From an optimization exercise on the open Yosys and OpenROAD flow, aimed at small area; shortcuts taken in it are not production practice. Only simulation tests tie the RTL to the original design; equivalence was not proved. Some runs may be left out. An edit can pass the tests and still lose a function that they never use. No activity file was given, so power comes from the tool's default toggle rates.

$ cat design/flow/config.mk
export PLATFORM = sky130hd
export DESIGN_NAME = vfchd_i2cmux
export DESIGN_NICKNAME = vfchd_i2cmux
export VERILOG_FILES = /design/flow/design.v
export SDC_FILE = /design/flow/constraint.sdc
export NUM_CORES = 4
export LEC_CHECK = 0
export CAP_MARGIN = 20
export CORE_MARGIN = 2
export CORE_UTILIZATION = 40
export SLEW_MARGIN = 20
$ cat design/flow/constraint.sdc
create_clock -name core_clock -period 10.0 [get_ports {Clk_ik}]
set_input_delay 2.0000 -clock core_clock [delete_from_list [all_inputs] [get_ports {Clk_ik}]]
set_output_delay 2.0000 -clock core_clock [all_outputs]
set_load 0.01 [all_outputs]
$ cat design/flow/design.v
`timescale 1ns/100ps 
module I2cExpAndMuxMaster 
#(  parameter g_SclHalfPeriod = 10'd256)      
(   
    input             Clk_ik,
    input             Rst_irq,
    input             IoExpWrReq_i,    
    output reg        IoExpWrOn_oq,
    input             IoExpRdReq_i,     
    output reg        IoExpRdOn_oq,    
    input       [2:0] IoExpAddr_ib3,
    input       [1:0] IoExpRegAddr_ib2, 
    input       [7:0] IoExpData_ib8,  
    input             I2cSlaveWrReq_i,
    output reg        I2cSlaveWrOn_o,
    input             I2cSlaveRdReq_i,
    output reg        I2cSlaveRdOn_o,    
    input             I2cMuxAddress_i,
    input       [1:0] I2cMuxChannel_ib2, 
    input       [6:0] I2cSlaveAddr_ib7,
    input       [7:0] I2cSlaveRegAddr_ib8,
    input       [7:0] I2cSlaveByte_ib8,   
    output reg        Busy_o,
    output reg        NewByteRead_op,
    output reg  [7:0] ByteOut_ob8,
    output reg        AckError_op,    
    input             Scl_ioz,
    input             Sda_ioz,
    output            SclOe_o,
    output            SdaOe_o
);     
localparam  s_Idle              = 4'h0,
            s_FetchCommand      = 4'h1,
            s_StartExecution    = 4'h2,
            s_StartSda1         = 4'h3,
            s_StartScl1         = 4'h4,
            s_StartSda0         = 4'h5,
            s_StartScl0         = 4'h6,
            s_SendScl0          = 4'h7,
            s_SendScl1          = 4'h8,
            s_GetScl0           = 4'h9,
            s_GetScl1           = 4'ha,
            s_StopSda0          = 4'hb,
            s_StopScl1          = 4'hc,
            s_StopSda1          = 4'hd;
localparam  c_IoExpWriteSeq     = 3'd0,
            c_IoExpReadSeq      = 3'd1,
            c_I2cSlaveRead      = 3'd2,  
            c_I2cSlaveWrite     = 3'd3;
localparam  c_SendStartBit  = 3'd1, 
            c_SendStopBit   = 3'd2,
            c_SendByte      = 3'd3,
            c_GetByte       = 3'd4,
            c_GoToIdle      = 3'b0;           
reg [3:0] State_qb4, NextState_ab4;    
reg [2:0] Command_b3;
reg [9:0] SclCounter_c10; 
reg [3:0] BitCounter_c4;
reg       SclOe_e, SdaOe_e;        
reg       I2CAck;  
reg [7:0] ShReg_b8;   
reg [2:0] ActiveSequence_b3;  
reg  [3:0] CommandPointer_c4;          
reg [10:0] IoExpWriteSeq_b11, IoExpReadSeq_b11;
reg  [2:0] IoExpAddr_qb3;
reg  [1:0] IoExpRegAddr_qb2;
reg  [7:0] IoExpData_qb8; 
reg [10:0] I2cMuxRdSlaveRegSeq_b11, I2cMuxWrSlaveRegSeq_b11;
reg        I2cMuxAddress_q;
reg  [1:0] I2cMuxChannel_qb2; 
reg  [6:0] I2cSlaveAddr_qb7;
reg  [7:0] I2cSlaveRegAddr_qb8;
reg  [7:0] I2cSlaveByte_qb8;   
always @(posedge Clk_ik) case(CommandPointer_c4) 
    4'd0: IoExpWriteSeq_b11    <= {c_SendStartBit, 8'h0};
    4'd1: IoExpWriteSeq_b11    <= {c_SendByte, 4'b0100, IoExpAddr_qb3, 1'b0};  
    4'd2: IoExpWriteSeq_b11    <= {c_SendByte, 6'b0, IoExpRegAddr_qb2};        
    4'd3: IoExpWriteSeq_b11    <= {c_SendByte, IoExpData_qb8};                 
    4'd4: IoExpWriteSeq_b11    <= {c_SendStopBit, 8'h0};
    default: IoExpWriteSeq_b11 <= {c_GoToIdle, 8'h0};
endcase
always @(posedge Clk_ik) case(CommandPointer_c4) 
    4'd0: IoExpReadSeq_b11    <= {c_SendStartBit, 8'h0};
    4'd1: IoExpReadSeq_b11    <= {c_SendByte, 4'b0100, IoExpAddr_qb3, 1'b0};  
    4'd2: IoExpReadSeq_b11    <= {c_SendByte, 6'b0, IoExpRegAddr_qb2};        
    4'd3: IoExpReadSeq_b11    <= {c_SendStartBit, 8'h0};                      
    4'd4: IoExpReadSeq_b11    <= {c_SendByte, 4'b0100, IoExpAddr_qb3, 1'b1};  
    4'd5: IoExpReadSeq_b11    <= {c_GetByte, 8'h1};                            
    4'd6: IoExpReadSeq_b11    <= {c_SendStopBit, 8'h0};
    default: IoExpReadSeq_b11 <= {c_GoToIdle, 8'h0};  
endcase
always @(posedge Clk_ik) case(CommandPointer_c4) 
    4'h0: I2cMuxRdSlaveRegSeq_b11 <= {c_SendStartBit, 8'h0};
    4'h1: I2cMuxRdSlaveRegSeq_b11 <= {c_SendByte, 6'h38, I2cMuxAddress_q, 1'b0};   
    4'h2: I2cMuxRdSlaveRegSeq_b11 <= {c_SendByte, 5'b0, 1'b1, I2cMuxChannel_qb2};  
    4'h3: I2cMuxRdSlaveRegSeq_b11 <= {c_SendStopBit, 8'h0};
    4'h4: I2cMuxRdSlaveRegSeq_b11 <= {c_SendStartBit, 8'h0};
    4'h5: I2cMuxRdSlaveRegSeq_b11 <= {c_SendByte, I2cSlaveAddr_qb7, 1'b0};          
    4'h6: I2cMuxRdSlaveRegSeq_b11 <= {c_SendByte, I2cSlaveRegAddr_qb8};             
    4'h7: I2cMuxRdSlaveRegSeq_b11 <= {c_SendStartBit, 8'h0};                       
    4'h8: I2cMuxRdSlaveRegSeq_b11 <= {c_SendByte, I2cSlaveAddr_qb7, 1'b1};          
    4'h9: I2cMuxRdSlaveRegSeq_b11 <= {c_GetByte, 8'h1};                            
    4'ha: I2cMuxRdSlaveRegSeq_b11 <= {c_SendStopBit, 8'h0};
    4'hb: I2cMuxRdSlaveRegSeq_b11 <= {c_SendStartBit, 8'h0};
    4'hc: I2cMuxRdSlaveRegSeq_b11 <= {c_SendByte, 6'h38, I2cMuxAddress_q, 1'b0};  
    4'hd: I2cMuxRdSlaveRegSeq_b11 <= {c_SendByte, 5'b0, 3'b0};                    
    4'he: I2cMuxRdSlaveRegSeq_b11 <= {c_SendStopBit, 8'h0};        
    default: I2cMuxRdSlaveRegSeq_b11 <= {c_GoToIdle, 8'h0};
endcase
always @(posedge Clk_ik) case(CommandPointer_c4) 
    4'h0: I2cMuxWrSlaveRegSeq_b11 <= {c_SendStartBit, 8'h0};
    4'h1: I2cMuxWrSlaveRegSeq_b11 <= {c_SendByte, 6'h38, I2cMuxAddress_q, 1'b0};   
    4'h2: I2cMuxWrSlaveRegSeq_b11 <= {c_SendByte, 5'b0, 1'b1, I2cMuxChannel_qb2};  
    4'h3: I2cMuxWrSlaveRegSeq_b11 <= {c_SendStopBit, 8'h0};
    4'h4: I2cMuxWrSlaveRegSeq_b11 <= {c_SendStartBit, 8'h0};
    4'h5: I2cMuxWrSlaveRegSeq_b11 <= {c_SendByte, I2cSlaveAddr_qb7, 1'b0};          
    4'h6: I2cMuxWrSlaveRegSeq_b11 <= {c_SendByte, I2cSlaveRegAddr_qb8};             
    4'h7: I2cMuxWrSlaveRegSeq_b11 <= {c_SendByte, I2cSlaveByte_qb8};                
    4'h8: I2cMuxWrSlaveRegSeq_b11 <= {c_SendStopBit, 8'h0};
    4'h9: I2cMuxWrSlaveRegSeq_b11 <= {c_SendStartBit, 8'h0};
    4'ha: I2cMuxWrSlaveRegSeq_b11 <= {c_SendByte, 6'h38, I2cMuxAddress_q, 1'b0};  
    4'hb: I2cMuxWrSlaveRegSeq_b11 <= {c_SendByte, 5'b0, 3'b0};                    
    4'hc: I2cMuxWrSlaveRegSeq_b11 <= {c_SendStopBit, 8'h0};        
    default: I2cMuxWrSlaveRegSeq_b11 <= {c_GoToIdle, 8'h0};
endcase
always @(posedge Clk_ik) State_qb4 <= Rst_irq ?  s_Idle :  NextState_ab4;
always @* begin
    NextState_ab4 =  State_qb4;
    case(State_qb4)
    s_Idle: if (~Busy_o&&(IoExpWrReq_i || IoExpRdReq_i || I2cSlaveWrReq_i || I2cSlaveRdReq_i)) NextState_ab4 = s_FetchCommand;
    s_FetchCommand: NextState_ab4 =  s_StartExecution;
    s_StartExecution: if (Command_b3 == c_SendStartBit) NextState_ab4 = s_StartSda1;
                 else if (Command_b3 == c_SendByte)     NextState_ab4 = s_SendScl0;
                 else if (Command_b3 == c_GetByte)      NextState_ab4 = s_GetScl0;
                 else if (Command_b3 == c_SendStopBit)  NextState_ab4 = s_StopSda0;
                 else if (Command_b3 == c_GoToIdle)     NextState_ab4 = s_Idle; 
    s_StartSda1: if (SclCounter_c10 == g_SclHalfPeriod) NextState_ab4 = s_StartScl1;
    s_StartScl1: if (SclCounter_c10 == g_SclHalfPeriod) NextState_ab4 = s_StartSda0;
    s_StartSda0: if (SclCounter_c10 == g_SclHalfPeriod) NextState_ab4 = s_StartScl0;
    s_StartScl0: if (SclCounter_c10 == g_SclHalfPeriod) NextState_ab4 = s_FetchCommand;
    s_SendScl0: if (SclCounter_c10 == g_SclHalfPeriod) NextState_ab4 = (BitCounter_c4==4'd9) ? s_FetchCommand : s_SendScl1;
    s_SendScl1: if (SclCounter_c10 == g_SclHalfPeriod) NextState_ab4 = s_SendScl0;
    s_GetScl0 : if (SclCounter_c10 == g_SclHalfPeriod) NextState_ab4 = (BitCounter_c4==4'd9) ? s_FetchCommand : s_GetScl1;
    s_GetScl1 : if (SclCounter_c10 == g_SclHalfPeriod) NextState_ab4 = s_GetScl0;
    s_StopSda0: if (SclCounter_c10 == g_SclHalfPeriod) NextState_ab4 = s_StopScl1;
    s_StopScl1: if (SclCounter_c10 == g_SclHalfPeriod) NextState_ab4 = s_StopSda1;
    s_StopSda1: if (SclCounter_c10 == g_SclHalfPeriod) NextState_ab4 = s_FetchCommand;
    default: NextState_ab4 = s_Idle;
    endcase 
end 
always @(posedge Clk_ik) begin
    if  (Rst_irq) begin
        BitCounter_c4       <= 4'b0;
        SclCounter_c10      <= 10'b0;
        I2CAck              <= 1'b0;  
        ShReg_b8            <= 8'b0; 
        Command_b3          <= 3'b0;      
        CommandPointer_c4   <= 4'h0;
        ActiveSequence_b3   <= 3'b0;
        ByteOut_ob8         <= 8'b0;
        SclOe_e             <= 1'b0;
        SdaOe_e             <= 1'b0;   
        Busy_o              <= 1'b0;
        IoExpWrOn_oq        <= 1'b0;
        IoExpRdOn_oq        <= 1'b0;
        I2cSlaveWrOn_o      <= 1'b0;
        I2cSlaveRdOn_o      <= 1'b0;   
        NewByteRead_op      <= 1'b0;
    end else case(State_qb4)
        s_Idle : begin
            SclOe_e             <= 1'b0;
            SdaOe_e             <= 1'b0;         
            CommandPointer_c4   <= 4'h0; 
            IoExpWrOn_oq        <= 1'b0;
            IoExpRdOn_oq        <= 1'b0;
            I2cSlaveWrOn_o      <= 1'b0;
            I2cSlaveRdOn_o      <= 1'b0; 
            Busy_o              <= 1'b0;
            NewByteRead_op      <= 1'b0;
            if (NextState_ab4 != s_Idle) begin
                AckError_op <= 1'b0;  
                Busy_o      <= 1'b1;                
                if (IoExpWrReq_i) begin    
                    ActiveSequence_b3   <= c_IoExpWriteSeq;
                    IoExpWrOn_oq        <= 1'b1;
                    IoExpAddr_qb3       <= IoExpAddr_ib3;
                    IoExpRegAddr_qb2    <= IoExpRegAddr_ib2;
                    IoExpData_qb8       <= IoExpData_ib8;                        
                end else if (IoExpRdReq_i) begin
                    ActiveSequence_b3   <= c_IoExpReadSeq;   
                    IoExpRdOn_oq        <= 1'b1;
                    IoExpAddr_qb3       <= IoExpAddr_ib3;
                    IoExpRegAddr_qb2    <= IoExpRegAddr_ib2;
                end else if (I2cSlaveWrReq_i) begin
                    ActiveSequence_b3   <= c_I2cSlaveWrite;   
                    I2cSlaveWrOn_o      <= 1'b1; 
                    I2cMuxAddress_q     <= I2cMuxAddress_i;
                    I2cMuxChannel_qb2   <= I2cMuxChannel_ib2;
                    I2cSlaveAddr_qb7    <= I2cSlaveAddr_ib7;    
                    I2cSlaveRegAddr_qb8 <= I2cSlaveRegAddr_ib8;  
                    I2cSlaveByte_qb8    <= I2cSlaveByte_ib8;                         
                end else if (I2cSlaveRdReq_i) begin
                    ActiveSequence_b3   <= c_I2cSlaveRead;   
                    I2cSlaveRdOn_o      <= 1'b1;
                    I2cMuxAddress_q     <= I2cMuxAddress_i;
                    I2cMuxChannel_qb2   <= I2cMuxChannel_ib2;
                    I2cSlaveAddr_qb7    <= I2cSlaveAddr_ib7;    
                    I2cSlaveRegAddr_qb8 <= I2cSlaveRegAddr_ib8;  
                end 
            end
        end
        s_FetchCommand: begin
            NewByteRead_op    <= Command_b3 == c_GetByte;
            ByteOut_ob8       <= ShReg_b8;   
            AckError_op       <= Command_b3 == c_SendByte &&  I2CAck;   
            CommandPointer_c4 <= CommandPointer_c4 + 1'b1;
            case (ActiveSequence_b3) 
                c_IoExpWriteSeq:     {Command_b3, ShReg_b8} <= IoExpWriteSeq_b11;         
                c_IoExpReadSeq:      {Command_b3, ShReg_b8} <= IoExpReadSeq_b11;   
                c_I2cSlaveRead:      {Command_b3, ShReg_b8} <= I2cMuxRdSlaveRegSeq_b11; 
                c_I2cSlaveWrite:     {Command_b3, ShReg_b8} <= I2cMuxWrSlaveRegSeq_b11;  
                default:             {Command_b3, ShReg_b8} <= {c_GoToIdle, 8'h0};  
            endcase
        end
        s_StartExecution : begin
            NewByteRead_op    <= 1'b0;
            BitCounter_c4     <= 4'h0;
            SclCounter_c10    <= 10'h0;
            if (NextState_ab4==s_GetScl0)   I2CAck      <= ShReg_b8[0]; 
        end     
        s_StartSda1 : begin
            SdaOe_e <= 1'b0;
            if (NextState_ab4 !=  State_qb4) SclCounter_c10    <= 'h0;
            else if (Sda_ioz) SclCounter_c10 <= SclCounter_c10 + 1'b1;
            else SclCounter_c10    <= 'h0;
        end             
        s_StartScl1 : begin
            SclOe_e <= 1'b0;
            if (NextState_ab4 !=  State_qb4) SclCounter_c10    <= 'h0;
            else if (Scl_ioz) SclCounter_c10 <= SclCounter_c10 + 1'b1;
            else SclCounter_c10    <= 'h0;        
        end          
        s_StartSda0 : begin
            SdaOe_e <= 1'b1;
            if (NextState_ab4 !=  State_qb4) SclCounter_c10    <= 'h0;
            else if (!Sda_ioz) SclCounter_c10 <= SclCounter_c10 + 1'b1;
            else SclCounter_c10    <= 'h0;        
        end             
        s_StartScl0 : begin
            SclOe_e <= 1'b1;
            if (NextState_ab4 !=  State_qb4) SclCounter_c10    <= 'h0;
            else if (!Scl_ioz) SclCounter_c10 <= SclCounter_c10 + 1'b1;
            else SclCounter_c10    <= 'h0;        
        end   
        s_SendScl0 : begin
            SclOe_e             <= 1'b1;
            if (NextState_ab4 !=  State_qb4) SclCounter_c10    <= 'h0;
            else if (!Scl_ioz) SclCounter_c10 <= SclCounter_c10 + 1'b1;
            else SclCounter_c10    <= 'h0; 
            if (SclCounter_c10[8:0]==g_SclHalfPeriod[9:1])  SdaOe_e <= BitCounter_c4[3] ? 1'b0 : !ShReg_b8[7];   
        end
        s_SendScl1 : begin
            SclOe_e             <= 1'b0;
            if (NextState_ab4 !=  State_qb4) begin
                BitCounter_c4       <= BitCounter_c4 + 1'b1;
                SclCounter_c10    <= 'h0;
                ShReg_b8[7:1]       <= ShReg_b8[6:0];
                I2CAck              <= Sda_ioz; 
            end else if (Scl_ioz) SclCounter_c10 <= SclCounter_c10 + 1'b1;
            else SclCounter_c10    <= 'h0;                          
        end             
        s_GetScl0 : begin
            SclOe_e             <= 1'b1;
            SdaOe_e             <= (BitCounter_c4==4'd8) ? !I2CAck : 1'b0;        
            if (NextState_ab4 !=  State_qb4) SclCounter_c10    <= 'h0;
            else if (!Scl_ioz) SclCounter_c10 <= SclCounter_c10 + 1'b1;
            else SclCounter_c10    <= 'h0;         
        end                              
        s_GetScl1 : begin
            SclOe_e             <= 1'b0;
            if (NextState_ab4 !=  State_qb4) begin
                BitCounter_c4       <= BitCounter_c4 + 1'b1;
                SclCounter_c10    <= 'h0;
                ShReg_b8            <= (BitCounter_c4==4'd8) ? ShReg_b8 : {ShReg_b8[6:0], Sda_ioz};         
            end else if (Scl_ioz) SclCounter_c10 <= SclCounter_c10 + 1'b1;
            else SclCounter_c10    <= 'h0;               
        end  
        s_StopSda0 : begin
            SdaOe_e <= 1'b1;
            if (NextState_ab4 !=  State_qb4) SclCounter_c10    <= 'h0;
            else if (!Sda_ioz) SclCounter_c10 <= SclCounter_c10 + 1'b1;
            else SclCounter_c10    <= 'h0;  
        end              
        s_StopScl1 : begin
            SclOe_e <= 1'b0;
            if (NextState_ab4 !=  State_qb4) SclCounter_c10    <= 'h0;
            else if (Scl_ioz) SclCounter_c10 <= SclCounter_c10 + 1'b1;
            else SclCounter_c10    <= 'h0;        
        end              
        s_StopSda1 : begin
            SdaOe_e <= 1'b0;
            if (NextState_ab4 !=  State_qb4) SclCounter_c10    <= 'h0;
            else if (Sda_ioz) SclCounter_c10 <= SclCounter_c10 + 1'b1;
            else SclCounter_c10    <= 'h0;        
        end  
        default: begin
            SclOe_e             <= 1'b0;
            SdaOe_e             <= 1'b0;         
        end
    endcase
 end
assign SclOe_o = SclOe_e;
assign SdaOe_o = SdaOe_e;
endmodule
`timescale 1ns/100ps 
module I2cExpAndMuxReqArbiter 
#(  parameter g_SclHalfPeriod = 10'd256,
    parameter g_IdWaitWidth   = 24)      
(   
    input             Clk_ik,
    input             Rst_irq,
    output reg        IoExpWrReq_oq,    
    input             IoExpWrOn_i,
    output reg        IoExpRdReq_oq,     
    input             IoExpRdOn_i,    
    output reg  [2:0] IoExpAddr_oqb3,
    output reg  [1:0] IoExpRegAddr_oqb2, 
    output reg  [7:0] IoExpData_oqb8,  
    output reg        I2cSlaveWrReq_oq,
    input             I2cSlaveWrOn_i,
    output reg        I2cSlaveRdReq_oq,
    input             I2cSlaveRdOn_i,    
    output reg        I2cMuxAddress_oq,
    output reg  [1:0] I2cMuxChannel_oqb2, 
    output reg  [6:0] I2cSlaveAddr_oqb7,
    output reg  [7:0] I2cSlaveRegAddr_oqb8,
    output reg  [7:0] I2cSlaveByte_oqb8,   
    input             MasterBusy_i,
    input             MasterNewByteRead_ip,
    input       [7:0] MasterByteOut_ib8,
    input             MasterAckError_i,
    input             IoExpApp12Int_ian,
    input             IoExpApp34Int_ian,
    input             IoExpBstEthInt_ian,
    input             IoExpLosInt_ian,
    input             IoExpBlmInInt_ian,   
    output reg        InitDone_oq,
    output reg  [4:0] VmeGa_onqb5,
    output reg        VmeGaP_onq,
    input       [7:0] Led_ib8,
    output reg  [7:0] StatusLed_ob8,
    input             GpIo1A2B_i,
    input             EnGpIo1Term_i,
    input             GpIo2A2B_i,
    input             EnGpIo2Term_i,    
    input             GpIo34A2B_i,
    input             EnGpIo3Term_i,    
    input             EnGpIo4Term_i,    
    output reg        StatusGpIo1A2B_oq,
    output reg        StatusEnGpIo1Term_oq,
    output reg        StatusGpIo2A2B_oq,
    output reg        StatusEnGpIo2Term_oq,    
    output reg        StatusGpIo34A2B_oq,
    output reg        StatusEnGpIo3Term_oq,    
    output reg        StatusEnGpIo4Term_oq, 
    output reg  [7:0] BlmIn_oqb8,
    output reg        AppSfp1Present_oq,
    output reg [15:0] AppSfp1Id_oq16,
    output reg        AppSfp1TxFault_oq,
    output reg        AppSfp1Los_oq,
    input             AppSfp1TxDisable_i,
    input             AppSfp1RateSelect_i,
    output reg        StatusAppSfp1TxDisable_oq,
    output reg        StatusAppSfp1RateSelect_oq,    
    output reg        AppSfp2Present_oq,
    output reg [15:0] AppSfp2Id_oq16,
    output reg        AppSfp2TxFault_oq,
    output reg        AppSfp2Los_oq,
    input             AppSfp2TxDisable_i,
    input             AppSfp2RateSelect_i, 
    output reg        StatusAppSfp2TxDisable_oq,
    output reg        StatusAppSfp2RateSelect_oq,    
    output reg        AppSfp3Present_oq,
    output reg [15:0] AppSfp3Id_oq16,
    output reg        AppSfp3TxFault_oq,
    output reg        AppSfp3Los_oq,
    input             AppSfp3TxDisable_i,
    input             AppSfp3RateSelect_i,  
    output reg        StatusAppSfp3TxDisable_oq,
    output reg        StatusAppSfp3RateSelect_oq,
    output reg        AppSfp4Present_oq,
    output reg [15:0] AppSfp4Id_oq16,
    output reg        AppSfp4TxFault_oq,
    output reg        AppSfp4Los_oq,
    input             AppSfp4TxDisable_i,
    input             AppSfp4RateSelect_i,  
    output reg        StatusAppSfp4TxDisable_oq,
    output reg        StatusAppSfp4RateSelect_oq,
    output reg        BstSfpPresent_oq,
    output reg [15:0] BstSfpId_oq16,
    output reg        BstSfpTxFault_oq,
    output reg        BstSfpLos_oq,
    input             BstSfpTxDisable_i,
    input             BstSfpRateSelect_i,  
    output reg        StatusBstSfpTxDisable_oq,
    output reg        StatusBstSfpRateSelect_oq,    
    output reg        EthSfpPresent_oq,
    output reg [15:0] EthSfpId_oq16,
    output reg        EthSfpTxFault_oq,
    output reg        EthSfpLos_oq,
    input             EthSfpTxDisable_i,
    input             EthSfpRateSelect_i, 
    output reg        StatusEthSfpTxDisable_oq,
    output reg        StatusEthSfpRateSelect_oq,     
    output reg        CdrLos_oq,
    output reg        CdrLol_oq,
    input              I2cWbCyc_i,
    input              I2cWbStb_i,
    input              I2cWbWe_i,
    input       [11:0] I2cWbAdr_ib12,
    input        [7:0] I2cWbDat_ib8,
    output  reg  [7:0] I2cWbDat_ob8,
    output  reg        I2cWbAck_o,    
    input              WbCyc_i,
    input              WbStb_i,
    input              WbWe_i,
    input       [31:0] WbDat_ib32,
    output  reg [31:0] WbDat_oqb32,
    output  reg        WbAck_oa    
);     
localparam  s_Idle            = 6'd00,
            s_GaRead          = 6'd01,
            s_BlmInRead       = 6'd02,
            s_LosRead         = 6'd03,
            s_GpioWrite       = 6'd04, 
            s_GpioSetMode     = 6'd05, 
            s_LedWrite        = 6'd06, 
            s_LedSetMode      = 6'd07,     
            s_BstEthWrite     = 6'd08, 
            s_BstEthSetMode   = 6'd09, 
            s_App1App2Write   = 6'd10, 
            s_App1App2SetMode = 6'd11, 
            s_App3App4Write   = 6'd12, 
            s_App3App4SetMode = 6'd13, 
            s_BstEthRead      = 6'd14, 
            s_BstReadId1      = 6'd15, 
            s_BstReadId2      = 6'd16,      
            s_BstI2cRead      = 6'd17, 
            s_BstI2cWrite     = 6'd18,       
            s_EthReadId1      = 6'd19, 
            s_EthReadId2      = 6'd20, 
            s_EthI2cRead      = 6'd21, 
            s_EthI2cWrite     = 6'd22, 
            s_App1App2Read    = 6'd23, 
            s_App1ReadId1     = 6'd24, 
            s_App1ReadId2     = 6'd25, 
            s_App1I2cRead     = 6'd26, 
            s_App1I2cWrite    = 6'd27,       
            s_App2ReadId1     = 6'd28, 
            s_App2ReadId2     = 6'd29, 
            s_App2I2cRead     = 6'd30, 
            s_App2I2cWrite    = 6'd31, 
            s_App3App4Read    = 6'd32, 
            s_App3ReadId1     = 6'd33, 
            s_App3ReadId2     = 6'd34, 
            s_App3I2cRead     = 6'd35, 
            s_App3I2cWrite    = 6'd36, 
            s_App4ReadId1     = 6'd37, 
            s_App4ReadId2     = 6'd38,       
            s_App4I2cRead     = 6'd39, 
            s_App4I2cWrite    = 6'd40, 
            s_CdrI2cRead      = 6'd41, 
            s_CdrI2cWrite     = 6'd42,        
            s_Si57xI2cRead    = 6'd43, 
            s_Si57xI2cWrite   = 6'd44; 
reg [31:0] GlobalConfigReg_q32;
reg [31:0] BlmInConfigReg_q32;
reg [5:0] State_q, NextState_a, State_d;
reg AppSfp12ExpWrReqMask, AppSfp34ExpWrReqMask, BstEthSfpExpWrReqMask, GpioExpWrReqMask, LedExpWrReqMask, AppSfp12ExpRdReqMask, AppSfp34ExpRdReqMask, BstEthSfpExpRdReqMask, LosExRdReqMask;       
reg BlmInRdReqMask, AppSfp1I2cAccReqMask, AppSfp2I2cAccReqMask, AppSfp3I2cAccReqMask, AppSfp4I2cAccReqMask, BstSfpI2cAccReqMask, EthSfpI2cAccReqMask, CdrI2cAccReqMask, Si57xI2cAccReqMask; 
reg [23:0] BlmInMuteOthersCnt_c24;
reg PreAppSfp1Present_q, 
    PreAppSfp2Present_q, 
    PreAppSfp3Present_q, 
    PreAppSfp4Present_q, 
    PreEthSfpPresent_q, 
    PreBstSfpPresent_q; 
reg MasterBusy_d,
    MasterTrnDone_p;
reg [2:0] IoExpApp12Int_x3, IoExpApp34Int_x3, IoExpBstEthInt_x3, IoExpLosInt_x3, IoExpBlmInInt_x3;
reg [g_IdWaitWidth-1:0] WaitCounter_c24;
always @(posedge Clk_ik) 
    if (Rst_irq) begin
        GlobalConfigReg_q32 <= {3'b0, 1'b0, 1'b0, 1'b0, 1'b0, 1'b0, 24'd250_000};  
        WbAck_oa            <= 1'b0;
    end else begin  
        if (WbCyc_i && WbWe_i && WbStb_i) GlobalConfigReg_q32 <= WbDat_ib32;
        WbDat_oqb32    <= WbWe_i ? WbDat_ib32 : GlobalConfigReg_q32;
        WbAck_oa       <= WbStb_i&&WbCyc_i;
    end
wire        a_BlmInI2cIntDisable         = GlobalConfigReg_q32[28]; 
wire        a_LosI2cIntDisable           = GlobalConfigReg_q32[27]; 
wire        a_BstEthSfpI2cIntDisable     = GlobalConfigReg_q32[26];
wire        a_AppSfp34I2cIntDisable      = GlobalConfigReg_q32[25];
wire        a_AppSfp12I2cIntDisable      = GlobalConfigReg_q32[24];
wire [23:0] a_BlmInMuteOthersTime_b24    = GlobalConfigReg_q32[23:0];   
wire        a_BlmInI2cIntTimeOutEnable   = |a_BlmInMuteOthersTime_b24;    
reg [3:0] SelectedInterface_b4 ;
localparam  c_SelNothing    = 4'd0,
            c_SelAppSfp1    = 4'd1,
            c_SelAppSfp2    = 4'd2,
            c_SelAppSfp3    = 4'd3,
            c_SelAppSfp4    = 4'd4,
            c_SelBstSfp     = 4'd5,
            c_SelEthSfp     = 4'd6,
            c_SelCdr        = 4'd7,
            c_SelSi57x      = 4'd8;
always @* 
    if (I2cWbCyc_i && I2cWbStb_i && ~I2cWbAck_o) casez(I2cWbAdr_ib12)
        12'b000?_????????: SelectedInterface_b4 = c_SelAppSfp1 ;
        12'b001?_????????: SelectedInterface_b4 = c_SelAppSfp2 ;
        12'b010?_????????: SelectedInterface_b4 = c_SelAppSfp3 ;
        12'b011?_????????: SelectedInterface_b4 = c_SelAppSfp4 ;
        12'b100?_????????: SelectedInterface_b4 = c_SelBstSfp  ;
        12'b101?_????????: SelectedInterface_b4 = c_SelEthSfp  ;
        12'b1100_????????: SelectedInterface_b4 = c_SelCdr     ;
        12'b1110_????????: SelectedInterface_b4 = c_SelSi57x   ;
        default:           SelectedInterface_b4 = c_SelNothing ;
        endcase 
    else SelectedInterface_b4 = c_SelNothing;
always @(posedge Clk_ik) begin
    IoExpApp12Int_x3  <= {IoExpApp12Int_x3 [1:0], IoExpApp12Int_ian};
    IoExpApp34Int_x3  <= {IoExpApp34Int_x3 [1:0], IoExpApp34Int_ian};
    IoExpBstEthInt_x3 <= {IoExpBstEthInt_x3[1:0], IoExpBstEthInt_ian};
    IoExpLosInt_x3    <= {IoExpLosInt_x3   [1:0], IoExpLosInt_ian};
    IoExpBlmInInt_x3  <= {IoExpBlmInInt_x3 [1:0], IoExpBlmInInt_ian};
end 
wire BlmInRdReq        = ~BlmInRdReqMask        && ~(IoExpBlmInInt_x3[2] || a_BlmInI2cIntDisable);
wire AppSfp12ExpRdReq  = ~AppSfp12ExpRdReqMask  && ~(IoExpApp12Int_x3[2] || a_AppSfp12I2cIntDisable);
wire AppSfp34ExpRdReq  = ~AppSfp34ExpRdReqMask  && ~(IoExpApp34Int_x3[2] || a_AppSfp34I2cIntDisable);
wire BstEthSfpExpRdReq = ~BstEthSfpExpRdReqMask && ~(IoExpBstEthInt_x3[2] || a_BstEthSfpI2cIntDisable);
wire LosExRdReq        = ~LosExRdReqMask        && ~(IoExpLosInt_x3[2] || a_LosI2cIntDisable);
wire AppSfp12ExpWrReq  = ~AppSfp12ExpWrReqMask  && (AppSfp1TxDisable_i^StatusAppSfp1TxDisable_oq) || (AppSfp1RateSelect_i^StatusAppSfp1RateSelect_oq) || (AppSfp2TxDisable_i^StatusAppSfp2TxDisable_oq) || (AppSfp2RateSelect_i^StatusAppSfp2RateSelect_oq);
wire AppSfp34ExpWrReq  = ~AppSfp34ExpWrReqMask  && (AppSfp3TxDisable_i^StatusAppSfp3TxDisable_oq) || (AppSfp3RateSelect_i^StatusAppSfp3RateSelect_oq) || (AppSfp4TxDisable_i^StatusAppSfp4TxDisable_oq) || (AppSfp4RateSelect_i^StatusAppSfp4RateSelect_oq);
wire BstEthSfpExpWrReq = ~BstEthSfpExpWrReqMask && (BstSfpTxDisable_i^StatusBstSfpTxDisable_oq) || (BstSfpRateSelect_i^StatusBstSfpRateSelect_oq) || (EthSfpTxDisable_i^StatusEthSfpTxDisable_oq) || (EthSfpRateSelect_i^StatusEthSfpRateSelect_oq);
wire GpioExpWrReq      = ~GpioExpWrReqMask      && (GpIo1A2B_i^StatusGpIo1A2B_oq || EnGpIo1Term_i^StatusEnGpIo1Term_oq || GpIo2A2B_i^StatusGpIo2A2B_oq || EnGpIo2Term_i^StatusEnGpIo2Term_oq || GpIo34A2B_i^StatusGpIo34A2B_oq || EnGpIo3Term_i^StatusEnGpIo3Term_oq || EnGpIo4Term_i^StatusEnGpIo4Term_oq);    
wire LedExpWrReq       = ~LedExpWrReqMask       && (Led_ib8!=StatusLed_ob8);
wire AppSfp1I2cAccReq  = ~AppSfp1I2cAccReqMask  && SelectedInterface_b4 == c_SelAppSfp1;
wire AppSfp2I2cAccReq  = ~AppSfp2I2cAccReqMask  && SelectedInterface_b4 == c_SelAppSfp2;
wire AppSfp3I2cAccReq  = ~AppSfp3I2cAccReqMask  && SelectedInterface_b4 == c_SelAppSfp3;
wire AppSfp4I2cAccReq  = ~AppSfp4I2cAccReqMask  && SelectedInterface_b4 == c_SelAppSfp4;
wire BstSfpI2cAccReq   = ~BstSfpI2cAccReqMask   && SelectedInterface_b4 == c_SelBstSfp;
wire EthSfpI2cAccReq   = ~EthSfpI2cAccReqMask   && SelectedInterface_b4 == c_SelEthSfp;
wire CdrI2cAccReq      = ~CdrI2cAccReqMask      && SelectedInterface_b4 == c_SelCdr;
wire Si57xI2cAccReq    = ~Si57xI2cAccReqMask    && SelectedInterface_b4 == c_SelSi57x;
always @(posedge Clk_ik) MasterBusy_d    <= MasterBusy_i;
always @(posedge Clk_ik) MasterTrnDone_p <= MasterBusy_d && ~MasterBusy_i;
always @(posedge Clk_ik) State_d <= State_q;
always @(posedge Clk_ik) State_q <= Rst_irq ?  s_Idle :  NextState_a;
always @* begin
    NextState_a = State_q;
    case (State_q)
    s_Idle            : if (~MasterBusy_i) begin
                            if (~InitDone_oq) NextState_a = s_GaRead;
                            else if (|BlmInMuteOthersCnt_c24) begin   
                                if ((BlmInMuteOthersCnt_c24 == a_BlmInMuteOthersTime_b24) && BlmInRdReq ) NextState_a = s_BlmInRead;
                            end else begin
                                if (BlmInRdReq && ~|a_BlmInMuteOthersTime_b24) NextState_a = s_BlmInRead;  
                                else if (AppSfp12ExpRdReq )                    NextState_a = s_App1App2Read;
                                else if (AppSfp34ExpRdReq )                    NextState_a = s_App3App4Read;
                                else if (BstEthSfpExpRdReq)                    NextState_a = s_BstEthRead;
                                else if (LosExRdReq       )                    NextState_a = s_LosRead;
                                else if (AppSfp12ExpWrReq )                    NextState_a = s_App1App2Write;
                                else if (AppSfp34ExpWrReq )                    NextState_a = s_App3App4Write;
                                else if (BstEthSfpExpWrReq)                    NextState_a = s_BstEthWrite;
                                else if (GpioExpWrReq     )                    NextState_a = s_GpioWrite;
                                else if (LedExpWrReq      )                    NextState_a = s_LedWrite;
                                else if (AppSfp1I2cAccReq )                    NextState_a = I2cWbWe_i ? s_App1I2cWrite  : s_App1I2cRead; 
                                else if (AppSfp2I2cAccReq )                    NextState_a = I2cWbWe_i ? s_App2I2cWrite  : s_App2I2cRead; 
                                else if (AppSfp3I2cAccReq )                    NextState_a = I2cWbWe_i ? s_App3I2cWrite  : s_App3I2cRead; 
                                else if (AppSfp4I2cAccReq )                    NextState_a = I2cWbWe_i ? s_App4I2cWrite  : s_App4I2cRead; 
                                else if (BstSfpI2cAccReq  )                    NextState_a = I2cWbWe_i ? s_BstI2cWrite   : s_BstI2cRead; 
                                else if (EthSfpI2cAccReq  )                    NextState_a = I2cWbWe_i ? s_EthI2cWrite   : s_EthI2cRead;
                                else if (CdrI2cAccReq     )                    NextState_a = I2cWbWe_i ? s_CdrI2cWrite   : s_CdrI2cRead;
                                else if (Si57xI2cAccReq   )                    NextState_a = I2cWbWe_i ? s_Si57xI2cWrite : s_Si57xI2cRead;
                            end   
                        end
    s_GaRead          : if (MasterTrnDone_p) NextState_a = s_BlmInRead;  
    s_BlmInRead       : if (MasterTrnDone_p) NextState_a = InitDone_oq ? s_Idle : s_LosRead        ;
    s_LosRead         : if (MasterTrnDone_p) NextState_a = InitDone_oq ? s_Idle : s_GpioWrite      ;
    s_GpioWrite       : if (MasterTrnDone_p) NextState_a = InitDone_oq ? s_Idle : s_GpioSetMode    ;
    s_GpioSetMode     : if (MasterTrnDone_p) NextState_a = InitDone_oq ? s_Idle : s_LedWrite       ;
    s_LedWrite        : if (MasterTrnDone_p) NextState_a = InitDone_oq ? s_Idle : s_LedSetMode     ;
    s_LedSetMode      : if (MasterTrnDone_p) NextState_a = InitDone_oq ? s_Idle : s_BstEthWrite    ;
    s_BstEthWrite     : if (MasterTrnDone_p) NextState_a = InitDone_oq ? s_Idle : s_BstEthSetMode  ;   
    s_BstEthSetMode   : if (MasterTrnDone_p) NextState_a = InitDone_oq ? s_Idle : s_App1App2Write  ;
    s_App1App2Write   : if (MasterTrnDone_p) NextState_a = InitDone_oq ? s_Idle : s_App1App2SetMode;
    s_App1App2SetMode : if (MasterTrnDone_p) NextState_a = InitDone_oq ? s_Idle : s_App3App4Write  ;
    s_App3App4Write   : if (MasterTrnDone_p) NextState_a = InitDone_oq ? s_Idle : s_App3App4SetMode;
    s_App3App4SetMode : if (MasterTrnDone_p) NextState_a = InitDone_oq ? s_Idle : s_BstEthRead     ;
    s_BstEthRead      : if (MasterTrnDone_p) begin
                            if      (PreBstSfpPresent_q && ~BstSfpPresent_oq) NextState_a = s_BstReadId1;
                            else if (PreEthSfpPresent_q && ~EthSfpPresent_oq) NextState_a = s_EthReadId1;
                            else                                              NextState_a = InitDone_oq ? s_Idle : s_App1App2Read;
                        end
    s_BstReadId1      : if (MasterTrnDone_p) NextState_a = s_BstReadId2;
    s_BstReadId2      : if (MasterTrnDone_p) begin
                            if (PreEthSfpPresent_q && ~EthSfpPresent_oq) NextState_a = s_EthReadId1;
                            else                                         NextState_a = InitDone_oq ? s_Idle : s_App1App2Read;
                        end
    s_EthReadId1      : if (MasterTrnDone_p) NextState_a = s_EthReadId2;
    s_EthReadId2      : if (MasterTrnDone_p) NextState_a = InitDone_oq ? s_Idle : s_App1App2Read;
    s_App1App2Read    : if (MasterTrnDone_p) begin
                            if      (PreAppSfp1Present_q && ~AppSfp1Present_oq) NextState_a = s_App1ReadId1;
                            else if (PreAppSfp2Present_q && ~AppSfp2Present_oq) NextState_a = s_App2ReadId1;
                            else                                               NextState_a = InitDone_oq ? s_Idle : s_App3App4Read;
                        end
    s_App1ReadId1     : if (MasterTrnDone_p) NextState_a = s_App1ReadId2;
    s_App1ReadId2     : if (MasterTrnDone_p) begin
                            if (PreAppSfp2Present_q && ~AppSfp2Present_oq) NextState_a = s_App2ReadId1;
                            else                                          NextState_a = InitDone_oq ? s_Idle : s_App3App4Read;
                        end   
    s_App2ReadId1     : if (MasterTrnDone_p) NextState_a = s_App2ReadId2;
    s_App2ReadId2     : if (MasterTrnDone_p) NextState_a = InitDone_oq ? s_Idle : s_App3App4Read;  
    s_App3App4Read    : if (MasterTrnDone_p) begin
                            if      (PreAppSfp3Present_q && ~AppSfp3Present_oq) NextState_a = s_App3ReadId1;
                            else if (PreAppSfp4Present_q && ~AppSfp4Present_oq) NextState_a = s_App4ReadId1;
                            else                                               NextState_a = s_Idle;
                        end
    s_App3ReadId1     : if (MasterTrnDone_p) NextState_a = s_App3ReadId2;
    s_App3ReadId2     : if (MasterTrnDone_p) begin
                            if (PreAppSfp4Present_q && ~AppSfp4Present_oq) NextState_a = s_App4ReadId1;
                            else                                          NextState_a = s_Idle;
                        end   
    s_App4ReadId1     : if (MasterTrnDone_p) NextState_a = s_App4ReadId2;
    s_App4ReadId2     : if (MasterTrnDone_p) NextState_a = s_Idle; 
    s_BstI2cRead      : if (~(I2cWbCyc_i && I2cWbStb_i)) NextState_a = s_Idle;
    s_BstI2cWrite     : if (~(I2cWbCyc_i && I2cWbStb_i)) NextState_a = s_Idle;
    s_EthI2cRead      : if (~(I2cWbCyc_i && I2cWbStb_i)) NextState_a = s_Idle;
    s_EthI2cWrite     : if (~(I2cWbCyc_i && I2cWbStb_i)) NextState_a = s_Idle;
    s_App1I2cRead     : if (~(I2cWbCyc_i && I2cWbStb_i)) NextState_a = s_Idle;
    s_App1I2cWrite    : if (~(I2cWbCyc_i && I2cWbStb_i)) NextState_a = s_Idle;
    s_App2I2cRead     : if (~(I2cWbCyc_i && I2cWbStb_i)) NextState_a = s_Idle;
    s_App2I2cWrite    : if (~(I2cWbCyc_i && I2cWbStb_i)) NextState_a = s_Idle;
    s_App3I2cRead     : if (~(I2cWbCyc_i && I2cWbStb_i)) NextState_a = s_Idle;
    s_App3I2cWrite    : if (~(I2cWbCyc_i && I2cWbStb_i)) NextState_a = s_Idle;
    s_App4I2cRead     : if (~(I2cWbCyc_i && I2cWbStb_i)) NextState_a = s_Idle;
    s_App4I2cWrite    : if (~(I2cWbCyc_i && I2cWbStb_i)) NextState_a = s_Idle; 
    s_CdrI2cRead      : if (~(I2cWbCyc_i && I2cWbStb_i)) NextState_a = s_Idle;
    s_CdrI2cWrite     : if (~(I2cWbCyc_i && I2cWbStb_i)) NextState_a = s_Idle;
    s_Si57xI2cRead    : if (~(I2cWbCyc_i && I2cWbStb_i)) NextState_a = s_Idle;
    s_Si57xI2cWrite   : if (~(I2cWbCyc_i && I2cWbStb_i)) NextState_a = s_Idle;
    endcase
end
always @(posedge Clk_ik) begin
    if (Rst_irq) begin
        InitDone_oq                <= 1'b0;
        IoExpWrReq_oq              <= 1'b0;    
        IoExpRdReq_oq              <= 1'b0;     
        IoExpAddr_oqb3             <= 3'b0;
        IoExpRegAddr_oqb2          <= 2'b0; 
        IoExpData_oqb8             <= 8'b0;  
        I2cSlaveWrReq_oq           <= 1'b0;
        I2cSlaveRdReq_oq           <= 1'b0;
        I2cMuxAddress_oq           <= 1'b0;
        I2cMuxChannel_oqb2         <= 2'b0; 
        I2cSlaveAddr_oqb7          <= 7'b0;
        I2cSlaveRegAddr_oqb8       <= 8'b0;
        I2cSlaveByte_oqb8          <= 8'b0;      
        VmeGa_onqb5                <= 5'b0;
        VmeGaP_onq                 <= 1'b0;
        StatusLed_ob8              <= 8'b0;
        StatusGpIo1A2B_oq          <= 1'b0;
        StatusEnGpIo1Term_oq       <= 1'b0;
        StatusGpIo2A2B_oq          <= 1'b0;
        StatusEnGpIo2Term_oq       <= 1'b0;    
        StatusGpIo34A2B_oq         <= 1'b0;
        StatusEnGpIo3Term_oq       <= 1'b0;    
        StatusEnGpIo4Term_oq       <= 1'b0; 
        BlmIn_oqb8                 <= 8'b0;
        AppSfp1Present_oq          <= 1'b0;
        AppSfp1Id_oq16             <= 16'b0;
        AppSfp1TxFault_oq          <= 1'b0;
        AppSfp1Los_oq              <= 1'b0;
        StatusAppSfp1TxDisable_oq  <= 1'b0;
        StatusAppSfp1RateSelect_oq <= 1'b0;    
        AppSfp2Present_oq          <= 1'b0;
        AppSfp2Id_oq16             <= 16'b0;
        AppSfp2TxFault_oq          <= 1'b0;
        AppSfp2Los_oq              <= 1'b0;
        StatusAppSfp2TxDisable_oq  <= 1'b0;
        StatusAppSfp2RateSelect_oq <= 1'b0;    
        AppSfp3Present_oq          <= 1'b0;
        AppSfp3Id_oq16             <= 16'b0;
        AppSfp3TxFault_oq          <= 1'b0;
        AppSfp3Los_oq              <= 1'b0;
        StatusAppSfp3TxDisable_oq  <= 1'b0;
        StatusAppSfp3RateSelect_oq <= 1'b0; 
        AppSfp4Present_oq          <= 1'b0;
        AppSfp4Id_oq16             <= 16'b0;
        AppSfp4TxFault_oq          <= 1'b0;
        AppSfp4Los_oq              <= 1'b0;
        StatusAppSfp4TxDisable_oq  <= 1'b0;
        StatusAppSfp4RateSelect_oq <= 1'b0; 
        BstSfpPresent_oq           <= 1'b0;
        BstSfpId_oq16              <= 16'b0;
        BstSfpTxFault_oq           <= 1'b0;
        BstSfpLos_oq               <= 1'b0;
        StatusBstSfpTxDisable_oq   <= 1'b0;
        StatusBstSfpRateSelect_oq  <= 1'b0;    
        EthSfpPresent_oq           <= 1'b0;
        EthSfpId_oq16              <= 16'b0;
        EthSfpTxFault_oq           <= 1'b0;
        EthSfpLos_oq               <= 1'b0;
        StatusEthSfpTxDisable_oq   <= 1'b0;
        StatusEthSfpRateSelect_oq  <= 1'b0;     
        CdrLos_oq                  <= 1'b0;
        CdrLol_oq                  <= 1'b1;
        BlmInRdReqMask             <= 1'b0;
        AppSfp12ExpRdReqMask       <= 1'b0;
        AppSfp34ExpRdReqMask       <= 1'b0;
        BstEthSfpExpRdReqMask      <= 1'b0;
        LosExRdReqMask             <= 1'b0;
        AppSfp12ExpWrReqMask       <= 1'b0;
        AppSfp34ExpWrReqMask       <= 1'b0;
        BstEthSfpExpWrReqMask      <= 1'b0;
        GpioExpWrReqMask           <= 1'b0;
        LedExpWrReqMask            <= 1'b0;
        AppSfp1I2cAccReqMask       <= 1'b0;
        AppSfp2I2cAccReqMask       <= 1'b0;
        AppSfp3I2cAccReqMask       <= 1'b0;
        AppSfp4I2cAccReqMask       <= 1'b0;
        BstSfpI2cAccReqMask        <= 1'b0;
        EthSfpI2cAccReqMask        <= 1'b0;
        CdrI2cAccReqMask           <= 1'b0;
        Si57xI2cAccReqMask         <= 1'b0;
        BlmInMuteOthersCnt_c24     <= 24'h0;
        PreAppSfp1Present_q        <= 1'b0; 
        PreAppSfp2Present_q        <= 1'b0; 
        PreAppSfp3Present_q        <= 1'b0; 
        PreAppSfp4Present_q        <= 1'b0; 
        PreEthSfpPresent_q         <= 1'b0; 
        PreBstSfpPresent_q         <= 1'b0;  
        I2cWbAck_o                 <= 1'b0;
        WaitCounter_c24            <= {g_IdWaitWidth{1'b0}};
    end else begin
        if (~InitDone_oq || ~a_BlmInI2cIntTimeOutEnable) BlmInMuteOthersCnt_c24 <= 24'h0;
        else if (|BlmInMuteOthersCnt_c24 || (BlmInRdReq && |a_BlmInMuteOthersTime_b24)) BlmInMuteOthersCnt_c24 <= BlmInMuteOthersCnt_c24 + 1'b1;      
        case(State_q)
        s_Idle            : begin 
            I2cWbAck_o                 <= 1'b0;
            WaitCounter_c24            <= {g_IdWaitWidth{1'b0}};
            if (~(BlmInRdReq||AppSfp12ExpRdReq||AppSfp34ExpRdReq||BstEthSfpExpRdReq||LosExRdReq||AppSfp12ExpWrReq||AppSfp34ExpWrReq||BstEthSfpExpWrReq||GpioExpWrReq||LedExpWrReq||AppSfp1I2cAccReq||AppSfp2I2cAccReq||AppSfp3I2cAccReq ||AppSfp4I2cAccReq||BstSfpI2cAccReq||EthSfpI2cAccReq||CdrI2cAccReq||Si57xI2cAccReq)) begin
                BlmInRdReqMask             <= 1'b0;
                AppSfp12ExpRdReqMask       <= 1'b0;
                AppSfp34ExpRdReqMask       <= 1'b0;
                BstEthSfpExpRdReqMask      <= 1'b0;
                LosExRdReqMask             <= 1'b0;
                AppSfp12ExpWrReqMask       <= 1'b0;
                AppSfp34ExpWrReqMask       <= 1'b0;
                BstEthSfpExpWrReqMask      <= 1'b0;
                GpioExpWrReqMask           <= 1'b0;
                LedExpWrReqMask            <= 1'b0;
                AppSfp1I2cAccReqMask       <= 1'b0;
                AppSfp2I2cAccReqMask       <= 1'b0;
                AppSfp3I2cAccReqMask       <= 1'b0;
                AppSfp4I2cAccReqMask       <= 1'b0;
                BstSfpI2cAccReqMask        <= 1'b0;
                EthSfpI2cAccReqMask        <= 1'b0;
                CdrI2cAccReqMask           <= 1'b0;
                Si57xI2cAccReqMask         <= 1'b0;           
            end
        end             
        s_GaRead          : begin
            if (State_q!=State_d) IoExpRdReq_oq <= 1'b1; 
            else if (IoExpRdOn_i) IoExpRdReq_oq <= 1'b0; 
            IoExpAddr_oqb3            <= 3'b011;
            IoExpRegAddr_oqb2         <= 2'b00; 
            if (MasterNewByteRead_ip) {VmeGaP_onq, VmeGa_onqb5} <= MasterByteOut_ib8[5:0];
        end
        s_BlmInRead       : begin
            if (State_q!=State_d) IoExpRdReq_oq <= 1'b1; 
            else if (IoExpRdOn_i) IoExpRdReq_oq <= 1'b0; 
            IoExpAddr_oqb3            <= 3'b110;
            IoExpRegAddr_oqb2         <= 2'b00; 
            if (MasterNewByteRead_ip) BlmIn_oqb8 <= MasterByteOut_ib8;
            BlmInRdReqMask         <= ~a_BlmInI2cIntTimeOutEnable;
            BlmInMuteOthersCnt_c24 <= 24'b0;
        end
        s_LosRead         : begin
            if (State_q!=State_d) IoExpRdReq_oq <= 1'b1; 
            else if (IoExpRdOn_i) IoExpRdReq_oq <= 1'b0; 
            IoExpAddr_oqb3            <= 3'b111;
            IoExpRegAddr_oqb2         <= 2'b00; 
            if (MasterNewByteRead_ip) {CdrLol_oq, CdrLos_oq, EthSfpLos_oq, BstSfpLos_oq, AppSfp4Los_oq, AppSfp3Los_oq, AppSfp2Los_oq, AppSfp1Los_oq} <= MasterByteOut_ib8;
            LosExRdReqMask         <= 1'b1;
        end
        s_GpioWrite       : begin
            if (State_q!=State_d) begin 
                IoExpWrReq_oq  <= 1'b1; 
                IoExpData_oqb8 <= {1'b0, EnGpIo4Term_i, EnGpIo3Term_i, EnGpIo2Term_i, EnGpIo1Term_i, GpIo34A2B_i, GpIo2A2B_i, GpIo1A2B_i};
            end else if (IoExpWrOn_i) IoExpWrReq_oq <= 1'b0; 
            IoExpAddr_oqb3            <= 3'b100;
            IoExpRegAddr_oqb2         <= 2'b01;             
            if (NextState_a != s_GpioWrite) {StatusEnGpIo4Term_oq, StatusEnGpIo3Term_oq, StatusEnGpIo2Term_oq, StatusEnGpIo1Term_oq, StatusGpIo34A2B_oq, StatusGpIo2A2B_oq, StatusGpIo1A2B_oq} <= IoExpData_oqb8[6:0];
            GpioExpWrReqMask         <= 1'b1;
        end
        s_GpioSetMode     : begin
            if (State_q!=State_d) begin 
                IoExpWrReq_oq  <= 1'b1; 
                IoExpData_oqb8 <= 8'b0;
            end else if (IoExpWrOn_i) IoExpWrReq_oq <= 1'b0; 
            IoExpAddr_oqb3            <= 3'b100;
            IoExpRegAddr_oqb2         <= 2'b11;             
        end
        s_LedWrite        : begin
            if (State_q!=State_d) begin 
                IoExpWrReq_oq  <= 1'b1; 
                IoExpData_oqb8 <= ~Led_ib8;
            end else if (IoExpWrOn_i) IoExpWrReq_oq <= 1'b0; 
            IoExpAddr_oqb3            <= 3'b101;
            IoExpRegAddr_oqb2         <= 2'b01;             
            if (NextState_a != s_LedWrite) StatusLed_ob8 <= ~IoExpData_oqb8;
            LedExpWrReqMask         <= 1'b1;
        end
        s_LedSetMode      : begin
            if (State_q!=State_d) begin 
                IoExpWrReq_oq  <= 1'b1; 
                IoExpData_oqb8 <= 8'b0;
            end else if (IoExpWrOn_i) IoExpWrReq_oq <= 1'b0; 
            IoExpAddr_oqb3            <= 3'b101;
            IoExpRegAddr_oqb2         <= 2'b11;             
        end        
        s_BstEthWrite     : begin
            if (State_q!=State_d) begin 
                IoExpWrReq_oq  <= 1'b1; 
                IoExpData_oqb8 <= {1'b0, EthSfpRateSelect_i, EthSfpTxDisable_i, 1'b0, 1'b0, BstSfpRateSelect_i, BstSfpTxDisable_i, 1'b0};
            end else if (IoExpWrOn_i) IoExpWrReq_oq <= 1'b0; 
            IoExpAddr_oqb3            <= 3'b010;
            IoExpRegAddr_oqb2         <= 2'b01;             
            if (NextState_a != s_BstEthWrite) begin
                StatusEthSfpRateSelect_oq <= IoExpData_oqb8[6];
                StatusEthSfpTxDisable_oq  <= IoExpData_oqb8[5];
                StatusBstSfpRateSelect_oq <= IoExpData_oqb8[2];
                StatusBstSfpTxDisable_oq  <= IoExpData_oqb8[1];
            end    
            BstEthSfpExpWrReqMask         <= 1'b1;
        end
        s_BstEthSetMode   : begin
            if (State_q!=State_d) begin 
                IoExpWrReq_oq  <= 1'b1; 
            end else if (IoExpWrOn_i) IoExpWrReq_oq <= 1'b0; 
            IoExpAddr_oqb3            <= 3'b010;
            IoExpRegAddr_oqb2         <= 2'b11; 
            IoExpData_oqb8            <= 8'b10011001;            
        end
        s_BstEthRead      : begin
            if (State_q!=State_d) IoExpRdReq_oq <= 1'b1; 
            else if (IoExpRdOn_i) IoExpRdReq_oq <= 1'b0; 
            IoExpAddr_oqb3            <= 3'b010;
            IoExpRegAddr_oqb2         <= 2'b00; 
            if (MasterNewByteRead_ip) begin
                if (MasterByteOut_ib8[7]) begin
                    EthSfpPresent_oq <= 1'b0;
                    EthSfpId_oq16    <= 16'h0;
                end  
                PreEthSfpPresent_q <= ~MasterByteOut_ib8[7]; 
                EthSfpTxFault_oq   <= MasterByteOut_ib8[4];
                if (MasterByteOut_ib8[3]) begin
                    BstSfpPresent_oq <= 1'b0;
                    BstSfpId_oq16    <= 16'h0;
                end  
                PreBstSfpPresent_q  <= ~MasterByteOut_ib8[3];
                BstSfpTxFault_oq    <= MasterByteOut_ib8[0];
            end       
            BstEthSfpExpRdReqMask  <= 1'b1;
        end
        s_BstReadId1      : begin
            if ((State_q!=State_d) || |WaitCounter_c24)   WaitCounter_c24  <= WaitCounter_c24 + 1'b1;
            if (&WaitCounter_c24)    I2cSlaveRdReq_oq <= 1'b1; 
            else if (I2cSlaveRdOn_i) I2cSlaveRdReq_oq <= 1'b0;         
            I2cMuxAddress_oq          <= 1'b1;
            I2cMuxChannel_oqb2        <= 2'b00; 
            I2cSlaveAddr_oqb7         <= 7'h50;
            I2cSlaveRegAddr_oqb8      <= 8'b0;
            if (MasterNewByteRead_ip) BstSfpId_oq16[7:0] <= MasterByteOut_ib8; 
        end
        s_BstReadId2      : begin
            if (State_q!=State_d)    I2cSlaveRdReq_oq <= 1'b1; 
            else if (I2cSlaveRdOn_i) I2cSlaveRdReq_oq <= 1'b0;       
            I2cMuxAddress_oq          <= 1'b1;
            I2cMuxChannel_oqb2        <= 2'b00; 
            I2cSlaveAddr_oqb7         <= 7'h50;
            I2cSlaveRegAddr_oqb8      <= 8'b1;
            if (MasterNewByteRead_ip) begin 
                BstSfpId_oq16[15:8] <= MasterByteOut_ib8;
                BstSfpPresent_oq    <= 1'b1;
            end
        end   
        s_EthReadId1      : begin
            if ((State_q!=State_d) || |WaitCounter_c24)   WaitCounter_c24  <= WaitCounter_c24 + 1'b1;
            if (&WaitCounter_c24)    I2cSlaveRdReq_oq <= 1'b1;            
            else if (I2cSlaveRdOn_i) I2cSlaveRdReq_oq <= 1'b0;         
            I2cMuxAddress_oq          <= 1'b1;
            I2cMuxChannel_oqb2        <= 2'b01; 
            I2cSlaveAddr_oqb7         <= 7'h50;
            I2cSlaveRegAddr_oqb8      <= 8'b0;
            if (MasterNewByteRead_ip) EthSfpId_oq16[7:0] <= MasterByteOut_ib8; 
        end
        s_EthReadId2      : begin
            if (State_q!=State_d)    I2cSlaveRdReq_oq <= 1'b1; 
            else if (I2cSlaveRdOn_i) I2cSlaveRdReq_oq <= 1'b0;         
            I2cMuxAddress_oq          <= 1'b1;
            I2cMuxChannel_oqb2        <= 2'b01; 
            I2cSlaveAddr_oqb7         <= 7'h50;
            I2cSlaveRegAddr_oqb8      <= 8'b1;
            if (MasterNewByteRead_ip) begin 
                EthSfpId_oq16[15:8] <= MasterByteOut_ib8;
                EthSfpPresent_oq    <= 1'b1;
            end
        end 
        s_App1App2Write     : begin
            if (State_q!=State_d) begin 
                IoExpWrReq_oq  <= 1'b1; 
                IoExpData_oqb8 <= {1'b0, AppSfp2RateSelect_i, AppSfp2TxDisable_i, 1'b0, 1'b0, AppSfp1RateSelect_i, AppSfp1TxDisable_i, 1'b0};
            end else if (IoExpWrOn_i) IoExpWrReq_oq <= 1'b0; 
            IoExpAddr_oqb3            <= 3'b000;
            IoExpRegAddr_oqb2         <= 2'b01;             
            if (NextState_a != s_App1App2Write) begin
                StatusAppSfp2RateSelect_oq <= IoExpData_oqb8[6];
                StatusAppSfp2TxDisable_oq  <= IoExpData_oqb8[5];
                StatusAppSfp1RateSelect_oq <= IoExpData_oqb8[2];
                StatusAppSfp1TxDisable_oq  <= IoExpData_oqb8[1];
            end    
            AppSfp12ExpWrReqMask         <= 1'b1;
        end
        s_App1App2SetMode   : begin
            if (State_q!=State_d) begin 
                IoExpWrReq_oq  <= 1'b1; 
            end else if (IoExpWrOn_i) IoExpWrReq_oq <= 1'b0; 
            IoExpAddr_oqb3            <= 3'b000;
            IoExpRegAddr_oqb2         <= 2'b11;
            IoExpData_oqb8            <= 8'b10011001;            
        end
        s_App1App2Read      : begin
            if (State_q!=State_d) IoExpRdReq_oq <= 1'b1; 
            else if (IoExpRdOn_i) IoExpRdReq_oq <= 1'b0; 
            IoExpAddr_oqb3          <= 3'b000;
            IoExpRegAddr_oqb2       <= 2'b00; 
            if (MasterNewByteRead_ip) begin
                if (MasterByteOut_ib8[7]) begin
                    AppSfp2Present_oq <= 1'b0;
                    AppSfp2Id_oq16    <= 16'h0;
                end 
                PreAppSfp2Present_q <= ~MasterByteOut_ib8[7]; 
                AppSfp2TxFault_oq   <= MasterByteOut_ib8[4];
                if (MasterByteOut_ib8[3]) begin
                    AppSfp1Present_oq <= 1'b0;
                    AppSfp1Id_oq16    <= 16'h0;
                end 
                PreAppSfp1Present_q <= ~MasterByteOut_ib8[3];
                AppSfp1TxFault_oq   <= MasterByteOut_ib8[0];
            end    
            AppSfp12ExpRdReqMask    <= 1'b1;
        end
        s_App1ReadId1      : begin
            if ((State_q!=State_d) || |WaitCounter_c24)   WaitCounter_c24  <= WaitCounter_c24 + 1'b1;
            if (&WaitCounter_c24)    I2cSlaveRdReq_oq <= 1'b1;             
            else if (I2cSlaveRdOn_i) I2cSlaveRdReq_oq <= 1'b0;         
            I2cMuxAddress_oq          <= 1'b0;
            I2cMuxChannel_oqb2        <= 2'b00; 
            I2cSlaveAddr_oqb7         <= 7'h50;
            I2cSlaveRegAddr_oqb8      <= 8'b0;
            if (MasterNewByteRead_ip) AppSfp1Id_oq16[7:0] <= MasterByteOut_ib8; 
        end        
        s_App1ReadId2      : begin
            if (State_q!=State_d)    I2cSlaveRdReq_oq <= 1'b1; 
            else if (I2cSlaveRdOn_i) I2cSlaveRdReq_oq <= 1'b0;     
            I2cMuxAddress_oq          <= 1'b0;
            I2cMuxChannel_oqb2        <= 2'b00; 
            I2cSlaveAddr_oqb7         <= 7'h50;
            I2cSlaveRegAddr_oqb8      <= 8'b1;
            if (MasterNewByteRead_ip) begin 
                AppSfp1Id_oq16[15:8]  <= MasterByteOut_ib8;
                AppSfp1Present_oq     <= 1'b1;
            end
        end  
        s_App2ReadId1      : begin
            if ((State_q!=State_d) || |WaitCounter_c24)   WaitCounter_c24  <= WaitCounter_c24 + 1'b1;
            if (&WaitCounter_c24)    I2cSlaveRdReq_oq <= 1'b1;             
            else if (I2cSlaveRdOn_i) I2cSlaveRdReq_oq <= 1'b0;        
            I2cMuxAddress_oq          <= 1'b0;
            I2cMuxChannel_oqb2        <= 2'b01; 
            I2cSlaveAddr_oqb7         <= 7'h50;
            I2cSlaveRegAddr_oqb8      <= 8'b0;
            if (MasterNewByteRead_ip) AppSfp2Id_oq16[7:0] <= MasterByteOut_ib8; 
        end        
        s_App2ReadId2      : begin
            if (State_q!=State_d)    I2cSlaveRdReq_oq <= 1'b1; 
            else if (I2cSlaveRdOn_i) I2cSlaveRdReq_oq <= 1'b0;
            I2cMuxAddress_oq          <= 1'b0;
            I2cMuxChannel_oqb2        <= 2'b01; 
            I2cSlaveAddr_oqb7         <= 7'h50;
            I2cSlaveRegAddr_oqb8      <= 8'b1;
            if (MasterNewByteRead_ip) begin 
                AppSfp2Id_oq16[15:8] <= MasterByteOut_ib8;
                AppSfp2Present_oq    <= 1'b1;
            end
        end 
        s_App3App4Write     : begin
            if (State_q!=State_d) begin 
                IoExpWrReq_oq  <= 1'b1; 
                IoExpData_oqb8 <= {1'b0, AppSfp4RateSelect_i, AppSfp4TxDisable_i, 1'b0, 1'b0, AppSfp3RateSelect_i, AppSfp3TxDisable_i, 1'b0};
            end else if (IoExpWrOn_i) IoExpWrReq_oq <= 1'b0; 
            IoExpAddr_oqb3            <= 3'b001;
            IoExpRegAddr_oqb2         <= 2'b01;             
            if (NextState_a != s_App1App2Write) begin
                StatusAppSfp4RateSelect_oq <= IoExpData_oqb8[6];
                StatusAppSfp4TxDisable_oq  <= IoExpData_oqb8[5];
                StatusAppSfp3RateSelect_oq <= IoExpData_oqb8[2];
                StatusAppSfp3TxDisable_oq  <= IoExpData_oqb8[1];
            end    
            AppSfp34ExpWrReqMask     <= 1'b1;
        end
        s_App3App4SetMode   : begin
            if (State_q!=State_d) begin 
                IoExpWrReq_oq  <= 1'b1; 
            end else if (IoExpWrOn_i) IoExpWrReq_oq <= 1'b0; 
            IoExpAddr_oqb3            <= 3'b001;
            IoExpRegAddr_oqb2         <= 2'b11; 
            IoExpData_oqb8            <= 8'b10011001;            
        end       
        s_App3App4Read      : begin
            if (State_q!=State_d) IoExpRdReq_oq <= 1'b1; 
            else if (IoExpRdOn_i) IoExpRdReq_oq <= 1'b0; 
            IoExpAddr_oqb3            <= 3'b001;
            IoExpRegAddr_oqb2         <= 2'b00; 
            if (MasterNewByteRead_ip) begin
                if (MasterByteOut_ib8[7]) begin
                    AppSfp4Present_oq <= 1'b0;
                    AppSfp4Id_oq16    <= 16'h0;
                end 
                PreAppSfp4Present_q <= ~MasterByteOut_ib8[7]; 
                AppSfp4TxFault_oq   <= MasterByteOut_ib8[4];
                if (MasterByteOut_ib8[3]) begin
                    AppSfp3Present_oq <= 1'b0;
                    AppSfp3Id_oq16    <= 16'h0;
                end 
                PreAppSfp3Present_q <= ~MasterByteOut_ib8[3];
                AppSfp3TxFault_oq   <= MasterByteOut_ib8[0];
            end    
            AppSfp34ExpRdReqMask  <= 1'b1;
            if (NextState_a==s_Idle) InitDone_oq           <= 1'b1;
        end
        s_App3ReadId1      : begin
            if ((State_q!=State_d) || |WaitCounter_c24)   WaitCounter_c24  <= WaitCounter_c24 + 1'b1;
            if (&WaitCounter_c24)    I2cSlaveRdReq_oq <= 1'b1;             
            else if (I2cSlaveRdOn_i) I2cSlaveRdReq_oq <= 1'b0; 
            I2cMuxAddress_oq          <= 1'b0;
            I2cMuxChannel_oqb2        <= 2'b10; 
            I2cSlaveAddr_oqb7         <= 7'h50;
            I2cSlaveRegAddr_oqb8      <= 8'b0;
            if (MasterNewByteRead_ip) AppSfp3Id_oq16[7:0] <= MasterByteOut_ib8; 
        end        
        s_App3ReadId2      : begin
            if (State_q!=State_d)    I2cSlaveRdReq_oq <= 1'b1; 
            else if (I2cSlaveRdOn_i) I2cSlaveRdReq_oq <= 1'b0; 
            I2cMuxAddress_oq          <= 1'b0;
            I2cMuxChannel_oqb2        <= 2'b10; 
            I2cSlaveAddr_oqb7         <= 7'h50;
            I2cSlaveRegAddr_oqb8      <= 8'b1;
            if (MasterNewByteRead_ip) begin 
                AppSfp3Id_oq16[15:8] <= MasterByteOut_ib8;
                AppSfp3Present_oq    <= 1'b1;
            end
            if (NextState_a==s_Idle) InitDone_oq           <= 1'b1;            
        end  
        s_App4ReadId1      : begin
            if ((State_q!=State_d) || |WaitCounter_c24)   WaitCounter_c24  <= WaitCounter_c24 + 1'b1;
            if (&WaitCounter_c24)    I2cSlaveRdReq_oq <= 1'b1;             
            else if (I2cSlaveRdOn_i) I2cSlaveRdReq_oq <= 1'b0; 
            I2cMuxAddress_oq          <= 1'b0;
            I2cMuxChannel_oqb2        <= 2'b11; 
            I2cSlaveAddr_oqb7         <= 7'h50;
            I2cSlaveRegAddr_oqb8      <= 8'b0;
            if (MasterNewByteRead_ip) AppSfp4Id_oq16[7:0] <= MasterByteOut_ib8; 
        end        
        s_App4ReadId2      : begin
            if (State_q!=State_d)    I2cSlaveRdReq_oq <= 1'b1;
            else if (I2cSlaveRdOn_i) I2cSlaveRdReq_oq <= 1'b0;
            I2cMuxAddress_oq          <= 1'b0;
            I2cMuxChannel_oqb2        <= 2'b11; 
            I2cSlaveAddr_oqb7         <= 7'h50;
            I2cSlaveRegAddr_oqb8      <= 8'b1;
            if (MasterNewByteRead_ip) begin 
                AppSfp4Id_oq16[15:8] <= MasterByteOut_ib8;
                AppSfp4Present_oq    <= 1'b1;
            end
            if (NextState_a==s_Idle) InitDone_oq <= 1'b1;
        end     
        s_BstI2cRead      : begin
            if (State_q!=State_d)    I2cSlaveRdReq_oq <= 1'b1; 
            else if (I2cSlaveRdOn_i) I2cSlaveRdReq_oq <= 1'b0; 
            I2cMuxAddress_oq          <= 1'b1;
            I2cMuxChannel_oqb2        <= 2'b00; 
            I2cSlaveAddr_oqb7         <= {6'b101000, I2cWbAdr_ib12[8]};
            I2cSlaveRegAddr_oqb8      <= I2cWbAdr_ib12[7:0];
            if (MasterNewByteRead_ip) I2cWbDat_ob8 <= MasterByteOut_ib8;
            BstSfpI2cAccReqMask        <= 1'b1;
            if (MasterTrnDone_p)      I2cWbAck_o   <= 1'b1;
        end 
        s_BstI2cWrite     : begin
            if (State_q!=State_d)    I2cSlaveWrReq_oq <= 1'b1; 
            else if (I2cSlaveWrOn_i) I2cSlaveWrReq_oq <= 1'b0; 
            I2cSlaveByte_oqb8         <= I2cWbDat_ib8;
            I2cMuxAddress_oq          <= 1'b1;
            I2cMuxChannel_oqb2        <= 2'b00; 
            I2cSlaveAddr_oqb7         <= {6'b101000, I2cWbAdr_ib12[8]};
            I2cSlaveRegAddr_oqb8      <= I2cWbAdr_ib12[7:0];
            BstSfpI2cAccReqMask       <= 1'b1;
            if (MasterTrnDone_p)      I2cWbAck_o   <= 1'b1;
        end 
        s_EthI2cRead      : begin
            if (State_q!=State_d)    I2cSlaveRdReq_oq <= 1'b1; 
            else if (I2cSlaveRdOn_i) I2cSlaveRdReq_oq <= 1'b0; 
            I2cMuxAddress_oq          <= 1'b1;
            I2cMuxChannel_oqb2        <= 2'b01; 
            I2cSlaveAddr_oqb7         <= {6'b101000, I2cWbAdr_ib12[8]};
            I2cSlaveRegAddr_oqb8      <= I2cWbAdr_ib12[7:0];
            if (MasterNewByteRead_ip) I2cWbDat_ob8 <= MasterByteOut_ib8;
            EthSfpI2cAccReqMask        <= 1'b1;
            if (MasterTrnDone_p)      I2cWbAck_o   <= 1'b1;
        end 
        s_EthI2cWrite     : begin
            if (State_q!=State_d)    I2cSlaveWrReq_oq <= 1'b1; 
            else if (I2cSlaveWrOn_i) I2cSlaveWrReq_oq <= 1'b0; 
            I2cSlaveByte_oqb8         <= I2cWbDat_ib8;
            I2cMuxAddress_oq          <= 1'b1;
            I2cMuxChannel_oqb2        <= 2'b01; 
            I2cSlaveAddr_oqb7         <= {6'b101000, I2cWbAdr_ib12[8]};
            I2cSlaveRegAddr_oqb8      <= I2cWbAdr_ib12[7:0];
            EthSfpI2cAccReqMask       <= 1'b1;
            if (MasterTrnDone_p)      I2cWbAck_o   <= 1'b1;
        end        
        s_Si57xI2cRead      : begin
            if (State_q!=State_d)    I2cSlaveRdReq_oq <= 1'b1; 
            else if (I2cSlaveRdOn_i) I2cSlaveRdReq_oq <= 1'b0; 
            I2cMuxAddress_oq          <= 1'b1;
            I2cMuxChannel_oqb2        <= 2'b10; 
            I2cSlaveAddr_oqb7         <= 7'h55;
            I2cSlaveRegAddr_oqb8      <= I2cWbAdr_ib12[7:0];
            if (MasterNewByteRead_ip) I2cWbDat_ob8 <= MasterByteOut_ib8;
            Si57xI2cAccReqMask        <= 1'b1;
            if (MasterTrnDone_p)      I2cWbAck_o   <= 1'b1;
        end 
        s_Si57xI2cWrite     : begin
            if (State_q!=State_d)    I2cSlaveWrReq_oq <= 1'b1; 
            else if (I2cSlaveWrOn_i) I2cSlaveWrReq_oq <= 1'b0; 
            I2cSlaveByte_oqb8         <= I2cWbDat_ib8;            
            I2cMuxAddress_oq          <= 1'b1;
            I2cMuxChannel_oqb2        <= 2'b10; 
            I2cSlaveAddr_oqb7         <= 7'h55;
            I2cSlaveRegAddr_oqb8      <= I2cWbAdr_ib12[7:0];
            Si57xI2cAccReqMask        <= 1'b1;
            if (MasterTrnDone_p)      I2cWbAck_o   <= 1'b1;
        end 
        s_CdrI2cRead      : begin
            if (State_q!=State_d)    I2cSlaveRdReq_oq <= 1'b1; 
            else if (I2cSlaveRdOn_i) I2cSlaveRdReq_oq <= 1'b0; 
            I2cMuxAddress_oq          <= 1'b1;
            I2cMuxChannel_oqb2        <= 2'b11; 
            I2cSlaveAddr_oqb7         <= 7'h40;
            I2cSlaveRegAddr_oqb8      <= I2cWbAdr_ib12[7:0];
            if (MasterNewByteRead_ip) I2cWbDat_ob8     <= MasterByteOut_ib8;
            CdrI2cAccReqMask          <= 1'b1;
            if (MasterTrnDone_p)      I2cWbAck_o   <= 1'b1;
        end 
        s_CdrI2cWrite     : begin
            if (State_q!=State_d)    I2cSlaveWrReq_oq <= 1'b1; 
            else if (I2cSlaveWrOn_i) I2cSlaveWrReq_oq <= 1'b0; 
            I2cSlaveByte_oqb8         <= I2cWbDat_ib8;            
            I2cMuxAddress_oq          <= 1'b1;
            I2cMuxChannel_oqb2        <= 2'b11; 
            I2cSlaveAddr_oqb7         <= 7'h40;
            I2cSlaveRegAddr_oqb8      <= I2cWbAdr_ib12[7:0];
            CdrI2cAccReqMask          <= 1'b1;
            if (MasterTrnDone_p)      I2cWbAck_o   <= 1'b1;
        end
        s_App1I2cRead      : begin
            if (State_q!=State_d)    I2cSlaveRdReq_oq <= 1'b1; 
            else if (I2cSlaveRdOn_i) I2cSlaveRdReq_oq <= 1'b0; 
            I2cMuxAddress_oq          <= 1'b0;
            I2cMuxChannel_oqb2        <= 2'b00; 
            I2cSlaveAddr_oqb7         <= {6'b101000, I2cWbAdr_ib12[8]};
            I2cSlaveRegAddr_oqb8      <= I2cWbAdr_ib12[7:0];
            if (MasterNewByteRead_ip) I2cWbDat_ob8 <= MasterByteOut_ib8;
            AppSfp1I2cAccReqMask      <= 1'b1;
            if (MasterTrnDone_p)      I2cWbAck_o   <= 1'b1;
        end 
        s_App1I2cWrite     : begin
            if (State_q!=State_d)    I2cSlaveWrReq_oq <= 1'b1; 
            else if (I2cSlaveWrOn_i) I2cSlaveWrReq_oq <= 1'b0; 
            I2cSlaveByte_oqb8         <= I2cWbDat_ib8;            
            I2cMuxAddress_oq          <= 1'b0;
            I2cMuxChannel_oqb2        <= 2'b00; 
            I2cSlaveAddr_oqb7         <= {6'b101000, I2cWbAdr_ib12[8]};
            I2cSlaveRegAddr_oqb8      <= I2cWbAdr_ib12[7:0];
            AppSfp1I2cAccReqMask      <= 1'b1;
            if (MasterTrnDone_p)      I2cWbAck_o   <= 1'b1;
        end 
        s_App2I2cRead      : begin
            if (State_q!=State_d)    I2cSlaveRdReq_oq <= 1'b1; 
            else if (I2cSlaveRdOn_i) I2cSlaveRdReq_oq <= 1'b0; 
            I2cMuxAddress_oq          <= 1'b0;
            I2cMuxChannel_oqb2        <= 2'b01; 
            I2cSlaveAddr_oqb7         <= {6'b101000, I2cWbAdr_ib12[8]};
            I2cSlaveRegAddr_oqb8      <= I2cWbAdr_ib12[7:0];
            if (MasterNewByteRead_ip) I2cWbDat_ob8 <= MasterByteOut_ib8;
            AppSfp2I2cAccReqMask      <= 1'b1;
            if (MasterTrnDone_p)      I2cWbAck_o   <= 1'b1;
        end 
        s_App2I2cWrite     : begin
            if (State_q!=State_d)    I2cSlaveWrReq_oq <= 1'b1; 
            else if (I2cSlaveWrOn_i) I2cSlaveWrReq_oq <= 1'b0; 
            I2cSlaveByte_oqb8         <= I2cWbDat_ib8;            
            I2cMuxAddress_oq          <= 1'b0;
            I2cMuxChannel_oqb2        <= 2'b01; 
            I2cSlaveAddr_oqb7         <= {6'b101000, I2cWbAdr_ib12[8]};
            I2cSlaveRegAddr_oqb8      <= I2cWbAdr_ib12[7:0];
            AppSfp2I2cAccReqMask      <= 1'b1;
            if (MasterTrnDone_p)      I2cWbAck_o   <= 1'b1;
        end  
        s_App3I2cRead      : begin
            if (State_q!=State_d)    I2cSlaveRdReq_oq <= 1'b1; 
            else if (I2cSlaveRdOn_i) I2cSlaveRdReq_oq <= 1'b0; 
            I2cMuxAddress_oq          <= 1'b0;
            I2cMuxChannel_oqb2        <= 2'b10; 
            I2cSlaveAddr_oqb7         <= {6'b101000, I2cWbAdr_ib12[8]};
            I2cSlaveRegAddr_oqb8      <= I2cWbAdr_ib12[7:0];
            if (MasterNewByteRead_ip) I2cWbDat_ob8 <= MasterByteOut_ib8; 
            AppSfp3I2cAccReqMask      <= 1'b1;
            if (MasterTrnDone_p)      I2cWbAck_o   <= 1'b1;
        end 
        s_App3I2cWrite     : begin
            if (State_q!=State_d)    I2cSlaveWrReq_oq <= 1'b1; 
            else if (I2cSlaveWrOn_i) I2cSlaveWrReq_oq <= 1'b0; 
            I2cSlaveByte_oqb8         <= I2cWbDat_ib8;            
            I2cMuxAddress_oq          <= 1'b0;
            I2cMuxChannel_oqb2        <= 2'b10; 
            I2cSlaveAddr_oqb7         <= {6'b101000, I2cWbAdr_ib12[8]};
            I2cSlaveRegAddr_oqb8      <= I2cWbAdr_ib12[7:0];
            AppSfp3I2cAccReqMask      <= 1'b1;
            if (MasterTrnDone_p)      I2cWbAck_o   <= 1'b1;
        end  
         s_App4I2cRead      : begin
            if (State_q!=State_d)    I2cSlaveRdReq_oq <= 1'b1; 
            else if (I2cSlaveRdOn_i) I2cSlaveRdReq_oq <= 1'b0; 
            I2cMuxAddress_oq          <= 1'b0;
            I2cMuxChannel_oqb2        <= 2'b11; 
            I2cSlaveAddr_oqb7         <= {6'b101000, I2cWbAdr_ib12[8]};
            I2cSlaveRegAddr_oqb8      <= I2cWbAdr_ib12[7:0];
            if (MasterNewByteRead_ip)  I2cWbDat_ob8 <= MasterByteOut_ib8;
            AppSfp4I2cAccReqMask      <= 1'b1;
            if (MasterTrnDone_p)      I2cWbAck_o   <= 1'b1;
        end 
        s_App4I2cWrite     : begin
            if (State_q!=State_d)    I2cSlaveWrReq_oq <= 1'b1; 
            else if (I2cSlaveWrOn_i) I2cSlaveWrReq_oq <= 1'b0; 
            I2cSlaveByte_oqb8         <= I2cWbDat_ib8;            
            I2cMuxAddress_oq          <= 1'b0;
            I2cMuxChannel_oqb2        <= 2'b11; 
            I2cSlaveAddr_oqb7         <= {6'b101000, I2cWbAdr_ib12[8]};
            I2cSlaveRegAddr_oqb8      <= I2cWbAdr_ib12[7:0];
            AppSfp4I2cAccReqMask      <= 1'b1;
            if (MasterTrnDone_p)      I2cWbAck_o   <= 1'b1;
        end 
        default           : begin
            InitDone_oq                <= 1'b0;
            IoExpWrReq_oq              <= 1'b0;    
            IoExpRdReq_oq              <= 1'b0;     
            IoExpAddr_oqb3             <= 3'b0;
            IoExpRegAddr_oqb2          <= 2'b0; 
            IoExpData_oqb8             <= 8'b0;  
            I2cSlaveWrReq_oq           <= 1'b0;
            I2cSlaveRdReq_oq           <= 1'b0;
            I2cMuxAddress_oq           <= 1'b0;
            I2cMuxChannel_oqb2         <= 2'b0; 
            I2cSlaveAddr_oqb7          <= 7'b0;
            I2cSlaveRegAddr_oqb8       <= 8'b0;
            I2cSlaveByte_oqb8          <= 8'b0;      
            VmeGa_onqb5                <= 5'b0;
            VmeGaP_onq                 <= 1'b0;
            StatusLed_ob8              <= 8'b0;
            StatusGpIo1A2B_oq          <= 1'b0;
            StatusEnGpIo1Term_oq       <= 1'b0;
            StatusGpIo2A2B_oq          <= 1'b0;
            StatusEnGpIo2Term_oq       <= 1'b0;    
            StatusGpIo34A2B_oq         <= 1'b0;
            StatusEnGpIo3Term_oq       <= 1'b0;    
            StatusEnGpIo4Term_oq       <= 1'b0; 
            BlmIn_oqb8                 <= 8'b0;
            AppSfp1Present_oq          <= 1'b0;
            AppSfp1Id_oq16             <= 16'b0;
            AppSfp1TxFault_oq          <= 1'b0;
            AppSfp1Los_oq              <= 1'b0;
            StatusAppSfp1TxDisable_oq  <= 1'b0;
            StatusAppSfp1RateSelect_oq <= 1'b0;    
            AppSfp2Present_oq          <= 1'b0;
            AppSfp2Id_oq16             <= 16'b0;
            AppSfp2TxFault_oq          <= 1'b0;
            AppSfp2Los_oq              <= 1'b0;
            StatusAppSfp2TxDisable_oq  <= 1'b0;
            StatusAppSfp2RateSelect_oq <= 1'b0;    
            AppSfp3Present_oq          <= 1'b0;
            AppSfp3Id_oq16             <= 16'b0;
            AppSfp3TxFault_oq          <= 1'b0;
            AppSfp3Los_oq              <= 1'b0;
            StatusAppSfp3TxDisable_oq  <= 1'b0;
            StatusAppSfp3RateSelect_oq <= 1'b0; 
            AppSfp4Present_oq          <= 1'b0;
            AppSfp4Id_oq16             <= 16'b0;
            AppSfp4TxFault_oq          <= 1'b0;
            AppSfp4Los_oq              <= 1'b0;
            StatusAppSfp4TxDisable_oq  <= 1'b0;
            StatusAppSfp4RateSelect_oq <= 1'b0; 
            BstSfpPresent_oq           <= 1'b0;
            BstSfpId_oq16              <= 16'b0;
            BstSfpTxFault_oq           <= 1'b0;
            BstSfpLos_oq               <= 1'b0;
            StatusBstSfpTxDisable_oq   <= 1'b0;
            StatusBstSfpRateSelect_oq  <= 1'b0;    
            EthSfpPresent_oq           <= 1'b0;
            EthSfpId_oq16              <= 16'b0;
            EthSfpTxFault_oq           <= 1'b0;
            EthSfpLos_oq               <= 1'b0;
            StatusEthSfpTxDisable_oq   <= 1'b0;
            StatusEthSfpRateSelect_oq  <= 1'b0;     
            CdrLos_oq                  <= 1'b0;
            CdrLol_oq                  <= 1'b1;
            BlmInRdReqMask             <= 1'b0;
            AppSfp12ExpRdReqMask       <= 1'b0;
            AppSfp34ExpRdReqMask       <= 1'b0;
            BstEthSfpExpRdReqMask      <= 1'b0;
            LosExRdReqMask             <= 1'b0;
            AppSfp12ExpWrReqMask       <= 1'b0;
            AppSfp34ExpWrReqMask       <= 1'b0;
            BstEthSfpExpWrReqMask      <= 1'b0;
            GpioExpWrReqMask           <= 1'b0;
            LedExpWrReqMask            <= 1'b0;
            AppSfp1I2cAccReqMask       <= 1'b0;
            AppSfp2I2cAccReqMask       <= 1'b0;
            AppSfp3I2cAccReqMask       <= 1'b0;
            AppSfp4I2cAccReqMask       <= 1'b0;
            BstSfpI2cAccReqMask        <= 1'b0;
            EthSfpI2cAccReqMask        <= 1'b0;
            CdrI2cAccReqMask           <= 1'b0;
            Si57xI2cAccReqMask         <= 1'b0;
            BlmInMuteOthersCnt_c24     <= 24'h0;
            PreAppSfp1Present_q        <= 1'b0; 
            PreAppSfp2Present_q        <= 1'b0; 
            PreAppSfp3Present_q        <= 1'b0; 
            PreAppSfp4Present_q        <= 1'b0; 
            PreEthSfpPresent_q         <= 1'b0; 
            PreBstSfpPresent_q         <= 1'b0;  
            I2cWbAck_o                 <= 1'b0;
        end
        endcase
    end
end
endmodule
`timescale 1ns/100ps
module vfchd_i2cmux (
    input           Clk_ik,
    input           Rst_irq,
    input           IoExpApp12Int_ian,
    input           IoExpApp34Int_ian,
    input           IoExpBstEthInt_ian,
    input           IoExpLosInt_ian,
    input           IoExpBlmInInt_ian,
    output          InitDone_oq,
    output [4:0]    VmeGa_onqb5,
    output          VmeGaP_onq,
    input  [7:0]    Led_ib8,
    output [7:0]    StatusLed_ob8,
    input           GpIo1A2B_i,
    input           EnGpIo1Term_i,
    input           GpIo2A2B_i,
    input           EnGpIo2Term_i,
    input           GpIo34A2B_i,
    input           EnGpIo3Term_i,
    input           EnGpIo4Term_i,
    output          StatusGpIo1A2B_oq,
    output          StatusEnGpIo1Term_oq,
    output          StatusGpIo2A2B_oq,
    output          StatusEnGpIo2Term_oq,
    output          StatusGpIo34A2B_oq,
    output          StatusEnGpIo3Term_oq,
    output          StatusEnGpIo4Term_oq,
    output [7:0]    BlmIn_oqb8,
    output          AppSfp1Present_oq,
    output [15:0]   AppSfp1Id_oq16,
    output          AppSfp1TxFault_oq,
    output          AppSfp1Los_oq,
    input           AppSfp1TxDisable_i,
    input           AppSfp1RateSelect_i,
    output          StatusAppSfp1TxDisable_oq,
    output          StatusAppSfp1RateSelect_oq,
    output          AppSfp2Present_oq,
    output [15:0]   AppSfp2Id_oq16,
    output          AppSfp2TxFault_oq,
    output          AppSfp2Los_oq,
    input           AppSfp2TxDisable_i,
    input           AppSfp2RateSelect_i,
    output          StatusAppSfp2TxDisable_oq,
    output          StatusAppSfp2RateSelect_oq,
    output          AppSfp3Present_oq,
    output [15:0]   AppSfp3Id_oq16,
    output          AppSfp3TxFault_oq,
    output          AppSfp3Los_oq,
    input           AppSfp3TxDisable_i,
    input           AppSfp3RateSelect_i,
    output          StatusAppSfp3TxDisable_oq,
    output          StatusAppSfp3RateSelect_oq,
    output          AppSfp4Present_oq,
    output [15:0]   AppSfp4Id_oq16,
    output          AppSfp4TxFault_oq,
    output          AppSfp4Los_oq,
    input           AppSfp4TxDisable_i,
    input           AppSfp4RateSelect_i,
    output          StatusAppSfp4TxDisable_oq,
    output          StatusAppSfp4RateSelect_oq,
    output          BstSfpPresent_oq,
    output [15:0]   BstSfpId_oq16,
    output          BstSfpTxFault_oq,
    output          BstSfpLos_oq,
    input           BstSfpTxDisable_i,
    input           BstSfpRateSelect_i,
    output          StatusBstSfpTxDisable_oq,
    output          StatusBstSfpRateSelect_oq,
    output          EthSfpPresent_oq,
    output [15:0]   EthSfpId_oq16,
    output          EthSfpTxFault_oq,
    output          EthSfpLos_oq,
    input           EthSfpTxDisable_i,
    input           EthSfpRateSelect_i,
    output          StatusEthSfpTxDisable_oq,
    output          StatusEthSfpRateSelect_oq,
    output          CdrLos_oq,
    output          CdrLol_oq,
    input           I2cWbCyc_i,
    input           I2cWbStb_i,
    input           I2cWbWe_i,
    input  [11:0]   I2cWbAdr_ib12,
    input  [7:0]    I2cWbDat_ib8,
    output [7:0]    I2cWbDat_ob8,
    output          I2cWbAck_o,
    input           WbCyc_i,
    input           WbStb_i,
    input           WbWe_i,
    input  [31:0]   WbDat_ib32,
    output [31:0]   WbDat_oqb32,
    output          WbAck_oa,
    input           Scl_i,
    input           Sda_i,
    output          SclOe_o,
    output          SdaOe_o
);
wire       IoExpWrReq, IoExpWrOn, IoExpRdReq, IoExpRdOn;
wire [2:0] IoExpAddr;
wire [1:0] IoExpRegAddr;
wire [7:0] IoExpData;
wire       I2cSlaveWrReq, I2cSlaveWrOn, I2cSlaveRdReq, I2cSlaveRdOn;
wire       I2cMuxAddress;
wire [1:0] I2cMuxChannel;
wire [6:0] I2cSlaveAddr;
wire [7:0] I2cSlaveRegAddr, I2cSlaveByte;
wire       MasterBusy, MasterNewByteRead, MasterAckError;
wire [7:0] MasterByteOut;
I2cExpAndMuxReqArbiter #(.g_IdWaitWidth(12)) i_Arbiter (
    .Clk_ik                      (Clk_ik),
    .Rst_irq                     (Rst_irq),
    .IoExpWrReq_oq               (IoExpWrReq),
    .IoExpWrOn_i                 (IoExpWrOn),
    .IoExpRdReq_oq               (IoExpRdReq),
    .IoExpRdOn_i                 (IoExpRdOn),
    .IoExpAddr_oqb3              (IoExpAddr),
    .IoExpRegAddr_oqb2           (IoExpRegAddr),
    .IoExpData_oqb8              (IoExpData),
    .I2cSlaveWrReq_oq            (I2cSlaveWrReq),
    .I2cSlaveWrOn_i              (I2cSlaveWrOn),
    .I2cSlaveRdReq_oq            (I2cSlaveRdReq),
    .I2cSlaveRdOn_i              (I2cSlaveRdOn),
    .I2cMuxAddress_oq            (I2cMuxAddress),
    .I2cMuxChannel_oqb2          (I2cMuxChannel),
    .I2cSlaveAddr_oqb7           (I2cSlaveAddr),
    .I2cSlaveRegAddr_oqb8        (I2cSlaveRegAddr),
    .I2cSlaveByte_oqb8           (I2cSlaveByte),
    .MasterBusy_i                (MasterBusy),
    .MasterNewByteRead_ip        (MasterNewByteRead),
    .MasterByteOut_ib8           (MasterByteOut),
    .MasterAckError_i            (MasterAckError),
    .IoExpApp12Int_ian           (IoExpApp12Int_ian),
    .IoExpApp34Int_ian           (IoExpApp34Int_ian),
    .IoExpBstEthInt_ian          (IoExpBstEthInt_ian),
    .IoExpLosInt_ian             (IoExpLosInt_ian),
    .IoExpBlmInInt_ian           (IoExpBlmInInt_ian),
    .InitDone_oq                 (InitDone_oq),
    .VmeGa_onqb5                 (VmeGa_onqb5),
    .VmeGaP_onq                  (VmeGaP_onq),
    .Led_ib8                     (Led_ib8),
    .StatusLed_ob8               (StatusLed_ob8),
    .GpIo1A2B_i                  (GpIo1A2B_i),
    .EnGpIo1Term_i               (EnGpIo1Term_i),
    .GpIo2A2B_i                  (GpIo2A2B_i),
    .EnGpIo2Term_i               (EnGpIo2Term_i),
    .GpIo34A2B_i                 (GpIo34A2B_i),
    .EnGpIo3Term_i               (EnGpIo3Term_i),
    .EnGpIo4Term_i               (EnGpIo4Term_i),
    .StatusGpIo1A2B_oq           (StatusGpIo1A2B_oq),
    .StatusEnGpIo1Term_oq        (StatusEnGpIo1Term_oq),
    .StatusGpIo2A2B_oq           (StatusGpIo2A2B_oq),
    .StatusEnGpIo2Term_oq        (StatusEnGpIo2Term_oq),
    .StatusGpIo34A2B_oq          (StatusGpIo34A2B_oq),
    .StatusEnGpIo3Term_oq        (StatusEnGpIo3Term_oq),
    .StatusEnGpIo4Term_oq        (StatusEnGpIo4Term_oq),
    .BlmIn_oqb8                  (BlmIn_oqb8),
    .AppSfp1Present_oq           (AppSfp1Present_oq),
    .AppSfp1Id_oq16              (AppSfp1Id_oq16),
    .AppSfp1TxFault_oq           (AppSfp1TxFault_oq),
    .AppSfp1Los_oq               (AppSfp1Los_oq),
    .AppSfp1TxDisable_i          (AppSfp1TxDisable_i),
    .AppSfp1RateSelect_i         (AppSfp1RateSelect_i),
    .StatusAppSfp1TxDisable_oq   (StatusAppSfp1TxDisable_oq),
    .StatusAppSfp1RateSelect_oq  (StatusAppSfp1RateSelect_oq),
    .AppSfp2Present_oq           (AppSfp2Present_oq),
    .AppSfp2Id_oq16              (AppSfp2Id_oq16),
    .AppSfp2TxFault_oq           (AppSfp2TxFault_oq),
    .AppSfp2Los_oq               (AppSfp2Los_oq),
    .AppSfp2TxDisable_i          (AppSfp2TxDisable_i),
    .AppSfp2RateSelect_i         (AppSfp2RateSelect_i),
    .StatusAppSfp2TxDisable_oq   (StatusAppSfp2TxDisable_oq),
    .StatusAppSfp2RateSelect_oq  (StatusAppSfp2RateSelect_oq),
    .AppSfp3Present_oq           (AppSfp3Present_oq),
    .AppSfp3Id_oq16              (AppSfp3Id_oq16),
    .AppSfp3TxFault_oq           (AppSfp3TxFault_oq),
    .AppSfp3Los_oq               (AppSfp3Los_oq),
    .AppSfp3TxDisable_i          (AppSfp3TxDisable_i),
    .AppSfp3RateSelect_i         (AppSfp3RateSelect_i),
    .StatusAppSfp3TxDisable_oq   (StatusAppSfp3TxDisable_oq),
    .StatusAppSfp3RateSelect_oq  (StatusAppSfp3RateSelect_oq),
    .AppSfp4Present_oq           (AppSfp4Present_oq),
    .AppSfp4Id_oq16              (AppSfp4Id_oq16),
    .AppSfp4TxFault_oq           (AppSfp4TxFault_oq),
    .AppSfp4Los_oq               (AppSfp4Los_oq),
    .AppSfp4TxDisable_i          (AppSfp4TxDisable_i),
    .AppSfp4RateSelect_i         (AppSfp4RateSelect_i),
    .StatusAppSfp4TxDisable_oq   (StatusAppSfp4TxDisable_oq),
    .StatusAppSfp4RateSelect_oq  (StatusAppSfp4RateSelect_oq),
    .BstSfpPresent_oq            (BstSfpPresent_oq),
    .BstSfpId_oq16               (BstSfpId_oq16),
    .BstSfpTxFault_oq            (BstSfpTxFault_oq),
    .BstSfpLos_oq                (BstSfpLos_oq),
    .BstSfpTxDisable_i           (BstSfpTxDisable_i),
    .BstSfpRateSelect_i          (BstSfpRateSelect_i),
    .StatusBstSfpTxDisable_oq    (StatusBstSfpTxDisable_oq),
    .StatusBstSfpRateSelect_oq   (StatusBstSfpRateSelect_oq),
    .EthSfpPresent_oq            (EthSfpPresent_oq),
    .EthSfpId_oq16               (EthSfpId_oq16),
    .EthSfpTxFault_oq            (EthSfpTxFault_oq),
    .EthSfpLos_oq                (EthSfpLos_oq),
    .EthSfpTxDisable_i           (EthSfpTxDisable_i),
    .EthSfpRateSelect_i          (EthSfpRateSelect_i),
    .StatusEthSfpTxDisable_oq    (StatusEthSfpTxDisable_oq),
    .StatusEthSfpRateSelect_oq   (StatusEthSfpRateSelect_oq),
    .CdrLos_oq                   (CdrLos_oq),
    .CdrLol_oq                   (CdrLol_oq),
    .I2cWbCyc_i                  (I2cWbCyc_i),
    .I2cWbStb_i                  (I2cWbStb_i),
    .I2cWbWe_i                   (I2cWbWe_i),
    .I2cWbAdr_ib12               (I2cWbAdr_ib12),
    .I2cWbDat_ib8                (I2cWbDat_ib8),
    .I2cWbDat_ob8                (I2cWbDat_ob8),
    .I2cWbAck_o                  (I2cWbAck_o),
    .WbCyc_i                     (WbCyc_i),
    .WbStb_i                     (WbStb_i),
    .WbWe_i                      (WbWe_i),
    .WbDat_ib32                  (WbDat_ib32),
    .WbDat_oqb32                 (WbDat_oqb32),
    .WbAck_oa                    (WbAck_oa)
);
I2cExpAndMuxMaster #(.g_SclHalfPeriod(10'd160)) i_Master (
    .Clk_ik             (Clk_ik),
    .Rst_irq            (Rst_irq),
    .IoExpWrReq_i       (IoExpWrReq),
    .IoExpWrOn_oq       (IoExpWrOn),
    .IoExpRdReq_i       (IoExpRdReq),
    .IoExpRdOn_oq       (IoExpRdOn),
    .IoExpAddr_ib3      (IoExpAddr),
    .IoExpRegAddr_ib2   (IoExpRegAddr),
    .IoExpData_ib8      (IoExpData),
    .I2cSlaveWrReq_i    (I2cSlaveWrReq),
    .I2cSlaveWrOn_o     (I2cSlaveWrOn),
    .I2cSlaveRdReq_i    (I2cSlaveRdReq),
    .I2cSlaveRdOn_o     (I2cSlaveRdOn),
    .I2cMuxAddress_i    (I2cMuxAddress),
    .I2cMuxChannel_ib2  (I2cMuxChannel),
    .I2cSlaveAddr_ib7   (I2cSlaveAddr),
    .I2cSlaveRegAddr_ib8(I2cSlaveRegAddr),
    .I2cSlaveByte_ib8   (I2cSlaveByte),
    .Busy_o             (MasterBusy),
    .NewByteRead_op     (MasterNewByteRead),
    .ByteOut_ob8        (MasterByteOut),
    .AckError_op        (MasterAckError),
    .Scl_ioz            (Scl_i),
    .Sda_ioz            (Sda_i),
    .SclOe_o            (SclOe_o),
    .SdaOe_o            (SdaOe_o));
endmodule
$ cat design/flow/run.sh
#!/bin/bash
# synth_recipe.tcl (not shown) runs the flow's synth.tcl, then flattens the netlist and writes it again
# the make line also repeats each setting of config.mk as NAME=value (left out here)
make -C /OpenROAD-flow-scripts/flow DESIGN_CONFIG=/design/flow/config.mk WORK_HOME=/design/flow/orfs CLKGATE_MAP_FILE= SYNTH_SCRIPT=/design/flow/synth_recipe.tcl finish
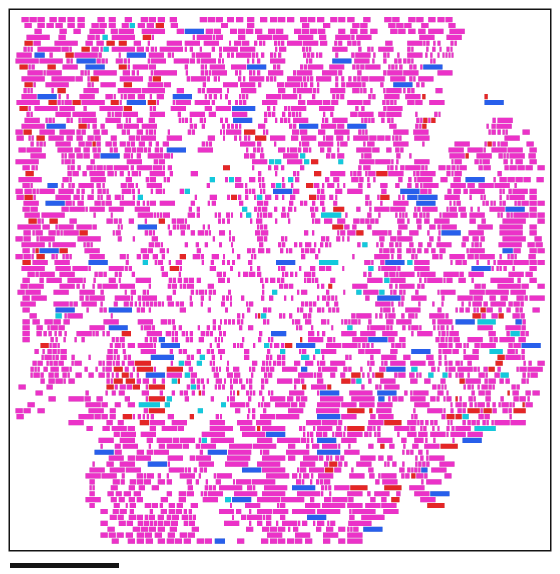
**Above:** run 1 (cells by drive strength).
Scale bar: 50 um.
- cyan: _3 and _4 cells (cells 57; share 1.9%)
- red: _2 cells (cells 115; share 3.8%)
- magenta: _0 and _1 cells (cells 2,798; share 92%)
- blue: _6 and larger (cells 73; share 2.4%)
final instance area: 29,100 um^2
post-route worst setup slack: 5.11 ns

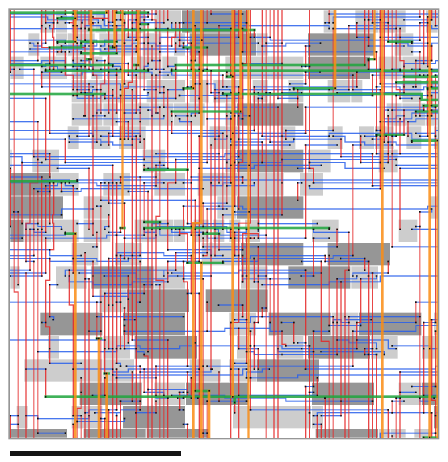
**Above:** run 1 (zoomed window).
Scale bar: 20 um. Region (37, 37) to (87, 87) um. Cells in gray, sequential cells in the stronger gray; small squares are vias.
- green: metal 3
- orange: metal 4
- blue: metal 1
- red: metal 2
- netlist names of flops here include: i_Arbiter.StatusLed_ob8 (8), i_Arbiter.State_q (6)
- most frequent: dfxtp_1 (20), nor2_1 (11), o2bb2ai_1 (8)
- sequential cells in the window: 26
- cells with their middle in the window: 135

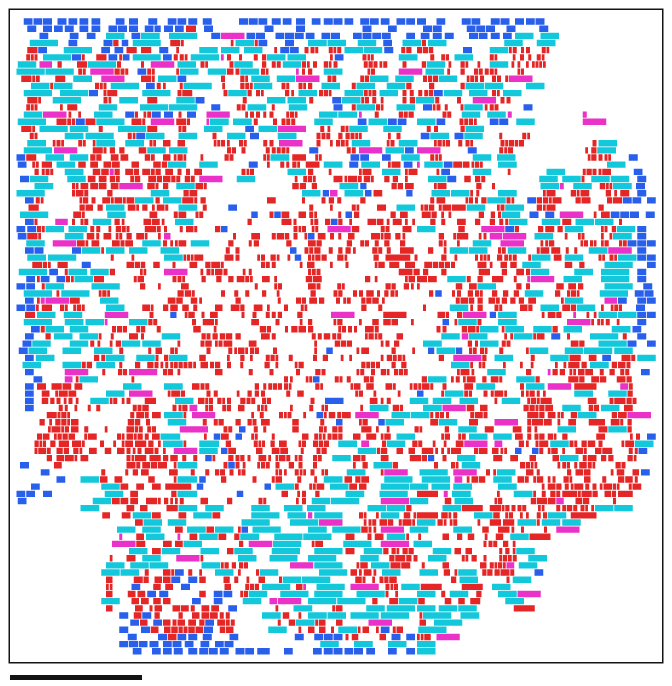
**Above:** run 1 (placement by cell class).
Scale bar: 50 um.
- magenta: clock drivers and dummy loads (cells 97; share of their area 6.5%)
- red: combinational and other logic (cells 2,121; share of their area 44%)
- cyan: flops (cells 488; share of their area 37%)
- blue: other buffers and delay cells (cells 337; share of their area 12%)
row count: 89
sequential share of cell area: 36.2%
core area: 58,900 um^2
final core occ: 49.4%

==> results.json, run 1 <==
{
  "yosys-top-cells-count": "412 x dfxtp_1, 346 x nand2_1, 315 x nor2_1",
  "avgSynthCellArea_um2": 8.48,
  "synth_most_common_cell": "dfxtp_1",
  "crit_slowest_cell": "clkdlybuf4s50_1",
  "synth_top_area_share_pct": 34.7,
  "rsz0062_at_grt": "false",
  "clock_skew_ns": 0.0249,
  "pwr-share-clk_pct": 39.4,
  "busiest_layer": "met2",
  "drt-initial-drc-count": 2217,
  "p_seq_mw": 2.19,
  "clk-power_mw": 2.05,
  "regToRegSetupSlack_ns": 5.28,
  "diodes": 0,
  "pwr-share-seq_pct": 42.0,
  "cts_tree": "yes",
  "cts_hold_buf": 0,
  "slowest_delay_ns": 0.78,
  "p_comb_share_pct": 18.6,
  "hpwl_um": 62000,
  "grt_pass1_vias": 21600,
  "yosysSeqAreaShare_pct": 44.3,
  "reg2reg_depth": 10,
  "met1Wirelength_um": 36500,
  "hold_viol": 0,
  "cts_inserted_buffers": 52,
  "wl_met2_um": 41000,
  "holdWs_ns": 0.315,
  "grt_max_degree": 167,
  "synth_fp_nets": 2913,
  "cp.required_ns": 10.48,
  "drive_gt1_share_pct": 8.05,
  "period_share_pct": 48.9,
  "critical-path-top-delay-family": "compound AO/OA/AOI/OAI gates",
  "p_sw_mw": 1.59,
  "slew_headroom_pct": 27.4,
  "cts_root_buffer": "clkbuf_16",
  "async_flop_share_pct": 0,
  "r2r_start": "i_Arbiter.State_q[5]",
  "synth_area_leaders": "dfxtp_1 35%, edfxtp_1 9.6%, a21oi_1 6.3%",
  "finalPower_mw": 5.21,
  "clk_pin_slew_ns": 0.06,
  "cp.arrival_ns": 5.37,
  "rr_endpoint": "i_Arbiter.StatusEnGpIo2Term_oq",
  "holdPathEnd": "i_Arbiter.IoExpBlmInInt_x3[2]",
  "post_cts_resized": 0,
  "ys.flop_type": "dfxtp_1",
  "syn_area_um2": 23800,
  "yosys.area.top_type": "dfxtp_1",
  "cp_cell_sequence": "clkdlybuf4s50_1 > nor4bb_1 > a31o_1 > mux2i_1 > a311oi_1 > o2111ai_1 > a31oi_2 > nand4_2 > a32o_1",
  "nets": 3107,
  "die_h_um": 248,
  "power.leakage_nw": 10.2,
  "start_util_pct": 40.4,
  "critPathBufInv": 1,
  "syn_inst": 2806,
  "setup_tns_ns": 0,
  "vias": 22700,
  "via_per_inst": 5.96,
  "status": "no timing/DRC/antenna violations",
  "ioPinCount": 296,
  "setup_viol": 0,
  "antenna_found_initial": 0,
  "crit_path_end_kind": "flop",
  "clk_path_buf_depth": 3,
  "ctsHtreeMaxLevel": 2,
  "worst_slew_pin_slew_ns": 1.09,
  "holdPathStages": 0,
  "area_delta_synth_final_pct": 22.4,
  "top_layer": "met4",
  "fill_cells": 5544,
  "dp.cells": 3719,
  "die_w_um": 248,
  "period_minus_slack_ns": 4.89,
  "drv_cap": 0,
  "wl_um": 87400,
  "wl_met3_um": 6220,
  "routabilityCongestion": 1.03,
  "synth-seq-cells": 488,
  "dpl_cell_area_um2": 27200,
  "clk_latency_ns": 0.61,
  "met1_usage_pct": 35.9,
  "p_int_mw": 3.62,
  "max_freq_ghz": 0.204,
  "yosys_warnings": 2,
  "crit_type": "in -> reg",
  "maxSlewViolCount": 0,
  "power.group.top": "registers",
  "hold_class": "reg -> reg",
  "drtPass1Iterations": 7,
  "grt_pass1_wl_um": 131000,
  "fin_cells": 3816
}
[run 1: placed cells by master, fill, tap and decap left out, drive strengths merged, types with 39 or more instances in the layout]
cell type / instances
dfxtp: 412
nand2: 347
nor2: 318
a21oi: 299
clkdlybuf4s50: 294
o21ai: 134
nand3: 132
edfxtp: 76
nor3: 73
clkbuf: 68
xnor2: 47
a22oi: 45
mux2i: 44
xor2: 44
inv: 44
buf: 42
mux2: 39
[run 1: area by class of cell]
type                    instances  area [um^2]  area share, %
clock inverters                30          363           1.25
well taps                     773          967           3.32
repair buffers                337         3280           11.3
multi-input cells            2079        12300           42.4
flip-flops and latches        488        10500           36.2
inverters                      42          158          0.542
clock buffers                  67         1460           5.02
[run 1: how the worst max path moves through the flow]
stage,startpoint,endpoint,depth (start not counted)
after floorplan,Rst_irq,i_Master.I2cSlaveByte_qb8[0],3
after global placement,EthSfpRateSelect_i,i_Arbiter.LedExpWrReqMask,10
after detailed placement,I2cWbAdr_ib12[11],i_Arbiter.StatusEnGpIo2Term_oq,10
after CTS,I2cWbAdr_ib12[11],i_Arbiter.StatusEnGpIo2Term_oq,10
after global routing,EthSfpRateSelect_i,i_Arbiter.LedExpWrReqMask,10
final,I2cWbAdr_ib12[11],i_Arbiter.StatusEnGpIo2Term_oq,9
[run 1: logic make-up (layout without fill, tap and decap cells)]
logic type      count (synthesis)  in the layout  share of synthesized area (%)
simple gates                 1143           1143                           23.0
buf+inv                       239            476                           4.11
mux                            90             90                           4.36
fa+ha+maj                      14             14                          0.726
xor+xnor                       91             91                           3.35
compound gates                741            741                           20.2
flops                         488            488                           44.3
[run 1: sequential cells by signal, indices dropped and copies added (netlist names), 10 cells and up]
register                          count
i_Master.I2cMuxWrSlaveRegSeq_b11     10
i_Master.I2cMuxRdSlaveRegSeq_b11     11
i_Arbiter.EthSfpId_oq16              16
i_Arbiter.WbDat_oqb32                32
i_Arbiter.BstSfpId_oq16              16
i_Arbiter.GlobalConfigReg_q32        32
i_Arbiter.WaitCounter_c24            12
i_Arbiter.AppSfp1Id_oq16             16
i_Arbiter.AppSfp4Id_oq16             16
i_Arbiter.BlmInMuteOthersCnt_c24     24
i_Arbiter.AppSfp3Id_oq16             16
i_Master.IoExpWriteSeq_b11           10
i_Master.SclCounter_c10              10
i_Arbiter.AppSfp2Id_oq16             16
--- run 2 (diff from run 1) ---
==> design/flow/flow/run.sh (new file) <==
#!/bin/bash
# Standard ORFS flow (standard.sh, unchanged synthesis) with smaller port buffers
# and smaller clock-tree buffers.
set -euo pipefail
bash standard.sh \
  BUFFER_PORTS_ARGS="-buffer_cell sky130_fd_sc_hd__buf_1" \
  CTS_ARGS="-sink_clustering_enable -repair_clock_nets -buf_list sky130_fd_sc_hd__clkbuf_4 -dont_use_dummy_load" \
  finish > standard_flow.log 2>&1
==> design/flow/standard.sh (new file) <==
#!/bin/bash
# synth_recipe.tcl (not shown) runs the flow's synth.tcl, then flattens the netlist and writes it again
# the make line also repeats each setting of config.mk as NAME=value (left out here)
make -C /OpenROAD-flow-scripts/flow DESIGN_CONFIG=/design/flow/config.mk WORK_HOME=/design/flow/orfs CLKGATE_MAP_FILE= SYNTH_SCRIPT=/design/flow/synth_recipe.tcl "${@:-finish}"
removed: design/flow/run.sh
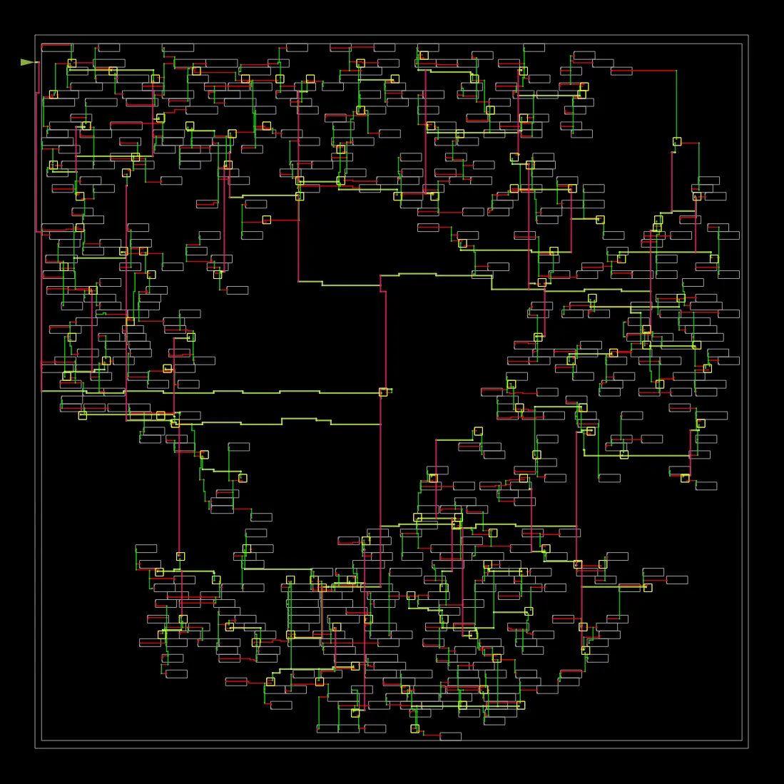
**Above:** run 2 (clock nets).
P_clk: 1.35 mW
Worst Clk Skew: 0.128 ns

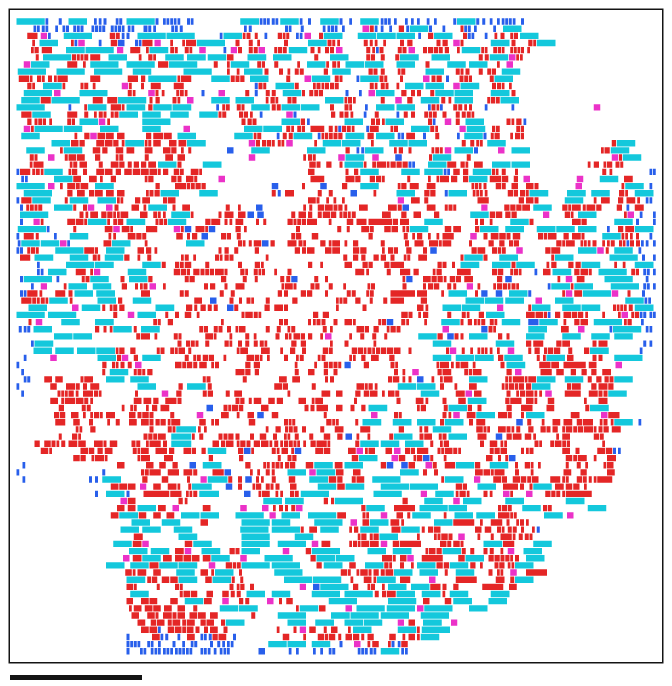
**Above:** run 2 (placement by cell class).
Scale bar: 50 um.
- magenta: clock drivers (cells 134; share of their area 3.9%)
- blue: other buffers and delay cells (cells 341; share of their area 5.7%)
- red: combinational and other logic (cells 2,121; share of their area 49%)
- cyan: flops (cells 488; share of their area 41%)
sequential share of cell area: 39.8%
final core occ: 44.9%
final instance area: 26,500 um^2

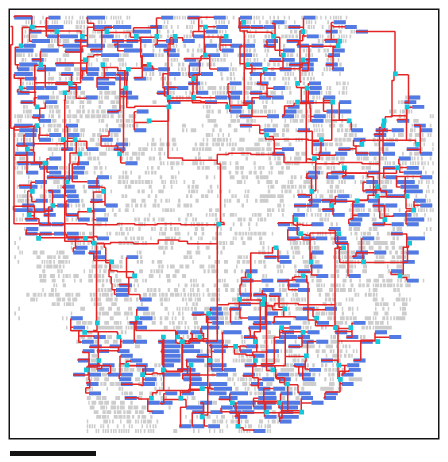
**Above:** run 2 (clock distribution).
Scale bar: 50 um.
- blue: flip-flops (count 488)
- cyan: clock drivers (count 134)
- red: clock wires (length 6,910 um)
- flops lie: spread over the die
- routed clock nets: 135
clock power share: 30.2%
worst skew pair latency: 1.05 ns

==> run 2 against run 1 <==
Against the previous run:
- combinational power fell by 4.3%
- hold slack got worse by 0.019 ns
- non-clock buffer count is 4 higher
- total power decreased by 14%
- still clean on timing, DRC and antenna
- highest routed layer unchanged
- synthesized cell count unchanged
- register-to-register slack better by 0.19 ns
- sequential power about the same
- fmax up 8.0%
- worst setup slack better by 0.36 ns
- wire length decreased by 0.75%
- clock power shrank 34%
- via count rose by 1.4%
==> results.json, run 2 <==
{
  "slew_headroom_pct": 27.1,
  "fin_ws_ns": 5.47,
  "top_regs": "i_Arbiter.GlobalConfigReg_q32: 32 flops, i_Arbiter.WbDat_oqb32: 32 flops, i_Arbiter.BlmInMuteOthersCnt_c24: 24 flops",
  "maxSlewViolCount": 0,
  "period_share_pct": 45.3,
  "vias": 23100,
  "start_util_pct": 40.4,
  "fin_cells": 3862,
  "nets": 3193,
  "dp.cells": 3722,
  "ant_nets": 0,
  "pre_cts_slack_ns": 4.98,
  "cts_inserted_buffers": 134,
  "synth-seq-cells": 488,
  "clkSinkCount": 488,
  "die_h_um": 248,
  "cts_setup_buffers": 0,
  "period_minus_slack_ns": 4.53,
  "rsz0062_at_grt": "false",
  "yosys.area.top_type": "dfxtp_1",
  "grt_usage_pct": 27.6,
  "syn_area_um2": 23800,
  "drive_gt1_share_pct": 9.70,
  "die_area_um2": 61400,
  "syn_inst": 2806,
  "yosys-top-cells-count": "412 x dfxtp_1, 346 x nand2_1, 315 x nor2_1",
  "setup_viol": 0,
  "ir_drop_mv": 0.104,
  "port_buffers": 295,
  "cts_hold_buf": 0,
  "fill_cells": 5877,
  "ys.flop_type": "dfxtp_1",
  "avgSynthCellArea_um2": 8.48,
  "regToRegSetupSlack_ns": 5.47,
  "yosysUniqueCellTypes": 117,
  "drv_cap": 0,
  "clk_pin_slew_ns": 0.06,
  "start_kind": "flop",
  "synth_most_common_cell": "dfxtp_1",
  "avgRoutedWirePerCell_um": 22.5,
  "worst_slew_pin_slew_ns": 1.09,
  "path_max_fanout": 44,
  "clk_path_buf_depth": 3,
  "mostFrequentLayoutCells": "406 x dfxtp_1, 346 x nand2_1, 315 x nor2_1",
  "cts_root_buffer": "clkbuf_4",
  "synth_fp_nets": 2913,
  "hpwl_um": 61200,
  "grt_max_degree": 113,
  "grt_pass1_wl_um": 131000,
  "area_delta_synth_final_pct": 11.3,
  "drt-initial-drc-count": 2511,
  "routabilityCongestion": 1.03,
  "cp.required_ns": 10.82,
  "via_per_inst": 5.97,
  "final_common_cell": "dfxtp_1",
  "core_um2": 58900,
  "wl_um": 86800,
  "overflow": 0,
  "synth_top_area_share_pct": 34.7,
  "hold_viol": 0,
  "hold_class": "reg -> reg",
  "async_flop_share_pct": 0,
  "die_w_um": 248,
  "antenna_found_initial": 2,
  "crit_path_end_kind": "flop",
  "post_cts_resized": 0,
  "max_freq_ghz": 0.221,
  "setup_tns_ns": 0,
  "status": "no timing/DRC/antenna violations",
  "yosysSeqAreaShare_pct": 44.3,
  "power.leakage_nw": 9.26,
  "p_per_area_nw_per_um2": 169,
  "synth_area_leaders": "dfxtp_1 35%, edfxtp_1 9.6%, a21oi_1 6.3%",
  "ctsHtreeMaxLevel": 4,
  "synth-edff-count": 76,
  "ioPinCount": 296,
  "grt_pass1_vias": 21900,
  "drcViolationCount": 0,
  "yosys_warnings": 2,
  "crit_type": "reg -> reg",
  "cts_tree": "yes",
  "num_rows": 89,
  "drtPass1Iterations": 6,
  "cp.arrival_ns": 5.35
}
==> run 2: power by group <==
| group | switching [mW] | internal [mW] | total [mW] |
|---|---|---|---|
| sequential | 0.0990 | 2.09 | 2.19 |
| combinational | 0.653 | 0.273 | 0.926 |
| clock | 0.740 | 0.606 | 1.35 |
==> run 2: kinds of logic after synthesis <==
| group | after synthesis | share of synthesized area, % |
|---|---|---|
| AOI/OAI and AO/OA | 741 | 20.2 |
| xor gates and xnor gates | 91 | 3.35 |
| adders and majority gates | 14 | 0.726 |
| buffers and inverters | 239 | 4.11 |
| DFF | 488 | 44.3 |
| muxes | 90 | 4.36 |
| and+or+nand+nor | 1143 | 23.0 |
==> run 2: critical path, cell delays in order, from the launching register on <==
cell and delay [ns]:
dfxtp_2 0.64, buf_4 0.54, nor2b_1 0.61, nand2_1 0.22, a2111oi_0 0.49, o22ai_1 0.19, a41oi_1 0.66, a211oi_2 0.19
and3_1 0.24, a32o_1 0.33, a32o_1 0.24
==> run 2: stage by stage <==
stage	hold WS (ns)	total power, mW	instance area [um^2]
after floorplan	0.310	2.80	23800
after global placement	0.312	3.12	25400
after detailed placement	0.312	3.12	25400
after CTS	0.292	4.47	26400
after global routing	0.310	4.68	26500
final	0.296	4.46	26500
==> run 2: cell type report <==
type	instances	area, um^2	share of cell area, %
multi-input cells	2079	12300	46.6
well taps	773	967	3.65
flip-flops and latches	488	10500	39.8
inverters	42	158	0.596
diodes	5	12.5	0.0473
repair buffers	341	1460	5.51
clock buffers	134	1010	3.80
==> run 2: final timing paths <==
check	startpoint	end	cells past startpoint
hold / removal	i_Arbiter.IoExpBstEthInt_x3[0]	i_Arbiter.IoExpBstEthInt_x3[1]	0
setup reg to reg	i_Arbiter.State_q[5]	i_Arbiter.StatusEnGpIo4Term_oq	10
setup / recovery	i_Arbiter.State_q[5]	i_Arbiter.StatusEnGpIo4Term_oq	10
hold reg to reg	i_Arbiter.IoExpBstEthInt_x3[0]	i_Arbiter.IoExpBstEthInt_x3[1]	0
==> run 2: layer usage <==
layer / share of wire, % / wire length (um) / track usage, % / vias to the layer above
met5: 0 / 0 / 0 / -
met4: 4.9 / 4220 / 14.9 / 0
met3: 7.7 / 6700 / 6.12 / 258
met2: 47 / 40400 / 43.8 / 1071
met1: 41 / 35400 / 34.8 / 11100
li1: - / - / - / 10700
==> run 3: a larger rewrite; changed files in full <==
==> design/flow/design.v <==
`timescale 1ns/100ps
module I2cExpAndMuxMaster
#(  parameter g_SclHalfPeriod = 10'd256)
(
    input             Clk_ik,
    input             Rst_irq,
    input             IoExpWrReq_i,
    output            IoExpWrOn_oq,
    input             IoExpRdReq_i,
    output            IoExpRdOn_oq,
    input       [2:0] IoExpAddr_ib3,
    input       [1:0] IoExpRegAddr_ib2,
    input       [7:0] IoExpData_ib8,
    input             I2cSlaveWrReq_i,
    output            I2cSlaveWrOn_o,
    input             I2cSlaveRdReq_i,
    output            I2cSlaveRdOn_o,
    input       [3:0] I2cTarget_ib4,
    input       [7:0] I2cSlaveRegAddr_ib8,
    input       [7:0] I2cSlaveByte_ib8,
    output            Busy_o,
    output            NewByteRead_op,
    output      [7:0] ByteOut_ob8,
    input             Scl_ioz,
    input             Sda_ioz,
    output reg        SclOe_o,
    output reg        SdaOe_o
);
localparam CW = (g_SclHalfPeriod >= 512) ? 10 : (g_SclHalfPeriod >= 256) ? 9 : (g_SclHalfPeriod >= 128) ? 8 :
                (g_SclHalfPeriod >= 64) ? 7 : (g_SclHalfPeriod >= 32) ? 6 : (g_SclHalfPeriod >= 16) ? 5 :
                (g_SclHalfPeriod >= 8) ? 4 : (g_SclHalfPeriod >= 4) ? 3 : 2;
localparam  s_Idle           = 4'h0,
            s_IdleFirst      = 4'h1,
            s_FetchCommand   = 4'h2,
            s_StartExecution = 4'h3,
            s_StartSda1      = 4'h4,
            s_StartScl1      = 4'h5,
            s_StartSda0      = 4'h6,
            s_StartScl0      = 4'h7,
            s_SendScl0       = 4'h8,
            s_SendScl1       = 4'h9,
            s_GetScl0        = 4'ha,
            s_GetScl1        = 4'hb,
            s_StopSda0       = 4'hc,
            s_StopScl1       = 4'hd,
            s_StopSda1       = 4'he;
localparam  c_IoExpWriteSeq = 2'd0,
            c_IoExpReadSeq  = 2'd1,
            c_I2cSlaveRead  = 2'd2,
            c_I2cSlaveWrite = 2'd3;
localparam  c_GoToIdle     = 3'd0,
            c_SendStartBit = 3'd1,
            c_SendStopBit  = 3'd2,
            c_SendByte     = 3'd3,
            c_GetByte      = 3'd4;
reg  [3:0]    State_qb4, NextState_ab4;
reg  [CW-1:0] SclCounter_c;
reg  [3:0]    BitCounter_c4;
reg  [7:0]    ShReg_b8;
reg  [1:0]    ActiveSequence_b2;
reg  [3:0]    CommandPointer_c4;      
reg  [3:0]    Target_qb4;             
reg  [7:0]    RegAddr_qb8;
reg  [7:0]    Data_qb8;
wire       Accept = (State_qb4 == s_Idle) && (IoExpWrReq_i || IoExpRdReq_i || I2cSlaveWrReq_i || I2cSlaveRdReq_i);
wire       SlaveAcc = ~IoExpWrReq_i && ~IoExpRdReq_i;
wire       CntDone = SclCounter_c == g_SclHalfPeriod;
assign Busy_o         = State_qb4 != s_Idle;
assign IoExpWrOn_oq   = Busy_o && ActiveSequence_b2 == c_IoExpWriteSeq;
assign IoExpRdOn_oq   = Busy_o && ActiveSequence_b2 == c_IoExpReadSeq;
assign I2cSlaveRdOn_o = Busy_o && ActiveSequence_b2 == c_I2cSlaveRead;
assign I2cSlaveWrOn_o = Busy_o && ActiveSequence_b2 == c_I2cSlaveWrite;
assign ByteOut_ob8    = ShReg_b8;
assign NewByteRead_op = State_qb4 == s_StartExecution &&
                        ((ActiveSequence_b2 == c_IoExpReadSeq && CommandPointer_c4 == 4'd6) ||
                         (ActiveSequence_b2 == c_I2cSlaveRead && CommandPointer_c4 == 4'ha));
wire [6:0] SlaveAddr_b7 = (Target_qb4[3] && Target_qb4[2:1] == 2'b10) ? 7'h55 :
                          (Target_qb4[3] && Target_qb4[2:1] == 2'b11) ? 7'h40 :
                                                                        {6'b101000, Target_qb4[0]};
wire [7:0] MuxAddrByte = {6'h38, Target_qb4[3], 1'b0};
wire [7:0] IoExpAddrByte = {4'b0100, Target_qb4[2:0], 1'b0};
reg  [2:0] Command_b3;
reg  [7:0] Byte_b8;
always @* begin
    Byte_b8 = 8'h00;
    case (ActiveSequence_b2)
    c_IoExpWriteSeq: case (CommandPointer_c4)
        4'd0: Command_b3 = c_SendStartBit;
        4'd1: begin Command_b3 = c_SendByte; Byte_b8 = IoExpAddrByte; end
        4'd2: begin Command_b3 = c_SendByte; Byte_b8 = RegAddr_qb8; end
        4'd3: begin Command_b3 = c_SendByte; Byte_b8 = Data_qb8; end
        4'd4: Command_b3 = c_SendStopBit;
        default: Command_b3 = c_GoToIdle;
        endcase
    c_IoExpReadSeq: case (CommandPointer_c4)
        4'd0: Command_b3 = c_SendStartBit;
        4'd1: begin Command_b3 = c_SendByte; Byte_b8 = IoExpAddrByte; end
        4'd2: begin Command_b3 = c_SendByte; Byte_b8 = RegAddr_qb8; end
        4'd3: Command_b3 = c_SendStartBit;
        4'd4: begin Command_b3 = c_SendByte; Byte_b8 = IoExpAddrByte | 8'h01; end
        4'd5: Command_b3 = c_GetByte;
        4'd6: Command_b3 = c_SendStopBit;
        default: Command_b3 = c_GoToIdle;
        endcase
    c_I2cSlaveRead: case (CommandPointer_c4)
        4'h0: Command_b3 = c_SendStartBit;
        4'h1: begin Command_b3 = c_SendByte; Byte_b8 = MuxAddrByte; end
        4'h2: begin Command_b3 = c_SendByte; Byte_b8 = {5'b0, 1'b1, Target_qb4[2:1]}; end
        4'h3: Command_b3 = c_SendStopBit;
        4'h4: Command_b3 = c_SendStartBit;
        4'h5: begin Command_b3 = c_SendByte; Byte_b8 = {SlaveAddr_b7, 1'b0}; end
        4'h6: begin Command_b3 = c_SendByte; Byte_b8 = RegAddr_qb8; end
        4'h7: Command_b3 = c_SendStartBit;
        4'h8: begin Command_b3 = c_SendByte; Byte_b8 = {SlaveAddr_b7, 1'b1}; end
        4'h9: Command_b3 = c_GetByte;
        4'ha: Command_b3 = c_SendStopBit;
        4'hb: Command_b3 = c_SendStartBit;
        4'hc: begin Command_b3 = c_SendByte; Byte_b8 = MuxAddrByte; end
        4'hd: Command_b3 = c_SendByte;
        4'he: Command_b3 = c_SendStopBit;
        default: Command_b3 = c_GoToIdle;
        endcase
    default: case (CommandPointer_c4)
        4'h0: Command_b3 = c_SendStartBit;
        4'h1: begin Command_b3 = c_SendByte; Byte_b8 = MuxAddrByte; end
        4'h2: begin Command_b3 = c_SendByte; Byte_b8 = {5'b0, 1'b1, Target_qb4[2:1]}; end
        4'h3: Command_b3 = c_SendStopBit;
        4'h4: Command_b3 = c_SendStartBit;
        4'h5: begin Command_b3 = c_SendByte; Byte_b8 = {SlaveAddr_b7, 1'b0}; end
        4'h6: begin Command_b3 = c_SendByte; Byte_b8 = RegAddr_qb8; end
        4'h7: begin Command_b3 = c_SendByte; Byte_b8 = Data_qb8; end
        4'h8: Command_b3 = c_SendStopBit;
        4'h9: Command_b3 = c_SendStartBit;
        4'ha: begin Command_b3 = c_SendByte; Byte_b8 = MuxAddrByte; end
        4'hb: Command_b3 = c_SendByte;
        4'hc: Command_b3 = c_SendStopBit;
        default: Command_b3 = c_GoToIdle;
        endcase
    endcase
end
always @* begin
    NextState_ab4 = State_qb4;
    case (State_qb4)
    s_Idle:           if (Accept) NextState_ab4 = s_FetchCommand;
    s_IdleFirst:      NextState_ab4 = s_Idle;
    s_FetchCommand:   NextState_ab4 = s_StartExecution;
    s_StartExecution: case (Command_b3)
                      c_SendStartBit: NextState_ab4 = s_StartSda1;
                      c_SendByte:     NextState_ab4 = s_SendScl0;
                      c_GetByte:      NextState_ab4 = s_GetScl0;
                      c_SendStopBit:  NextState_ab4 = s_StopSda0;
                      default:        NextState_ab4 = s_IdleFirst;
                      endcase
    s_StartSda1: if (CntDone) NextState_ab4 = s_StartScl1;
    s_StartScl1: if (CntDone) NextState_ab4 = s_StartSda0;
    s_StartSda0: if (CntDone) NextState_ab4 = s_StartScl0;
    s_StartScl0: if (CntDone) NextState_ab4 = s_FetchCommand;
    s_SendScl0:  if (CntDone) NextState_ab4 = (BitCounter_c4 == 4'd9) ? s_FetchCommand : s_SendScl1;
    s_SendScl1:  if (CntDone) NextState_ab4 = s_SendScl0;
    s_GetScl0:   if (CntDone) NextState_ab4 = (BitCounter_c4 == 4'd9) ? s_FetchCommand : s_GetScl1;
    s_GetScl1:   if (CntDone) NextState_ab4 = s_GetScl0;
    s_StopSda0:  if (CntDone) NextState_ab4 = s_StopScl1;
    s_StopScl1:  if (CntDone) NextState_ab4 = s_StopSda1;
    s_StopSda1:  if (CntDone) NextState_ab4 = s_FetchCommand;
    default:     NextState_ab4 = s_Idle;
    endcase
end
always @(posedge Clk_ik) State_qb4 <= Rst_irq ? s_Idle : NextState_ab4;
reg LineOk;
always @* case (State_qb4)
    s_StartSda1, s_StopSda1:                                  LineOk =  Sda_ioz;
    s_StartSda0, s_StopSda0:                                  LineOk = ~Sda_ioz;
    s_StartScl1, s_SendScl1, s_GetScl1, s_StopScl1:           LineOk =  Scl_ioz;
    default:                                                  LineOk = ~Scl_ioz;
endcase
always @(posedge Clk_ik) begin
    if (State_qb4 == s_StartExecution || CntDone || !LineOk) SclCounter_c <= {CW{1'b0}};
    else                                                     SclCounter_c <= SclCounter_c + 1'b1;
    if (State_qb4 == s_StartExecution) BitCounter_c4 <= 4'h0;
    else if ((State_qb4 == s_SendScl1 || State_qb4 == s_GetScl1) && CntDone) BitCounter_c4 <= BitCounter_c4 + 1'b1;
    if (State_qb4 == s_Idle || State_qb4 == s_IdleFirst) CommandPointer_c4 <= 4'hf;
    else if (State_qb4 == s_FetchCommand)                CommandPointer_c4 <= CommandPointer_c4 + 1'b1;
    if (State_qb4 == s_StartExecution && Command_b3 == c_SendByte) ShReg_b8 <= Byte_b8;
    else if (State_qb4 == s_SendScl1 && CntDone) ShReg_b8[7:1] <= ShReg_b8[6:0];
    else if (State_qb4 == s_GetScl1 && CntDone && BitCounter_c4 != 4'd8) ShReg_b8 <= {ShReg_b8[6:0], Sda_ioz};
    if (Accept) begin
        ActiveSequence_b2 <= IoExpWrReq_i ? c_IoExpWriteSeq :
                             IoExpRdReq_i ? c_IoExpReadSeq  :
                             I2cSlaveWrReq_i ? c_I2cSlaveWrite : c_I2cSlaveRead;
        Target_qb4  <= SlaveAcc ? I2cTarget_ib4 : {1'b0, IoExpAddr_ib3};
        RegAddr_qb8 <= SlaveAcc ? I2cSlaveRegAddr_ib8 : {6'b0, IoExpRegAddr_ib2};
        if (IoExpWrReq_i)                      Data_qb8 <= IoExpData_ib8;
        else if (~IoExpRdReq_i && I2cSlaveWrReq_i) Data_qb8 <= I2cSlaveByte_ib8;
    end
end
always @(posedge Clk_ik) begin
    if (Rst_irq) begin
        SclOe_o <= 1'b0;
        SdaOe_o <= 1'b0;
    end else case (State_qb4)
        s_Idle, s_IdleFirst: begin SclOe_o <= 1'b0; SdaOe_o <= 1'b0; end
        s_StartSda1, s_StopSda1: SdaOe_o <= 1'b0;
        s_StartSda0, s_StopSda0: SdaOe_o <= 1'b1;
        s_StartScl1, s_SendScl1, s_GetScl1, s_StopScl1: SclOe_o <= 1'b0;
        s_StartScl0: SclOe_o <= 1'b1;
        s_SendScl0: begin
            SclOe_o <= 1'b1;
            if (SclCounter_c == g_SclHalfPeriod[9:1]) SdaOe_o <= BitCounter_c4[3] ? 1'b0 : !ShReg_b8[7];
        end
        s_GetScl0: begin SclOe_o <= 1'b1; SdaOe_o <= 1'b0; end
        default: ;
    endcase
end
endmodule
`timescale 1ns/100ps
module I2cExpAndMuxReqArbiter
#(  parameter g_IdWaitWidth   = 24)
(
    input             Clk_ik,
    input             Rst_irq,
    output reg        IoExpWrReq_oq,
    input             IoExpWrOn_i,
    output reg        IoExpRdReq_oq,
    input             IoExpRdOn_i,
    output reg  [2:0] IoExpAddr_oqb3,
    output reg  [1:0] IoExpRegAddr_oqb2,
    output reg  [7:0] IoExpData_oqb8,
    output reg        I2cSlaveWrReq_oq,
    input             I2cSlaveWrOn_i,
    output reg        I2cSlaveRdReq_oq,
    input             I2cSlaveRdOn_i,
    output reg  [3:0] I2cTarget_oqb4,        
    output reg  [7:0] I2cSlaveRegAddr_oqb8,
    output reg  [7:0] I2cSlaveByte_oqb8,
    input             MasterBusy_i,
    input             MasterNewByteRead_ip,
    input       [7:0] MasterByteOut_ib8,
    input             IoExpApp12Int_ian,
    input             IoExpApp34Int_ian,
    input             IoExpBstEthInt_ian,
    input             IoExpLosInt_ian,
    input             IoExpBlmInInt_ian,
    output reg        InitDone_oq,
    output reg  [4:0] VmeGa_onqb5,
    output reg        VmeGaP_onq,
    input       [7:0] Led_ib8,
    output reg  [7:0] StatusLed_ob8,
    input             GpIo1A2B_i,
    input             EnGpIo1Term_i,
    input             GpIo2A2B_i,
    input             EnGpIo2Term_i,
    input             GpIo34A2B_i,
    input             EnGpIo3Term_i,
    input             EnGpIo4Term_i,
    output reg        StatusGpIo1A2B_oq,
    output reg        StatusEnGpIo1Term_oq,
    output reg        StatusGpIo2A2B_oq,
    output reg        StatusEnGpIo2Term_oq,
    output reg        StatusGpIo34A2B_oq,
    output reg        StatusEnGpIo3Term_oq,
    output reg        StatusEnGpIo4Term_oq,
    output reg  [7:0] BlmIn_oqb8,
    output reg        AppSfp1Present_oq,
    output reg [15:0] AppSfp1Id_oq16,
    output reg        AppSfp1TxFault_oq,
    output reg        AppSfp1Los_oq,
    input             AppSfp1TxDisable_i,
    input             AppSfp1RateSelect_i,
    output reg        StatusAppSfp1TxDisable_oq,
    output reg        StatusAppSfp1RateSelect_oq,
    output reg        AppSfp2Present_oq,
    output reg [15:0] AppSfp2Id_oq16,
    output reg        AppSfp2TxFault_oq,
    output reg        AppSfp2Los_oq,
    input             AppSfp2TxDisable_i,
    input             AppSfp2RateSelect_i,
    output reg        StatusAppSfp2TxDisable_oq,
    output reg        StatusAppSfp2RateSelect_oq,
    output reg        AppSfp3Present_oq,
    output reg [15:0] AppSfp3Id_oq16,
    output reg        AppSfp3TxFault_oq,
    output reg        AppSfp3Los_oq,
    input             AppSfp3TxDisable_i,
    input             AppSfp3RateSelect_i,
    output reg        StatusAppSfp3TxDisable_oq,
    output reg        StatusAppSfp3RateSelect_oq,
    output reg        AppSfp4Present_oq,
    output reg [15:0] AppSfp4Id_oq16,
    output reg        AppSfp4TxFault_oq,
    output reg        AppSfp4Los_oq,
    input             AppSfp4TxDisable_i,
    input             AppSfp4RateSelect_i,
    output reg        StatusAppSfp4TxDisable_oq,
    output reg        StatusAppSfp4RateSelect_oq,
    output reg        BstSfpPresent_oq,
    output reg [15:0] BstSfpId_oq16,
    output reg        BstSfpTxFault_oq,
    output reg        BstSfpLos_oq,
    input             BstSfpTxDisable_i,
    input             BstSfpRateSelect_i,
    output reg        StatusBstSfpTxDisable_oq,
    output reg        StatusBstSfpRateSelect_oq,
    output reg        EthSfpPresent_oq,
    output reg [15:0] EthSfpId_oq16,
    output reg        EthSfpTxFault_oq,
    output reg        EthSfpLos_oq,
    input             EthSfpTxDisable_i,
    input             EthSfpRateSelect_i,
    output reg        StatusEthSfpTxDisable_oq,
    output reg        StatusEthSfpRateSelect_oq,
    output reg        CdrLos_oq,
    output reg        CdrLol_oq,
    input              I2cWbCyc_i,
    input              I2cWbStb_i,
    input              I2cWbWe_i,
    input       [11:0] I2cWbAdr_ib12,
    input        [7:0] I2cWbDat_ib8,
    output  reg  [7:0] I2cWbDat_ob8,
    output  reg        I2cWbAck_o,
    input              WbCyc_i,
    input              WbStb_i,
    input              WbWe_i,
    input       [31:0] WbDat_ib32,
    output      [31:0] WbDat_oqb32,
    output  reg        WbAck_oa
);
localparam  s_Idle            = 6'b010000,
            s_GaRead          = 6'b000011,
            s_BlmInRead       = 6'b000110,
            s_LosRead         = 6'b000111,
            s_GpioWrite       = 6'b001100,
            s_GpioSetMode     = 6'b011100,
            s_LedWrite        = 6'b001101,
            s_LedSetMode      = 6'b011101,
            s_BstEthWrite     = 6'b001010,
            s_BstEthSetMode   = 6'b011010,
            s_App1App2Write   = 6'b001000,
            s_App1App2SetMode = 6'b011000,
            s_App3App4Write   = 6'b001001,
            s_App3App4SetMode = 6'b011001,
            s_BstEthRead      = 6'b000010,
            s_App1App2Read    = 6'b000000,
            s_App3App4Read    = 6'b000001,
            s_App1ReadId1     = 6'b100000,
            s_App2ReadId1     = 6'b100001,
            s_App3ReadId1     = 6'b100010,
            s_App4ReadId1     = 6'b100011,
            s_BstReadId1      = 6'b100100,
            s_EthReadId1      = 6'b100101,
            s_App1ReadId2     = 6'b101000,
            s_App2ReadId2     = 6'b101001,
            s_App3ReadId2     = 6'b101010,
            s_App4ReadId2     = 6'b101011,
            s_BstReadId2      = 6'b101100,
            s_EthReadId2      = 6'b101101;
reg [31:0] GlobalConfigReg_q32;
always @(posedge Clk_ik)
    if (Rst_irq) begin
        GlobalConfigReg_q32 <= 32'h0003_D090;
        WbAck_oa            <= 1'b0;
    end else begin
        if (WbCyc_i && WbWe_i && WbStb_i) GlobalConfigReg_q32 <= WbDat_ib32;
        WbAck_oa <= WbStb_i && WbCyc_i;
    end
assign WbDat_oqb32 = GlobalConfigReg_q32;
wire        a_BlmInI2cIntDisable       = GlobalConfigReg_q32[28];
wire        a_LosI2cIntDisable         = GlobalConfigReg_q32[27];
wire        a_BstEthSfpI2cIntDisable   = GlobalConfigReg_q32[26];
wire        a_AppSfp34I2cIntDisable    = GlobalConfigReg_q32[25];
wire        a_AppSfp12I2cIntDisable    = GlobalConfigReg_q32[24];
wire [23:0] a_BlmInMuteOthersTime_b24  = GlobalConfigReg_q32[23:0];
wire        a_BlmInI2cIntTimeOutEnable = |a_BlmInMuteOthersTime_b24;
reg [5:0] State_q, NextState_a;
reg       Enter_q;       
reg AppSfp12ExpWrReqMask, AppSfp34ExpWrReqMask, BstEthSfpExpWrReqMask, GpioExpWrReqMask, LedExpWrReqMask,
    AppSfp12ExpRdReqMask, AppSfp34ExpRdReqMask, BstEthSfpExpRdReqMask, LosExRdReqMask, BlmInRdReqMask;
reg [7:0] I2cAccReqMask_b8;
reg [23:0] BlmInMuteOthersCnt_c24;
reg PreAppSfp1Present_q, PreAppSfp2Present_q, PreAppSfp3Present_q, PreAppSfp4Present_q,
    PreEthSfpPresent_q, PreBstSfpPresent_q;
reg MasterBusy_d, MasterTrnDone_p;
reg [2:0] IoExpApp12Int_x3, IoExpApp34Int_x3, IoExpBstEthInt_x3, IoExpLosInt_x3, IoExpBlmInInt_x3;
reg [g_IdWaitWidth-1:0] WaitCounter_c;
always @(posedge Clk_ik) begin
    IoExpApp12Int_x3  <= {IoExpApp12Int_x3 [1:0], IoExpApp12Int_ian};
    IoExpApp34Int_x3  <= {IoExpApp34Int_x3 [1:0], IoExpApp34Int_ian};
    IoExpBstEthInt_x3 <= {IoExpBstEthInt_x3[1:0], IoExpBstEthInt_ian};
    IoExpLosInt_x3    <= {IoExpLosInt_x3   [1:0], IoExpLosInt_ian};
    IoExpBlmInInt_x3  <= {IoExpBlmInInt_x3 [1:0], IoExpBlmInInt_ian};
end
wire BlmInRdReq        = ~BlmInRdReqMask        && ~(IoExpBlmInInt_x3[2]  || a_BlmInI2cIntDisable);
wire AppSfp12ExpRdReq  = ~AppSfp12ExpRdReqMask  && ~(IoExpApp12Int_x3[2]  || a_AppSfp12I2cIntDisable);
wire AppSfp34ExpRdReq  = ~AppSfp34ExpRdReqMask  && ~(IoExpApp34Int_x3[2]  || a_AppSfp34I2cIntDisable);
wire BstEthSfpExpRdReq = ~BstEthSfpExpRdReqMask && ~(IoExpBstEthInt_x3[2] || a_BstEthSfpI2cIntDisable);
wire LosExRdReq        = ~LosExRdReqMask        && ~(IoExpLosInt_x3[2]    || a_LosI2cIntDisable);
wire AppSfp12ExpWrReq  = ~AppSfp12ExpWrReqMask  && (AppSfp1TxDisable_i^StatusAppSfp1TxDisable_oq) || (AppSfp1RateSelect_i^StatusAppSfp1RateSelect_oq) || (AppSfp2TxDisable_i^StatusAppSfp2TxDisable_oq) || (AppSfp2RateSelect_i^StatusAppSfp2RateSelect_oq);
wire AppSfp34ExpWrReq  = ~AppSfp34ExpWrReqMask  && (AppSfp3TxDisable_i^StatusAppSfp3TxDisable_oq) || (AppSfp3RateSelect_i^StatusAppSfp3RateSelect_oq) || (AppSfp4TxDisable_i^StatusAppSfp4TxDisable_oq) || (AppSfp4RateSelect_i^StatusAppSfp4RateSelect_oq);
wire BstEthSfpExpWrReq = ~BstEthSfpExpWrReqMask && (BstSfpTxDisable_i^StatusBstSfpTxDisable_oq) || (BstSfpRateSelect_i^StatusBstSfpRateSelect_oq) || (EthSfpTxDisable_i^StatusEthSfpTxDisable_oq) || (EthSfpRateSelect_i^StatusEthSfpRateSelect_oq);
wire GpioExpWrReq      = ~GpioExpWrReqMask      && (GpIo1A2B_i^StatusGpIo1A2B_oq || EnGpIo1Term_i^StatusEnGpIo1Term_oq || GpIo2A2B_i^StatusGpIo2A2B_oq || EnGpIo2Term_i^StatusEnGpIo2Term_oq || GpIo34A2B_i^StatusGpIo34A2B_oq || EnGpIo3Term_i^StatusEnGpIo3Term_oq || EnGpIo4Term_i^StatusEnGpIo4Term_oq);
wire LedExpWrReq       = ~LedExpWrReqMask       && (Led_ib8 != StatusLed_ob8);
wire       WbReq = I2cWbCyc_i && I2cWbStb_i && ~I2cWbAck_o &&
                   ~(I2cWbAdr_ib12[11:10] == 2'b11 && I2cWbAdr_ib12[8]);
wire [2:0] WbIface = (I2cWbAdr_ib12[11:10] == 2'b11) ? {2'b11, ~I2cWbAdr_ib12[9]} : I2cWbAdr_ib12[11:9];
wire [7:0] I2cAccReq_b8 = {8{WbReq}} & (8'b1 << WbIface) & ~I2cAccReqMask_b8;    
wire AnyReq = BlmInRdReq || AppSfp12ExpRdReq || AppSfp34ExpRdReq || BstEthSfpExpRdReq || LosExRdReq ||
              AppSfp12ExpWrReq || AppSfp34ExpWrReq || BstEthSfpExpWrReq || GpioExpWrReq || LedExpWrReq ||
              |I2cAccReq_b8;
always @(posedge Clk_ik) MasterBusy_d    <= MasterBusy_i;
always @(posedge Clk_ik) MasterTrnDone_p <= MasterBusy_d && ~MasterBusy_i;
wire StIoExp = ~State_q[5];
wire StId    = State_q[5] & ~State_q[4];
wire StWb    = State_q[5] &  State_q[4];
wire StIdle  = State_q == s_Idle;
wire [2:0] Iface = State_q[2:0];
always @* begin
    NextState_a = State_q;
    if (StWb) begin
        if (~(I2cWbCyc_i && I2cWbStb_i)) NextState_a = s_Idle;
    end else if (StIdle) begin
        if (~MasterBusy_i) begin
            if (~InitDone_oq) NextState_a = s_GaRead;
            else if (|BlmInMuteOthersCnt_c24) begin
                if ((BlmInMuteOthersCnt_c24 == a_BlmInMuteOthersTime_b24) && BlmInRdReq) NextState_a = s_BlmInRead;
            end else begin
                if (BlmInRdReq && ~a_BlmInI2cIntTimeOutEnable) NextState_a = s_BlmInRead;
                else if (AppSfp12ExpRdReq ) NextState_a = s_App1App2Read;
                else if (AppSfp34ExpRdReq ) NextState_a = s_App3App4Read;
                else if (BstEthSfpExpRdReq) NextState_a = s_BstEthRead;
                else if (LosExRdReq       ) NextState_a = s_LosRead;
                else if (AppSfp12ExpWrReq ) NextState_a = s_App1App2Write;
                else if (AppSfp34ExpWrReq ) NextState_a = s_App3App4Write;
                else if (BstEthSfpExpWrReq) NextState_a = s_BstEthWrite;
                else if (GpioExpWrReq     ) NextState_a = s_GpioWrite;
                else if (LedExpWrReq      ) NextState_a = s_LedWrite;
                else if (|I2cAccReq_b8    ) NextState_a = {2'b11, I2cWbWe_i, WbIface};
            end
        end
    end else if (MasterTrnDone_p) case (State_q)
        s_GaRead          : NextState_a = s_BlmInRead;
        s_BlmInRead       : NextState_a = InitDone_oq ? s_Idle : s_LosRead;
        s_LosRead         : NextState_a = InitDone_oq ? s_Idle : s_GpioWrite;
        s_GpioWrite       : NextState_a = InitDone_oq ? s_Idle : s_GpioSetMode;
        s_GpioSetMode     : NextState_a = InitDone_oq ? s_Idle : s_LedWrite;
        s_LedWrite        : NextState_a = InitDone_oq ? s_Idle : s_LedSetMode;
        s_LedSetMode      : NextState_a = InitDone_oq ? s_Idle : s_BstEthWrite;
        s_BstEthWrite     : NextState_a = InitDone_oq ? s_Idle : s_BstEthSetMode;
        s_BstEthSetMode   : NextState_a = InitDone_oq ? s_Idle : s_App1App2Write;
        s_App1App2Write   : NextState_a = InitDone_oq ? s_Idle : s_App1App2SetMode;
        s_App1App2SetMode : NextState_a = InitDone_oq ? s_Idle : s_App3App4Write;
        s_App3App4Write   : NextState_a = InitDone_oq ? s_Idle : s_App3App4SetMode;
        s_App3App4SetMode : NextState_a = InitDone_oq ? s_Idle : s_BstEthRead;
        s_BstEthRead      : if      (PreBstSfpPresent_q && ~BstSfpPresent_oq) NextState_a = s_BstReadId1;
                            else if (PreEthSfpPresent_q && ~EthSfpPresent_oq) NextState_a = s_EthReadId1;
                            else NextState_a = InitDone_oq ? s_Idle : s_App1App2Read;
        s_BstReadId1      : NextState_a = s_BstReadId2;
        s_BstReadId2      : if (PreEthSfpPresent_q && ~EthSfpPresent_oq) NextState_a = s_EthReadId1;
                            else NextState_a = InitDone_oq ? s_Idle : s_App1App2Read;
        s_EthReadId1      : NextState_a = s_EthReadId2;
        s_EthReadId2      : NextState_a = InitDone_oq ? s_Idle : s_App1App2Read;
        s_App1App2Read    : if      (PreAppSfp1Present_q && ~AppSfp1Present_oq) NextState_a = s_App1ReadId1;
                            else if (PreAppSfp2Present_q && ~AppSfp2Present_oq) NextState_a = s_App2ReadId1;
                            else NextState_a = InitDone_oq ? s_Idle : s_App3App4Read;
        s_App1ReadId1     : NextState_a = s_App1ReadId2;
        s_App1ReadId2     : if (PreAppSfp2Present_q && ~AppSfp2Present_oq) NextState_a = s_App2ReadId1;
                            else NextState_a = InitDone_oq ? s_Idle : s_App3App4Read;
        s_App2ReadId1     : NextState_a = s_App2ReadId2;
        s_App2ReadId2     : NextState_a = InitDone_oq ? s_Idle : s_App3App4Read;
        s_App3App4Read    : if      (PreAppSfp3Present_q && ~AppSfp3Present_oq) NextState_a = s_App3ReadId1;
                            else if (PreAppSfp4Present_q && ~AppSfp4Present_oq) NextState_a = s_App4ReadId1;
                            else NextState_a = s_Idle;
        s_App3ReadId1     : NextState_a = s_App3ReadId2;
        s_App3ReadId2     : if (PreAppSfp4Present_q && ~AppSfp4Present_oq) NextState_a = s_App4ReadId1;
                            else NextState_a = s_Idle;
        s_App4ReadId1     : NextState_a = s_App4ReadId2;
        s_App4ReadId2     : NextState_a = s_Idle;
        default           : ;
    endcase
end
always @(posedge Clk_ik) State_q <= Rst_irq ? s_Idle : NextState_a;
always @(posedge Clk_ik) Enter_q <= NextState_a != State_q;
wire NBR = MasterNewByteRead_ip;
wire [7:0] B = MasterByteOut_ib8;
wire StIoRd   = StIoExp && State_q[4:3] == 2'b00;
wire StIoWr   = StIoExp && State_q[4:3] == 2'b01;
wire StIoSm   = StIoExp && State_q[4:3] == 2'b11;
wire StId1    = StId && ~State_q[3];
wire StId2    = StId &&  State_q[3];
wire StWbRd   = StWb && ~State_q[3];
wire StWbWr   = StWb &&  State_q[3];
wire Exit     = NextState_a != State_q;
always @(posedge Clk_ik) begin
    if (Rst_irq) begin
        InitDone_oq                <= 1'b0;
        IoExpWrReq_oq              <= 1'b0;
        IoExpRdReq_oq              <= 1'b0;
        IoExpAddr_oqb3             <= 3'b0;
        IoExpRegAddr_oqb2          <= 2'b0;
        IoExpData_oqb8             <= 8'b0;
        I2cSlaveWrReq_oq           <= 1'b0;
        I2cSlaveRdReq_oq           <= 1'b0;
        VmeGa_onqb5                <= 5'b0;
        VmeGaP_onq                 <= 1'b0;
        StatusLed_ob8              <= 8'b0;
        StatusGpIo1A2B_oq          <= 1'b0;
        StatusEnGpIo1Term_oq       <= 1'b0;
        StatusGpIo2A2B_oq          <= 1'b0;
        StatusEnGpIo2Term_oq       <= 1'b0;
        StatusGpIo34A2B_oq         <= 1'b0;
        StatusEnGpIo3Term_oq       <= 1'b0;
        StatusEnGpIo4Term_oq       <= 1'b0;
        BlmIn_oqb8                 <= 8'b0;
        AppSfp1Present_oq          <= 1'b0;
        AppSfp1Id_oq16             <= 16'b0;
        AppSfp1TxFault_oq          <= 1'b0;
        AppSfp1Los_oq              <= 1'b0;
        StatusAppSfp1TxDisable_oq  <= 1'b0;
        StatusAppSfp1RateSelect_oq <= 1'b0;
        AppSfp2Present_oq          <= 1'b0;
        AppSfp2Id_oq16             <= 16'b0;
        AppSfp2TxFault_oq          <= 1'b0;
        AppSfp2Los_oq              <= 1'b0;
        StatusAppSfp2TxDisable_oq  <= 1'b0;
        StatusAppSfp2RateSelect_oq <= 1'b0;
        AppSfp3Present_oq          <= 1'b0;
        AppSfp3Id_oq16             <= 16'b0;
        AppSfp3TxFault_oq          <= 1'b0;
        AppSfp3Los_oq              <= 1'b0;
        StatusAppSfp3TxDisable_oq  <= 1'b0;
        StatusAppSfp3RateSelect_oq <= 1'b0;
        AppSfp4Present_oq          <= 1'b0;
        AppSfp4Id_oq16             <= 16'b0;
        AppSfp4TxFault_oq          <= 1'b0;
        AppSfp4Los_oq              <= 1'b0;
        StatusAppSfp4TxDisable_oq  <= 1'b0;
        StatusAppSfp4RateSelect_oq <= 1'b0;
        BstSfpPresent_oq           <= 1'b0;
        BstSfpId_oq16              <= 16'b0;
        BstSfpTxFault_oq           <= 1'b0;
        BstSfpLos_oq               <= 1'b0;
        StatusBstSfpTxDisable_oq   <= 1'b0;
        StatusBstSfpRateSelect_oq  <= 1'b0;
        EthSfpPresent_oq           <= 1'b0;
        EthSfpId_oq16              <= 16'b0;
        EthSfpTxFault_oq           <= 1'b0;
        EthSfpLos_oq               <= 1'b0;
        StatusEthSfpTxDisable_oq   <= 1'b0;
        StatusEthSfpRateSelect_oq  <= 1'b0;
        CdrLos_oq                  <= 1'b0;
        CdrLol_oq                  <= 1'b1;
        BlmInRdReqMask             <= 1'b0;
        AppSfp12ExpRdReqMask       <= 1'b0;
        AppSfp34ExpRdReqMask       <= 1'b0;
        BstEthSfpExpRdReqMask      <= 1'b0;
        LosExRdReqMask             <= 1'b0;
        AppSfp12ExpWrReqMask       <= 1'b0;
        AppSfp34ExpWrReqMask       <= 1'b0;
        BstEthSfpExpWrReqMask      <= 1'b0;
        GpioExpWrReqMask           <= 1'b0;
        LedExpWrReqMask            <= 1'b0;
        I2cAccReqMask_b8           <= 8'b0;
        BlmInMuteOthersCnt_c24     <= 24'h0;
        PreAppSfp1Present_q        <= 1'b0;
        PreAppSfp2Present_q        <= 1'b0;
        PreAppSfp3Present_q        <= 1'b0;
        PreAppSfp4Present_q        <= 1'b0;
        PreEthSfpPresent_q         <= 1'b0;
        PreBstSfpPresent_q         <= 1'b0;
        I2cWbAck_o                 <= 1'b0;
        WaitCounter_c              <= {g_IdWaitWidth{1'b0}};
    end else begin
        if (State_q == s_BlmInRead || ~InitDone_oq || ~a_BlmInI2cIntTimeOutEnable) BlmInMuteOthersCnt_c24 <= 24'h0;
        else if (|BlmInMuteOthersCnt_c24 || BlmInRdReq) BlmInMuteOthersCnt_c24 <= BlmInMuteOthersCnt_c24 + 1'b1;
        if (StIdle) begin
            I2cWbAck_o    <= 1'b0;
            WaitCounter_c <= {g_IdWaitWidth{1'b0}};
            if (~AnyReq) begin
                BlmInRdReqMask        <= 1'b0;
                AppSfp12ExpRdReqMask  <= 1'b0;
                AppSfp34ExpRdReqMask  <= 1'b0;
                BstEthSfpExpRdReqMask <= 1'b0;
                LosExRdReqMask        <= 1'b0;
                AppSfp12ExpWrReqMask  <= 1'b0;
                AppSfp34ExpWrReqMask  <= 1'b0;
                BstEthSfpExpWrReqMask <= 1'b0;
                GpioExpWrReqMask      <= 1'b0;
                LedExpWrReqMask       <= 1'b0;
                I2cAccReqMask_b8      <= 8'b0;
            end
        end
        if (StIoExp && ~StIdle) begin
            IoExpAddr_oqb3    <= State_q[2:0];
            IoExpRegAddr_oqb2 <= State_q[4:3];
        end
        if (StIoRd) begin
            if (Enter_q) IoExpRdReq_oq <= 1'b1;
            else if (IoExpRdOn_i) IoExpRdReq_oq <= 1'b0;
        end
        if (StIoWr || StIoSm) begin
            if (Enter_q) IoExpWrReq_oq <= 1'b1;
            else if (IoExpWrOn_i) IoExpWrReq_oq <= 1'b0;
        end
        if (StIoSm && State_q[2:1] != 2'b10) IoExpData_oqb8 <= 8'b10011001;    
        if (Enter_q) case (State_q)
            s_GpioWrite:     IoExpData_oqb8 <= {1'b0, EnGpIo4Term_i, EnGpIo3Term_i, EnGpIo2Term_i, EnGpIo1Term_i, GpIo34A2B_i, GpIo2A2B_i, GpIo1A2B_i};
            s_GpioSetMode,
            s_LedSetMode:    IoExpData_oqb8 <= 8'b0;
            s_LedWrite:      IoExpData_oqb8 <= ~Led_ib8;
            s_BstEthWrite:   IoExpData_oqb8 <= {1'b0, EthSfpRateSelect_i, EthSfpTxDisable_i, 2'b0, BstSfpRateSelect_i, BstSfpTxDisable_i, 1'b0};
            s_App1App2Write: IoExpData_oqb8 <= {1'b0, AppSfp2RateSelect_i, AppSfp2TxDisable_i, 2'b0, AppSfp1RateSelect_i, AppSfp1TxDisable_i, 1'b0};
            s_App3App4Write: IoExpData_oqb8 <= {1'b0, AppSfp4RateSelect_i, AppSfp4TxDisable_i, 2'b0, AppSfp3RateSelect_i, AppSfp3TxDisable_i, 1'b0};
            default: ;
        endcase
        case (State_q)
        s_GaRead: if (NBR) {VmeGaP_onq, VmeGa_onqb5} <= B[5:0];
        s_BlmInRead: begin
            if (NBR) BlmIn_oqb8 <= B;
            BlmInRdReqMask <= ~a_BlmInI2cIntTimeOutEnable;
        end
        s_LosRead: begin
            if (NBR) {CdrLol_oq, CdrLos_oq, EthSfpLos_oq, BstSfpLos_oq, AppSfp4Los_oq, AppSfp3Los_oq, AppSfp2Los_oq, AppSfp1Los_oq} <= B;
            LosExRdReqMask <= 1'b1;
        end
        s_GpioWrite: begin
            if (Exit) {StatusEnGpIo4Term_oq, StatusEnGpIo3Term_oq, StatusEnGpIo2Term_oq, StatusEnGpIo1Term_oq, StatusGpIo34A2B_oq, StatusGpIo2A2B_oq, StatusGpIo1A2B_oq} <= IoExpData_oqb8[6:0];
            GpioExpWrReqMask <= 1'b1;
        end
        s_LedWrite: begin
            if (Exit) StatusLed_ob8 <= ~IoExpData_oqb8;
            LedExpWrReqMask <= 1'b1;
        end
        s_BstEthWrite: begin
            if (Exit) {StatusEthSfpRateSelect_oq, StatusEthSfpTxDisable_oq, StatusBstSfpRateSelect_oq, StatusBstSfpTxDisable_oq} <= {IoExpData_oqb8[6:5], IoExpData_oqb8[2:1]};
            BstEthSfpExpWrReqMask <= 1'b1;
        end
        s_App1App2Write: begin
            if (Exit) {StatusAppSfp2RateSelect_oq, StatusAppSfp2TxDisable_oq, StatusAppSfp1RateSelect_oq, StatusAppSfp1TxDisable_oq} <= {IoExpData_oqb8[6:5], IoExpData_oqb8[2:1]};
            AppSfp12ExpWrReqMask <= 1'b1;
        end
        s_App3App4Write: begin
            {StatusAppSfp4RateSelect_oq, StatusAppSfp4TxDisable_oq, StatusAppSfp3RateSelect_oq, StatusAppSfp3TxDisable_oq} <= {IoExpData_oqb8[6:5], IoExpData_oqb8[2:1]};
            AppSfp34ExpWrReqMask <= 1'b1;
        end
        s_BstEthRead: begin
            if (NBR) begin
                if (B[7]) begin EthSfpPresent_oq <= 1'b0; EthSfpId_oq16 <= 16'h0; end
                PreEthSfpPresent_q <= ~B[7];
                EthSfpTxFault_oq   <= B[4];
                if (B[3]) begin BstSfpPresent_oq <= 1'b0; BstSfpId_oq16 <= 16'h0; end
                PreBstSfpPresent_q <= ~B[3];
                BstSfpTxFault_oq   <= B[0];
            end
            BstEthSfpExpRdReqMask <= 1'b1;
        end
        s_App1App2Read: begin
            if (NBR) begin
                if (B[7]) begin AppSfp2Present_oq <= 1'b0; AppSfp2Id_oq16 <= 16'h0; end
                PreAppSfp2Present_q <= ~B[7];
                AppSfp2TxFault_oq   <= B[4];
                if (B[3]) begin AppSfp1Present_oq <= 1'b0; AppSfp1Id_oq16 <= 16'h0; end
                PreAppSfp1Present_q <= ~B[3];
                AppSfp1TxFault_oq   <= B[0];
            end
            AppSfp12ExpRdReqMask <= 1'b1;
        end
        s_App3App4Read: begin
            if (NBR) begin
                if (B[7]) begin AppSfp4Present_oq <= 1'b0; AppSfp4Id_oq16 <= 16'h0; end
                PreAppSfp4Present_q <= ~B[7];
                AppSfp4TxFault_oq   <= B[4];
                if (B[3]) begin AppSfp3Present_oq <= 1'b0; AppSfp3Id_oq16 <= 16'h0; end
                PreAppSfp3Present_q <= ~B[3];
                AppSfp3TxFault_oq   <= B[0];
            end
            AppSfp34ExpRdReqMask <= 1'b1;
            if (NextState_a == s_Idle) InitDone_oq <= 1'b1;
        end
        s_App1ReadId1: if (NBR) AppSfp1Id_oq16[7:0]  <= B;
        s_App2ReadId1: if (NBR) AppSfp2Id_oq16[7:0]  <= B;
        s_App3ReadId1: if (NBR) AppSfp3Id_oq16[7:0]  <= B;
        s_App4ReadId1: if (NBR) AppSfp4Id_oq16[7:0]  <= B;
        s_BstReadId1:  if (NBR) BstSfpId_oq16[7:0]   <= B;
        s_EthReadId1:  if (NBR) EthSfpId_oq16[7:0]   <= B;
        s_App1ReadId2: if (NBR) begin AppSfp1Id_oq16[15:8] <= B; AppSfp1Present_oq <= 1'b1; end
        s_App2ReadId2: if (NBR) begin AppSfp2Id_oq16[15:8] <= B; AppSfp2Present_oq <= 1'b1; end
        s_App3ReadId2: begin
            if (NBR) begin AppSfp3Id_oq16[15:8] <= B; AppSfp3Present_oq <= 1'b1; end
            if (NextState_a == s_Idle) InitDone_oq <= 1'b1;
        end
        s_App4ReadId2: begin
            if (NBR) begin AppSfp4Id_oq16[15:8] <= B; AppSfp4Present_oq <= 1'b1; end
            if (NextState_a == s_Idle) InitDone_oq <= 1'b1;
        end
        s_BstReadId2:  if (NBR) begin BstSfpId_oq16[15:8] <= B; BstSfpPresent_oq <= 1'b1; end
        s_EthReadId2:  if (NBR) begin EthSfpId_oq16[15:8] <= B; EthSfpPresent_oq <= 1'b1; end
        default: ;
        endcase
        if (StId1 && (Enter_q || |WaitCounter_c)) WaitCounter_c <= WaitCounter_c + 1'b1;
        if (StId) begin
            I2cTarget_oqb4       <= {Iface[2], Iface[2] ? {1'b0, Iface[0]} : Iface[1:0], 1'b0};
            I2cSlaveRegAddr_oqb8 <= {7'b0, State_q[3]};
        end
        if (StId1) begin
            if (&WaitCounter_c) I2cSlaveRdReq_oq <= 1'b1;
            else if (I2cSlaveRdOn_i) I2cSlaveRdReq_oq <= 1'b0;
        end
        if (StWb) begin
            I2cTarget_oqb4       <= {Iface, I2cWbAdr_ib12[8]};
            I2cSlaveRegAddr_oqb8 <= I2cWbAdr_ib12[7:0];
            I2cAccReqMask_b8[Iface] <= 1'b1;
            if (MasterTrnDone_p) I2cWbAck_o <= 1'b1;
        end
        if (StWbRd && NBR) I2cWbDat_ob8 <= B;
        if (StWbWr) begin
            I2cSlaveByte_oqb8 <= I2cWbDat_ib8;
            if (Enter_q) I2cSlaveWrReq_oq <= 1'b1;
            else if (I2cSlaveWrOn_i) I2cSlaveWrReq_oq <= 1'b0;
        end
        if (StId2 || StWbRd) begin
            if (Enter_q) I2cSlaveRdReq_oq <= 1'b1;
            else if (I2cSlaveRdOn_i) I2cSlaveRdReq_oq <= 1'b0;
        end
    end
end
endmodule
`timescale 1ns/100ps
module vfchd_i2cmux (
    input           Clk_ik,
    input           Rst_irq,
    input           IoExpApp12Int_ian,
    input           IoExpApp34Int_ian,
    input           IoExpBstEthInt_ian,
    input           IoExpLosInt_ian,
    input           IoExpBlmInInt_ian,
    output          InitDone_oq,
    output [4:0]    VmeGa_onqb5,
    output          VmeGaP_onq,
    input  [7:0]    Led_ib8,
    output [7:0]    StatusLed_ob8,
    input           GpIo1A2B_i,
    input           EnGpIo1Term_i,
    input           GpIo2A2B_i,
    input           EnGpIo2Term_i,
    input           GpIo34A2B_i,
    input           EnGpIo3Term_i,
    input           EnGpIo4Term_i,
    output          StatusGpIo1A2B_oq,
    output          StatusEnGpIo1Term_oq,
    output          StatusGpIo2A2B_oq,
    output          StatusEnGpIo2Term_oq,
    output          StatusGpIo34A2B_oq,
    output          StatusEnGpIo3Term_oq,
    output          StatusEnGpIo4Term_oq,
    output [7:0]    BlmIn_oqb8,
    output          AppSfp1Present_oq,
    output [15:0]   AppSfp1Id_oq16,
    output          AppSfp1TxFault_oq,
    output          AppSfp1Los_oq,
    input           AppSfp1TxDisable_i,
    input           AppSfp1RateSelect_i,
    output          StatusAppSfp1TxDisable_oq,
    output          StatusAppSfp1RateSelect_oq,
    output          AppSfp2Present_oq,
    output [15:0]   AppSfp2Id_oq16,
    output          AppSfp2TxFault_oq,
    output          AppSfp2Los_oq,
    input           AppSfp2TxDisable_i,
    input           AppSfp2RateSelect_i,
    output          StatusAppSfp2TxDisable_oq,
    output          StatusAppSfp2RateSelect_oq,
    output          AppSfp3Present_oq,
    output [15:0]   AppSfp3Id_oq16,
    output          AppSfp3TxFault_oq,
    output          AppSfp3Los_oq,
    input           AppSfp3TxDisable_i,
    input           AppSfp3RateSelect_i,
    output          StatusAppSfp3TxDisable_oq,
    output          StatusAppSfp3RateSelect_oq,
    output          AppSfp4Present_oq,
    output [15:0]   AppSfp4Id_oq16,
    output          AppSfp4TxFault_oq,
    output          AppSfp4Los_oq,
    input           AppSfp4TxDisable_i,
    input           AppSfp4RateSelect_i,
    output          StatusAppSfp4TxDisable_oq,
    output          StatusAppSfp4RateSelect_oq,
    output          BstSfpPresent_oq,
    output [15:0]   BstSfpId_oq16,
    output          BstSfpTxFault_oq,
    output          BstSfpLos_oq,
    input           BstSfpTxDisable_i,
    input           BstSfpRateSelect_i,
    output          StatusBstSfpTxDisable_oq,
    output          StatusBstSfpRateSelect_oq,
    output          EthSfpPresent_oq,
    output [15:0]   EthSfpId_oq16,
    output          EthSfpTxFault_oq,
    output          EthSfpLos_oq,
    input           EthSfpTxDisable_i,
    input           EthSfpRateSelect_i,
    output          StatusEthSfpTxDisable_oq,
    output          StatusEthSfpRateSelect_oq,
    output          CdrLos_oq,
    output          CdrLol_oq,
    input           I2cWbCyc_i,
    input           I2cWbStb_i,
    input           I2cWbWe_i,
    input  [11:0]   I2cWbAdr_ib12,
    input  [7:0]    I2cWbDat_ib8,
    output [7:0]    I2cWbDat_ob8,
    output          I2cWbAck_o,
    input           WbCyc_i,
    input           WbStb_i,
    input           WbWe_i,
    input  [31:0]   WbDat_ib32,
    output [31:0]   WbDat_oqb32,
    output          WbAck_oa,
    input           Scl_i,
    input           Sda_i,
    output          SclOe_o,
    output          SdaOe_o
);
wire       IoExpWrReq, IoExpWrOn, IoExpRdReq, IoExpRdOn;
wire [2:0] IoExpAddr;
wire [1:0] IoExpRegAddr;
wire [7:0] IoExpData;
wire       I2cSlaveWrReq, I2cSlaveWrOn, I2cSlaveRdReq, I2cSlaveRdOn;
wire [3:0] I2cTarget;
wire [7:0] I2cSlaveRegAddr, I2cSlaveByte;
wire       MasterBusy, MasterNewByteRead;
wire [7:0] MasterByteOut;
I2cExpAndMuxReqArbiter #(.g_IdWaitWidth(12)) i_Arbiter (
    .Clk_ik                      (Clk_ik),
    .Rst_irq                     (Rst_irq),
    .IoExpWrReq_oq               (IoExpWrReq),
    .IoExpWrOn_i                 (IoExpWrOn),
    .IoExpRdReq_oq               (IoExpRdReq),
    .IoExpRdOn_i                 (IoExpRdOn),
    .IoExpAddr_oqb3              (IoExpAddr),
    .IoExpRegAddr_oqb2           (IoExpRegAddr),
    .IoExpData_oqb8              (IoExpData),
    .I2cSlaveWrReq_oq            (I2cSlaveWrReq),
    .I2cSlaveWrOn_i              (I2cSlaveWrOn),
    .I2cSlaveRdReq_oq            (I2cSlaveRdReq),
    .I2cSlaveRdOn_i              (I2cSlaveRdOn),
    .I2cTarget_oqb4              (I2cTarget),
    .I2cSlaveRegAddr_oqb8        (I2cSlaveRegAddr),
    .I2cSlaveByte_oqb8           (I2cSlaveByte),
    .MasterBusy_i                (MasterBusy),
    .MasterNewByteRead_ip        (MasterNewByteRead),
    .MasterByteOut_ib8           (MasterByteOut),
    .IoExpApp12Int_ian           (IoExpApp12Int_ian),
    .IoExpApp34Int_ian           (IoExpApp34Int_ian),
    .IoExpBstEthInt_ian          (IoExpBstEthInt_ian),
    .IoExpLosInt_ian             (IoExpLosInt_ian),
    .IoExpBlmInInt_ian           (IoExpBlmInInt_ian),
    .InitDone_oq                 (InitDone_oq),
    .VmeGa_onqb5                 (VmeGa_onqb5),
    .VmeGaP_onq                  (VmeGaP_onq),
    .Led_ib8                     (Led_ib8),
    .StatusLed_ob8               (StatusLed_ob8),
    .GpIo1A2B_i                  (GpIo1A2B_i),
    .EnGpIo1Term_i               (EnGpIo1Term_i),
    .GpIo2A2B_i                  (GpIo2A2B_i),
    .EnGpIo2Term_i               (EnGpIo2Term_i),
    .GpIo34A2B_i                 (GpIo34A2B_i),
    .EnGpIo3Term_i               (EnGpIo3Term_i),
    .EnGpIo4Term_i               (EnGpIo4Term_i),
    .StatusGpIo1A2B_oq           (StatusGpIo1A2B_oq),
    .StatusEnGpIo1Term_oq        (StatusEnGpIo1Term_oq),
    .StatusGpIo2A2B_oq           (StatusGpIo2A2B_oq),
    .StatusEnGpIo2Term_oq        (StatusEnGpIo2Term_oq),
    .StatusGpIo34A2B_oq          (StatusGpIo34A2B_oq),
    .StatusEnGpIo3Term_oq        (StatusEnGpIo3Term_oq),
    .StatusEnGpIo4Term_oq        (StatusEnGpIo4Term_oq),
    .BlmIn_oqb8                  (BlmIn_oqb8),
    .AppSfp1Present_oq           (AppSfp1Present_oq),
    .AppSfp1Id_oq16              (AppSfp1Id_oq16),
    .AppSfp1TxFault_oq           (AppSfp1TxFault_oq),
    .AppSfp1Los_oq               (AppSfp1Los_oq),
    .AppSfp1TxDisable_i          (AppSfp1TxDisable_i),
    .AppSfp1RateSelect_i         (AppSfp1RateSelect_i),
    .StatusAppSfp1TxDisable_oq   (StatusAppSfp1TxDisable_oq),
    .StatusAppSfp1RateSelect_oq  (StatusAppSfp1RateSelect_oq),
    .AppSfp2Present_oq           (AppSfp2Present_oq),
    .AppSfp2Id_oq16              (AppSfp2Id_oq16),
    .AppSfp2TxFault_oq           (AppSfp2TxFault_oq),
    .AppSfp2Los_oq               (AppSfp2Los_oq),
    .AppSfp2TxDisable_i          (AppSfp2TxDisable_i),
    .AppSfp2RateSelect_i         (AppSfp2RateSelect_i),
    .StatusAppSfp2TxDisable_oq   (StatusAppSfp2TxDisable_oq),
    .StatusAppSfp2RateSelect_oq  (StatusAppSfp2RateSelect_oq),
    .AppSfp3Present_oq           (AppSfp3Present_oq),
    .AppSfp3Id_oq16              (AppSfp3Id_oq16),
    .AppSfp3TxFault_oq           (AppSfp3TxFault_oq),
    .AppSfp3Los_oq               (AppSfp3Los_oq),
    .AppSfp3TxDisable_i          (AppSfp3TxDisable_i),
    .AppSfp3RateSelect_i         (AppSfp3RateSelect_i),
    .StatusAppSfp3TxDisable_oq   (StatusAppSfp3TxDisable_oq),
    .StatusAppSfp3RateSelect_oq  (StatusAppSfp3RateSelect_oq),
    .AppSfp4Present_oq           (AppSfp4Present_oq),
    .AppSfp4Id_oq16              (AppSfp4Id_oq16),
    .AppSfp4TxFault_oq           (AppSfp4TxFault_oq),
    .AppSfp4Los_oq               (AppSfp4Los_oq),
    .AppSfp4TxDisable_i          (AppSfp4TxDisable_i),
    .AppSfp4RateSelect_i         (AppSfp4RateSelect_i),
    .StatusAppSfp4TxDisable_oq   (StatusAppSfp4TxDisable_oq),
    .StatusAppSfp4RateSelect_oq  (StatusAppSfp4RateSelect_oq),
    .BstSfpPresent_oq            (BstSfpPresent_oq),
    .BstSfpId_oq16               (BstSfpId_oq16),
    .BstSfpTxFault_oq            (BstSfpTxFault_oq),
    .BstSfpLos_oq                (BstSfpLos_oq),
    .BstSfpTxDisable_i           (BstSfpTxDisable_i),
    .BstSfpRateSelect_i          (BstSfpRateSelect_i),
    .StatusBstSfpTxDisable_oq    (StatusBstSfpTxDisable_oq),
    .StatusBstSfpRateSelect_oq   (StatusBstSfpRateSelect_oq),
    .EthSfpPresent_oq            (EthSfpPresent_oq),
    .EthSfpId_oq16               (EthSfpId_oq16),
    .EthSfpTxFault_oq            (EthSfpTxFault_oq),
    .EthSfpLos_oq                (EthSfpLos_oq),
    .EthSfpTxDisable_i           (EthSfpTxDisable_i),
    .EthSfpRateSelect_i          (EthSfpRateSelect_i),
    .StatusEthSfpTxDisable_oq    (StatusEthSfpTxDisable_oq),
    .StatusEthSfpRateSelect_oq   (StatusEthSfpRateSelect_oq),
    .CdrLos_oq                   (CdrLos_oq),
    .CdrLol_oq                   (CdrLol_oq),
    .I2cWbCyc_i                  (I2cWbCyc_i),
    .I2cWbStb_i                  (I2cWbStb_i),
    .I2cWbWe_i                   (I2cWbWe_i),
    .I2cWbAdr_ib12               (I2cWbAdr_ib12),
    .I2cWbDat_ib8                (I2cWbDat_ib8),
    .I2cWbDat_ob8                (I2cWbDat_ob8),
    .I2cWbAck_o                  (I2cWbAck_o),
    .WbCyc_i                     (WbCyc_i),
    .WbStb_i                     (WbStb_i),
    .WbWe_i                      (WbWe_i),
    .WbDat_ib32                  (WbDat_ib32),
    .WbDat_oqb32                 (WbDat_oqb32),
    .WbAck_oa                    (WbAck_oa)
);
I2cExpAndMuxMaster #(.g_SclHalfPeriod(10'd160)) i_Master (
    .Clk_ik             (Clk_ik),
    .Rst_irq            (Rst_irq),
    .IoExpWrReq_i       (IoExpWrReq),
    .IoExpWrOn_oq       (IoExpWrOn),
    .IoExpRdReq_i       (IoExpRdReq),
    .IoExpRdOn_oq       (IoExpRdOn),
    .IoExpAddr_ib3      (IoExpAddr),
    .IoExpRegAddr_ib2   (IoExpRegAddr),
    .IoExpData_ib8      (IoExpData),
    .I2cSlaveWrReq_i    (I2cSlaveWrReq),
    .I2cSlaveWrOn_o     (I2cSlaveWrOn),
    .I2cSlaveRdReq_i    (I2cSlaveRdReq),
    .I2cSlaveRdOn_o     (I2cSlaveRdOn),
    .I2cTarget_ib4      (I2cTarget),
    .I2cSlaveRegAddr_ib8(I2cSlaveRegAddr),
    .I2cSlaveByte_ib8   (I2cSlaveByte),
    .Busy_o             (MasterBusy),
    .NewByteRead_op     (MasterNewByteRead),
    .ByteOut_ob8        (MasterByteOut),
    .Scl_ioz            (Scl_i),
    .Sda_ioz            (Sda_i),
    .SclOe_o            (SclOe_o),
    .SdaOe_o            (SdaOe_o));
endmodule
==> design/flow/flow/run.sh <==
#!/bin/bash
# Standard ORFS flow (standard.sh, unchanged synthesis) with smaller port buffers
# and a clock tree of fewer, mid-size buffers.
set -euo pipefail
bash standard.sh \
  BUFFER_PORTS_ARGS="-buffer_cell sky130_fd_sc_hd__buf_1" \
  CTS_ARGS="-sink_clustering_enable -repair_clock_nets -buf_list sky130_fd_sc_hd__clkbuf_16 -sink_clustering_size 30 -sink_clustering_max_diameter 100 -dont_use_dummy_load" \
  finish > standard_flow.log 2>&1
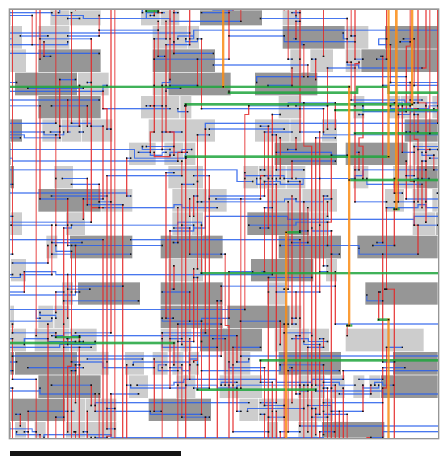
**Above:** run 3 (zoomed window).
Scale bar: 20 um. Region (28, 28) to (78, 78) um. Cells in gray, sequential cells in the stronger gray; small squares are vias.
- orange: metal 4
- red: metal 2
- green: metal 3
- blue: metal 1
- cells with their middle in the window: 134
- sequential cells in the window: 34
- most frequent: dfxtp_1 (30), nor2_1 (19), nand2b_1 (13)
- netlist names of flops here include: i_Arbiter.StatusLed_ob8 (8), i_Arbiter.IoExpData_oqb8 (6), i_Arbiter.State_q (4)

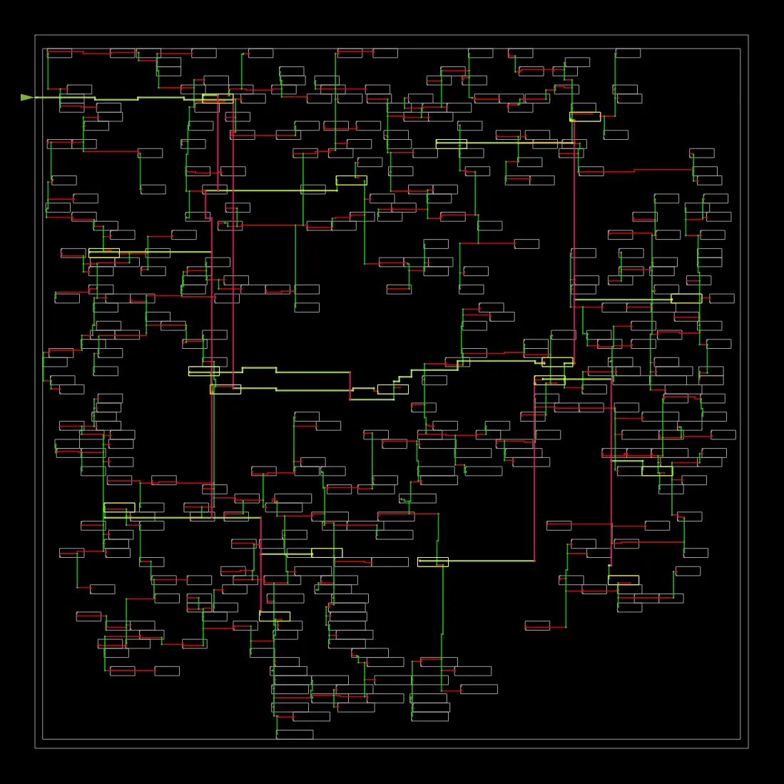
**Above:** run 3 (clock nets).
seq_cells: 373
worst skew pair latency: 0.55 ns

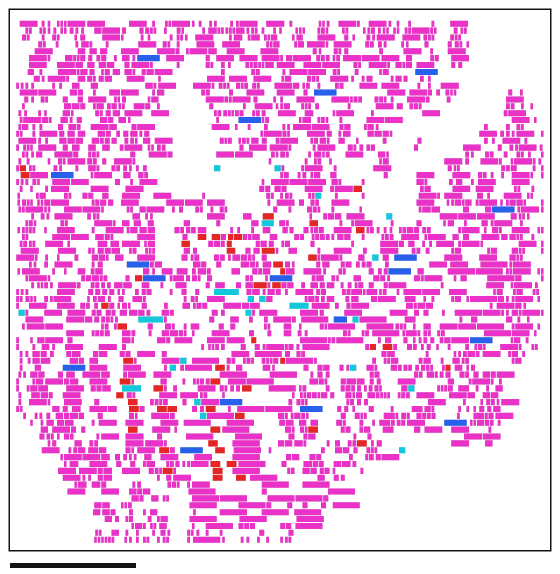
**Above:** run 3 (cells by drive strength).
Scale bar: 50 um.
- red: _2 cells (cells 53; share 2.4%)
- magenta: _0 and _1 cells (cells 2,141; share 96%)
- blue: _6 and larger (cells 18; share 0.81%)
- cyan: _3 and _4 cells (cells 22; share 0.98%)
final instance area: 19,500 um^2
post-route worst setup slack: 5.31 ns
P&R area growth vs syn: 10.9%

==> run 3 against run 2 <==
Against the previous run:
- still clean
- synthesized cell count decreased by 27%
- combinational power down 9.4%
- critical path depth rose by 1
- worst setup slack got worse by 0.16 ns
- largest power group unchanged
==> results.json, run 3 <==
{
  "crit_type": "reg -> reg",
  "cts_root_buffer": "clkbuf_16",
  "cts_setup_buffers": 0,
  "synth-edff-count": 58,
  "core_um2": 43200,
  "yosysSeqAreaShare_pct": 45.8,
  "status": "no timing/DRC/antenna violations",
  "async_flop_share_pct": 0,
  "rr_endpoint": "i_Arbiter.StatusLed_ob8[0]",
  "p_comb_share_pct": 25.4,
  "antenna_found_initial": 0,
  "period_share_pct": 46.9,
  "avgSynthCellArea_um2": 8.60,
  "clock_skew_ns": 0.0532,
  "holdPathStages": 0,
  "ant_nets": 0,
  "die_area_um2": 45600,
  "syn_inst": 2043,
  "setup_viol": 0,
  "top_register": "i_Arbiter.GlobalConfigReg_q32",
  "multiInputGateArea_um2": 8890,
  "pwr-share-clk_pct": 23.5,
  "cts_tree": "yes",
  "largest_reg_flops": 32,
  "cp.arrival_ns": 5.11,
  "setup_tns_ns": 0,
  "worstHoldStart": "i_Arbiter.IoExpBlmInInt_x3[1]",
  "grt_pass1_wl_um": 82900,
  "slowest_delay_ns": 0.69,
  "clk_pin_slew_ns": 0.12,
  "grt_max_degree": 99,
  "synth_most_common_cell": "dfxtp_1",
  "cpMostUsedCell": "a311o_1",
  "grt_pass1_vias": 14600,
  "swShare_pct": 34.1,
  "ioPinCount": 296,
  "pre_cts_slack_ns": 4.85,
  "top_regs": "i_Arbiter.GlobalConfigReg_q32: 32 flops, i_Arbiter.BlmInMuteOthersCnt_c24: 24 flops",
  "drt-initial-drc-count": 1539,
  "drive_gt1_share_pct": 4.16,
  "finalPower_mw": 3.31,
  "final_common_cell": "dfxtp_1",
  "period_minus_slack_ns": 4.69,
  "clkSinkCount": 373,
  "via_per_inst": 5.63,
  "ctsHtreeMaxLevel": 1,
  "max_freq_ghz": 0.213,
  "r2r_start": "i_Arbiter.State_q[0]"
}
==> run 3: changes by cell type after synthesis, moves of 26 or more <==
| cell | previous run | this run |
|---|---|---|
| a21oi_1 | 298 | 179 |
| dfxtp_1 | 412 | 315 |
| buf_2 | 36 | 9 |
| clkbuf_1 | 133 | 106 |
| nand3_1 | 128 | 89 |
| nor2_1 | 315 | 244 |
| nand2_1 | 346 | 231 |
| nor3_1 | 69 | 43 |
| a22oi_1 | 45 | 78 |
| o21ai_0 | 113 | 86 |
==> run 3: per-stage QoR <==
stage / std cells / instance area, um^2 / hold WS [ns] / utilization [%]
detailed placement: 2801 / 19000 / 0.312 / 44.0
CTS: 2818 / 19400 / 0.330 / 45.0
global placement: 2801 / 19000 / 0.310 / 44.0
finish: 2819 / 19500 / 0.330 / 45.1
global route: 2819 / 19500 / 0.344 / 45.1
floorplan: 2043 / 17600 / 0.310 / -
==> run 3: cell families after synthesis <==
group	synth area share [%]
and+or+nand+nor	22.3
AOI/OAI and AO/OA	18.4
DFF	45.8
buffers and inverters	3.91
xor gates and xnor gates	4.49
muxes	3.81
adders and majority gates	1.21
==> run 3: area by class of cell <==
type	count	area share, %
multi-input cells	1499	45.7
flip-flops and latches	373	41.3
repair buffers	312	6.40
well taps	585	3.76
clock buffers	17	2.19
inverters	33	0.636
==> run 3: power groups by stage <==
stage	sequential, mW	clock, mW	combinational (mW)
2_1_floorplan	1.67	0	0.644
3_3_place_gp	1.72	0	0.822
3_5_place_dp	1.72	0	0.826
4_1_cts	1.69	0.802	0.829
5_1_grt	1.70	0.850	0.930
6_report	1.69	0.777	0.839
==> run 3: routing by layer <==
metal / global-route usage [%] / vias to the layer above / wire length, um
li1: - / 7651 / -
met1: 31.5 / 7592 / 24200
met2: 37.1 / 541 / 24900
met3: 3.60 / 88 / 3420
met4: 6.87 / 0 / 1690
met5: 0 / - / 0
==> run 3: critical path, delay by kind of cell (launching register included) <==
kind / cells / cell delay (ns)
flip-flops: 1 / 0.69
AO/OA/AOI/OAI: 4 / 1.51
adder cells (fa/ha/maj): 1 / 0.39
multiplexers: 2 / 0.72
buffers and inverters: 1 / 0.20
AND/OR/NAND/NOR: 3 / 1.04
--- run 4 (diff from run 3) ---
==> design/flow/flow/run.sh (replaced) <==
#!/bin/bash
# Standard ORFS flow (standard.sh, unchanged synthesis) with smaller port buffers
# and a clock tree of fewer, mid-size buffers.
set -euo pipefail
bash standard.sh \
  BUFFER_PORTS_ARGS="-buffer_cell sky130_fd_sc_hd__buf_1" \
  CTS_ARGS="-sink_clustering_enable -repair_clock_nets -buf_list sky130_fd_sc_hd__clkbuf_8 -sink_clustering_size 16 -sink_clustering_max_diameter 60 -dont_use_dummy_load" \
  finish > standard_flow.log 2>&1
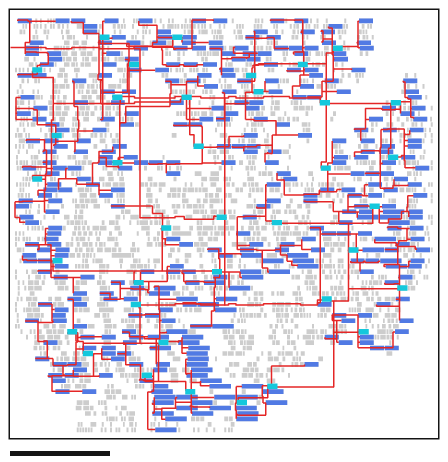
**Above:** run 4 (clock distribution).
Scale bar: 50 um.
- blue: flip-flops (count 373)
- red: clock wires (length 4,760 um)
- cyan: clock drivers (count 37)
- routed clock nets: 38
P_clk: 829 uW
worst skew pair latency: 0.62 ns

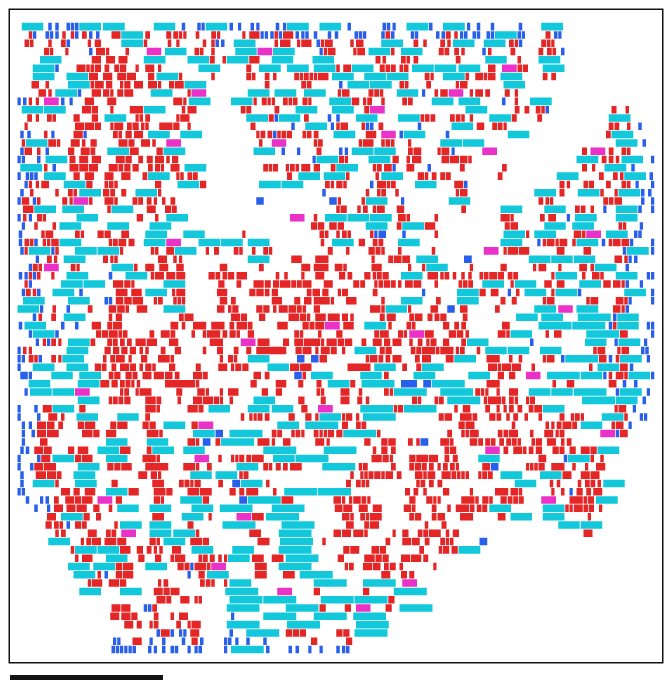
**Above:** run 4 (placement by cell class).
Scale bar: 50 um.
- cyan: flops (cells 373; share of their area 43%)
- blue: other buffers and delay cells (cells 312; share of their area 6.6%)
- magenta: clock drivers (cells 37; share of their area 2.7%)
- red: combinational and other logic (cells 1,532; share of their area 48%)
final instance area: 19,500 um^2
final core occ: 45.3%

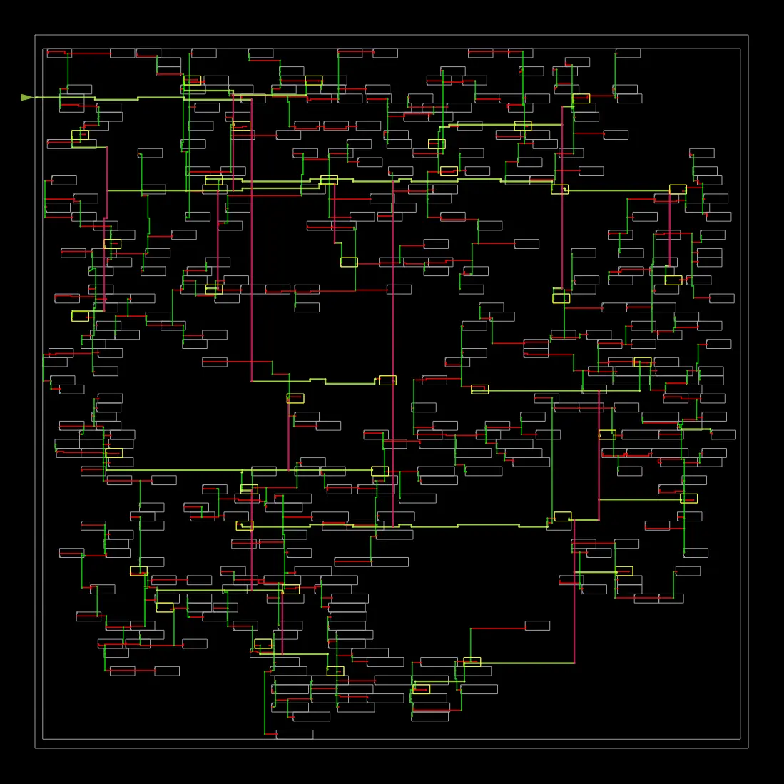
**Above:** run 4 (clock nets).
Worst Clk Skew: 0.0736 ns
Sinks on Clock Net: 373

==> run 4 against run 3 <==
Against the previous run:
- sequential share of layout area decreased by 0.17 points
- clock-buffer cell count rose by 20
- final area is 0.40% higher
- first-iteration DRC count shrank 2.1%
- critical path type unchanged
- die area is the same
- synthesized area is the same
- synthesized cell count unchanged
- highest routed layer unchanged
==> results.json, run 4 <==
{
  "async_flop_share_pct": 0,
  "cp.required_ns": 10.48,
  "max_freq_ghz": 0.213,
  "antenna_found_initial": 0,
  "wl_um": 54700,
  "cp.arrival_ns": 5.18,
  "die_area_um2": 45600,
  "routabilityCongestion": 0.922,
  "post_cts_resized": 0,
  "fin_ws_ns": 5.30,
  "crit_path_end_kind": "flop",
  "rsz0062_at_grt": "false",
  "via_per_inst": 5.66,
  "num_rows": 76,
  "dp.cells": 2801,
  "largest_reg_flops": 32,
  "setup_tns_ns": 0,
  "avgRoutedWirePerCell_um": 19.3,
  "mostFrequentLayoutCells": "315 x dfxtp_1, 294 x buf_1, 242 x nor2_1",
  "drtPass1Iterations": 6,
  "start_kind": "flop",
  "hold_viol": 0,
  "slew_headroom_pct": 23.1,
  "yosys-top-cells-count": "315 x dfxtp_1, 244 x nor2_1, 231 x nand2_1",
  "port_buffers": 295,
  "cts_root_buffer": "clkbuf_8",
  "fin_cells": 2839,
  "final_common_cell": "dfxtp_1",
  "ant_nets": 0,
  "avgSynthCellArea_um2": 8.60,
  "syn_area_um2": 17600,
  "area_delta_synth_final_pct": 11.3,
  "ys.flop_type": "dfxtp_1",
  "syn_inst": 2043,
  "drv_cap": 0,
  "drt-initial-drc-count": 1506,
  "fill_cells": 4413,
  "rr_endpoint": "i_Arbiter.StatusLed_ob8[0]",
  "crit_type": "reg -> reg",
  "hpwl_um": 39200,
  "yosys_warnings": 2,
  "r2r_start": "i_Arbiter.State_q[0]",
  "die_h_um": 214,
  "diodes": 0,
  "yosysSeqAreaShare_pct": 45.8,
  "power.leakage_nw": 6.62,
  "grt_pass1_wl_um": 83800,
  "start_util_pct": 40.7,
  "synth_area_leaders": "dfxtp_1 36%, edfxtp_1 9.9%, nor2_1 5.2%",
  "ctsHtreeMaxLevel": 2,
  "ioPinCount": 296,
  "cts_hold_buf": 0,
  "finalPower_mw": 3.36,
  "clk_pin_slew_ns": 0.09,
  "hold_class": "reg -> reg",
  "period_share_pct": 47.0,
  "nets": 2367,
  "die_w_um": 214,
  "synth-edff-count": 58,
  "period_minus_slack_ns": 4.70,
  "worst_slew_pin_slew_ns": 1.15,
  "top_regs": "i_Arbiter.GlobalConfigReg_q32: 32 flops, i_Arbiter.BlmInMuteOthersCnt_c24: 24 flops",
  "cts_setup_buffers": 0,
  "holdWs_ns": 0.334,
  "core_um2": 43200,
  "overflow": 0,
  "holdPathStages": 0,
  "dpl_cell_area_um2": 19000,
  "synth_fp_nets": 2154,
  "grt_usage_pct": 23.3,
  "drcViolationCount": 0,
  "synth-seq-cells": 373,
  "ir_drop_mv": 0.0912,
  "pre_cts_slack_ns": 4.85,
  "grt_max_degree": 99,
  "status": "no timing/DRC/antenna violations",
  "setup_viol": 0,
  "cts_inserted_buffers": 37,
  "top_register": "i_Arbiter.GlobalConfigReg_q32",
  "clk_path_buf_depth": 3,
  "worstHoldStart": "i_Arbiter.IoExpLosInt_x3[0]",
  "p_per_area_nw_per_um2": 172,
  "synth_top_area_share_pct": 35.9,
  "maxSlewViolCount": 0,
  "yosys.area.top_type": "dfxtp_1",
  "grt_pass1_vias": 14600,
  "regToRegSetupSlack_ns": 5.30,
  "reg2reg_depth": 11,
  "path_max_fanout": 13,
  "drive_gt1_share_pct": 4.97,
  "holdPathEnd": "i_Arbiter.IoExpLosInt_x3[1]",
  "synth_most_common_cell": "dfxtp_1",
  "yosysUniqueCellTypes": 90,
  "cts_tree": "yes",
  "vias": 16100
}
## run 4: cell count changes in the layout (fill, tap and decap cells not counted), sizes merged
cell | before | now
clkbuf | 18 | 38
## run 4: routing by layer
layer / track usage [%] / up-vias / wire [um]
met4: 5.82 / 0 / 1150
met2: 38.2 / 576 / 25600
li1: - / 7690 / -
met1: 32.0 / 7725 / 24500
met5: 0 / - / 0
met3: 3.66 / 71 / 3520
## run 4: how the worst max path moves through the flow
stage | startpoint | endpoint | slack (ns) | cells past startpoint
global placement | I2cWbAdr_ib12[9] | i_Arbiter.StatusLed_ob8[4] | 4.90 | 10
detailed placement | I2cWbAdr_ib12[9] | i_Arbiter.StatusLed_ob8[0] | 4.85 | 10
finish | i_Arbiter.State_q[0] | i_Arbiter.StatusLed_ob8[0] | 5.30 | 11
global route | i_Arbiter.State_q[0] | i_Arbiter.StatusLed_ob8[4] | 5.08 | 11
CTS | i_Arbiter.State_q[0] | i_Arbiter.StatusLed_ob8[0] | 5.40 | 11
floorplan | I2cWbAdr_ib12[9] | i_Arbiter.StatusLed_ob8[0] | 5.32 | 10
## run 4: cell type report
cell class | instances | area [um^2] | area share, %
multi-input combinational | 1499 | 8890 | 45.5
sequential | 373 | 8050 | 41.2
timing repair buffer | 312 | 1250 | 6.38
tap | 585 | 732 | 3.74
clock buffer | 37 | 509 | 2.61
inverter | 33 | 124 | 0.634
## run 4: kinds of logic (layout without fill, tap and decap cells)
family	after synthesis	after routing	share of synthesized area [%]
XOR/XNOR	90	90	4.49
adder cells (fa/ha/maj)	17	17	1.21
flip-flops	373	373	45.8
AO/OA/AOI/OAI	499	499	18.4
AND/OR/NAND/NOR	829	829	22.3
buffers and inverters	171	382	3.91
multiplexers	64	64	3.81
## run 4: critical path, cell delays in order, from the launching register on
cell     delay (ns)
dfxtp_1        0.66
inv_1          0.20
ha_1           0.40
or3b_1         0.53
nor2_1         0.25
a311o_1        0.38
o41ai_4        0.51
mux2i_1        0.32
a311o_1        0.19
nand4_1        0.29
a31oi_4        0.45
mux2_2         0.39
## run 4: report_power, final
part	leakage, nW	switching, mW	internal [mW]
clock	0.266	0.498	0.331
combinational	3.27	0.562	0.279
sequential	3.08	0.0975	1.59
--- run 5 (diff from run 4) ---
==> design/flow/flow/run.sh (replaced) <==
#!/bin/bash
# Standard ORFS flow (standard.sh, unchanged synthesis) with smaller port buffers
# and smaller clock-tree buffers.
set -euo pipefail
bash standard.sh \
  BUFFER_PORTS_ARGS="-buffer_cell sky130_fd_sc_hd__buf_1" \
  CTS_ARGS="-sink_clustering_enable -repair_clock_nets -buf_list sky130_fd_sc_hd__clkbuf_4 -dont_use_dummy_load" \
  finish > standard_flow.log 2>&1
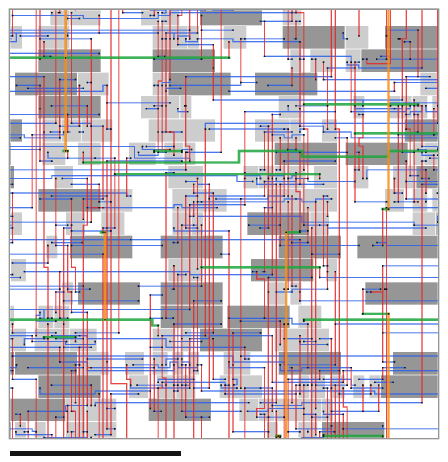
**Above:** run 5 (zoomed window).
Scale bar: 20 um. Region (28, 28) to (78, 78) um. Cells in gray, sequential cells in the stronger gray; small squares are vias.
- red: metal 2
- orange: metal 4
- green: metal 3
- blue: metal 1
- most frequent: dfxtp_1 (30), nor2_1 (19), nand2b_1 (13)
- cells with their middle in the window: 141
- sequential cells in the window: 34
- netlist names of flops here include: i_Arbiter.StatusLed_ob8 (8), i_Arbiter.IoExpData_oqb8 (6), i_Arbiter.State_q (4)

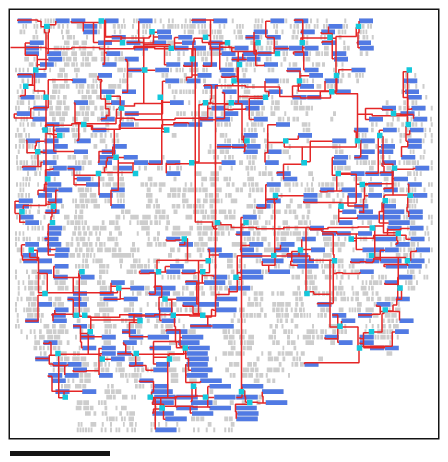
**Above:** run 5 (clock distribution).
Scale bar: 50 um.
- red: clock wires (length 5,320 um)
- blue: flip-flops (count 373)
- cyan: clock drivers (count 100)
- routed clock nets: 101
P_clk: 1.01 mW
Worst Clk Skew: 0.0605 ns
clock power share: 28.5%
worst skew pair latency: 0.81 ns

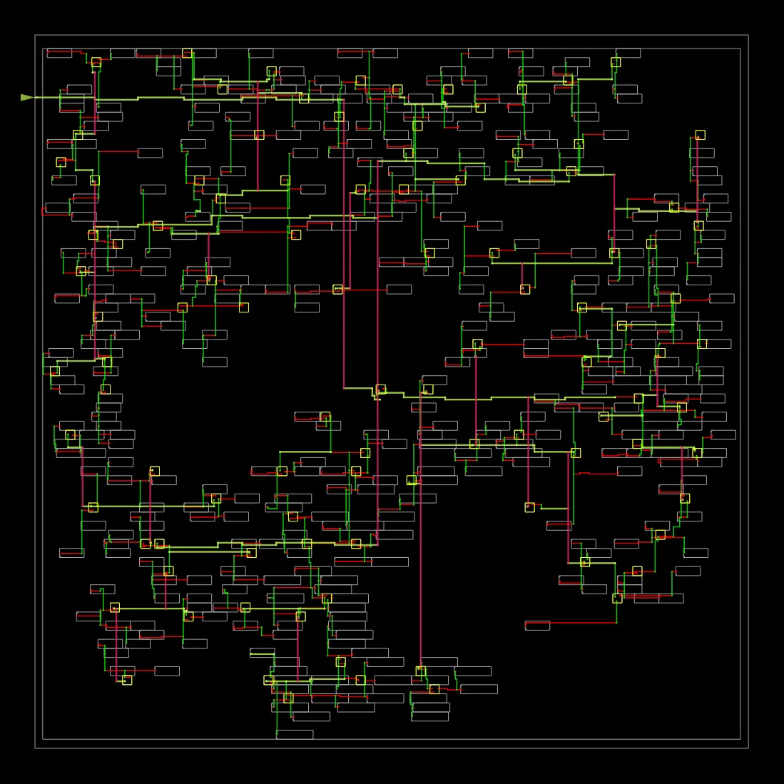
**Above:** run 5 (clock nets).
TritonCTS buffer count: 100
Clock buffer cells: 100

==> run 5 against run 4 <==
Against the previous run:
- sequential share of layout area is 0.52 points lower
- first-iteration DRC count decreased by 1.6%
- cell count rose by 2.3%
- via count is 2.4% higher
- clock skew is 0.013 ns lower
- sequential cell count unchanged
- final area increased by 1.3%
- synthesized area unchanged
- fmax grew 1.2%
- worst setup slack better by 0.056 ns
==> results.json, run 5 <==
{
  "status": "no timing/DRC/antenna violations",
  "clk_path_buf_depth": 3,
  "cp.arrival_ns": 5.32,
  "start_kind": "flop",
  "critical-path-top-delay-family": "compound AO/OA/AOI/OAI gates",
  "syn_inst": 2043,
  "syn_area_um2": 17600,
  "core_um2": 43200,
  "utilization_pct": 45.9,
  "cts_root_buffer": "clkbuf_4",
  "period_minus_slack_ns": 4.64,
  "yosysUniqueCellTypes": 90,
  "grt_pass1_vias": 15400,
  "p_per_area_nw_per_um2": 179,
  "nets": 2430,
  "die_area_um2": 45600,
  "synth-edff-count": 58,
  "cts_tree": "yes",
  "top_regs": "i_Arbiter.GlobalConfigReg_q32: 32 flops, i_Arbiter.BlmInMuteOthersCnt_c24: 24 flops",
  "fin_area_um2": 19800,
  "rr_endpoint": "i_Arbiter.StatusLed_ob8[2]",
  "die_h_um": 214,
  "grt_usage_pct": 23.8,
  "via_per_inst": 5.66,
  "ioPinCount": 296,
  "maxSlewViolCount": 0,
  "synth_most_common_cell": "dfxtp_1",
  "path_max_fanout": 13,
  "drive_gt1_share_pct": 7.55,
  "reg2reg_depth": 11,
  "cpMostUsedCell": "a311o_1",
  "port_buffers": 295,
  "routabilityCongestion": 0.922,
  "overflow": 0,
  "crit_type": "reg -> reg",
  "grt_max_degree": 99,
  "clkSinkCount": 373,
  "critical_path_depth": 11,
  "fin_cells": 2905,
  "synth_area_leaders": "dfxtp_1 36%, edfxtp_1 9.9%, nor2_1 5.2%",
  "async_flop_share_pct": 0,
  "area_delta_synth_final_pct": 12.7,
  "crit_slowest_cell": "dfxtp_1",
  "wl_um": 55400,
  "cp_cell_sequence": "inv_1 > ha_1 > or3b_1 > nor2_1 > a311o_1 > o41ai_4 > mux2i_1 > a311o_1 > nand4_1 > a31oi_4 > mux2_2",
  "top_register": "i_Arbiter.GlobalConfigReg_q32",
  "critPathBufInv": 1,
  "grt_pass1_wl_um": 85200,
  "yosys.area.top_type": "dfxtp_1",
  "synth_fp_nets": 2154,
  "clk_pin_slew_ns": 0.06,
  "dpl_cell_area_um2": 19000,
  "antenna_found_initial": 2,
  "yosys-top-cells-count": "315 x dfxtp_1, 244 x nor2_1, 231 x nand2_1",
  "drt-initial-drc-count": 1482,
  "post_cts_resized": 0,
  "yosysSeqAreaShare_pct": 45.8,
  "max_freq_ghz": 0.215,
  "rsz0062_at_grt": "false",
  "crit_end": "i_Arbiter.StatusLed_ob8[2]",
  "yosys_warnings": 2,
  "regToRegSetupSlack_ns": 5.36,
  "avgRoutedWirePerCell_um": 19.1
}
## run 5: cell counts after synthesis
No cell type changed its count.
## run 5: area by class of cell
cell class / count / area, um^2
tap: 585 / 732
timing repair buffer: 312 / 1250
multi-input combinational: 1499 / 8890
clock buffer: 100 / 751
inverter: 33 / 124
sequential: 373 / 8050
fill: 4415 / 23400
antenna: 3 / 7.51
## run 5: worst register-to-register path, stage by stage (launching register included)
cell and delay (ns):
dfxtp_1 0.66, inv_1 0.20, ha_1 0.40, or3b_1 0.51, nor2_1 0.24, a311o_1 0.37
o41ai_4 0.50, mux2i_1 0.34, a311o_1 0.19, nand4_1 0.29, a31oi_4 0.45, mux2_2 0.39
## run 5: logic make-up (layout without fill, tap and decap cells)
| family | count (synthesis) | in the layout | share of synthesized area [%] |
|---|---|---|---|
| simple gates | 829 | 829 | 22.3 |
| compound gates | 499 | 499 | 18.4 |
| flops | 373 | 373 | 45.8 |
| buf+inv | 171 | 445 | 3.91 |
| xor+xnor | 90 | 90 | 4.49 |
| mux | 64 | 64 | 3.81 |
| fa+ha+maj | 17 | 17 | 1.21 |
| other cells | 0 | 3 | 0 |
## run 5: power by group
group,switching (mW),internal (mW)
logic,0.563,0.279
clock network,0.559,0.450
registers,0.0978,1.60
total,1.22,2.33
## run 5: layer usage
metal / global-route usage, % / wire [um]
met1: 31.6 / 24500
met3: 4.82 / 3600
met4: 8.72 / 1570
met2: 38.2 / 25700
met5: 0 / 0
## run 5: how the worst min path moves through the flow
stage / endpoint / slack [ns] / from / depth (start not counted)
finish: i_Arbiter.IoExpApp34Int_x3[1] / 0.32 / i_Arbiter.IoExpApp34Int_x3[0] / 0
global route: i_Arbiter.IoExpApp34Int_x3[1] / 0.30 / i_Arbiter.IoExpApp34Int_x3[0] / 0
CTS: i_Arbiter.IoExpApp34Int_x3[1] / 0.31 / i_Arbiter.IoExpApp34Int_x3[0] / 0
detailed placement: i_Arbiter.IoExpLosInt_x3[1] / 0.31 / i_Arbiter.IoExpLosInt_x3[0] / 0
global placement: i_Arbiter.IoExpApp34Int_x3[2] / 0.31 / i_Arbiter.IoExpApp34Int_x3[1] / 0
floorplan: i_Arbiter.IoExpApp12Int_x3[1] / 0.31 / i_Arbiter.IoExpApp12Int_x3[0] / 0
--- run 6 (diff from run 5) ---
--- a/design/flow/design.v
+++ b/design/flow/design.v
@@ -58,3 +58,3 @@
 reg  [3:0]    BitCounter_c4;
-reg  [7:0]    ShReg_b8;
+reg  [7:0]    ShReg_b8;               
 reg  [1:0]    ActiveSequence_b2;
@@ -182,5 +182,3 @@
     else if (State_qb4 == s_FetchCommand)                CommandPointer_c4 <= CommandPointer_c4 + 1'b1;
-    if (State_qb4 == s_StartExecution && Command_b3 == c_SendByte) ShReg_b8 <= Byte_b8;
-    else if (State_qb4 == s_SendScl1 && CntDone) ShReg_b8[7:1] <= ShReg_b8[6:0];
-    else if (State_qb4 == s_GetScl1 && CntDone && BitCounter_c4 != 4'd8) ShReg_b8 <= {ShReg_b8[6:0], Sda_ioz};
+    if (State_qb4 == s_GetScl1 && CntDone && BitCounter_c4 != 4'd8) ShReg_b8 <= {ShReg_b8[6:0], Sda_ioz};
     if (Accept) begin
@@ -207,3 +205,3 @@
             SclOe_o <= 1'b1;
-            if (SclCounter_c == g_SclHalfPeriod[9:1]) SdaOe_o <= BitCounter_c4[3] ? 1'b0 : !ShReg_b8[7];
+            if (SclCounter_c == g_SclHalfPeriod[9:1]) SdaOe_o <= BitCounter_c4[3] ? 1'b0 : !Byte_b8[~BitCounter_c4[2:0]];
         end
@@ -480,4 +478,31 @@
 always @(posedge Clk_ik) Enter_q <= NextState_a != State_q;
+always @(posedge Clk_ik) begin
+        if (StIoExp && ~StIdle) begin
+            IoExpAddr_oqb3    <= State_q[2:0];
+            IoExpRegAddr_oqb2 <= State_q[4:3];
+        end
+        if (StIoSm && State_q[2:1] != 2'b10) IoExpData_oqb8 <= 8'b10011001;    
+        if (Enter_q) case (State_q)
+            s_GpioWrite:     IoExpData_oqb8 <= {1'b0, EnGpIo4Term_i, EnGpIo3Term_i, EnGpIo2Term_i, EnGpIo1Term_i, GpIo34A2B_i, GpIo2A2B_i, GpIo1A2B_i};
+            s_GpioSetMode,
+            s_LedSetMode:    IoExpData_oqb8 <= 8'b0;
+            s_LedWrite:      IoExpData_oqb8 <= ~Led_ib8;
+            s_BstEthWrite:   IoExpData_oqb8 <= {1'b0, EthSfpRateSelect_i, EthSfpTxDisable_i, 2'b0, BstSfpRateSelect_i, BstSfpTxDisable_i, 1'b0};
+            s_App1App2Write: IoExpData_oqb8 <= {1'b0, AppSfp2RateSelect_i, AppSfp2TxDisable_i, 2'b0, AppSfp1RateSelect_i, AppSfp1TxDisable_i, 1'b0};
+            s_App3App4Write: IoExpData_oqb8 <= {1'b0, AppSfp4RateSelect_i, AppSfp4TxDisable_i, 2'b0, AppSfp3RateSelect_i, AppSfp3TxDisable_i, 1'b0};
+            default: ;
+        endcase
+        if (StId) begin
+            I2cTarget_oqb4       <= {Iface[2], Iface[2] ? {1'b0, Iface[0]} : Iface[1:0], 1'b0};
+            I2cSlaveRegAddr_oqb8 <= {7'b0, State_q[3]};
+        end
+        if (StWb) begin
+            I2cTarget_oqb4       <= {Iface, I2cWbAdr_ib12[8]};
+            I2cSlaveRegAddr_oqb8 <= I2cWbAdr_ib12[7:0];
+        end
+        if (StWbWr) I2cSlaveByte_oqb8 <= I2cWbDat_ib8;
+end
 wire NBR = MasterNewByteRead_ip;
 wire [7:0] B = MasterByteOut_ib8;
+wire Done     = MasterTrnDone_p;
 wire StIoRd   = StIoExp && State_q[4:3] == 2'b00;
@@ -489,3 +514,62 @@
 wire StWbWr   = StWb &&  State_q[3];
-wire Exit     = NextState_a != State_q;
+wire [7:0] Br = B & {8{~Rst_irq}};                   
+wire [7:0] Bz = B & {8{~(Rst_irq | StIoRd)}};        
+wire       Pz = ~(Rst_irq | StIoRd);                 
+wire [7:0] Dr = IoExpData_oqb8 & {8{~Rst_irq}};
+wire RdApp12  = State_q == s_App1App2Read && NBR;
+wire RdApp34  = State_q == s_App3App4Read && NBR;
+wire RdBstEth = State_q == s_BstEthRead   && NBR;
+wire ClrApp1 = RdApp12  && B[3];
+wire ClrApp2 = RdApp12  && B[7];
+wire ClrApp3 = RdApp34  && B[3];
+wire ClrApp4 = RdApp34  && B[7];
+wire ClrBst  = RdBstEth && B[3];
+wire ClrEth  = RdBstEth && B[7];
+wire [5:0] LdId1 = {6{StId1 && NBR}} & (6'b1 << Iface);    
+wire [5:0] LdId2 = {6{StId2 && NBR}} & (6'b1 << Iface);
+always @(posedge Clk_ik) begin
+    if (Rst_irq || ClrApp1 || LdId1[0]) AppSfp1Id_oq16[7:0]  <= Bz;
+    if (Rst_irq || ClrApp2 || LdId1[1]) AppSfp2Id_oq16[7:0]  <= Bz;
+    if (Rst_irq || ClrApp3 || LdId1[2]) AppSfp3Id_oq16[7:0]  <= Bz;
+    if (Rst_irq || ClrApp4 || LdId1[3]) AppSfp4Id_oq16[7:0]  <= Bz;
+    if (Rst_irq || ClrBst  || LdId1[4]) BstSfpId_oq16[7:0]   <= Bz;
+    if (Rst_irq || ClrEth  || LdId1[5]) EthSfpId_oq16[7:0]   <= Bz;
+    if (Rst_irq || ClrApp1 || LdId2[0]) begin AppSfp1Id_oq16[15:8] <= Bz; AppSfp1Present_oq <= Pz; end
+    if (Rst_irq || ClrApp2 || LdId2[1]) begin AppSfp2Id_oq16[15:8] <= Bz; AppSfp2Present_oq <= Pz; end
+    if (Rst_irq || ClrApp3 || LdId2[2]) begin AppSfp3Id_oq16[15:8] <= Bz; AppSfp3Present_oq <= Pz; end
+    if (Rst_irq || ClrApp4 || LdId2[3]) begin AppSfp4Id_oq16[15:8] <= Bz; AppSfp4Present_oq <= Pz; end
+    if (Rst_irq || ClrBst  || LdId2[4]) begin BstSfpId_oq16[15:8]  <= Bz; BstSfpPresent_oq  <= Pz; end
+    if (Rst_irq || ClrEth  || LdId2[5]) begin EthSfpId_oq16[15:8]  <= Bz; EthSfpPresent_oq  <= Pz; end
+    if (Rst_irq || RdApp12) begin
+        AppSfp1TxFault_oq <= Br[0]; PreAppSfp1Present_q <= ~B[3] & ~Rst_irq;
+        AppSfp2TxFault_oq <= Br[4]; PreAppSfp2Present_q <= ~B[7] & ~Rst_irq;
+    end
+    if (Rst_irq || RdApp34) begin
+        AppSfp3TxFault_oq <= Br[0]; PreAppSfp3Present_q <= ~B[3] & ~Rst_irq;
+        AppSfp4TxFault_oq <= Br[4]; PreAppSfp4Present_q <= ~B[7] & ~Rst_irq;
+    end
+    if (Rst_irq || RdBstEth) begin
+        BstSfpTxFault_oq <= Br[0]; PreBstSfpPresent_q <= ~B[3] & ~Rst_irq;
+        EthSfpTxFault_oq <= Br[4]; PreEthSfpPresent_q <= ~B[7] & ~Rst_irq;
+    end
+    if (Rst_irq || (State_q == s_GaRead && NBR)) {VmeGaP_onq, VmeGa_onqb5} <= Br[5:0];
+    if (Rst_irq || (State_q == s_BlmInRead && NBR)) BlmIn_oqb8 <= Br;
+    if (Rst_irq || (State_q == s_LosRead && NBR))
+        {CdrLol_oq, CdrLos_oq, EthSfpLos_oq, BstSfpLos_oq, AppSfp4Los_oq, AppSfp3Los_oq, AppSfp2Los_oq, AppSfp1Los_oq} <= {B[7] | Rst_irq, Br[6:0]};
+    if (Rst_irq || (State_q == s_GpioWrite && Done))
+        {StatusEnGpIo4Term_oq, StatusEnGpIo3Term_oq, StatusEnGpIo2Term_oq, StatusEnGpIo1Term_oq, StatusGpIo34A2B_oq, StatusGpIo2A2B_oq, StatusGpIo1A2B_oq} <= Dr[6:0];
+    if (Rst_irq || (State_q == s_LedWrite && Done)) StatusLed_ob8 <= ~IoExpData_oqb8 & {8{~Rst_irq}};
+    if (Rst_irq || (State_q == s_BstEthWrite && Done))
+        {StatusEthSfpRateSelect_oq, StatusEthSfpTxDisable_oq, StatusBstSfpRateSelect_oq, StatusBstSfpTxDisable_oq} <= {Dr[6:5], Dr[2:1]};
+    if (Rst_irq || (State_q == s_App1App2Write && Done))
+        {StatusAppSfp2RateSelect_oq, StatusAppSfp2TxDisable_oq, StatusAppSfp1RateSelect_oq, StatusAppSfp1TxDisable_oq} <= {Dr[6:5], Dr[2:1]};
+    if (Rst_irq || State_q == s_App3App4Write)
+        {StatusAppSfp4RateSelect_oq, StatusAppSfp4TxDisable_oq, StatusAppSfp3RateSelect_oq, StatusAppSfp3TxDisable_oq} <= {Dr[6:5], Dr[2:1]};
+    if (StWbRd && NBR) I2cWbDat_ob8 <= B;
+end
+wire App4IdPending = PreAppSfp4Present_q && ~AppSfp4Present_oq;
+wire App3IdPending = PreAppSfp3Present_q && ~AppSfp3Present_oq;
+wire InitEnd = Done && ((State_q == s_App3App4Read && ~App3IdPending && ~App4IdPending) ||
+                        (State_q == s_App3ReadId2  && ~App4IdPending) ||
+                         State_q == s_App4ReadId2);
 always @(posedge Clk_ik) begin
@@ -495,56 +579,4 @@
         IoExpRdReq_oq              <= 1'b0;
-        IoExpAddr_oqb3             <= 3'b0;
-        IoExpRegAddr_oqb2          <= 2'b0;
-        IoExpData_oqb8             <= 8'b0;
         I2cSlaveWrReq_oq           <= 1'b0;
         I2cSlaveRdReq_oq           <= 1'b0;
-        VmeGa_onqb5                <= 5'b0;
-        VmeGaP_onq                 <= 1'b0;
-        StatusLed_ob8              <= 8'b0;
-        StatusGpIo1A2B_oq          <= 1'b0;
-        StatusEnGpIo1Term_oq       <= 1'b0;
-        StatusGpIo2A2B_oq          <= 1'b0;
-        StatusEnGpIo2Term_oq       <= 1'b0;
-        StatusGpIo34A2B_oq         <= 1'b0;
-        StatusEnGpIo3Term_oq       <= 1'b0;
-        StatusEnGpIo4Term_oq       <= 1'b0;
-        BlmIn_oqb8                 <= 8'b0;
-        AppSfp1Present_oq          <= 1'b0;
-        AppSfp1Id_oq16             <= 16'b0;
-        AppSfp1TxFault_oq          <= 1'b0;
-        AppSfp1Los_oq              <= 1'b0;
-        StatusAppSfp1TxDisable_oq  <= 1'b0;
-        StatusAppSfp1RateSelect_oq <= 1'b0;
-        AppSfp2Present_oq          <= 1'b0;
-        AppSfp2Id_oq16             <= 16'b0;
-        AppSfp2TxFault_oq          <= 1'b0;
-        AppSfp2Los_oq              <= 1'b0;
-        StatusAppSfp2TxDisable_oq  <= 1'b0;
-        StatusAppSfp2RateSelect_oq <= 1'b0;
-        AppSfp3Present_oq          <= 1'b0;
-        AppSfp3Id_oq16             <= 16'b0;
-        AppSfp3TxFault_oq          <= 1'b0;
-        AppSfp3Los_oq              <= 1'b0;
-        StatusAppSfp3TxDisable_oq  <= 1'b0;
-        StatusAppSfp3RateSelect_oq <= 1'b0;
-        AppSfp4Present_oq          <= 1'b0;
-        AppSfp4Id_oq16             <= 16'b0;
-        AppSfp4TxFault_oq          <= 1'b0;
-        AppSfp4Los_oq              <= 1'b0;
-        StatusAppSfp4TxDisable_oq  <= 1'b0;
-        StatusAppSfp4RateSelect_oq <= 1'b0;
-        BstSfpPresent_oq           <= 1'b0;
-        BstSfpId_oq16              <= 16'b0;
-        BstSfpTxFault_oq           <= 1'b0;
-        BstSfpLos_oq               <= 1'b0;
-        StatusBstSfpTxDisable_oq   <= 1'b0;
-        StatusBstSfpRateSelect_oq  <= 1'b0;
-        EthSfpPresent_oq           <= 1'b0;
-        EthSfpId_oq16              <= 16'b0;
-        EthSfpTxFault_oq           <= 1'b0;
-        EthSfpLos_oq               <= 1'b0;
-        StatusEthSfpTxDisable_oq   <= 1'b0;
-        StatusEthSfpRateSelect_oq  <= 1'b0;
-        CdrLos_oq                  <= 1'b0;
-        CdrLol_oq                  <= 1'b1;
         BlmInRdReqMask             <= 1'b0;
@@ -561,8 +593,2 @@
         BlmInMuteOthersCnt_c24     <= 24'h0;
-        PreAppSfp1Present_q        <= 1'b0;
-        PreAppSfp2Present_q        <= 1'b0;
-        PreAppSfp3Present_q        <= 1'b0;
-        PreAppSfp4Present_q        <= 1'b0;
-        PreEthSfpPresent_q         <= 1'b0;
-        PreBstSfpPresent_q         <= 1'b0;
         I2cWbAck_o                 <= 1'b0;
@@ -570,2 +596,3 @@
     end else begin
+        if (InitEnd) InitDone_oq <= 1'b1;
         if (State_q == s_BlmInRead || ~InitDone_oq || ~a_BlmInI2cIntTimeOutEnable) BlmInMuteOthersCnt_c24 <= 24'h0;
@@ -589,6 +616,15 @@
         end
-        if (StIoExp && ~StIdle) begin
-            IoExpAddr_oqb3    <= State_q[2:0];
-            IoExpRegAddr_oqb2 <= State_q[4:3];
-        end
+        case (State_q)
+        s_BlmInRead:     BlmInRdReqMask        <= ~a_BlmInI2cIntTimeOutEnable;
+        s_LosRead:       LosExRdReqMask        <= 1'b1;
+        s_GpioWrite:     GpioExpWrReqMask      <= 1'b1;
+        s_LedWrite:      LedExpWrReqMask       <= 1'b1;
+        s_BstEthWrite:   BstEthSfpExpWrReqMask <= 1'b1;
+        s_App1App2Write: AppSfp12ExpWrReqMask  <= 1'b1;
+        s_App3App4Write: AppSfp34ExpWrReqMask  <= 1'b1;
+        s_BstEthRead:    BstEthSfpExpRdReqMask <= 1'b1;
+        s_App1App2Read:  AppSfp12ExpRdReqMask  <= 1'b1;
+        s_App3App4Read:  AppSfp34ExpRdReqMask  <= 1'b1;
+        default: ;
+        endcase
         if (StIoRd) begin
@@ -601,102 +637,3 @@
         end
-        if (StIoSm && State_q[2:1] != 2'b10) IoExpData_oqb8 <= 8'b10011001;    
-        if (Enter_q) case (State_q)
-            s_GpioWrite:     IoExpData_oqb8 <= {1'b0, EnGpIo4Term_i, EnGpIo3Term_i, EnGpIo2Term_i, EnGpIo1Term_i, GpIo34A2B_i, GpIo2A2B_i, GpIo1A2B_i};
-            s_GpioSetMode,
-            s_LedSetMode:    IoExpData_oqb8 <= 8'b0;
-            s_LedWrite:      IoExpData_oqb8 <= ~Led_ib8;
-            s_BstEthWrite:   IoExpData_oqb8 <= {1'b0, EthSfpRateSelect_i, EthSfpTxDisable_i, 2'b0, BstSfpRateSelect_i, BstSfpTxDisable_i, 1'b0};
-            s_App1App2Write: IoExpData_oqb8 <= {1'b0, AppSfp2RateSelect_i, AppSfp2TxDisable_i, 2'b0, AppSfp1RateSelect_i, AppSfp1TxDisable_i, 1'b0};
-            s_App3App4Write: IoExpData_oqb8 <= {1'b0, AppSfp4RateSelect_i, AppSfp4TxDisable_i, 2'b0, AppSfp3RateSelect_i, AppSfp3TxDisable_i, 1'b0};
-            default: ;
-        endcase
-        case (State_q)
-        s_GaRead: if (NBR) {VmeGaP_onq, VmeGa_onqb5} <= B[5:0];
-        s_BlmInRead: begin
-            if (NBR) BlmIn_oqb8 <= B;
-            BlmInRdReqMask <= ~a_BlmInI2cIntTimeOutEnable;
-        end
-        s_LosRead: begin
-            if (NBR) {CdrLol_oq, CdrLos_oq, EthSfpLos_oq, BstSfpLos_oq, AppSfp4Los_oq, AppSfp3Los_oq, AppSfp2Los_oq, AppSfp1Los_oq} <= B;
-            LosExRdReqMask <= 1'b1;
-        end
-        s_GpioWrite: begin
-            if (Exit) {StatusEnGpIo4Term_oq, StatusEnGpIo3Term_oq, StatusEnGpIo2Term_oq, StatusEnGpIo1Term_oq, StatusGpIo34A2B_oq, StatusGpIo2A2B_oq, StatusGpIo1A2B_oq} <= IoExpData_oqb8[6:0];
-            GpioExpWrReqMask <= 1'b1;
-        end
-        s_LedWrite: begin
-            if (Exit) StatusLed_ob8 <= ~IoExpData_oqb8;
-            LedExpWrReqMask <= 1'b1;
-        end
-        s_BstEthWrite: begin
-            if (Exit) {StatusEthSfpRateSelect_oq, StatusEthSfpTxDisable_oq, StatusBstSfpRateSelect_oq, StatusBstSfpTxDisable_oq} <= {IoExpData_oqb8[6:5], IoExpData_oqb8[2:1]};
-            BstEthSfpExpWrReqMask <= 1'b1;
-        end
-        s_App1App2Write: begin
-            if (Exit) {StatusAppSfp2RateSelect_oq, StatusAppSfp2TxDisable_oq, StatusAppSfp1RateSelect_oq, StatusAppSfp1TxDisable_oq} <= {IoExpData_oqb8[6:5], IoExpData_oqb8[2:1]};
-            AppSfp12ExpWrReqMask <= 1'b1;
-        end
-        s_App3App4Write: begin
-            {StatusAppSfp4RateSelect_oq, StatusAppSfp4TxDisable_oq, StatusAppSfp3RateSelect_oq, StatusAppSfp3TxDisable_oq} <= {IoExpData_oqb8[6:5], IoExpData_oqb8[2:1]};
-            AppSfp34ExpWrReqMask <= 1'b1;
-        end
-        s_BstEthRead: begin
-            if (NBR) begin
-                if (B[7]) begin EthSfpPresent_oq <= 1'b0; EthSfpId_oq16 <= 16'h0; end
-                PreEthSfpPresent_q <= ~B[7];
-                EthSfpTxFault_oq   <= B[4];
-                if (B[3]) begin BstSfpPresent_oq <= 1'b0; BstSfpId_oq16 <= 16'h0; end
-                PreBstSfpPresent_q <= ~B[3];
-                BstSfpTxFault_oq   <= B[0];
-            end
-            BstEthSfpExpRdReqMask <= 1'b1;
-        end
-        s_App1App2Read: begin
-            if (NBR) begin
-                if (B[7]) begin AppSfp2Present_oq <= 1'b0; AppSfp2Id_oq16 <= 16'h0; end
-                PreAppSfp2Present_q <= ~B[7];
-                AppSfp2TxFault_oq   <= B[4];
-                if (B[3]) begin AppSfp1Present_oq <= 1'b0; AppSfp1Id_oq16 <= 16'h0; end
-                PreAppSfp1Present_q <= ~B[3];
-                AppSfp1TxFault_oq   <= B[0];
-            end
-            AppSfp12ExpRdReqMask <= 1'b1;
-        end
-        s_App3App4Read: begin
-            if (NBR) begin
-                if (B[7]) begin AppSfp4Present_oq <= 1'b0; AppSfp4Id_oq16 <= 16'h0; end
-                PreAppSfp4Present_q <= ~B[7];
-                AppSfp4TxFault_oq   <= B[4];
-                if (B[3]) begin AppSfp3Present_oq <= 1'b0; AppSfp3Id_oq16 <= 16'h0; end
-                PreAppSfp3Present_q <= ~B[3];
-                AppSfp3TxFault_oq   <= B[0];
-            end
-            AppSfp34ExpRdReqMask <= 1'b1;
-            if (NextState_a == s_Idle) InitDone_oq <= 1'b1;
-        end
-        s_App1ReadId1: if (NBR) AppSfp1Id_oq16[7:0]  <= B;
-        s_App2ReadId1: if (NBR) AppSfp2Id_oq16[7:0]  <= B;
-        s_App3ReadId1: if (NBR) AppSfp3Id_oq16[7:0]  <= B;
-        s_App4ReadId1: if (NBR) AppSfp4Id_oq16[7:0]  <= B;
-        s_BstReadId1:  if (NBR) BstSfpId_oq16[7:0]   <= B;
-        s_EthReadId1:  if (NBR) EthSfpId_oq16[7:0]   <= B;
-        s_App1ReadId2: if (NBR) begin AppSfp1Id_oq16[15:8] <= B; AppSfp1Present_oq <= 1'b1; end
-        s_App2ReadId2: if (NBR) begin AppSfp2Id_oq16[15:8] <= B; AppSfp2Present_oq <= 1'b1; end
-        s_App3ReadId2: begin
-            if (NBR) begin AppSfp3Id_oq16[15:8] <= B; AppSfp3Present_oq <= 1'b1; end
-            if (NextState_a == s_Idle) InitDone_oq <= 1'b1;
-        end
-        s_App4ReadId2: begin
-            if (NBR) begin AppSfp4Id_oq16[15:8] <= B; AppSfp4Present_oq <= 1'b1; end
-            if (NextState_a == s_Idle) InitDone_oq <= 1'b1;
-        end
-        s_BstReadId2:  if (NBR) begin BstSfpId_oq16[15:8] <= B; BstSfpPresent_oq <= 1'b1; end
-        s_EthReadId2:  if (NBR) begin EthSfpId_oq16[15:8] <= B; EthSfpPresent_oq <= 1'b1; end
-        default: ;
-        endcase
         if (StId1 && (Enter_q || |WaitCounter_c)) WaitCounter_c <= WaitCounter_c + 1'b1;
-        if (StId) begin
-            I2cTarget_oqb4       <= {Iface[2], Iface[2] ? {1'b0, Iface[0]} : Iface[1:0], 1'b0};
-            I2cSlaveRegAddr_oqb8 <= {7'b0, State_q[3]};
-        end
         if (StId1) begin
@@ -706,10 +643,6 @@
         if (StWb) begin
-            I2cTarget_oqb4       <= {Iface, I2cWbAdr_ib12[8]};
-            I2cSlaveRegAddr_oqb8 <= I2cWbAdr_ib12[7:0];
             I2cAccReqMask_b8[Iface] <= 1'b1;
-            if (MasterTrnDone_p) I2cWbAck_o <= 1'b1;
+            if (Done) I2cWbAck_o <= 1'b1;
         end
-        if (StWbRd && NBR) I2cWbDat_ob8 <= B;
         if (StWbWr) begin
-            I2cSlaveByte_oqb8 <= I2cWbDat_ib8;
             if (Enter_q) I2cSlaveWrReq_oq <= 1'b1;
==> design/flow/flow/run.sh (replaced) <==
#!/bin/bash
# Standard ORFS flow (standard.sh, unchanged synthesis) with smaller port buffers
# and a clock tree of fewer, mid-size buffers.
set -euo pipefail
bash standard.sh \
  BUFFER_PORTS_ARGS="-buffer_cell sky130_fd_sc_hd__buf_1" \
  CTS_ARGS="-sink_clustering_enable -repair_clock_nets -buf_list sky130_fd_sc_hd__clkbuf_8 -sink_clustering_size 20 -sink_clustering_max_diameter 80 -dont_use_dummy_load" \
  finish > standard_flow.log 2>&1
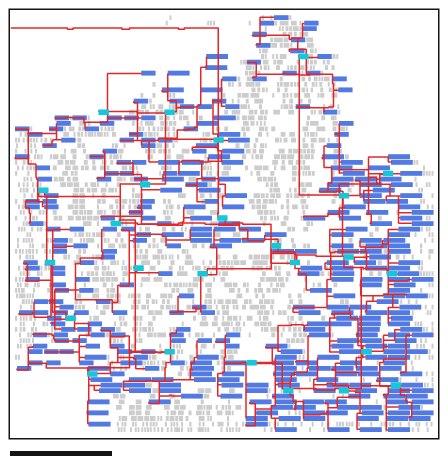
**Above:** run 6 (clock distribution).
Scale bar: 50 um.
- blue: flip-flops (count 373)
- cyan: clock drivers (count 25)
- red: clock wires (length 4,170 um)
- flops lie: spread over the die
- routed clock nets: 26
Worst Clk Skew: 0.0554 ns
worst skew pair latency: 0.59 ns
P_clk: 677 uW

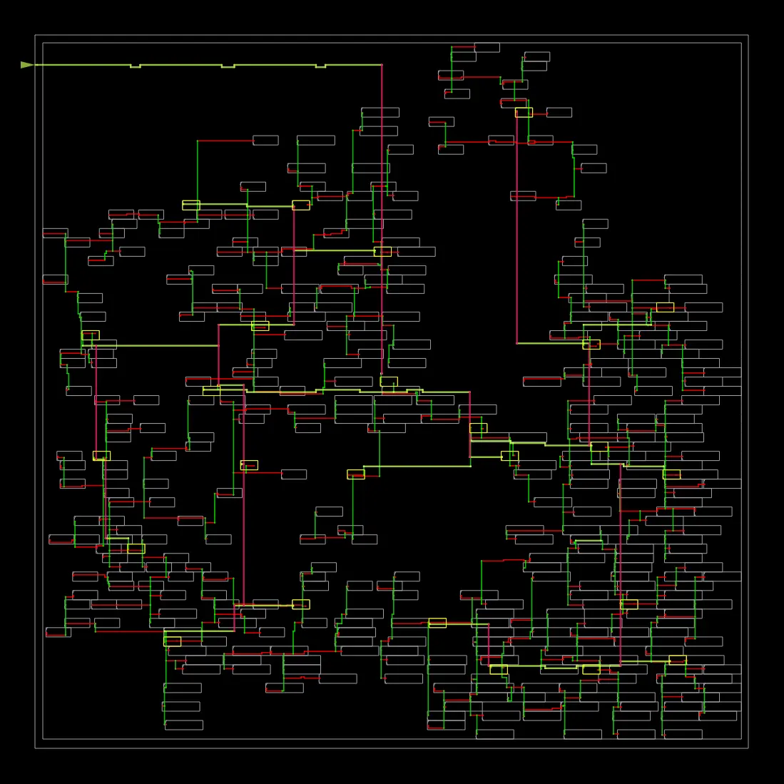
**Above:** run 6 (clock nets).
Clock buffer cells: 25
TritonCTS buffer count: 25

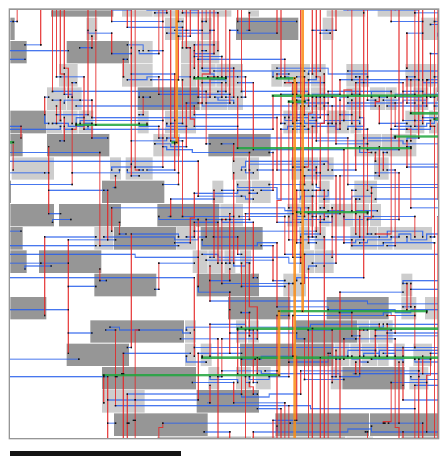
**Above:** run 6 (zoomed window).
Scale bar: 20 um. Region (27, 27) to (77, 77) um. Cells in gray, sequential cells in the stronger gray; small squares are vias.
- orange: metal 4
- red: metal 2
- blue: metal 1
- green: metal 3
- most frequent: dfxtp_1 (22), nor2_1 (18)
- cells with their middle in the window: 125
- netlist names of flops here include: i_Arbiter.I2cAccReqMask_b8 (4), i_Arbiter.IoExpLosInt_x3 (3), i_Arbiter.IoExpBstEthInt_x3 (2)
- sequential cells in the window: 28

==> run 6 against run 5 <==
Against the previous run:
- highest routed layer is now met5
- critical path type is now in -> reg
- via count decreased by 20%
- global-route usage fell by 2.6 points
- clock-buffer cell count shrank 75
==> results.json, run 6 <==
{
  "start_kind": "primary input",
  "yosys.area.top_type": "edfxtp_1",
  "maxSlewViolCount": 0,
  "synth_most_common_cell": "edfxtp_1",
  "grt_max_degree": 68,
  "power.leakage_nw": 6.18,
  "yosysUniqueCellTypes": 84,
  "setup_viol": 0,
  "synth_area_leaders": "edfxtp_1 40%, dfxtp_1 18%, nand2_1 3.4%",
  "yosys-top-cells-count": "226 x edfxtp_1, 153 x nand2_1, 147 x dfxtp_1",
  "pre_cts_slack_ns": 5.27,
  "grt_pass1_wl_um": 73000,
  "cp.arrival_ns": 4.62,
  "crit_slowest_cell": "nand3_1",
  "synth_fp_nets": 1689,
  "p_per_area_nw_per_um2": 199,
  "grt_usage_pct": 21.1,
  "setup_tns_ns": 0,
  "core_um2": 41800,
  "cts_tree": "yes",
  "clk_path_buf_depth": 3,
  "port_buffers": 295,
  "status": "no timing/DRC/antenna violations",
  "fin_ws_ns": 5.84,
  "worstHoldStart": "i_Arbiter.IoExpBlmInInt_x3[0]",
  "drt-initial-drc-count": 1106,
  "synth_top_area_share_pct": 40.4,
  "overflow": 0,
  "crit_type": "in -> reg",
  "top_regs": "i_Arbiter.GlobalConfigReg_q32: 32 flops, i_Arbiter.BlmInMuteOthersCnt_c24: 24 flops",
  "ioPinCount": 296,
  "slew_headroom_pct": 28.3,
  "die_w_um": 209,
  "die_h_um": 209,
  "wl_um": 47600,
  "antenna_found_initial": 2,
  "period_share_pct": 41.6,
  "grt_pass1_vias": 12500,
  "post_cts_resized": 0,
  "final_common_cell": "buf_1",
  "drtPass1Iterations": 5,
  "rsz0062_at_grt": "false",
  "fill_cells": 4050,
  "period_minus_slack_ns": 4.16,
  "mostFrequentLayoutCells": "294 x buf_1, 226 x edfxtp_1, 153 x nand2_1",
  "hold_class": "reg -> reg",
  "via_per_inst": 5.60,
  "async_flop_share_pct": 0,
  "cts_hold_buf": 0,
  "finalPower_mw": 3.70
}
[run 6: cell types whose count changed in the layout (fill, tap and decap cells not counted), sizes merged, moves of 59 or more]
cell	previous run	this run
dfxtp	315	147
edfxtp	58	226
nor2	244	137
a21oi	179	98
nand2	232	153
clkbuf	101	26
a22oi	78	19
[run 6: routing by layer]
layer / wire (um) / global-route usage, % / part of all wire (%) / vias up
li1: - / - / - / 6228
met4: 1110 / 5.32 / 2.3 / 2
met1: 21300 / 29.4 / 45 / 6375
met5: 13 / 0 / 0.027 / -
met2: 22200 / 34.9 / 47 / 517
met3: 2980 / 2.95 / 6.3 / 67
[run 6: through the flow]
stage	cell area, um^2	std cells	hold slack [ns]	utilization [%]
3_5_place_dp	18300	2331	0.312	43.8
6_report	18600	2357	0.322	44.6
4_1_cts	18600	2356	0.319	44.6
2_1_floorplan	16800	1576	0.310	-
5_1_grt	18600	2356	0.330	44.6
3_3_place_gp	18300	2331	0.312	43.8
[run 6: worst paths after layout]
check,slack (ns),to,cells past startpoint
worst max-delay path,5.84,i_Arbiter.I2cAccReqMask_b8[0],8
worst min-delay path,0.32,i_Arbiter.IoExpBlmInInt_x3[1],0
worst max register to register,6.30,i_Arbiter.I2cAccReqMask_b8[0],8
worst min register to register,0.32,i_Arbiter.IoExpBlmInInt_x3[1],0
[run 6: worst max-delay path: cells and delay by family]
kind	cells	cell delay (ns)
xor+xnor	1	0.14
buf+inv	1	0.09
simple gates	4	1.71
compound gates	2	0.68
[run 6: cells by family (layout without fill, tap and decap cells)]
| group | Yosys count | count (layout) | share of synthesized area [%] |
|---|---|---|---|
| adders and majority gates | 19 | 19 | 1.41 |
| muxes | 27 | 27 | 1.76 |
| other | 0 | 1 | 0 |
| AOI/OAI and AO/OA | 344 | 344 | 13.4 |
| buffers and inverters | 132 | 373 | 3.32 |
| DFF | 373 | 373 | 57.9 |
| and+or+nand+nor | 592 | 592 | 17.6 |
| xor gates and xnor gates | 89 | 89 | 4.64 |
[run 6: where the power goes]
part           switching (mW)  internal, mW
Clock                   0.452         0.225
Combinational           0.655         0.339
Sequential              0.190          1.84
Total                    1.30          2.41
[run 6: area by class of cell]
class,count,area (um^2),area share [%]
Tap cell,539,674,3.62
Inverter,41,154,0.825
Clock buffer,25,344,1.85
Timing Repair Buffer,307,1200,6.44
Antenna cell,1,2.50,0.0134
Sequential cell,373,9730,52.2
Multi-Input combinational cell,1071,6540,35.1
--- run 7 (diff from run 6) ---
==> design/flow/flow/run.sh (replaced) <==
#!/bin/bash
# Standard ORFS flow (standard.sh, unchanged synthesis) with smaller port buffers
# and a clock tree of fewer, mid-size buffers.
set -euo pipefail
bash standard.sh \
  BUFFER_PORTS_ARGS="-buffer_cell sky130_fd_sc_hd__buf_1" \
  CTS_ARGS="-sink_clustering_enable -repair_clock_nets -buf_list sky130_fd_sc_hd__clkbuf_8 -sink_clustering_size 16 -sink_clustering_max_diameter 60 -dont_use_dummy_load" \
  finish > standard_flow.log 2>&1
--- a/design/flow/config.mk
+++ b/design/flow/config.mk
@@ -9,3 +9,3 @@
 export CORE_MARGIN = 2
-export CORE_UTILIZATION = 40
+export CORE_UTILIZATION = 60
 export SLEW_MARGIN = 20
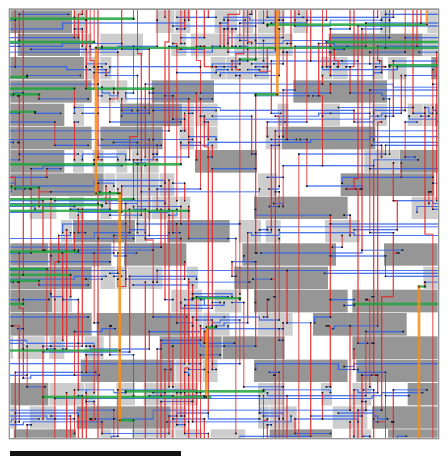
**Above:** run 7 (zoomed window).
Scale bar: 20 um. Region (18, 18) to (68, 68) um. Cells in gray, sequential cells in the stronger gray; small squares are vias.
- blue: metal 1
- orange: metal 4
- green: metal 3
- red: metal 2
- netlist names of flops here include: i_Arbiter.IoExpData_oqb8 (6), i_Arbiter.I2cTarget_oqb4 (4), i_Master.Data_qb8 (4)
- cells with their middle in the window: 124
- sequential cells in the window: 38
- most frequent: edfxtp_1 (27), nand2_1 (13)

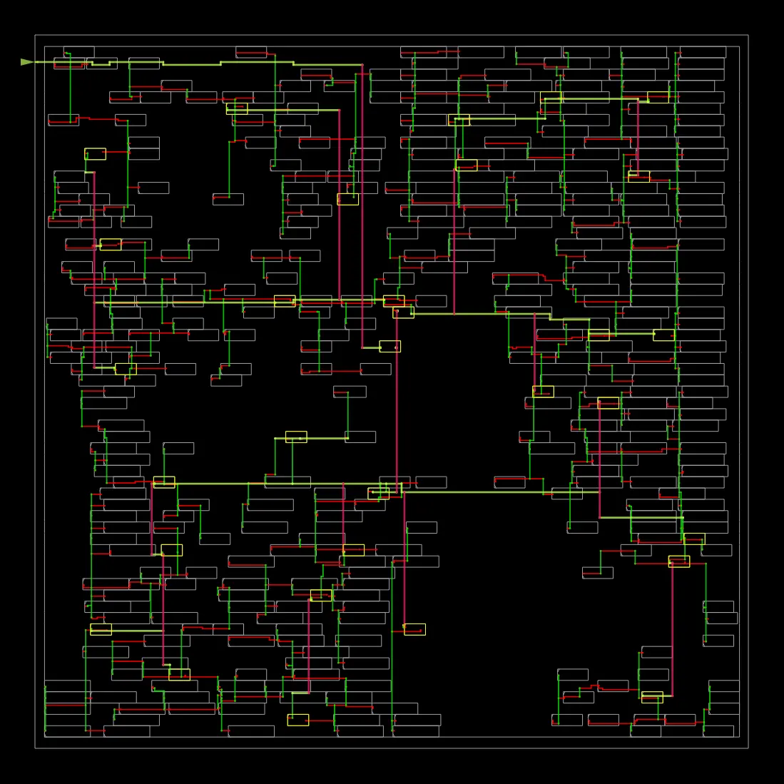
**Above:** run 7 (clock nets).
worst skew pair latency: 0.61 ns
Worst Clk Skew: 0.0542 ns
TritonCTS buffer count: 31
Clock buffer cells: 31
P_clk: 726 uW

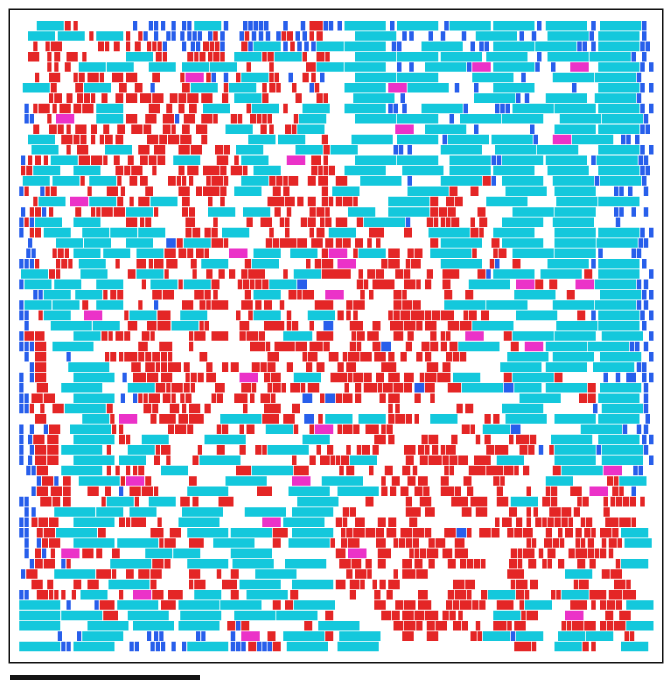
**Above:** run 7 (placement by cell class).
Scale bar: 50 um.
- magenta: clock drivers (cells 31; share of their area 2.4%)
- blue: other buffers and delay cells (cells 306; share of their area 6.6%)
- red: combinational and other logic (cells 1,112; share of their area 37%)
- cyan: flops (cells 373; share of their area 54%)
row count: 61
core area: 27,700 um^2
sequential share of cell area: 52.5%
final core occ: 66.9%
final instance area: 18,500 um^2

==> run 7 against run 6 <==
Against the previous run:
- clock skew shrank 0.0012 ns
- sequential power barely moved
- global-route usage up 7.4 points
- utilization rose by 22 points
- non-clock buffer count is 1 lower
- total power up 0.46%
- clock-buffer cell count rose by 6
- synthesized cell count did not move
- synthesized area stayed put
- fmax shrank 4.6%
- combinational power grew 0.4%
==> results.json, run 7 <==
{
  "status": "no timing/DRC/antenna violations",
  "rsz0062_at_grt": "false",
  "period_minus_slack_ns": 4.36,
  "critPathBufInv": 1,
  "rr_endpoint": "i_Arbiter.I2cAccReqMask_b8[4]",
  "drive_gt1_share_pct": 4.56,
  "slew_headroom_pct": 28.7,
  "maxSlewViolCount": 0,
  "cts_root_buffer": "clkbuf_8",
  "max_freq_ghz": 0.229,
  "die_h_um": 171,
  "pre_cts_slack_ns": 5.07,
  "drv_cap": 0,
  "crit_path_end_kind": "flop",
  "start_kind": "primary input",
  "start_util_pct": 60.7,
  "vias": 13300,
  "crit_type": "in -> reg",
  "antenna_found_initial": 0,
  "cp.required_ns": 10.46,
  "cts_hold_buf": 0,
  "largest_reg_flops": 32,
  "reg2reg_depth": 8,
  "drtPass1Iterations": 6,
  "yosys-top-cells-count": "226 x edfxtp_1, 153 x nand2_1, 147 x dfxtp_1",
  "die_area_um2": 29400,
  "clk_path_buf_depth": 3,
  "ctsHtreeMaxLevel": 1,
  "syn_area_um2": 16800,
  "hold_class": "reg -> reg",
  "cts_tree": "yes",
  "path_max_fanout": 18,
  "wl_um": 43500,
  "avgRoutedWirePerCell_um": 19.8,
  "hpwl_um": 31200,
  "drt-initial-drc-count": 1364,
  "overflow": 0,
  "avgSynthCellArea_um2": 10.7,
  "worstHoldStart": "i_Arbiter.IoExpApp12Int_x3[0]",
  "port_buffers": 295,
  "yosys_warnings": 2,
  "regToRegSetupSlack_ns": 6.22,
  "grt_max_degree": 89,
  "async_flop_share_pct": 0,
  "yosysSeqAreaShare_pct": 57.9,
  "hold_viol": 0,
  "ioPinCount": 296,
  "ir_drop_mv": 0.121,
  "crit_slowest_cell": "nand3_1",
  "ys.flop_type": "edfxtp_1",
  "power.leakage_nw": 6.21,
  "cp_cell_sequence": "buf_1 > xor2_1 > nor4_1 > a41oi_1 > nor4_2 > nand3_1 > a32oi_1 > nor2_1",
  "clk_pin_slew_ns": 0.09,
  "post_cts_resized": 0,
  "fin_ws_ns": 5.64
}
run 7: layout make-up:
type / instances / area [um^2]
Tap cell: 378 / 473
Timing Repair Buffer: 306 / 1190
Inverter: 41 / 154
Sequential cell: 373 / 9730
Clock buffer: 31 / 427
Multi-Input combinational cell: 1071 / 6550
Fill cell: 2235 / 9180
run 7: layer usage:
layer  vias up  track usage, %  part of all wire (%)
li1       6235               -                     -
met2       676            45.0                    45
met4         0            7.48                   2.4
met3        86            4.95                   8.5
met5         -               0                     0
met1      6266            41.1                    44
run 7: kinds of logic (layout without fill, tap and decap cells):
kind of cell / after synthesis / after routing / share of synthesized area (%)
AO/OA/AOI/OAI: 344 / 344 / 13.4
adder cells (fa/ha/maj): 19 / 19 / 1.41
buffers and inverters: 132 / 378 / 3.32
flip-flops: 373 / 373 / 57.9
XOR/XNOR: 89 / 89 / 4.64
AND/OR/NAND/NOR: 592 / 592 / 17.6
multiplexers: 27 / 27 / 1.76
run 7: stage by stage:
step | instances | hold WS [ns] | area, um^2 | util [%] | total power [mW]
2_1_floorplan | 1576 | 0.310 | 16800 | - | 2.69
3_3_place_gp | 2169 | 0.310 | 18100 | 65.3 | 2.99
3_5_place_dp | 2169 | 0.312 | 18100 | 65.3 | 3.00
4_1_cts | 2200 | 0.334 | 18500 | 66.8 | 3.71
5_1_grt | 2200 | 0.339 | 18500 | 66.9 | 3.90
6_report | 2200 | 0.334 | 18500 | 66.9 | 3.72
run 7: worst max-delay path by stage:
stage | start | end | slack (ns) | depth (start not counted)
5_1_grt | Led_ib8[6] | i_Arbiter.LedExpWrReqMask | 5.37 | 8
2_1_floorplan | Led_ib8[6] | i_Arbiter.I2cAccReqMask_b8[0] | 6.05 | 8
3_3_place_gp | Led_ib8[6] | i_Arbiter.I2cAccReqMask_b8[4] | 5.23 | 8
4_1_cts | Led_ib8[6] | i_Arbiter.I2cAccReqMask_b8[4] | 5.73 | 8
6_report | Led_ib8[6] | i_Arbiter.I2cAccReqMask_b8[4] | 5.64 | 8
3_5_place_dp | Led_ib8[6] | i_Arbiter.I2cAccReqMask_b8[4] | 5.07 | 8
run 7: power breakdown:
part           internal [mW]  total (mW)  switching [mW]
Combinational          0.338       0.998           0.661
Sequential              1.84        2.00           0.153
Clock                  0.275       0.726           0.451
Total                   2.46        3.72            1.27
--- run 8 (diff from run 7) ---
--- a/design/flow/config.mk
+++ b/design/flow/config.mk
@@ -9,3 +9,3 @@
 export CORE_MARGIN = 2
-export CORE_UTILIZATION = 60
+export CORE_UTILIZATION = 40
 export SLEW_MARGIN = 20
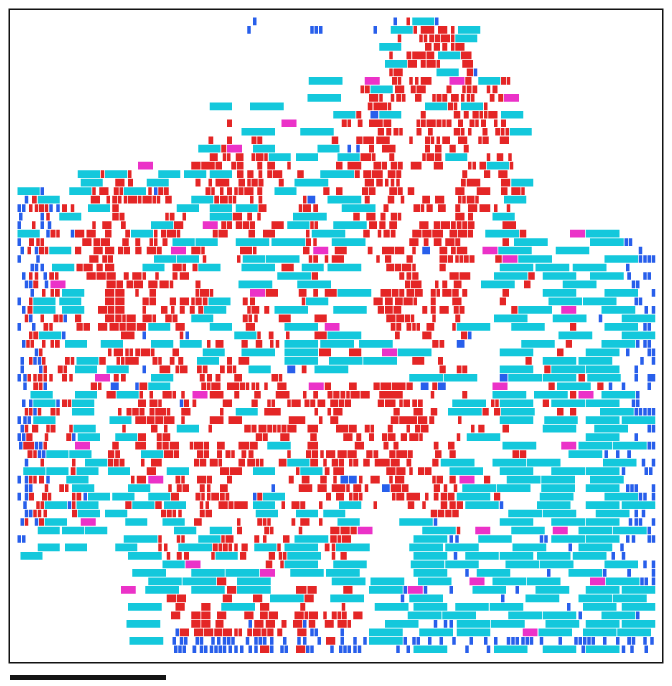
**Above:** run 8 (placement by cell class).
Scale bar: 50 um.
- blue: other buffers and delay cells (cells 307; share of their area 6.6%)
- magenta: clock drivers (cells 37; share of their area 2.8%)
- cyan: flops (cells 373; share of their area 54%)
- red: combinational and other logic (cells 1,112; share of their area 37%)
final instance area: 18,800 um^2
sequential share of cell area: 51.7%
final core occ: 45.0%
row count: 75

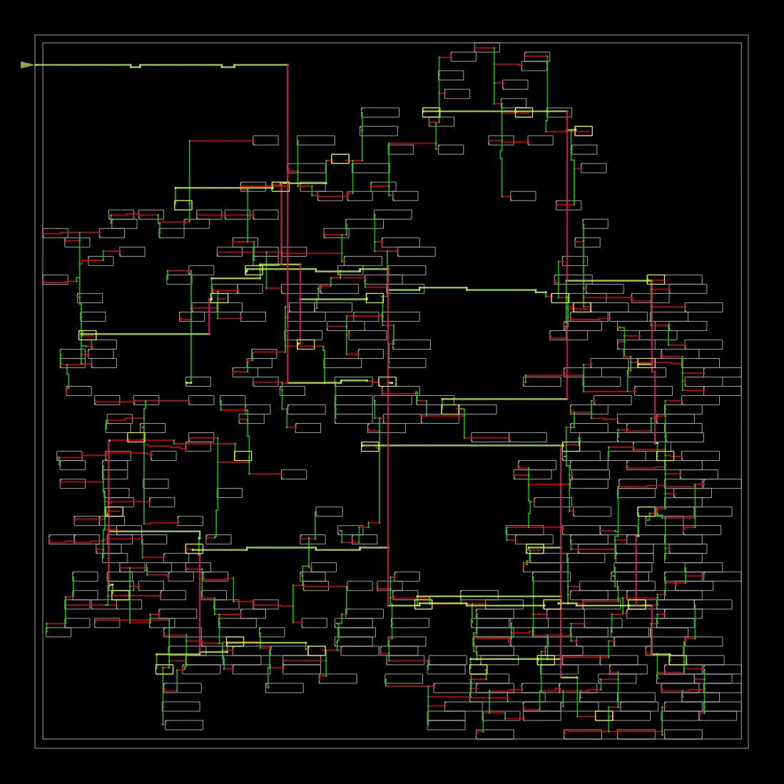
**Above:** run 8 (clock nets).
Clock buffer cells: 37
TritonCTS buffer count: 37
worst skew pair latency: 0.63 ns

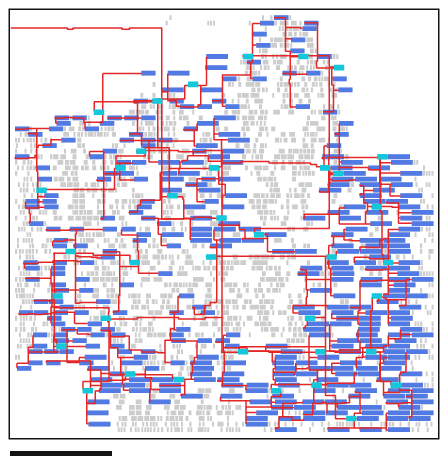
**Above:** run 8 (clock distribution).
Scale bar: 50 um.
- red: clock wires (length 4,630 um)
- cyan: clock drivers (count 37)
- blue: flip-flops (count 373)
- routed clock nets: 38
Worst Clk Skew: 0.0728 ns
clock power share: 21.4%
P_clk: 825 uW

==> run 8 against run 7 <==
Against the previous run:
- critical path depth did not move
- critical endpoint is now i_Arbiter.I2cAccReqMask_b8[0]
- clock power rose by 14%
- first-iteration DRC count fell by 24%
- final area rose by 1.6%
- still clean on timing, DRC and antenna
- synthesized cell count did not move
- fmax rose by 3.9%
- synthesized area did not move
- sequential share of layout area fell by 0.80 points
- combinational power fell by 0.5%
- utilization fell by 22 points
==> results.json, run 8 <==
{
  "status": "no timing/DRC/antenna violations",
  "area_delta_synth_final_pct": 11.9,
  "finalPower_mw": 3.85,
  "worstHoldStart": "i_Arbiter.IoExpApp12Int_x3[1]",
  "clk_path_buf_depth": 3,
  "p_per_area_nw_per_um2": 205,
  "crit_type": "in -> reg",
  "ys.flop_type": "edfxtp_1",
  "grt_pass1_vias": 12600,
  "holdWs_ns": 0.293,
  "slowest_delay_ns": 0.65,
  "grt_pass1_wl_um": 73600,
  "antenna_found_initial": 2,
  "pre_cts_slack_ns": 5.27,
  "largest_reg_flops": 32,
  "dp.cells": 2331,
  "grt_max_degree": 68,
  "top_regs": "i_Arbiter.GlobalConfigReg_q32: 32 flops, i_Arbiter.BlmInMuteOthersCnt_c24: 24 flops",
  "yosys.area.top_type": "edfxtp_1",
  "holdPathStages": 0,
  "ir_drop_mv": 0.0898,
  "cp.arrival_ns": 4.61,
  "regToRegSetupSlack_ns": 6.28,
  "wl_um": 48000,
  "holdPathEnd": "i_Arbiter.IoExpApp12Int_x3[2]",
  "avgSynthCellArea_um2": 10.7,
  "yosysUniqueCellTypes": 84,
  "multiInputGateArea_um2": 6540,
  "drive_gt1_share_pct": 4.76,
  "clkSinkCount": 373,
  "vias": 13300,
  "yosysSeqAreaShare_pct": 57.9,
  "max_freq_ghz": 0.239,
  "die_w_um": 209,
  "avgRoutedWirePerCell_um": 20.3,
  "maxSlewViolCount": 0,
  "ioPinCount": 296,
  "cp_cell_sequence": "buf_1 > xor2_1 > nor4_1 > a41oi_1 > nor4_2 > nand3_1 > a32oi_1 > nor2_1",
  "start_util_pct": 40.3,
  "synth_most_common_cell": "edfxtp_1",
  "ctsHtreeMaxLevel": 2,
  "slew_headroom_pct": 29.2,
  "synth-edff-count": 226,
  "crit_slowest_cell": "nand3_1",
  "setup_viol": 0,
  "cts_tree": "yes",
  "worst_slew_pin_slew_ns": 1.06,
  "overflow": 0,
  "critical-path-top-delay-family": "simple AND/OR/NAND/NOR gates",
  "post_cts_resized": 0,
  "core_um2": 41800,
  "drcViolationCount": 0,
  "yosys-top-cells-count": "226 x edfxtp_1, 153 x nand2_1, 147 x dfxtp_1",
  "power.leakage_nw": 6.26,
  "ant_nets": 0,
  "rsz0062_at_grt": "false",
  "seqCellArea_um2": 9730,
  "async_flop_share_pct": 0,
  "synth_top_area_share_pct": 40.4,
  "yosys_warnings": 2,
  "die_area_um2": 43700,
  "synth-seq-cells": 373,
  "synth_area_leaders": "edfxtp_1 40%, dfxtp_1 18%, nand2_1 3.4%",
  "synth_fp_nets": 1689,
  "hold_viol": 0
}
## run 8: cell counts after synthesis
No cell type changed its count.
## run 8: layer usage
metal	vias to the layer above	GRT usage, %	routed length [um]
li1	6255	-	-
met1	6436	29.3	21600
met2	505	35.1	22400
met3	68	4.07	3010
met4	2	5.91	1090
met5	-	0	13
## run 8: worst max-delay path by stage
| stage | startpoint | to | slack [ns] | cells after the start |
|---|---|---|---|---|
| 2_1_floorplan | Led_ib8[6] | i_Arbiter.I2cAccReqMask_b8[0] | 6.05 | 8 |
| 3_5_place_dp | Led_ib8[6] | i_Arbiter.I2cAccReqMask_b8[2] | 5.27 | 8 |
| 3_3_place_gp | Led_ib8[6] | i_Arbiter.I2cAccReqMask_b8[4] | 5.37 | 8 |
| 6_report | Led_ib8[6] | i_Arbiter.I2cAccReqMask_b8[0] | 5.81 | 8 |
| 5_1_grt | Led_ib8[3] | i_Arbiter.I2cAccReqMask_b8[4] | 5.55 | 8 |
| 4_1_cts | Led_ib8[6] | i_Arbiter.I2cAccReqMask_b8[0] | 5.87 | 8 |
## run 8: final cells by class
type	count	share of cell area, %
diodes	2	0.0266
clock buffers	37	2.71
inverters	41	0.818
multi-input cells	1071	34.8
flip-flops and latches	373	51.7
well taps	539	3.58
repair buffers	307	6.39
## run 8: power breakdown
group          total (mW)  internal [mW]  switching [mW]  leakage, nW
Combinational       0.993          0.339           0.653         2.58
Clock               0.825          0.331           0.494        0.266
Sequential           2.03           1.84           0.190         3.41
## run 8: logic make-up after synthesis
kind of cell / after synthesis / synth area share, %
adders and majority gates: 19 / 1.41
DFF: 373 / 57.9
xor gates and xnor gates: 89 / 4.64
muxes: 27 / 1.76
and+or+nand+nor: 592 / 17.6
AOI/OAI and AO/OA: 344 / 13.4
buffers and inverters: 132 / 3.32
--- run 9 (diff from run 8) ---
--- a/design/flow/design.v
+++ b/design/flow/design.v
@@ -21,2 +21,3 @@
     output            Busy_o,
+    output            TrnDone_o,         
     output            NewByteRead_op,
@@ -32,3 +33,3 @@
 localparam  s_Idle           = 4'h0,
-            s_IdleFirst      = 4'h1,
+            s_IdleA          = 4'h1,      
             s_FetchCommand   = 4'h2,
@@ -45,3 +46,4 @@
             s_StopScl1       = 4'hd,
-            s_StopSda1       = 4'he;
+            s_StopSda1       = 4'he,
+            s_IdleFirst      = 4'hf;      
 localparam  c_IoExpWriteSeq = 2'd0,
@@ -64,6 +66,8 @@
 reg  [7:0]    Data_qb8;
-wire       Accept = (State_qb4 == s_Idle) && (IoExpWrReq_i || IoExpRdReq_i || I2cSlaveWrReq_i || I2cSlaveRdReq_i);
+wire       Idle = State_qb4 == s_Idle || State_qb4 == s_IdleA;
+wire       Accept = Idle && (IoExpWrReq_i || IoExpRdReq_i || I2cSlaveWrReq_i || I2cSlaveRdReq_i);
 wire       SlaveAcc = ~IoExpWrReq_i && ~IoExpRdReq_i;
 wire       CntDone = SclCounter_c == g_SclHalfPeriod;
-assign Busy_o         = State_qb4 != s_Idle;
+assign Busy_o         = ~Idle;
+assign TrnDone_o      = State_qb4 == s_IdleA;
 assign IoExpWrOn_oq   = Busy_o && ActiveSequence_b2 == c_IoExpWriteSeq;
@@ -144,3 +148,4 @@
     s_Idle:           if (Accept) NextState_ab4 = s_FetchCommand;
-    s_IdleFirst:      NextState_ab4 = s_Idle;
+    s_IdleA:          NextState_ab4 = Accept ? s_FetchCommand : s_Idle;
+    s_IdleFirst:      NextState_ab4 = s_IdleA;
     s_FetchCommand:   NextState_ab4 = s_StartExecution;
@@ -164,3 +169,2 @@
     s_StopSda1:  if (CntDone) NextState_ab4 = s_FetchCommand;
-    default:     NextState_ab4 = s_Idle;
     endcase
@@ -180,3 +184,3 @@
     else if ((State_qb4 == s_SendScl1 || State_qb4 == s_GetScl1) && CntDone) BitCounter_c4 <= BitCounter_c4 + 1'b1;
-    if (State_qb4 == s_Idle || State_qb4 == s_IdleFirst) CommandPointer_c4 <= 4'hf;
+    if (Idle || State_qb4 == s_IdleFirst) CommandPointer_c4 <= 4'hf;
     else if (State_qb4 == s_FetchCommand)                CommandPointer_c4 <= CommandPointer_c4 + 1'b1;
@@ -198,3 +202,3 @@
     end else case (State_qb4)
-        s_Idle, s_IdleFirst: begin SclOe_o <= 1'b0; SdaOe_o <= 1'b0; end
+        s_Idle, s_IdleA, s_IdleFirst: begin SclOe_o <= 1'b0; SdaOe_o <= 1'b0; end
         s_StartSda1, s_StopSda1: SdaOe_o <= 1'b0;
@@ -233,2 +237,3 @@
     input             MasterBusy_i,
+    input             MasterTrnDone_i,
     input             MasterNewByteRead_ip,
@@ -378,5 +383,33 @@
     PreEthSfpPresent_q, PreBstSfpPresent_q;
-reg MasterBusy_d, MasterTrnDone_p;
+reg MasterTrnDone_p;
 reg [2:0] IoExpApp12Int_x3, IoExpApp34Int_x3, IoExpBstEthInt_x3, IoExpLosInt_x3, IoExpBlmInInt_x3;
 reg [g_IdWaitWidth-1:0] WaitCounter_c;
+localparam [23:0] c_WaitTaps = (g_IdWaitWidth == 2) ? 24'h000003 :
+                                (g_IdWaitWidth == 3) ? 24'h000006 :
+                                (g_IdWaitWidth == 4) ? 24'h00000c :
+                                (g_IdWaitWidth == 5) ? 24'h000014 :
+                                (g_IdWaitWidth == 6) ? 24'h000030 :
+                                (g_IdWaitWidth == 7) ? 24'h000060 :
+                                (g_IdWaitWidth == 8) ? 24'h0000b8 :
+                                (g_IdWaitWidth == 9) ? 24'h000110 :
+                                (g_IdWaitWidth == 10) ? 24'h000240 :
+                                (g_IdWaitWidth == 11) ? 24'h000500 :
+                                (g_IdWaitWidth == 12) ? 24'h000829 :
+                                (g_IdWaitWidth == 13) ? 24'h00100d :
+                                (g_IdWaitWidth == 14) ? 24'h002015 :
+                                (g_IdWaitWidth == 15) ? 24'h006000 :
+                                (g_IdWaitWidth == 16) ? 24'h00d008 :
+                                (g_IdWaitWidth == 17) ? 24'h012000 :
+                                (g_IdWaitWidth == 18) ? 24'h020400 :
+                                (g_IdWaitWidth == 19) ? 24'h040023 :
+                                (g_IdWaitWidth == 20) ? 24'h090000 :
+                                (g_IdWaitWidth == 21) ? 24'h140000 :
+                                (g_IdWaitWidth == 22) ? 24'h300000 :
+                                (g_IdWaitWidth == 23) ? 24'h420000 :
+                                (g_IdWaitWidth == 24) ? 24'he10000 : 24'h000000;
+wire WaitZero = ~|WaitCounter_c;
+wire WaitLast = &WaitCounter_c;
+wire [g_IdWaitWidth-1:0] WaitNext = WaitZero ? {{(g_IdWaitWidth-1){1'b1}}, 1'b0} :
+                                    WaitLast ? {g_IdWaitWidth{1'b0}} :
+                                    {WaitCounter_c[g_IdWaitWidth-2:0], ^(WaitCounter_c & c_WaitTaps[g_IdWaitWidth-1:0])};
 always @(posedge Clk_ik) begin
@@ -405,4 +438,3 @@
               |I2cAccReq_b8;
-always @(posedge Clk_ik) MasterBusy_d    <= MasterBusy_i;
-always @(posedge Clk_ik) MasterTrnDone_p <= MasterBusy_d && ~MasterBusy_i;
+always @(posedge Clk_ik) MasterTrnDone_p <= MasterTrnDone_i;
 wire StIoExp = ~State_q[5];
@@ -477,3 +509,9 @@
 always @(posedge Clk_ik) State_q <= Rst_irq ? s_Idle : NextState_a;
-always @(posedge Clk_ik) Enter_q <= NextState_a != State_q;
+wire MuteActive = |BlmInMuteOthersCnt_c24;
+wire GoReq = (BlmInRdReq && ~a_BlmInI2cIntTimeOutEnable) || AppSfp12ExpRdReq || AppSfp34ExpRdReq ||
+             BstEthSfpExpRdReq || LosExRdReq || AppSfp12ExpWrReq || AppSfp34ExpWrReq ||
+             BstEthSfpExpWrReq || GpioExpWrReq || LedExpWrReq || |I2cAccReq_b8;
+wire IdleGo = ~MasterBusy_i && (~InitDone_oq ||
+              (MuteActive ? (BlmInMuteOthersCnt_c24 == a_BlmInMuteOthersTime_b24) && BlmInRdReq : GoReq));
+always @(posedge Clk_ik) Enter_q <= StIdle ? IdleGo : StWb ? ~(I2cWbCyc_i && I2cWbStb_i) : MasterTrnDone_p;
 always @(posedge Clk_ik) begin
@@ -637,5 +675,5 @@
         end
-        if (StId1 && (Enter_q || |WaitCounter_c)) WaitCounter_c <= WaitCounter_c + 1'b1;
+        if (StId1 && (Enter_q || ~WaitZero)) WaitCounter_c <= WaitNext;
         if (StId1) begin
-            if (&WaitCounter_c) I2cSlaveRdReq_oq <= 1'b1;
+            if (WaitLast) I2cSlaveRdReq_oq <= 1'b1;
             else if (I2cSlaveRdOn_i) I2cSlaveRdReq_oq <= 1'b0;
@@ -761,3 +799,3 @@
 wire [7:0] I2cSlaveRegAddr, I2cSlaveByte;
-wire       MasterBusy, MasterNewByteRead;
+wire       MasterBusy, MasterTrnDone, MasterNewByteRead;
 wire [7:0] MasterByteOut;
@@ -781,2 +819,3 @@
     .MasterBusy_i                (MasterBusy),
+    .MasterTrnDone_i             (MasterTrnDone),
     .MasterNewByteRead_ip        (MasterNewByteRead),
@@ -890,2 +929,3 @@
     .Busy_o             (MasterBusy),
+    .TrnDone_o          (MasterTrnDone),
     .NewByteRead_op     (MasterNewByteRead),
--- a/design/flow/config.mk
+++ b/design/flow/config.mk
@@ -9,3 +9,3 @@
 export CORE_MARGIN = 2
-export CORE_UTILIZATION = 40
+export CORE_UTILIZATION = 75
 export SLEW_MARGIN = 20
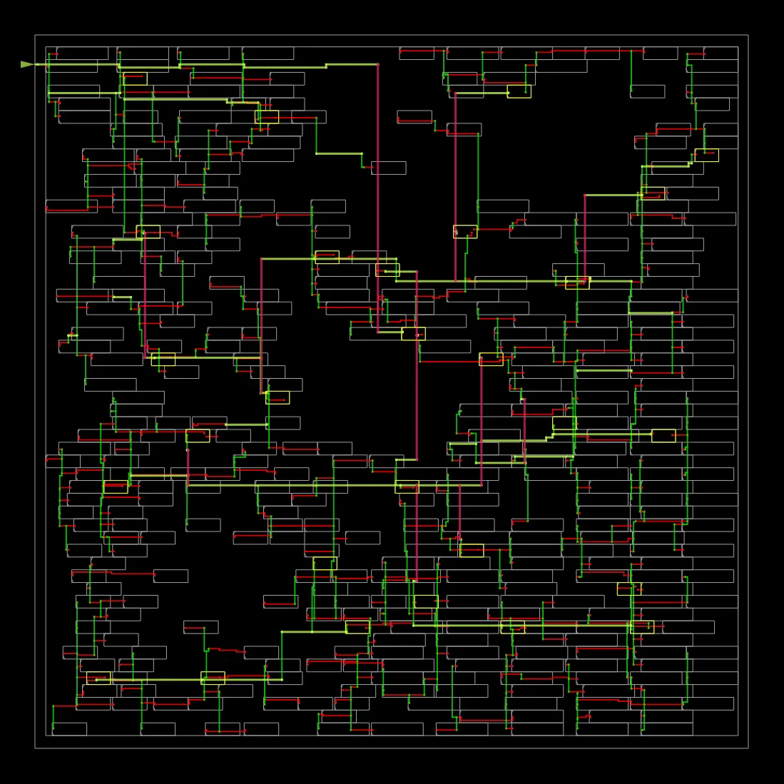
**Above:** run 9 (clock nets).
Clock buffer cells: 28
P_clk: 702 uW
Sinks on Clock Net: 372

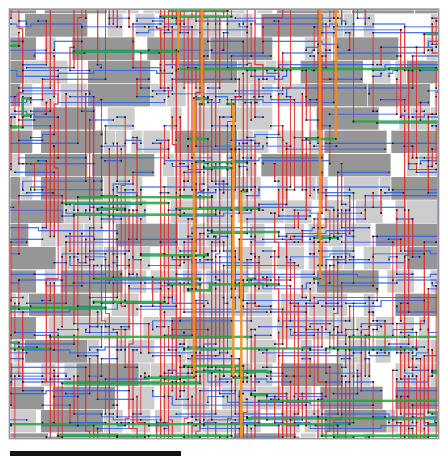
**Above:** run 9 (zoomed window).
Scale bar: 20 um. Region (13, 13) to (63, 63) um. Cells in gray, sequential cells in the stronger gray; small squares are vias.
- blue: metal 1
- orange: metal 4
- red: metal 2
- green: metal 3
- most frequent: dfxtp_1 (42), nor2_1 (34), nand2_1 (25)
- netlist names of flops here include: i_Arbiter.BlmInMuteOthersCnt_c24 (22), i_Arbiter.GlobalConfigReg_q32 (8), i_Arbiter.IoExpApp34Int_x3 (3)
- cells with their middle in the window: 237
- sequential cells in the window: 42

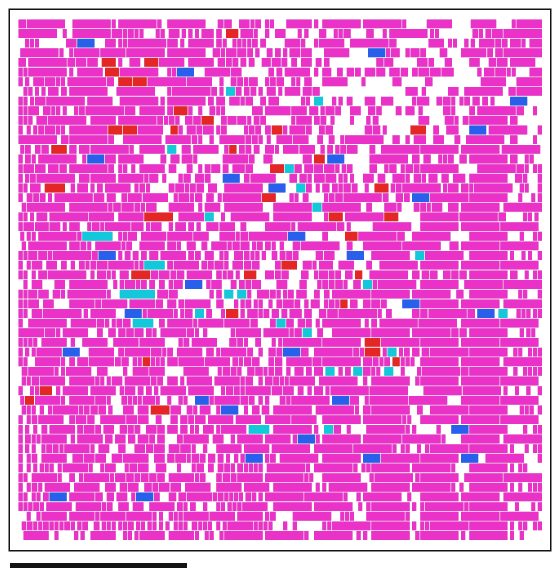
**Above:** run 9 (cells by drive strength).
Scale bar: 50 um.
- red: _2 cells (cells 37; share 2.1%)
- cyan: _3 and _4 cells (cells 25; share 1.4%)
- magenta: _0 and _1 cells (cells 1,704; share 95%)
- blue: _6 and larger (cells 29; share 1.6%)
Signal buffers: 315
post-route worst setup slack: 5.78 ns
final instance area: 18,100 um^2
P&R area growth vs syn: 10.1%

==> run 9 against run 8 <==
Against the previous run:
- cell count fell by 12%
- critical endpoint is now i_Arbiter.BstSfpPresent_oq
- synthesized area fell by 2.1%
- total power fell by 7.6%
- still clean on timing, DRC and antenna
- first-iteration DRC count rose by 72%
- fmax fell by 0.70%
- synthesized cell count fell by 2.2%
==> results.json, run 9 <==
{
  "yosys-top-cells-count": "226 x edfxtp_1, 186 x nand2_1, 146 x dfxtp_1",
  "hold_viol": 0,
  "port_buffers": 295,
  "drv_cap": 0,
  "grt_pass1_wl_um": 70800,
  "setup_tns_ns": 0,
  "routabilityCongestion": 0.942,
  "dpl_cell_area_um2": 17700,
  "slew_headroom_pct": 15.9,
  "hpwl_um": 33300,
  "grt_usage_pct": 38.3,
  "pre_cts_slack_ns": 5.67,
  "avgRoutedWirePerCell_um": 22.1,
  "yosys_warnings": 2,
  "synth-edff-count": 226,
  "p_per_area_nw_per_um2": 196,
  "holdWs_ns": 0.337,
  "synth_most_common_cell": "edfxtp_1",
  "status": "no timing/DRC/antenna violations",
  "period_share_pct": 42.2,
  "worst_slew_pin_slew_ns": 1.26,
  "crit_path_end_kind": "flop",
  "synth_top_area_share_pct": 41.2,
  "rsz0062_at_grt": "false",
  "synth_fp_nets": 1654,
  "syn_area_um2": 16500,
  "diodes": 0,
  "drt-initial-drc-count": 1783,
  "start_kind": "flop",
  "holdPathEnd": "i_Arbiter.IoExpLosInt_x3[2]",
  "synth-seq-cells": 372,
  "cp.arrival_ns": 4.45,
  "via_per_inst": 6.67,
  "setup_viol": 0,
  "antenna_found_initial": 0,
  "ant_nets": 0,
  "post_cts_resized": 0,
  "die_h_um": 152,
  "ys.flop_type": "edfxtp_1",
  "clock_skew_ns": 0.0556,
  "cts_inserted_buffers": 28,
  "grt_max_degree": 93,
  "reg2reg_depth": 7,
  "num_rows": 54,
  "ioPinCount": 296,
  "power.leakage_nw": 6.19,
  "largest_reg_flops": 32
}
run 9: changes by cell type after synthesis, sizes merged, moves of 9 or more:
cell,change
a21oi,+13
buf,-16
nand2,+33
inv,-12
xnor2,-14
nand3,-24
clkbuf,+14
o22ai,-9
xor2,+9
a31oi,+11
run 9: worst max path at each step:
stage,slack [ns],end,depth (start not counted)
global route,5.68,i_Arbiter.BstSfpPresent_oq,7
global placement,5.73,i_Arbiter.I2cAccReqMask_b8[2],8
floorplan,6.19,i_Arbiter.State_q[4],8
detailed placement,5.67,i_Arbiter.I2cAccReqMask_b8[5],8
CTS,6.02,i_Arbiter.BstSfpPresent_oq,7
finish,5.78,i_Arbiter.BstSfpPresent_oq,7
run 9: logic make-up after synthesis:
| logic type | count (synthesis) | synth area share, % |
|---|---|---|
| simple gates | 575 | 16.9 |
| flops | 372 | 59.0 |
| compound gates | 353 | 13.9 |
| buf+inv | 118 | 2.87 |
| xor+xnor | 84 | 4.47 |
| mux | 20 | 1.41 |
| fa+ha+maj | 19 | 1.44 |
run 9: critical path, cell delays in order, from the launching register on:
cell	delay, ns
dfxtp_1	0.41
inv_1	0.16
ha_1	0.32
nor2b_1	1.02
nand2_1	0.39
o21ai_0	0.84
o21ai_0	0.30
nand2_1	0.45
run 9: routing by layer:
layer | vias to the layer above | share of wire [%] | global-route usage [%]
li1 | 6103 | - | -
met1 | 6494 | 38 | 53.4
met2 | 1089 | 46 | 61.4
met3 | 160 | 13 | 7.51
met4 | 0 | 3.5 | 12.5
met5 | - | 0 | 0
run 9: cell type report:
| cell class | count | area (um^2) | share of cell area, % |
|---|---|---|---|
| inverter | 29 | 109 | 0.601 |
| timing repair buffer | 315 | 1260 | 6.98 |
| clock buffer | 28 | 385 | 2.13 |
| tap | 280 | 350 | 1.93 |
| sequential | 372 | 9710 | 53.6 |
| multi-input combinational | 1051 | 6300 | 34.8 |
run 9: report_power, final:
part           leakage, nW  internal (mW)  switching [mW]
combinational         2.58          0.295           0.648
clock                0.201          0.250           0.452
sequential            3.41           1.79           0.125
total                 6.19           2.34            1.22
--- run 10 (diff from run 9) ---
--- a/design/flow/config.mk
+++ b/design/flow/config.mk
@@ -9,3 +9,3 @@
 export CORE_MARGIN = 2
-export CORE_UTILIZATION = 75
+export CORE_UTILIZATION = 40
 export SLEW_MARGIN = 20
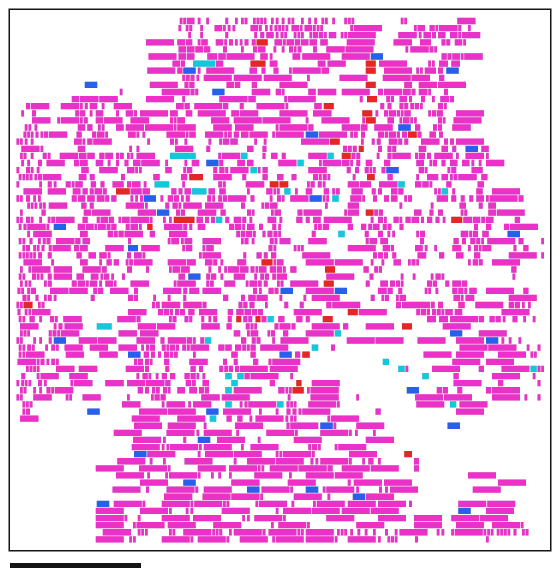
**Above:** run 10 (cells by drive strength).
Scale bar: 50 um.
- cyan: _3 and _4 cells (cells 31; share 1.7%)
- red: _2 cells (cells 35; share 1.9%)
- blue: _6 and larger (cells 37; share 2.0%)
- magenta: _0 and _1 cells (cells 1,706; share 94%)
final instance area: 18,600 um^2
Signal buffers: 321

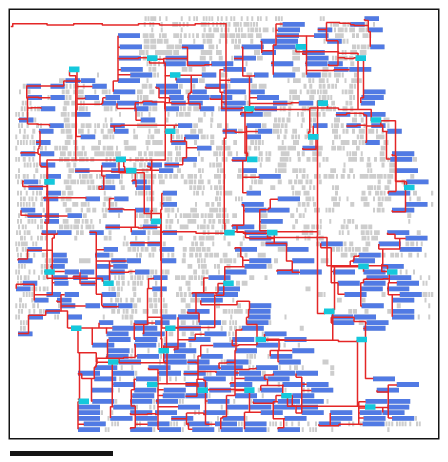
**Above:** run 10 (clock distribution).
Scale bar: 50 um.
- blue: flip-flops (count 372)
- cyan: clock drivers (count 36)
- red: clock wires (length 4,460 um)
- flops lie: spread over the die
worst skew pair latency: 0.60 ns
P_clk: 803 uW

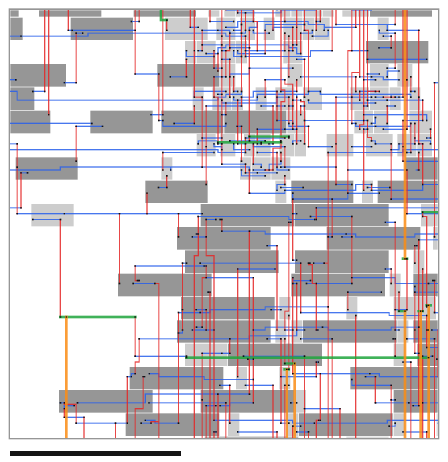
**Above:** run 10 (zoomed window).
Scale bar: 20 um. Region (27, 27) to (77, 77) um. Cells in gray, sequential cells in the stronger gray; small squares are vias.
- green: metal 3
- blue: metal 1
- orange: metal 4
- red: metal 2
- sequential cells in the window: 31
- most frequent: edfxtp_1 (18), buf_1 (14), dfxtp_1 (13)
- netlist names of flops here include: i_Arbiter.AppSfp2Id_oq16 (10), i_Arbiter.WaitCounter_c (8), i_Arbiter.AppSfp3Id_oq16 (5)
- cells with their middle in the window: 95

==> run 10 against run 9 <==
Against the previous run:
- clock-buffer cell count increased by 8
- via count decreased by 6.1%
- critical path depth increased by 1
- clock skew increased by 0.020 ns
- still clean
- global-route usage decreased by 16 points
- first-iteration DRC count decreased by 42%
- utilization decreased by 38 points
- fmax increased by 13%
==> results.json, run 10 <==
{
  "ctsHtreeMaxLevel": 2,
  "start_kind": "primary input",
  "cts_setup_buffers": 0,
  "ioPinCount": 296,
  "utilization_pct": 45.6,
  "setup_tns_ns": 0,
  "reg2reg_depth": 7,
  "syn_area_um2": 16500,
  "die_area_um2": 42800,
  "antenna_found_initial": 2,
  "start_util_pct": 40.4,
  "synth_area_leaders": "edfxtp_1 41%, dfxtp_1 18%, nand2_1 4.2%",
  "ir_drop_mv": 0.0971,
  "final_common_cell": "buf_1",
  "period_share_pct": 37.4,
  "cts_hold_buf": 0,
  "grt_usage_pct": 22.3,
  "path_max_fanout": 18,
  "diodes": 0,
  "clock_skew_ns": 0.0760,
  "wl_um": 48200,
  "largest_reg_flops": 32,
  "cp.required_ns": 10.45,
  "cts_tree": "yes",
  "drcViolationCount": 0,
  "grt_pass1_wl_um": 72800,
  "async_flop_share_pct": 0,
  "core_um2": 40700,
  "avgSynthCellArea_um2": 10.7,
  "p_int_mw": 2.41,
  "die_w_um": 207,
  "post_cts_resized": 0,
  "crit_type": "in -> reg",
  "cts_inserted_buffers": 36,
  "drt-initial-drc-count": 1030,
  "worst_slew_pin_slew_ns": 1.05,
  "area_delta_synth_final_pct": 12.9,
  "die_h_um": 207,
  "top_regs": "i_Arbiter.GlobalConfigReg_q32: 32 flops, i_Arbiter.BlmInMuteOthersCnt_c24: 24 flops",
  "routabilityCongestion": 0.915,
  "dp.cells": 2304,
  "synth-edff-count": 226,
  "p_comb_share_pct": 26.1,
  "setup_viol": 0,
  "mostFrequentLayoutCells": "294 x buf_1, 226 x edfxtp_1, 186 x nand2_1",
  "clk_pin_slew_ns": 0.09,
  "top_register": "i_Arbiter.GlobalConfigReg_q32",
  "drtPass1Iterations": 5,
  "synth_fp_nets": 1654,
  "grt_max_degree": 93,
  "grt_pass1_vias": 12200,
  "hold_class": "reg -> reg",
  "status": "no timing/DRC/antenna violations",
  "p_sw_mw": 1.24,
  "max_freq_ghz": 0.267,
  "p_per_area_nw_per_um2": 196,
  "drv_cap": 0,
  "fin_cells": 2341,
  "overflow": 0,
  "port_buffers": 295,
  "clk_path_buf_depth": 3,
  "synth_most_common_cell": "edfxtp_1",
  "power.leakage_nw": 6.28,
  "yosys_warnings": 2,
  "avgRoutedWirePerCell_um": 20.6,
  "synth_top_area_share_pct": 41.2,
  "vias": 13000,
  "yosysUniqueCellTypes": 81,
  "pwr-share-clk_pct": 22.0,
  "dpl_cell_area_um2": 18100,
  "num_rows": 74,
  "swShare_pct": 33.9,
  "hold_viol": 0,
  "maxSlewViolCount": 0,
  "holdPathStages": 0,
  "synth-seq-cells": 372,
  "pwr-share-seq_pct": 51.9,
  "yosysSeqAreaShare_pct": 59.0,
  "via_per_inst": 5.55,
  "syn_inst": 1541,
  "drive_gt1_share_pct": 5.69
}
[run 10: power groups by stage]
stage          Clock, mW  Sequential (mW)  Combinational (mW)
6_report           0.803             1.89               0.951
3_5_place_dp           0             1.93               0.941
5_1_grt            0.884             1.91                1.04
2_1_floorplan          0             1.92               0.618
4_1_cts            0.832             1.89               0.945
3_3_place_gp           0             1.93               0.933
[run 10: final timing paths]
check	from	end	slack [ns]
worst max-delay path	Led_ib8[1]	i_Arbiter.I2cAccReqMask_b8[1]	6.26
worst min-delay path	i_Arbiter.IoExpApp34Int_x3[0]	i_Arbiter.IoExpApp34Int_x3[1]	0.28
worst max register to register	i_Master.State_qb4[0]	i_Arbiter.BstSfpPresent_oq	6.27
worst min register to register	i_Arbiter.IoExpApp34Int_x3[0]	i_Arbiter.IoExpApp34Int_x3[1]	0.28
[run 10: kinds of logic (layout without fill, tap and decap cells)]
kind of cell / after synthesis / in the layout / share of synthesized area (%)
muxes: 20 / 20 / 1.41
AOI/OAI and AO/OA: 353 / 353 / 13.9
DFF: 372 / 372 / 59.0
buffers and inverters: 118 / 386 / 2.87
and+or+nand+nor: 575 / 575 / 16.9
adders and majority gates: 19 / 19 / 1.44
xor gates and xnor gates: 84 / 84 / 4.47
[run 10: area by class of cell]
class,count,area [um^2]
Inverter,29,109
Sequential cell,372,9710
Multi-Input combinational cell,1051,6290
Clock buffer,36,495
Fill cell,3890,22200
Tap cell,532,666
Timing Repair Buffer,321,1310
[run 10: metrics by stage]
step | setup WS, ns | total power [mW] | hold WS, ns
2_1_floorplan | 6.19 | 2.53 | 0.310
3_3_place_gp | 5.74 | 2.86 | 0.317
3_5_place_dp | 5.68 | 2.87 | 0.313
4_1_cts | 6.32 | 3.67 | 0.296
5_1_grt | 5.98 | 3.84 | 0.313
6_report | 6.26 | 3.65 | 0.281
[run 10: worst max-delay path: stages]
cell and delay (ns):
buf_1 0.09, xor2_1 0.14, nor4_1 0.33, a21oi_1 0.25, nor4b_4 0.48, nand4b_2 0.51
a32oi_1 0.33, nor2_1 0.06
[run 10: routing by layer]
layer / vias to the layer above / part of all wire [%] / wire (um) / GRT usage [%]
met1: 6321 / 42 / 20300 / 29.0
met2: 447 / 49 / 23500 / 37.2
met4: 4 / 3.6 / 1720 / 8.94
li1: 6126 / - / - / -
met3: 101 / 5.3 / 2540 / 3.72
met5: - / 0.062 / 30 / 0

==> separate check: timing with driven ports <==
The results above use ideal ports. As a check the final layouts listed here were re-extracted and re-timed, cells and wires unchanged. Step 1 sets driving cells, clkbuf_16 on the clock port and buf_2 on the other inputs (assumed; they add their load-dependent delay and slew). Step 2 also shifts input and output timing later by t, the mid clock arrival at the registers, as if the neighbouring blocks saw the same clock. a / b / c = no drivers / after step 1 / after step 2; a / b = the first two.
run | t, ns | setup WS [ns]
run 1 | 0.659 | 5.108 / 5.142 / 4.482
run 2 | 1.045 | 5.472 / 5.472 / 4.881
run 3 | 0.575 | 5.315 / 5.315 / 4.836
run 4 | 0.633 | 5.301 / 5.301 / 4.795
run 5 | 0.852 | 5.357 / 5.357 / 4.762
run 6 | 0.628 | 5.844 / 5.869 / 5.241
run 7 | 0.635 | 5.642 / 5.671 / 5.036
run 8 | 0.639 | 5.807 / 5.834 / 5.195
run 9 | 0.627 | 5.778 / 5.778 / 5.525
run 10 | 0.632 | 6.258 / 6.265 / 5.660
After both steps setup and hold are still met in every run listed.
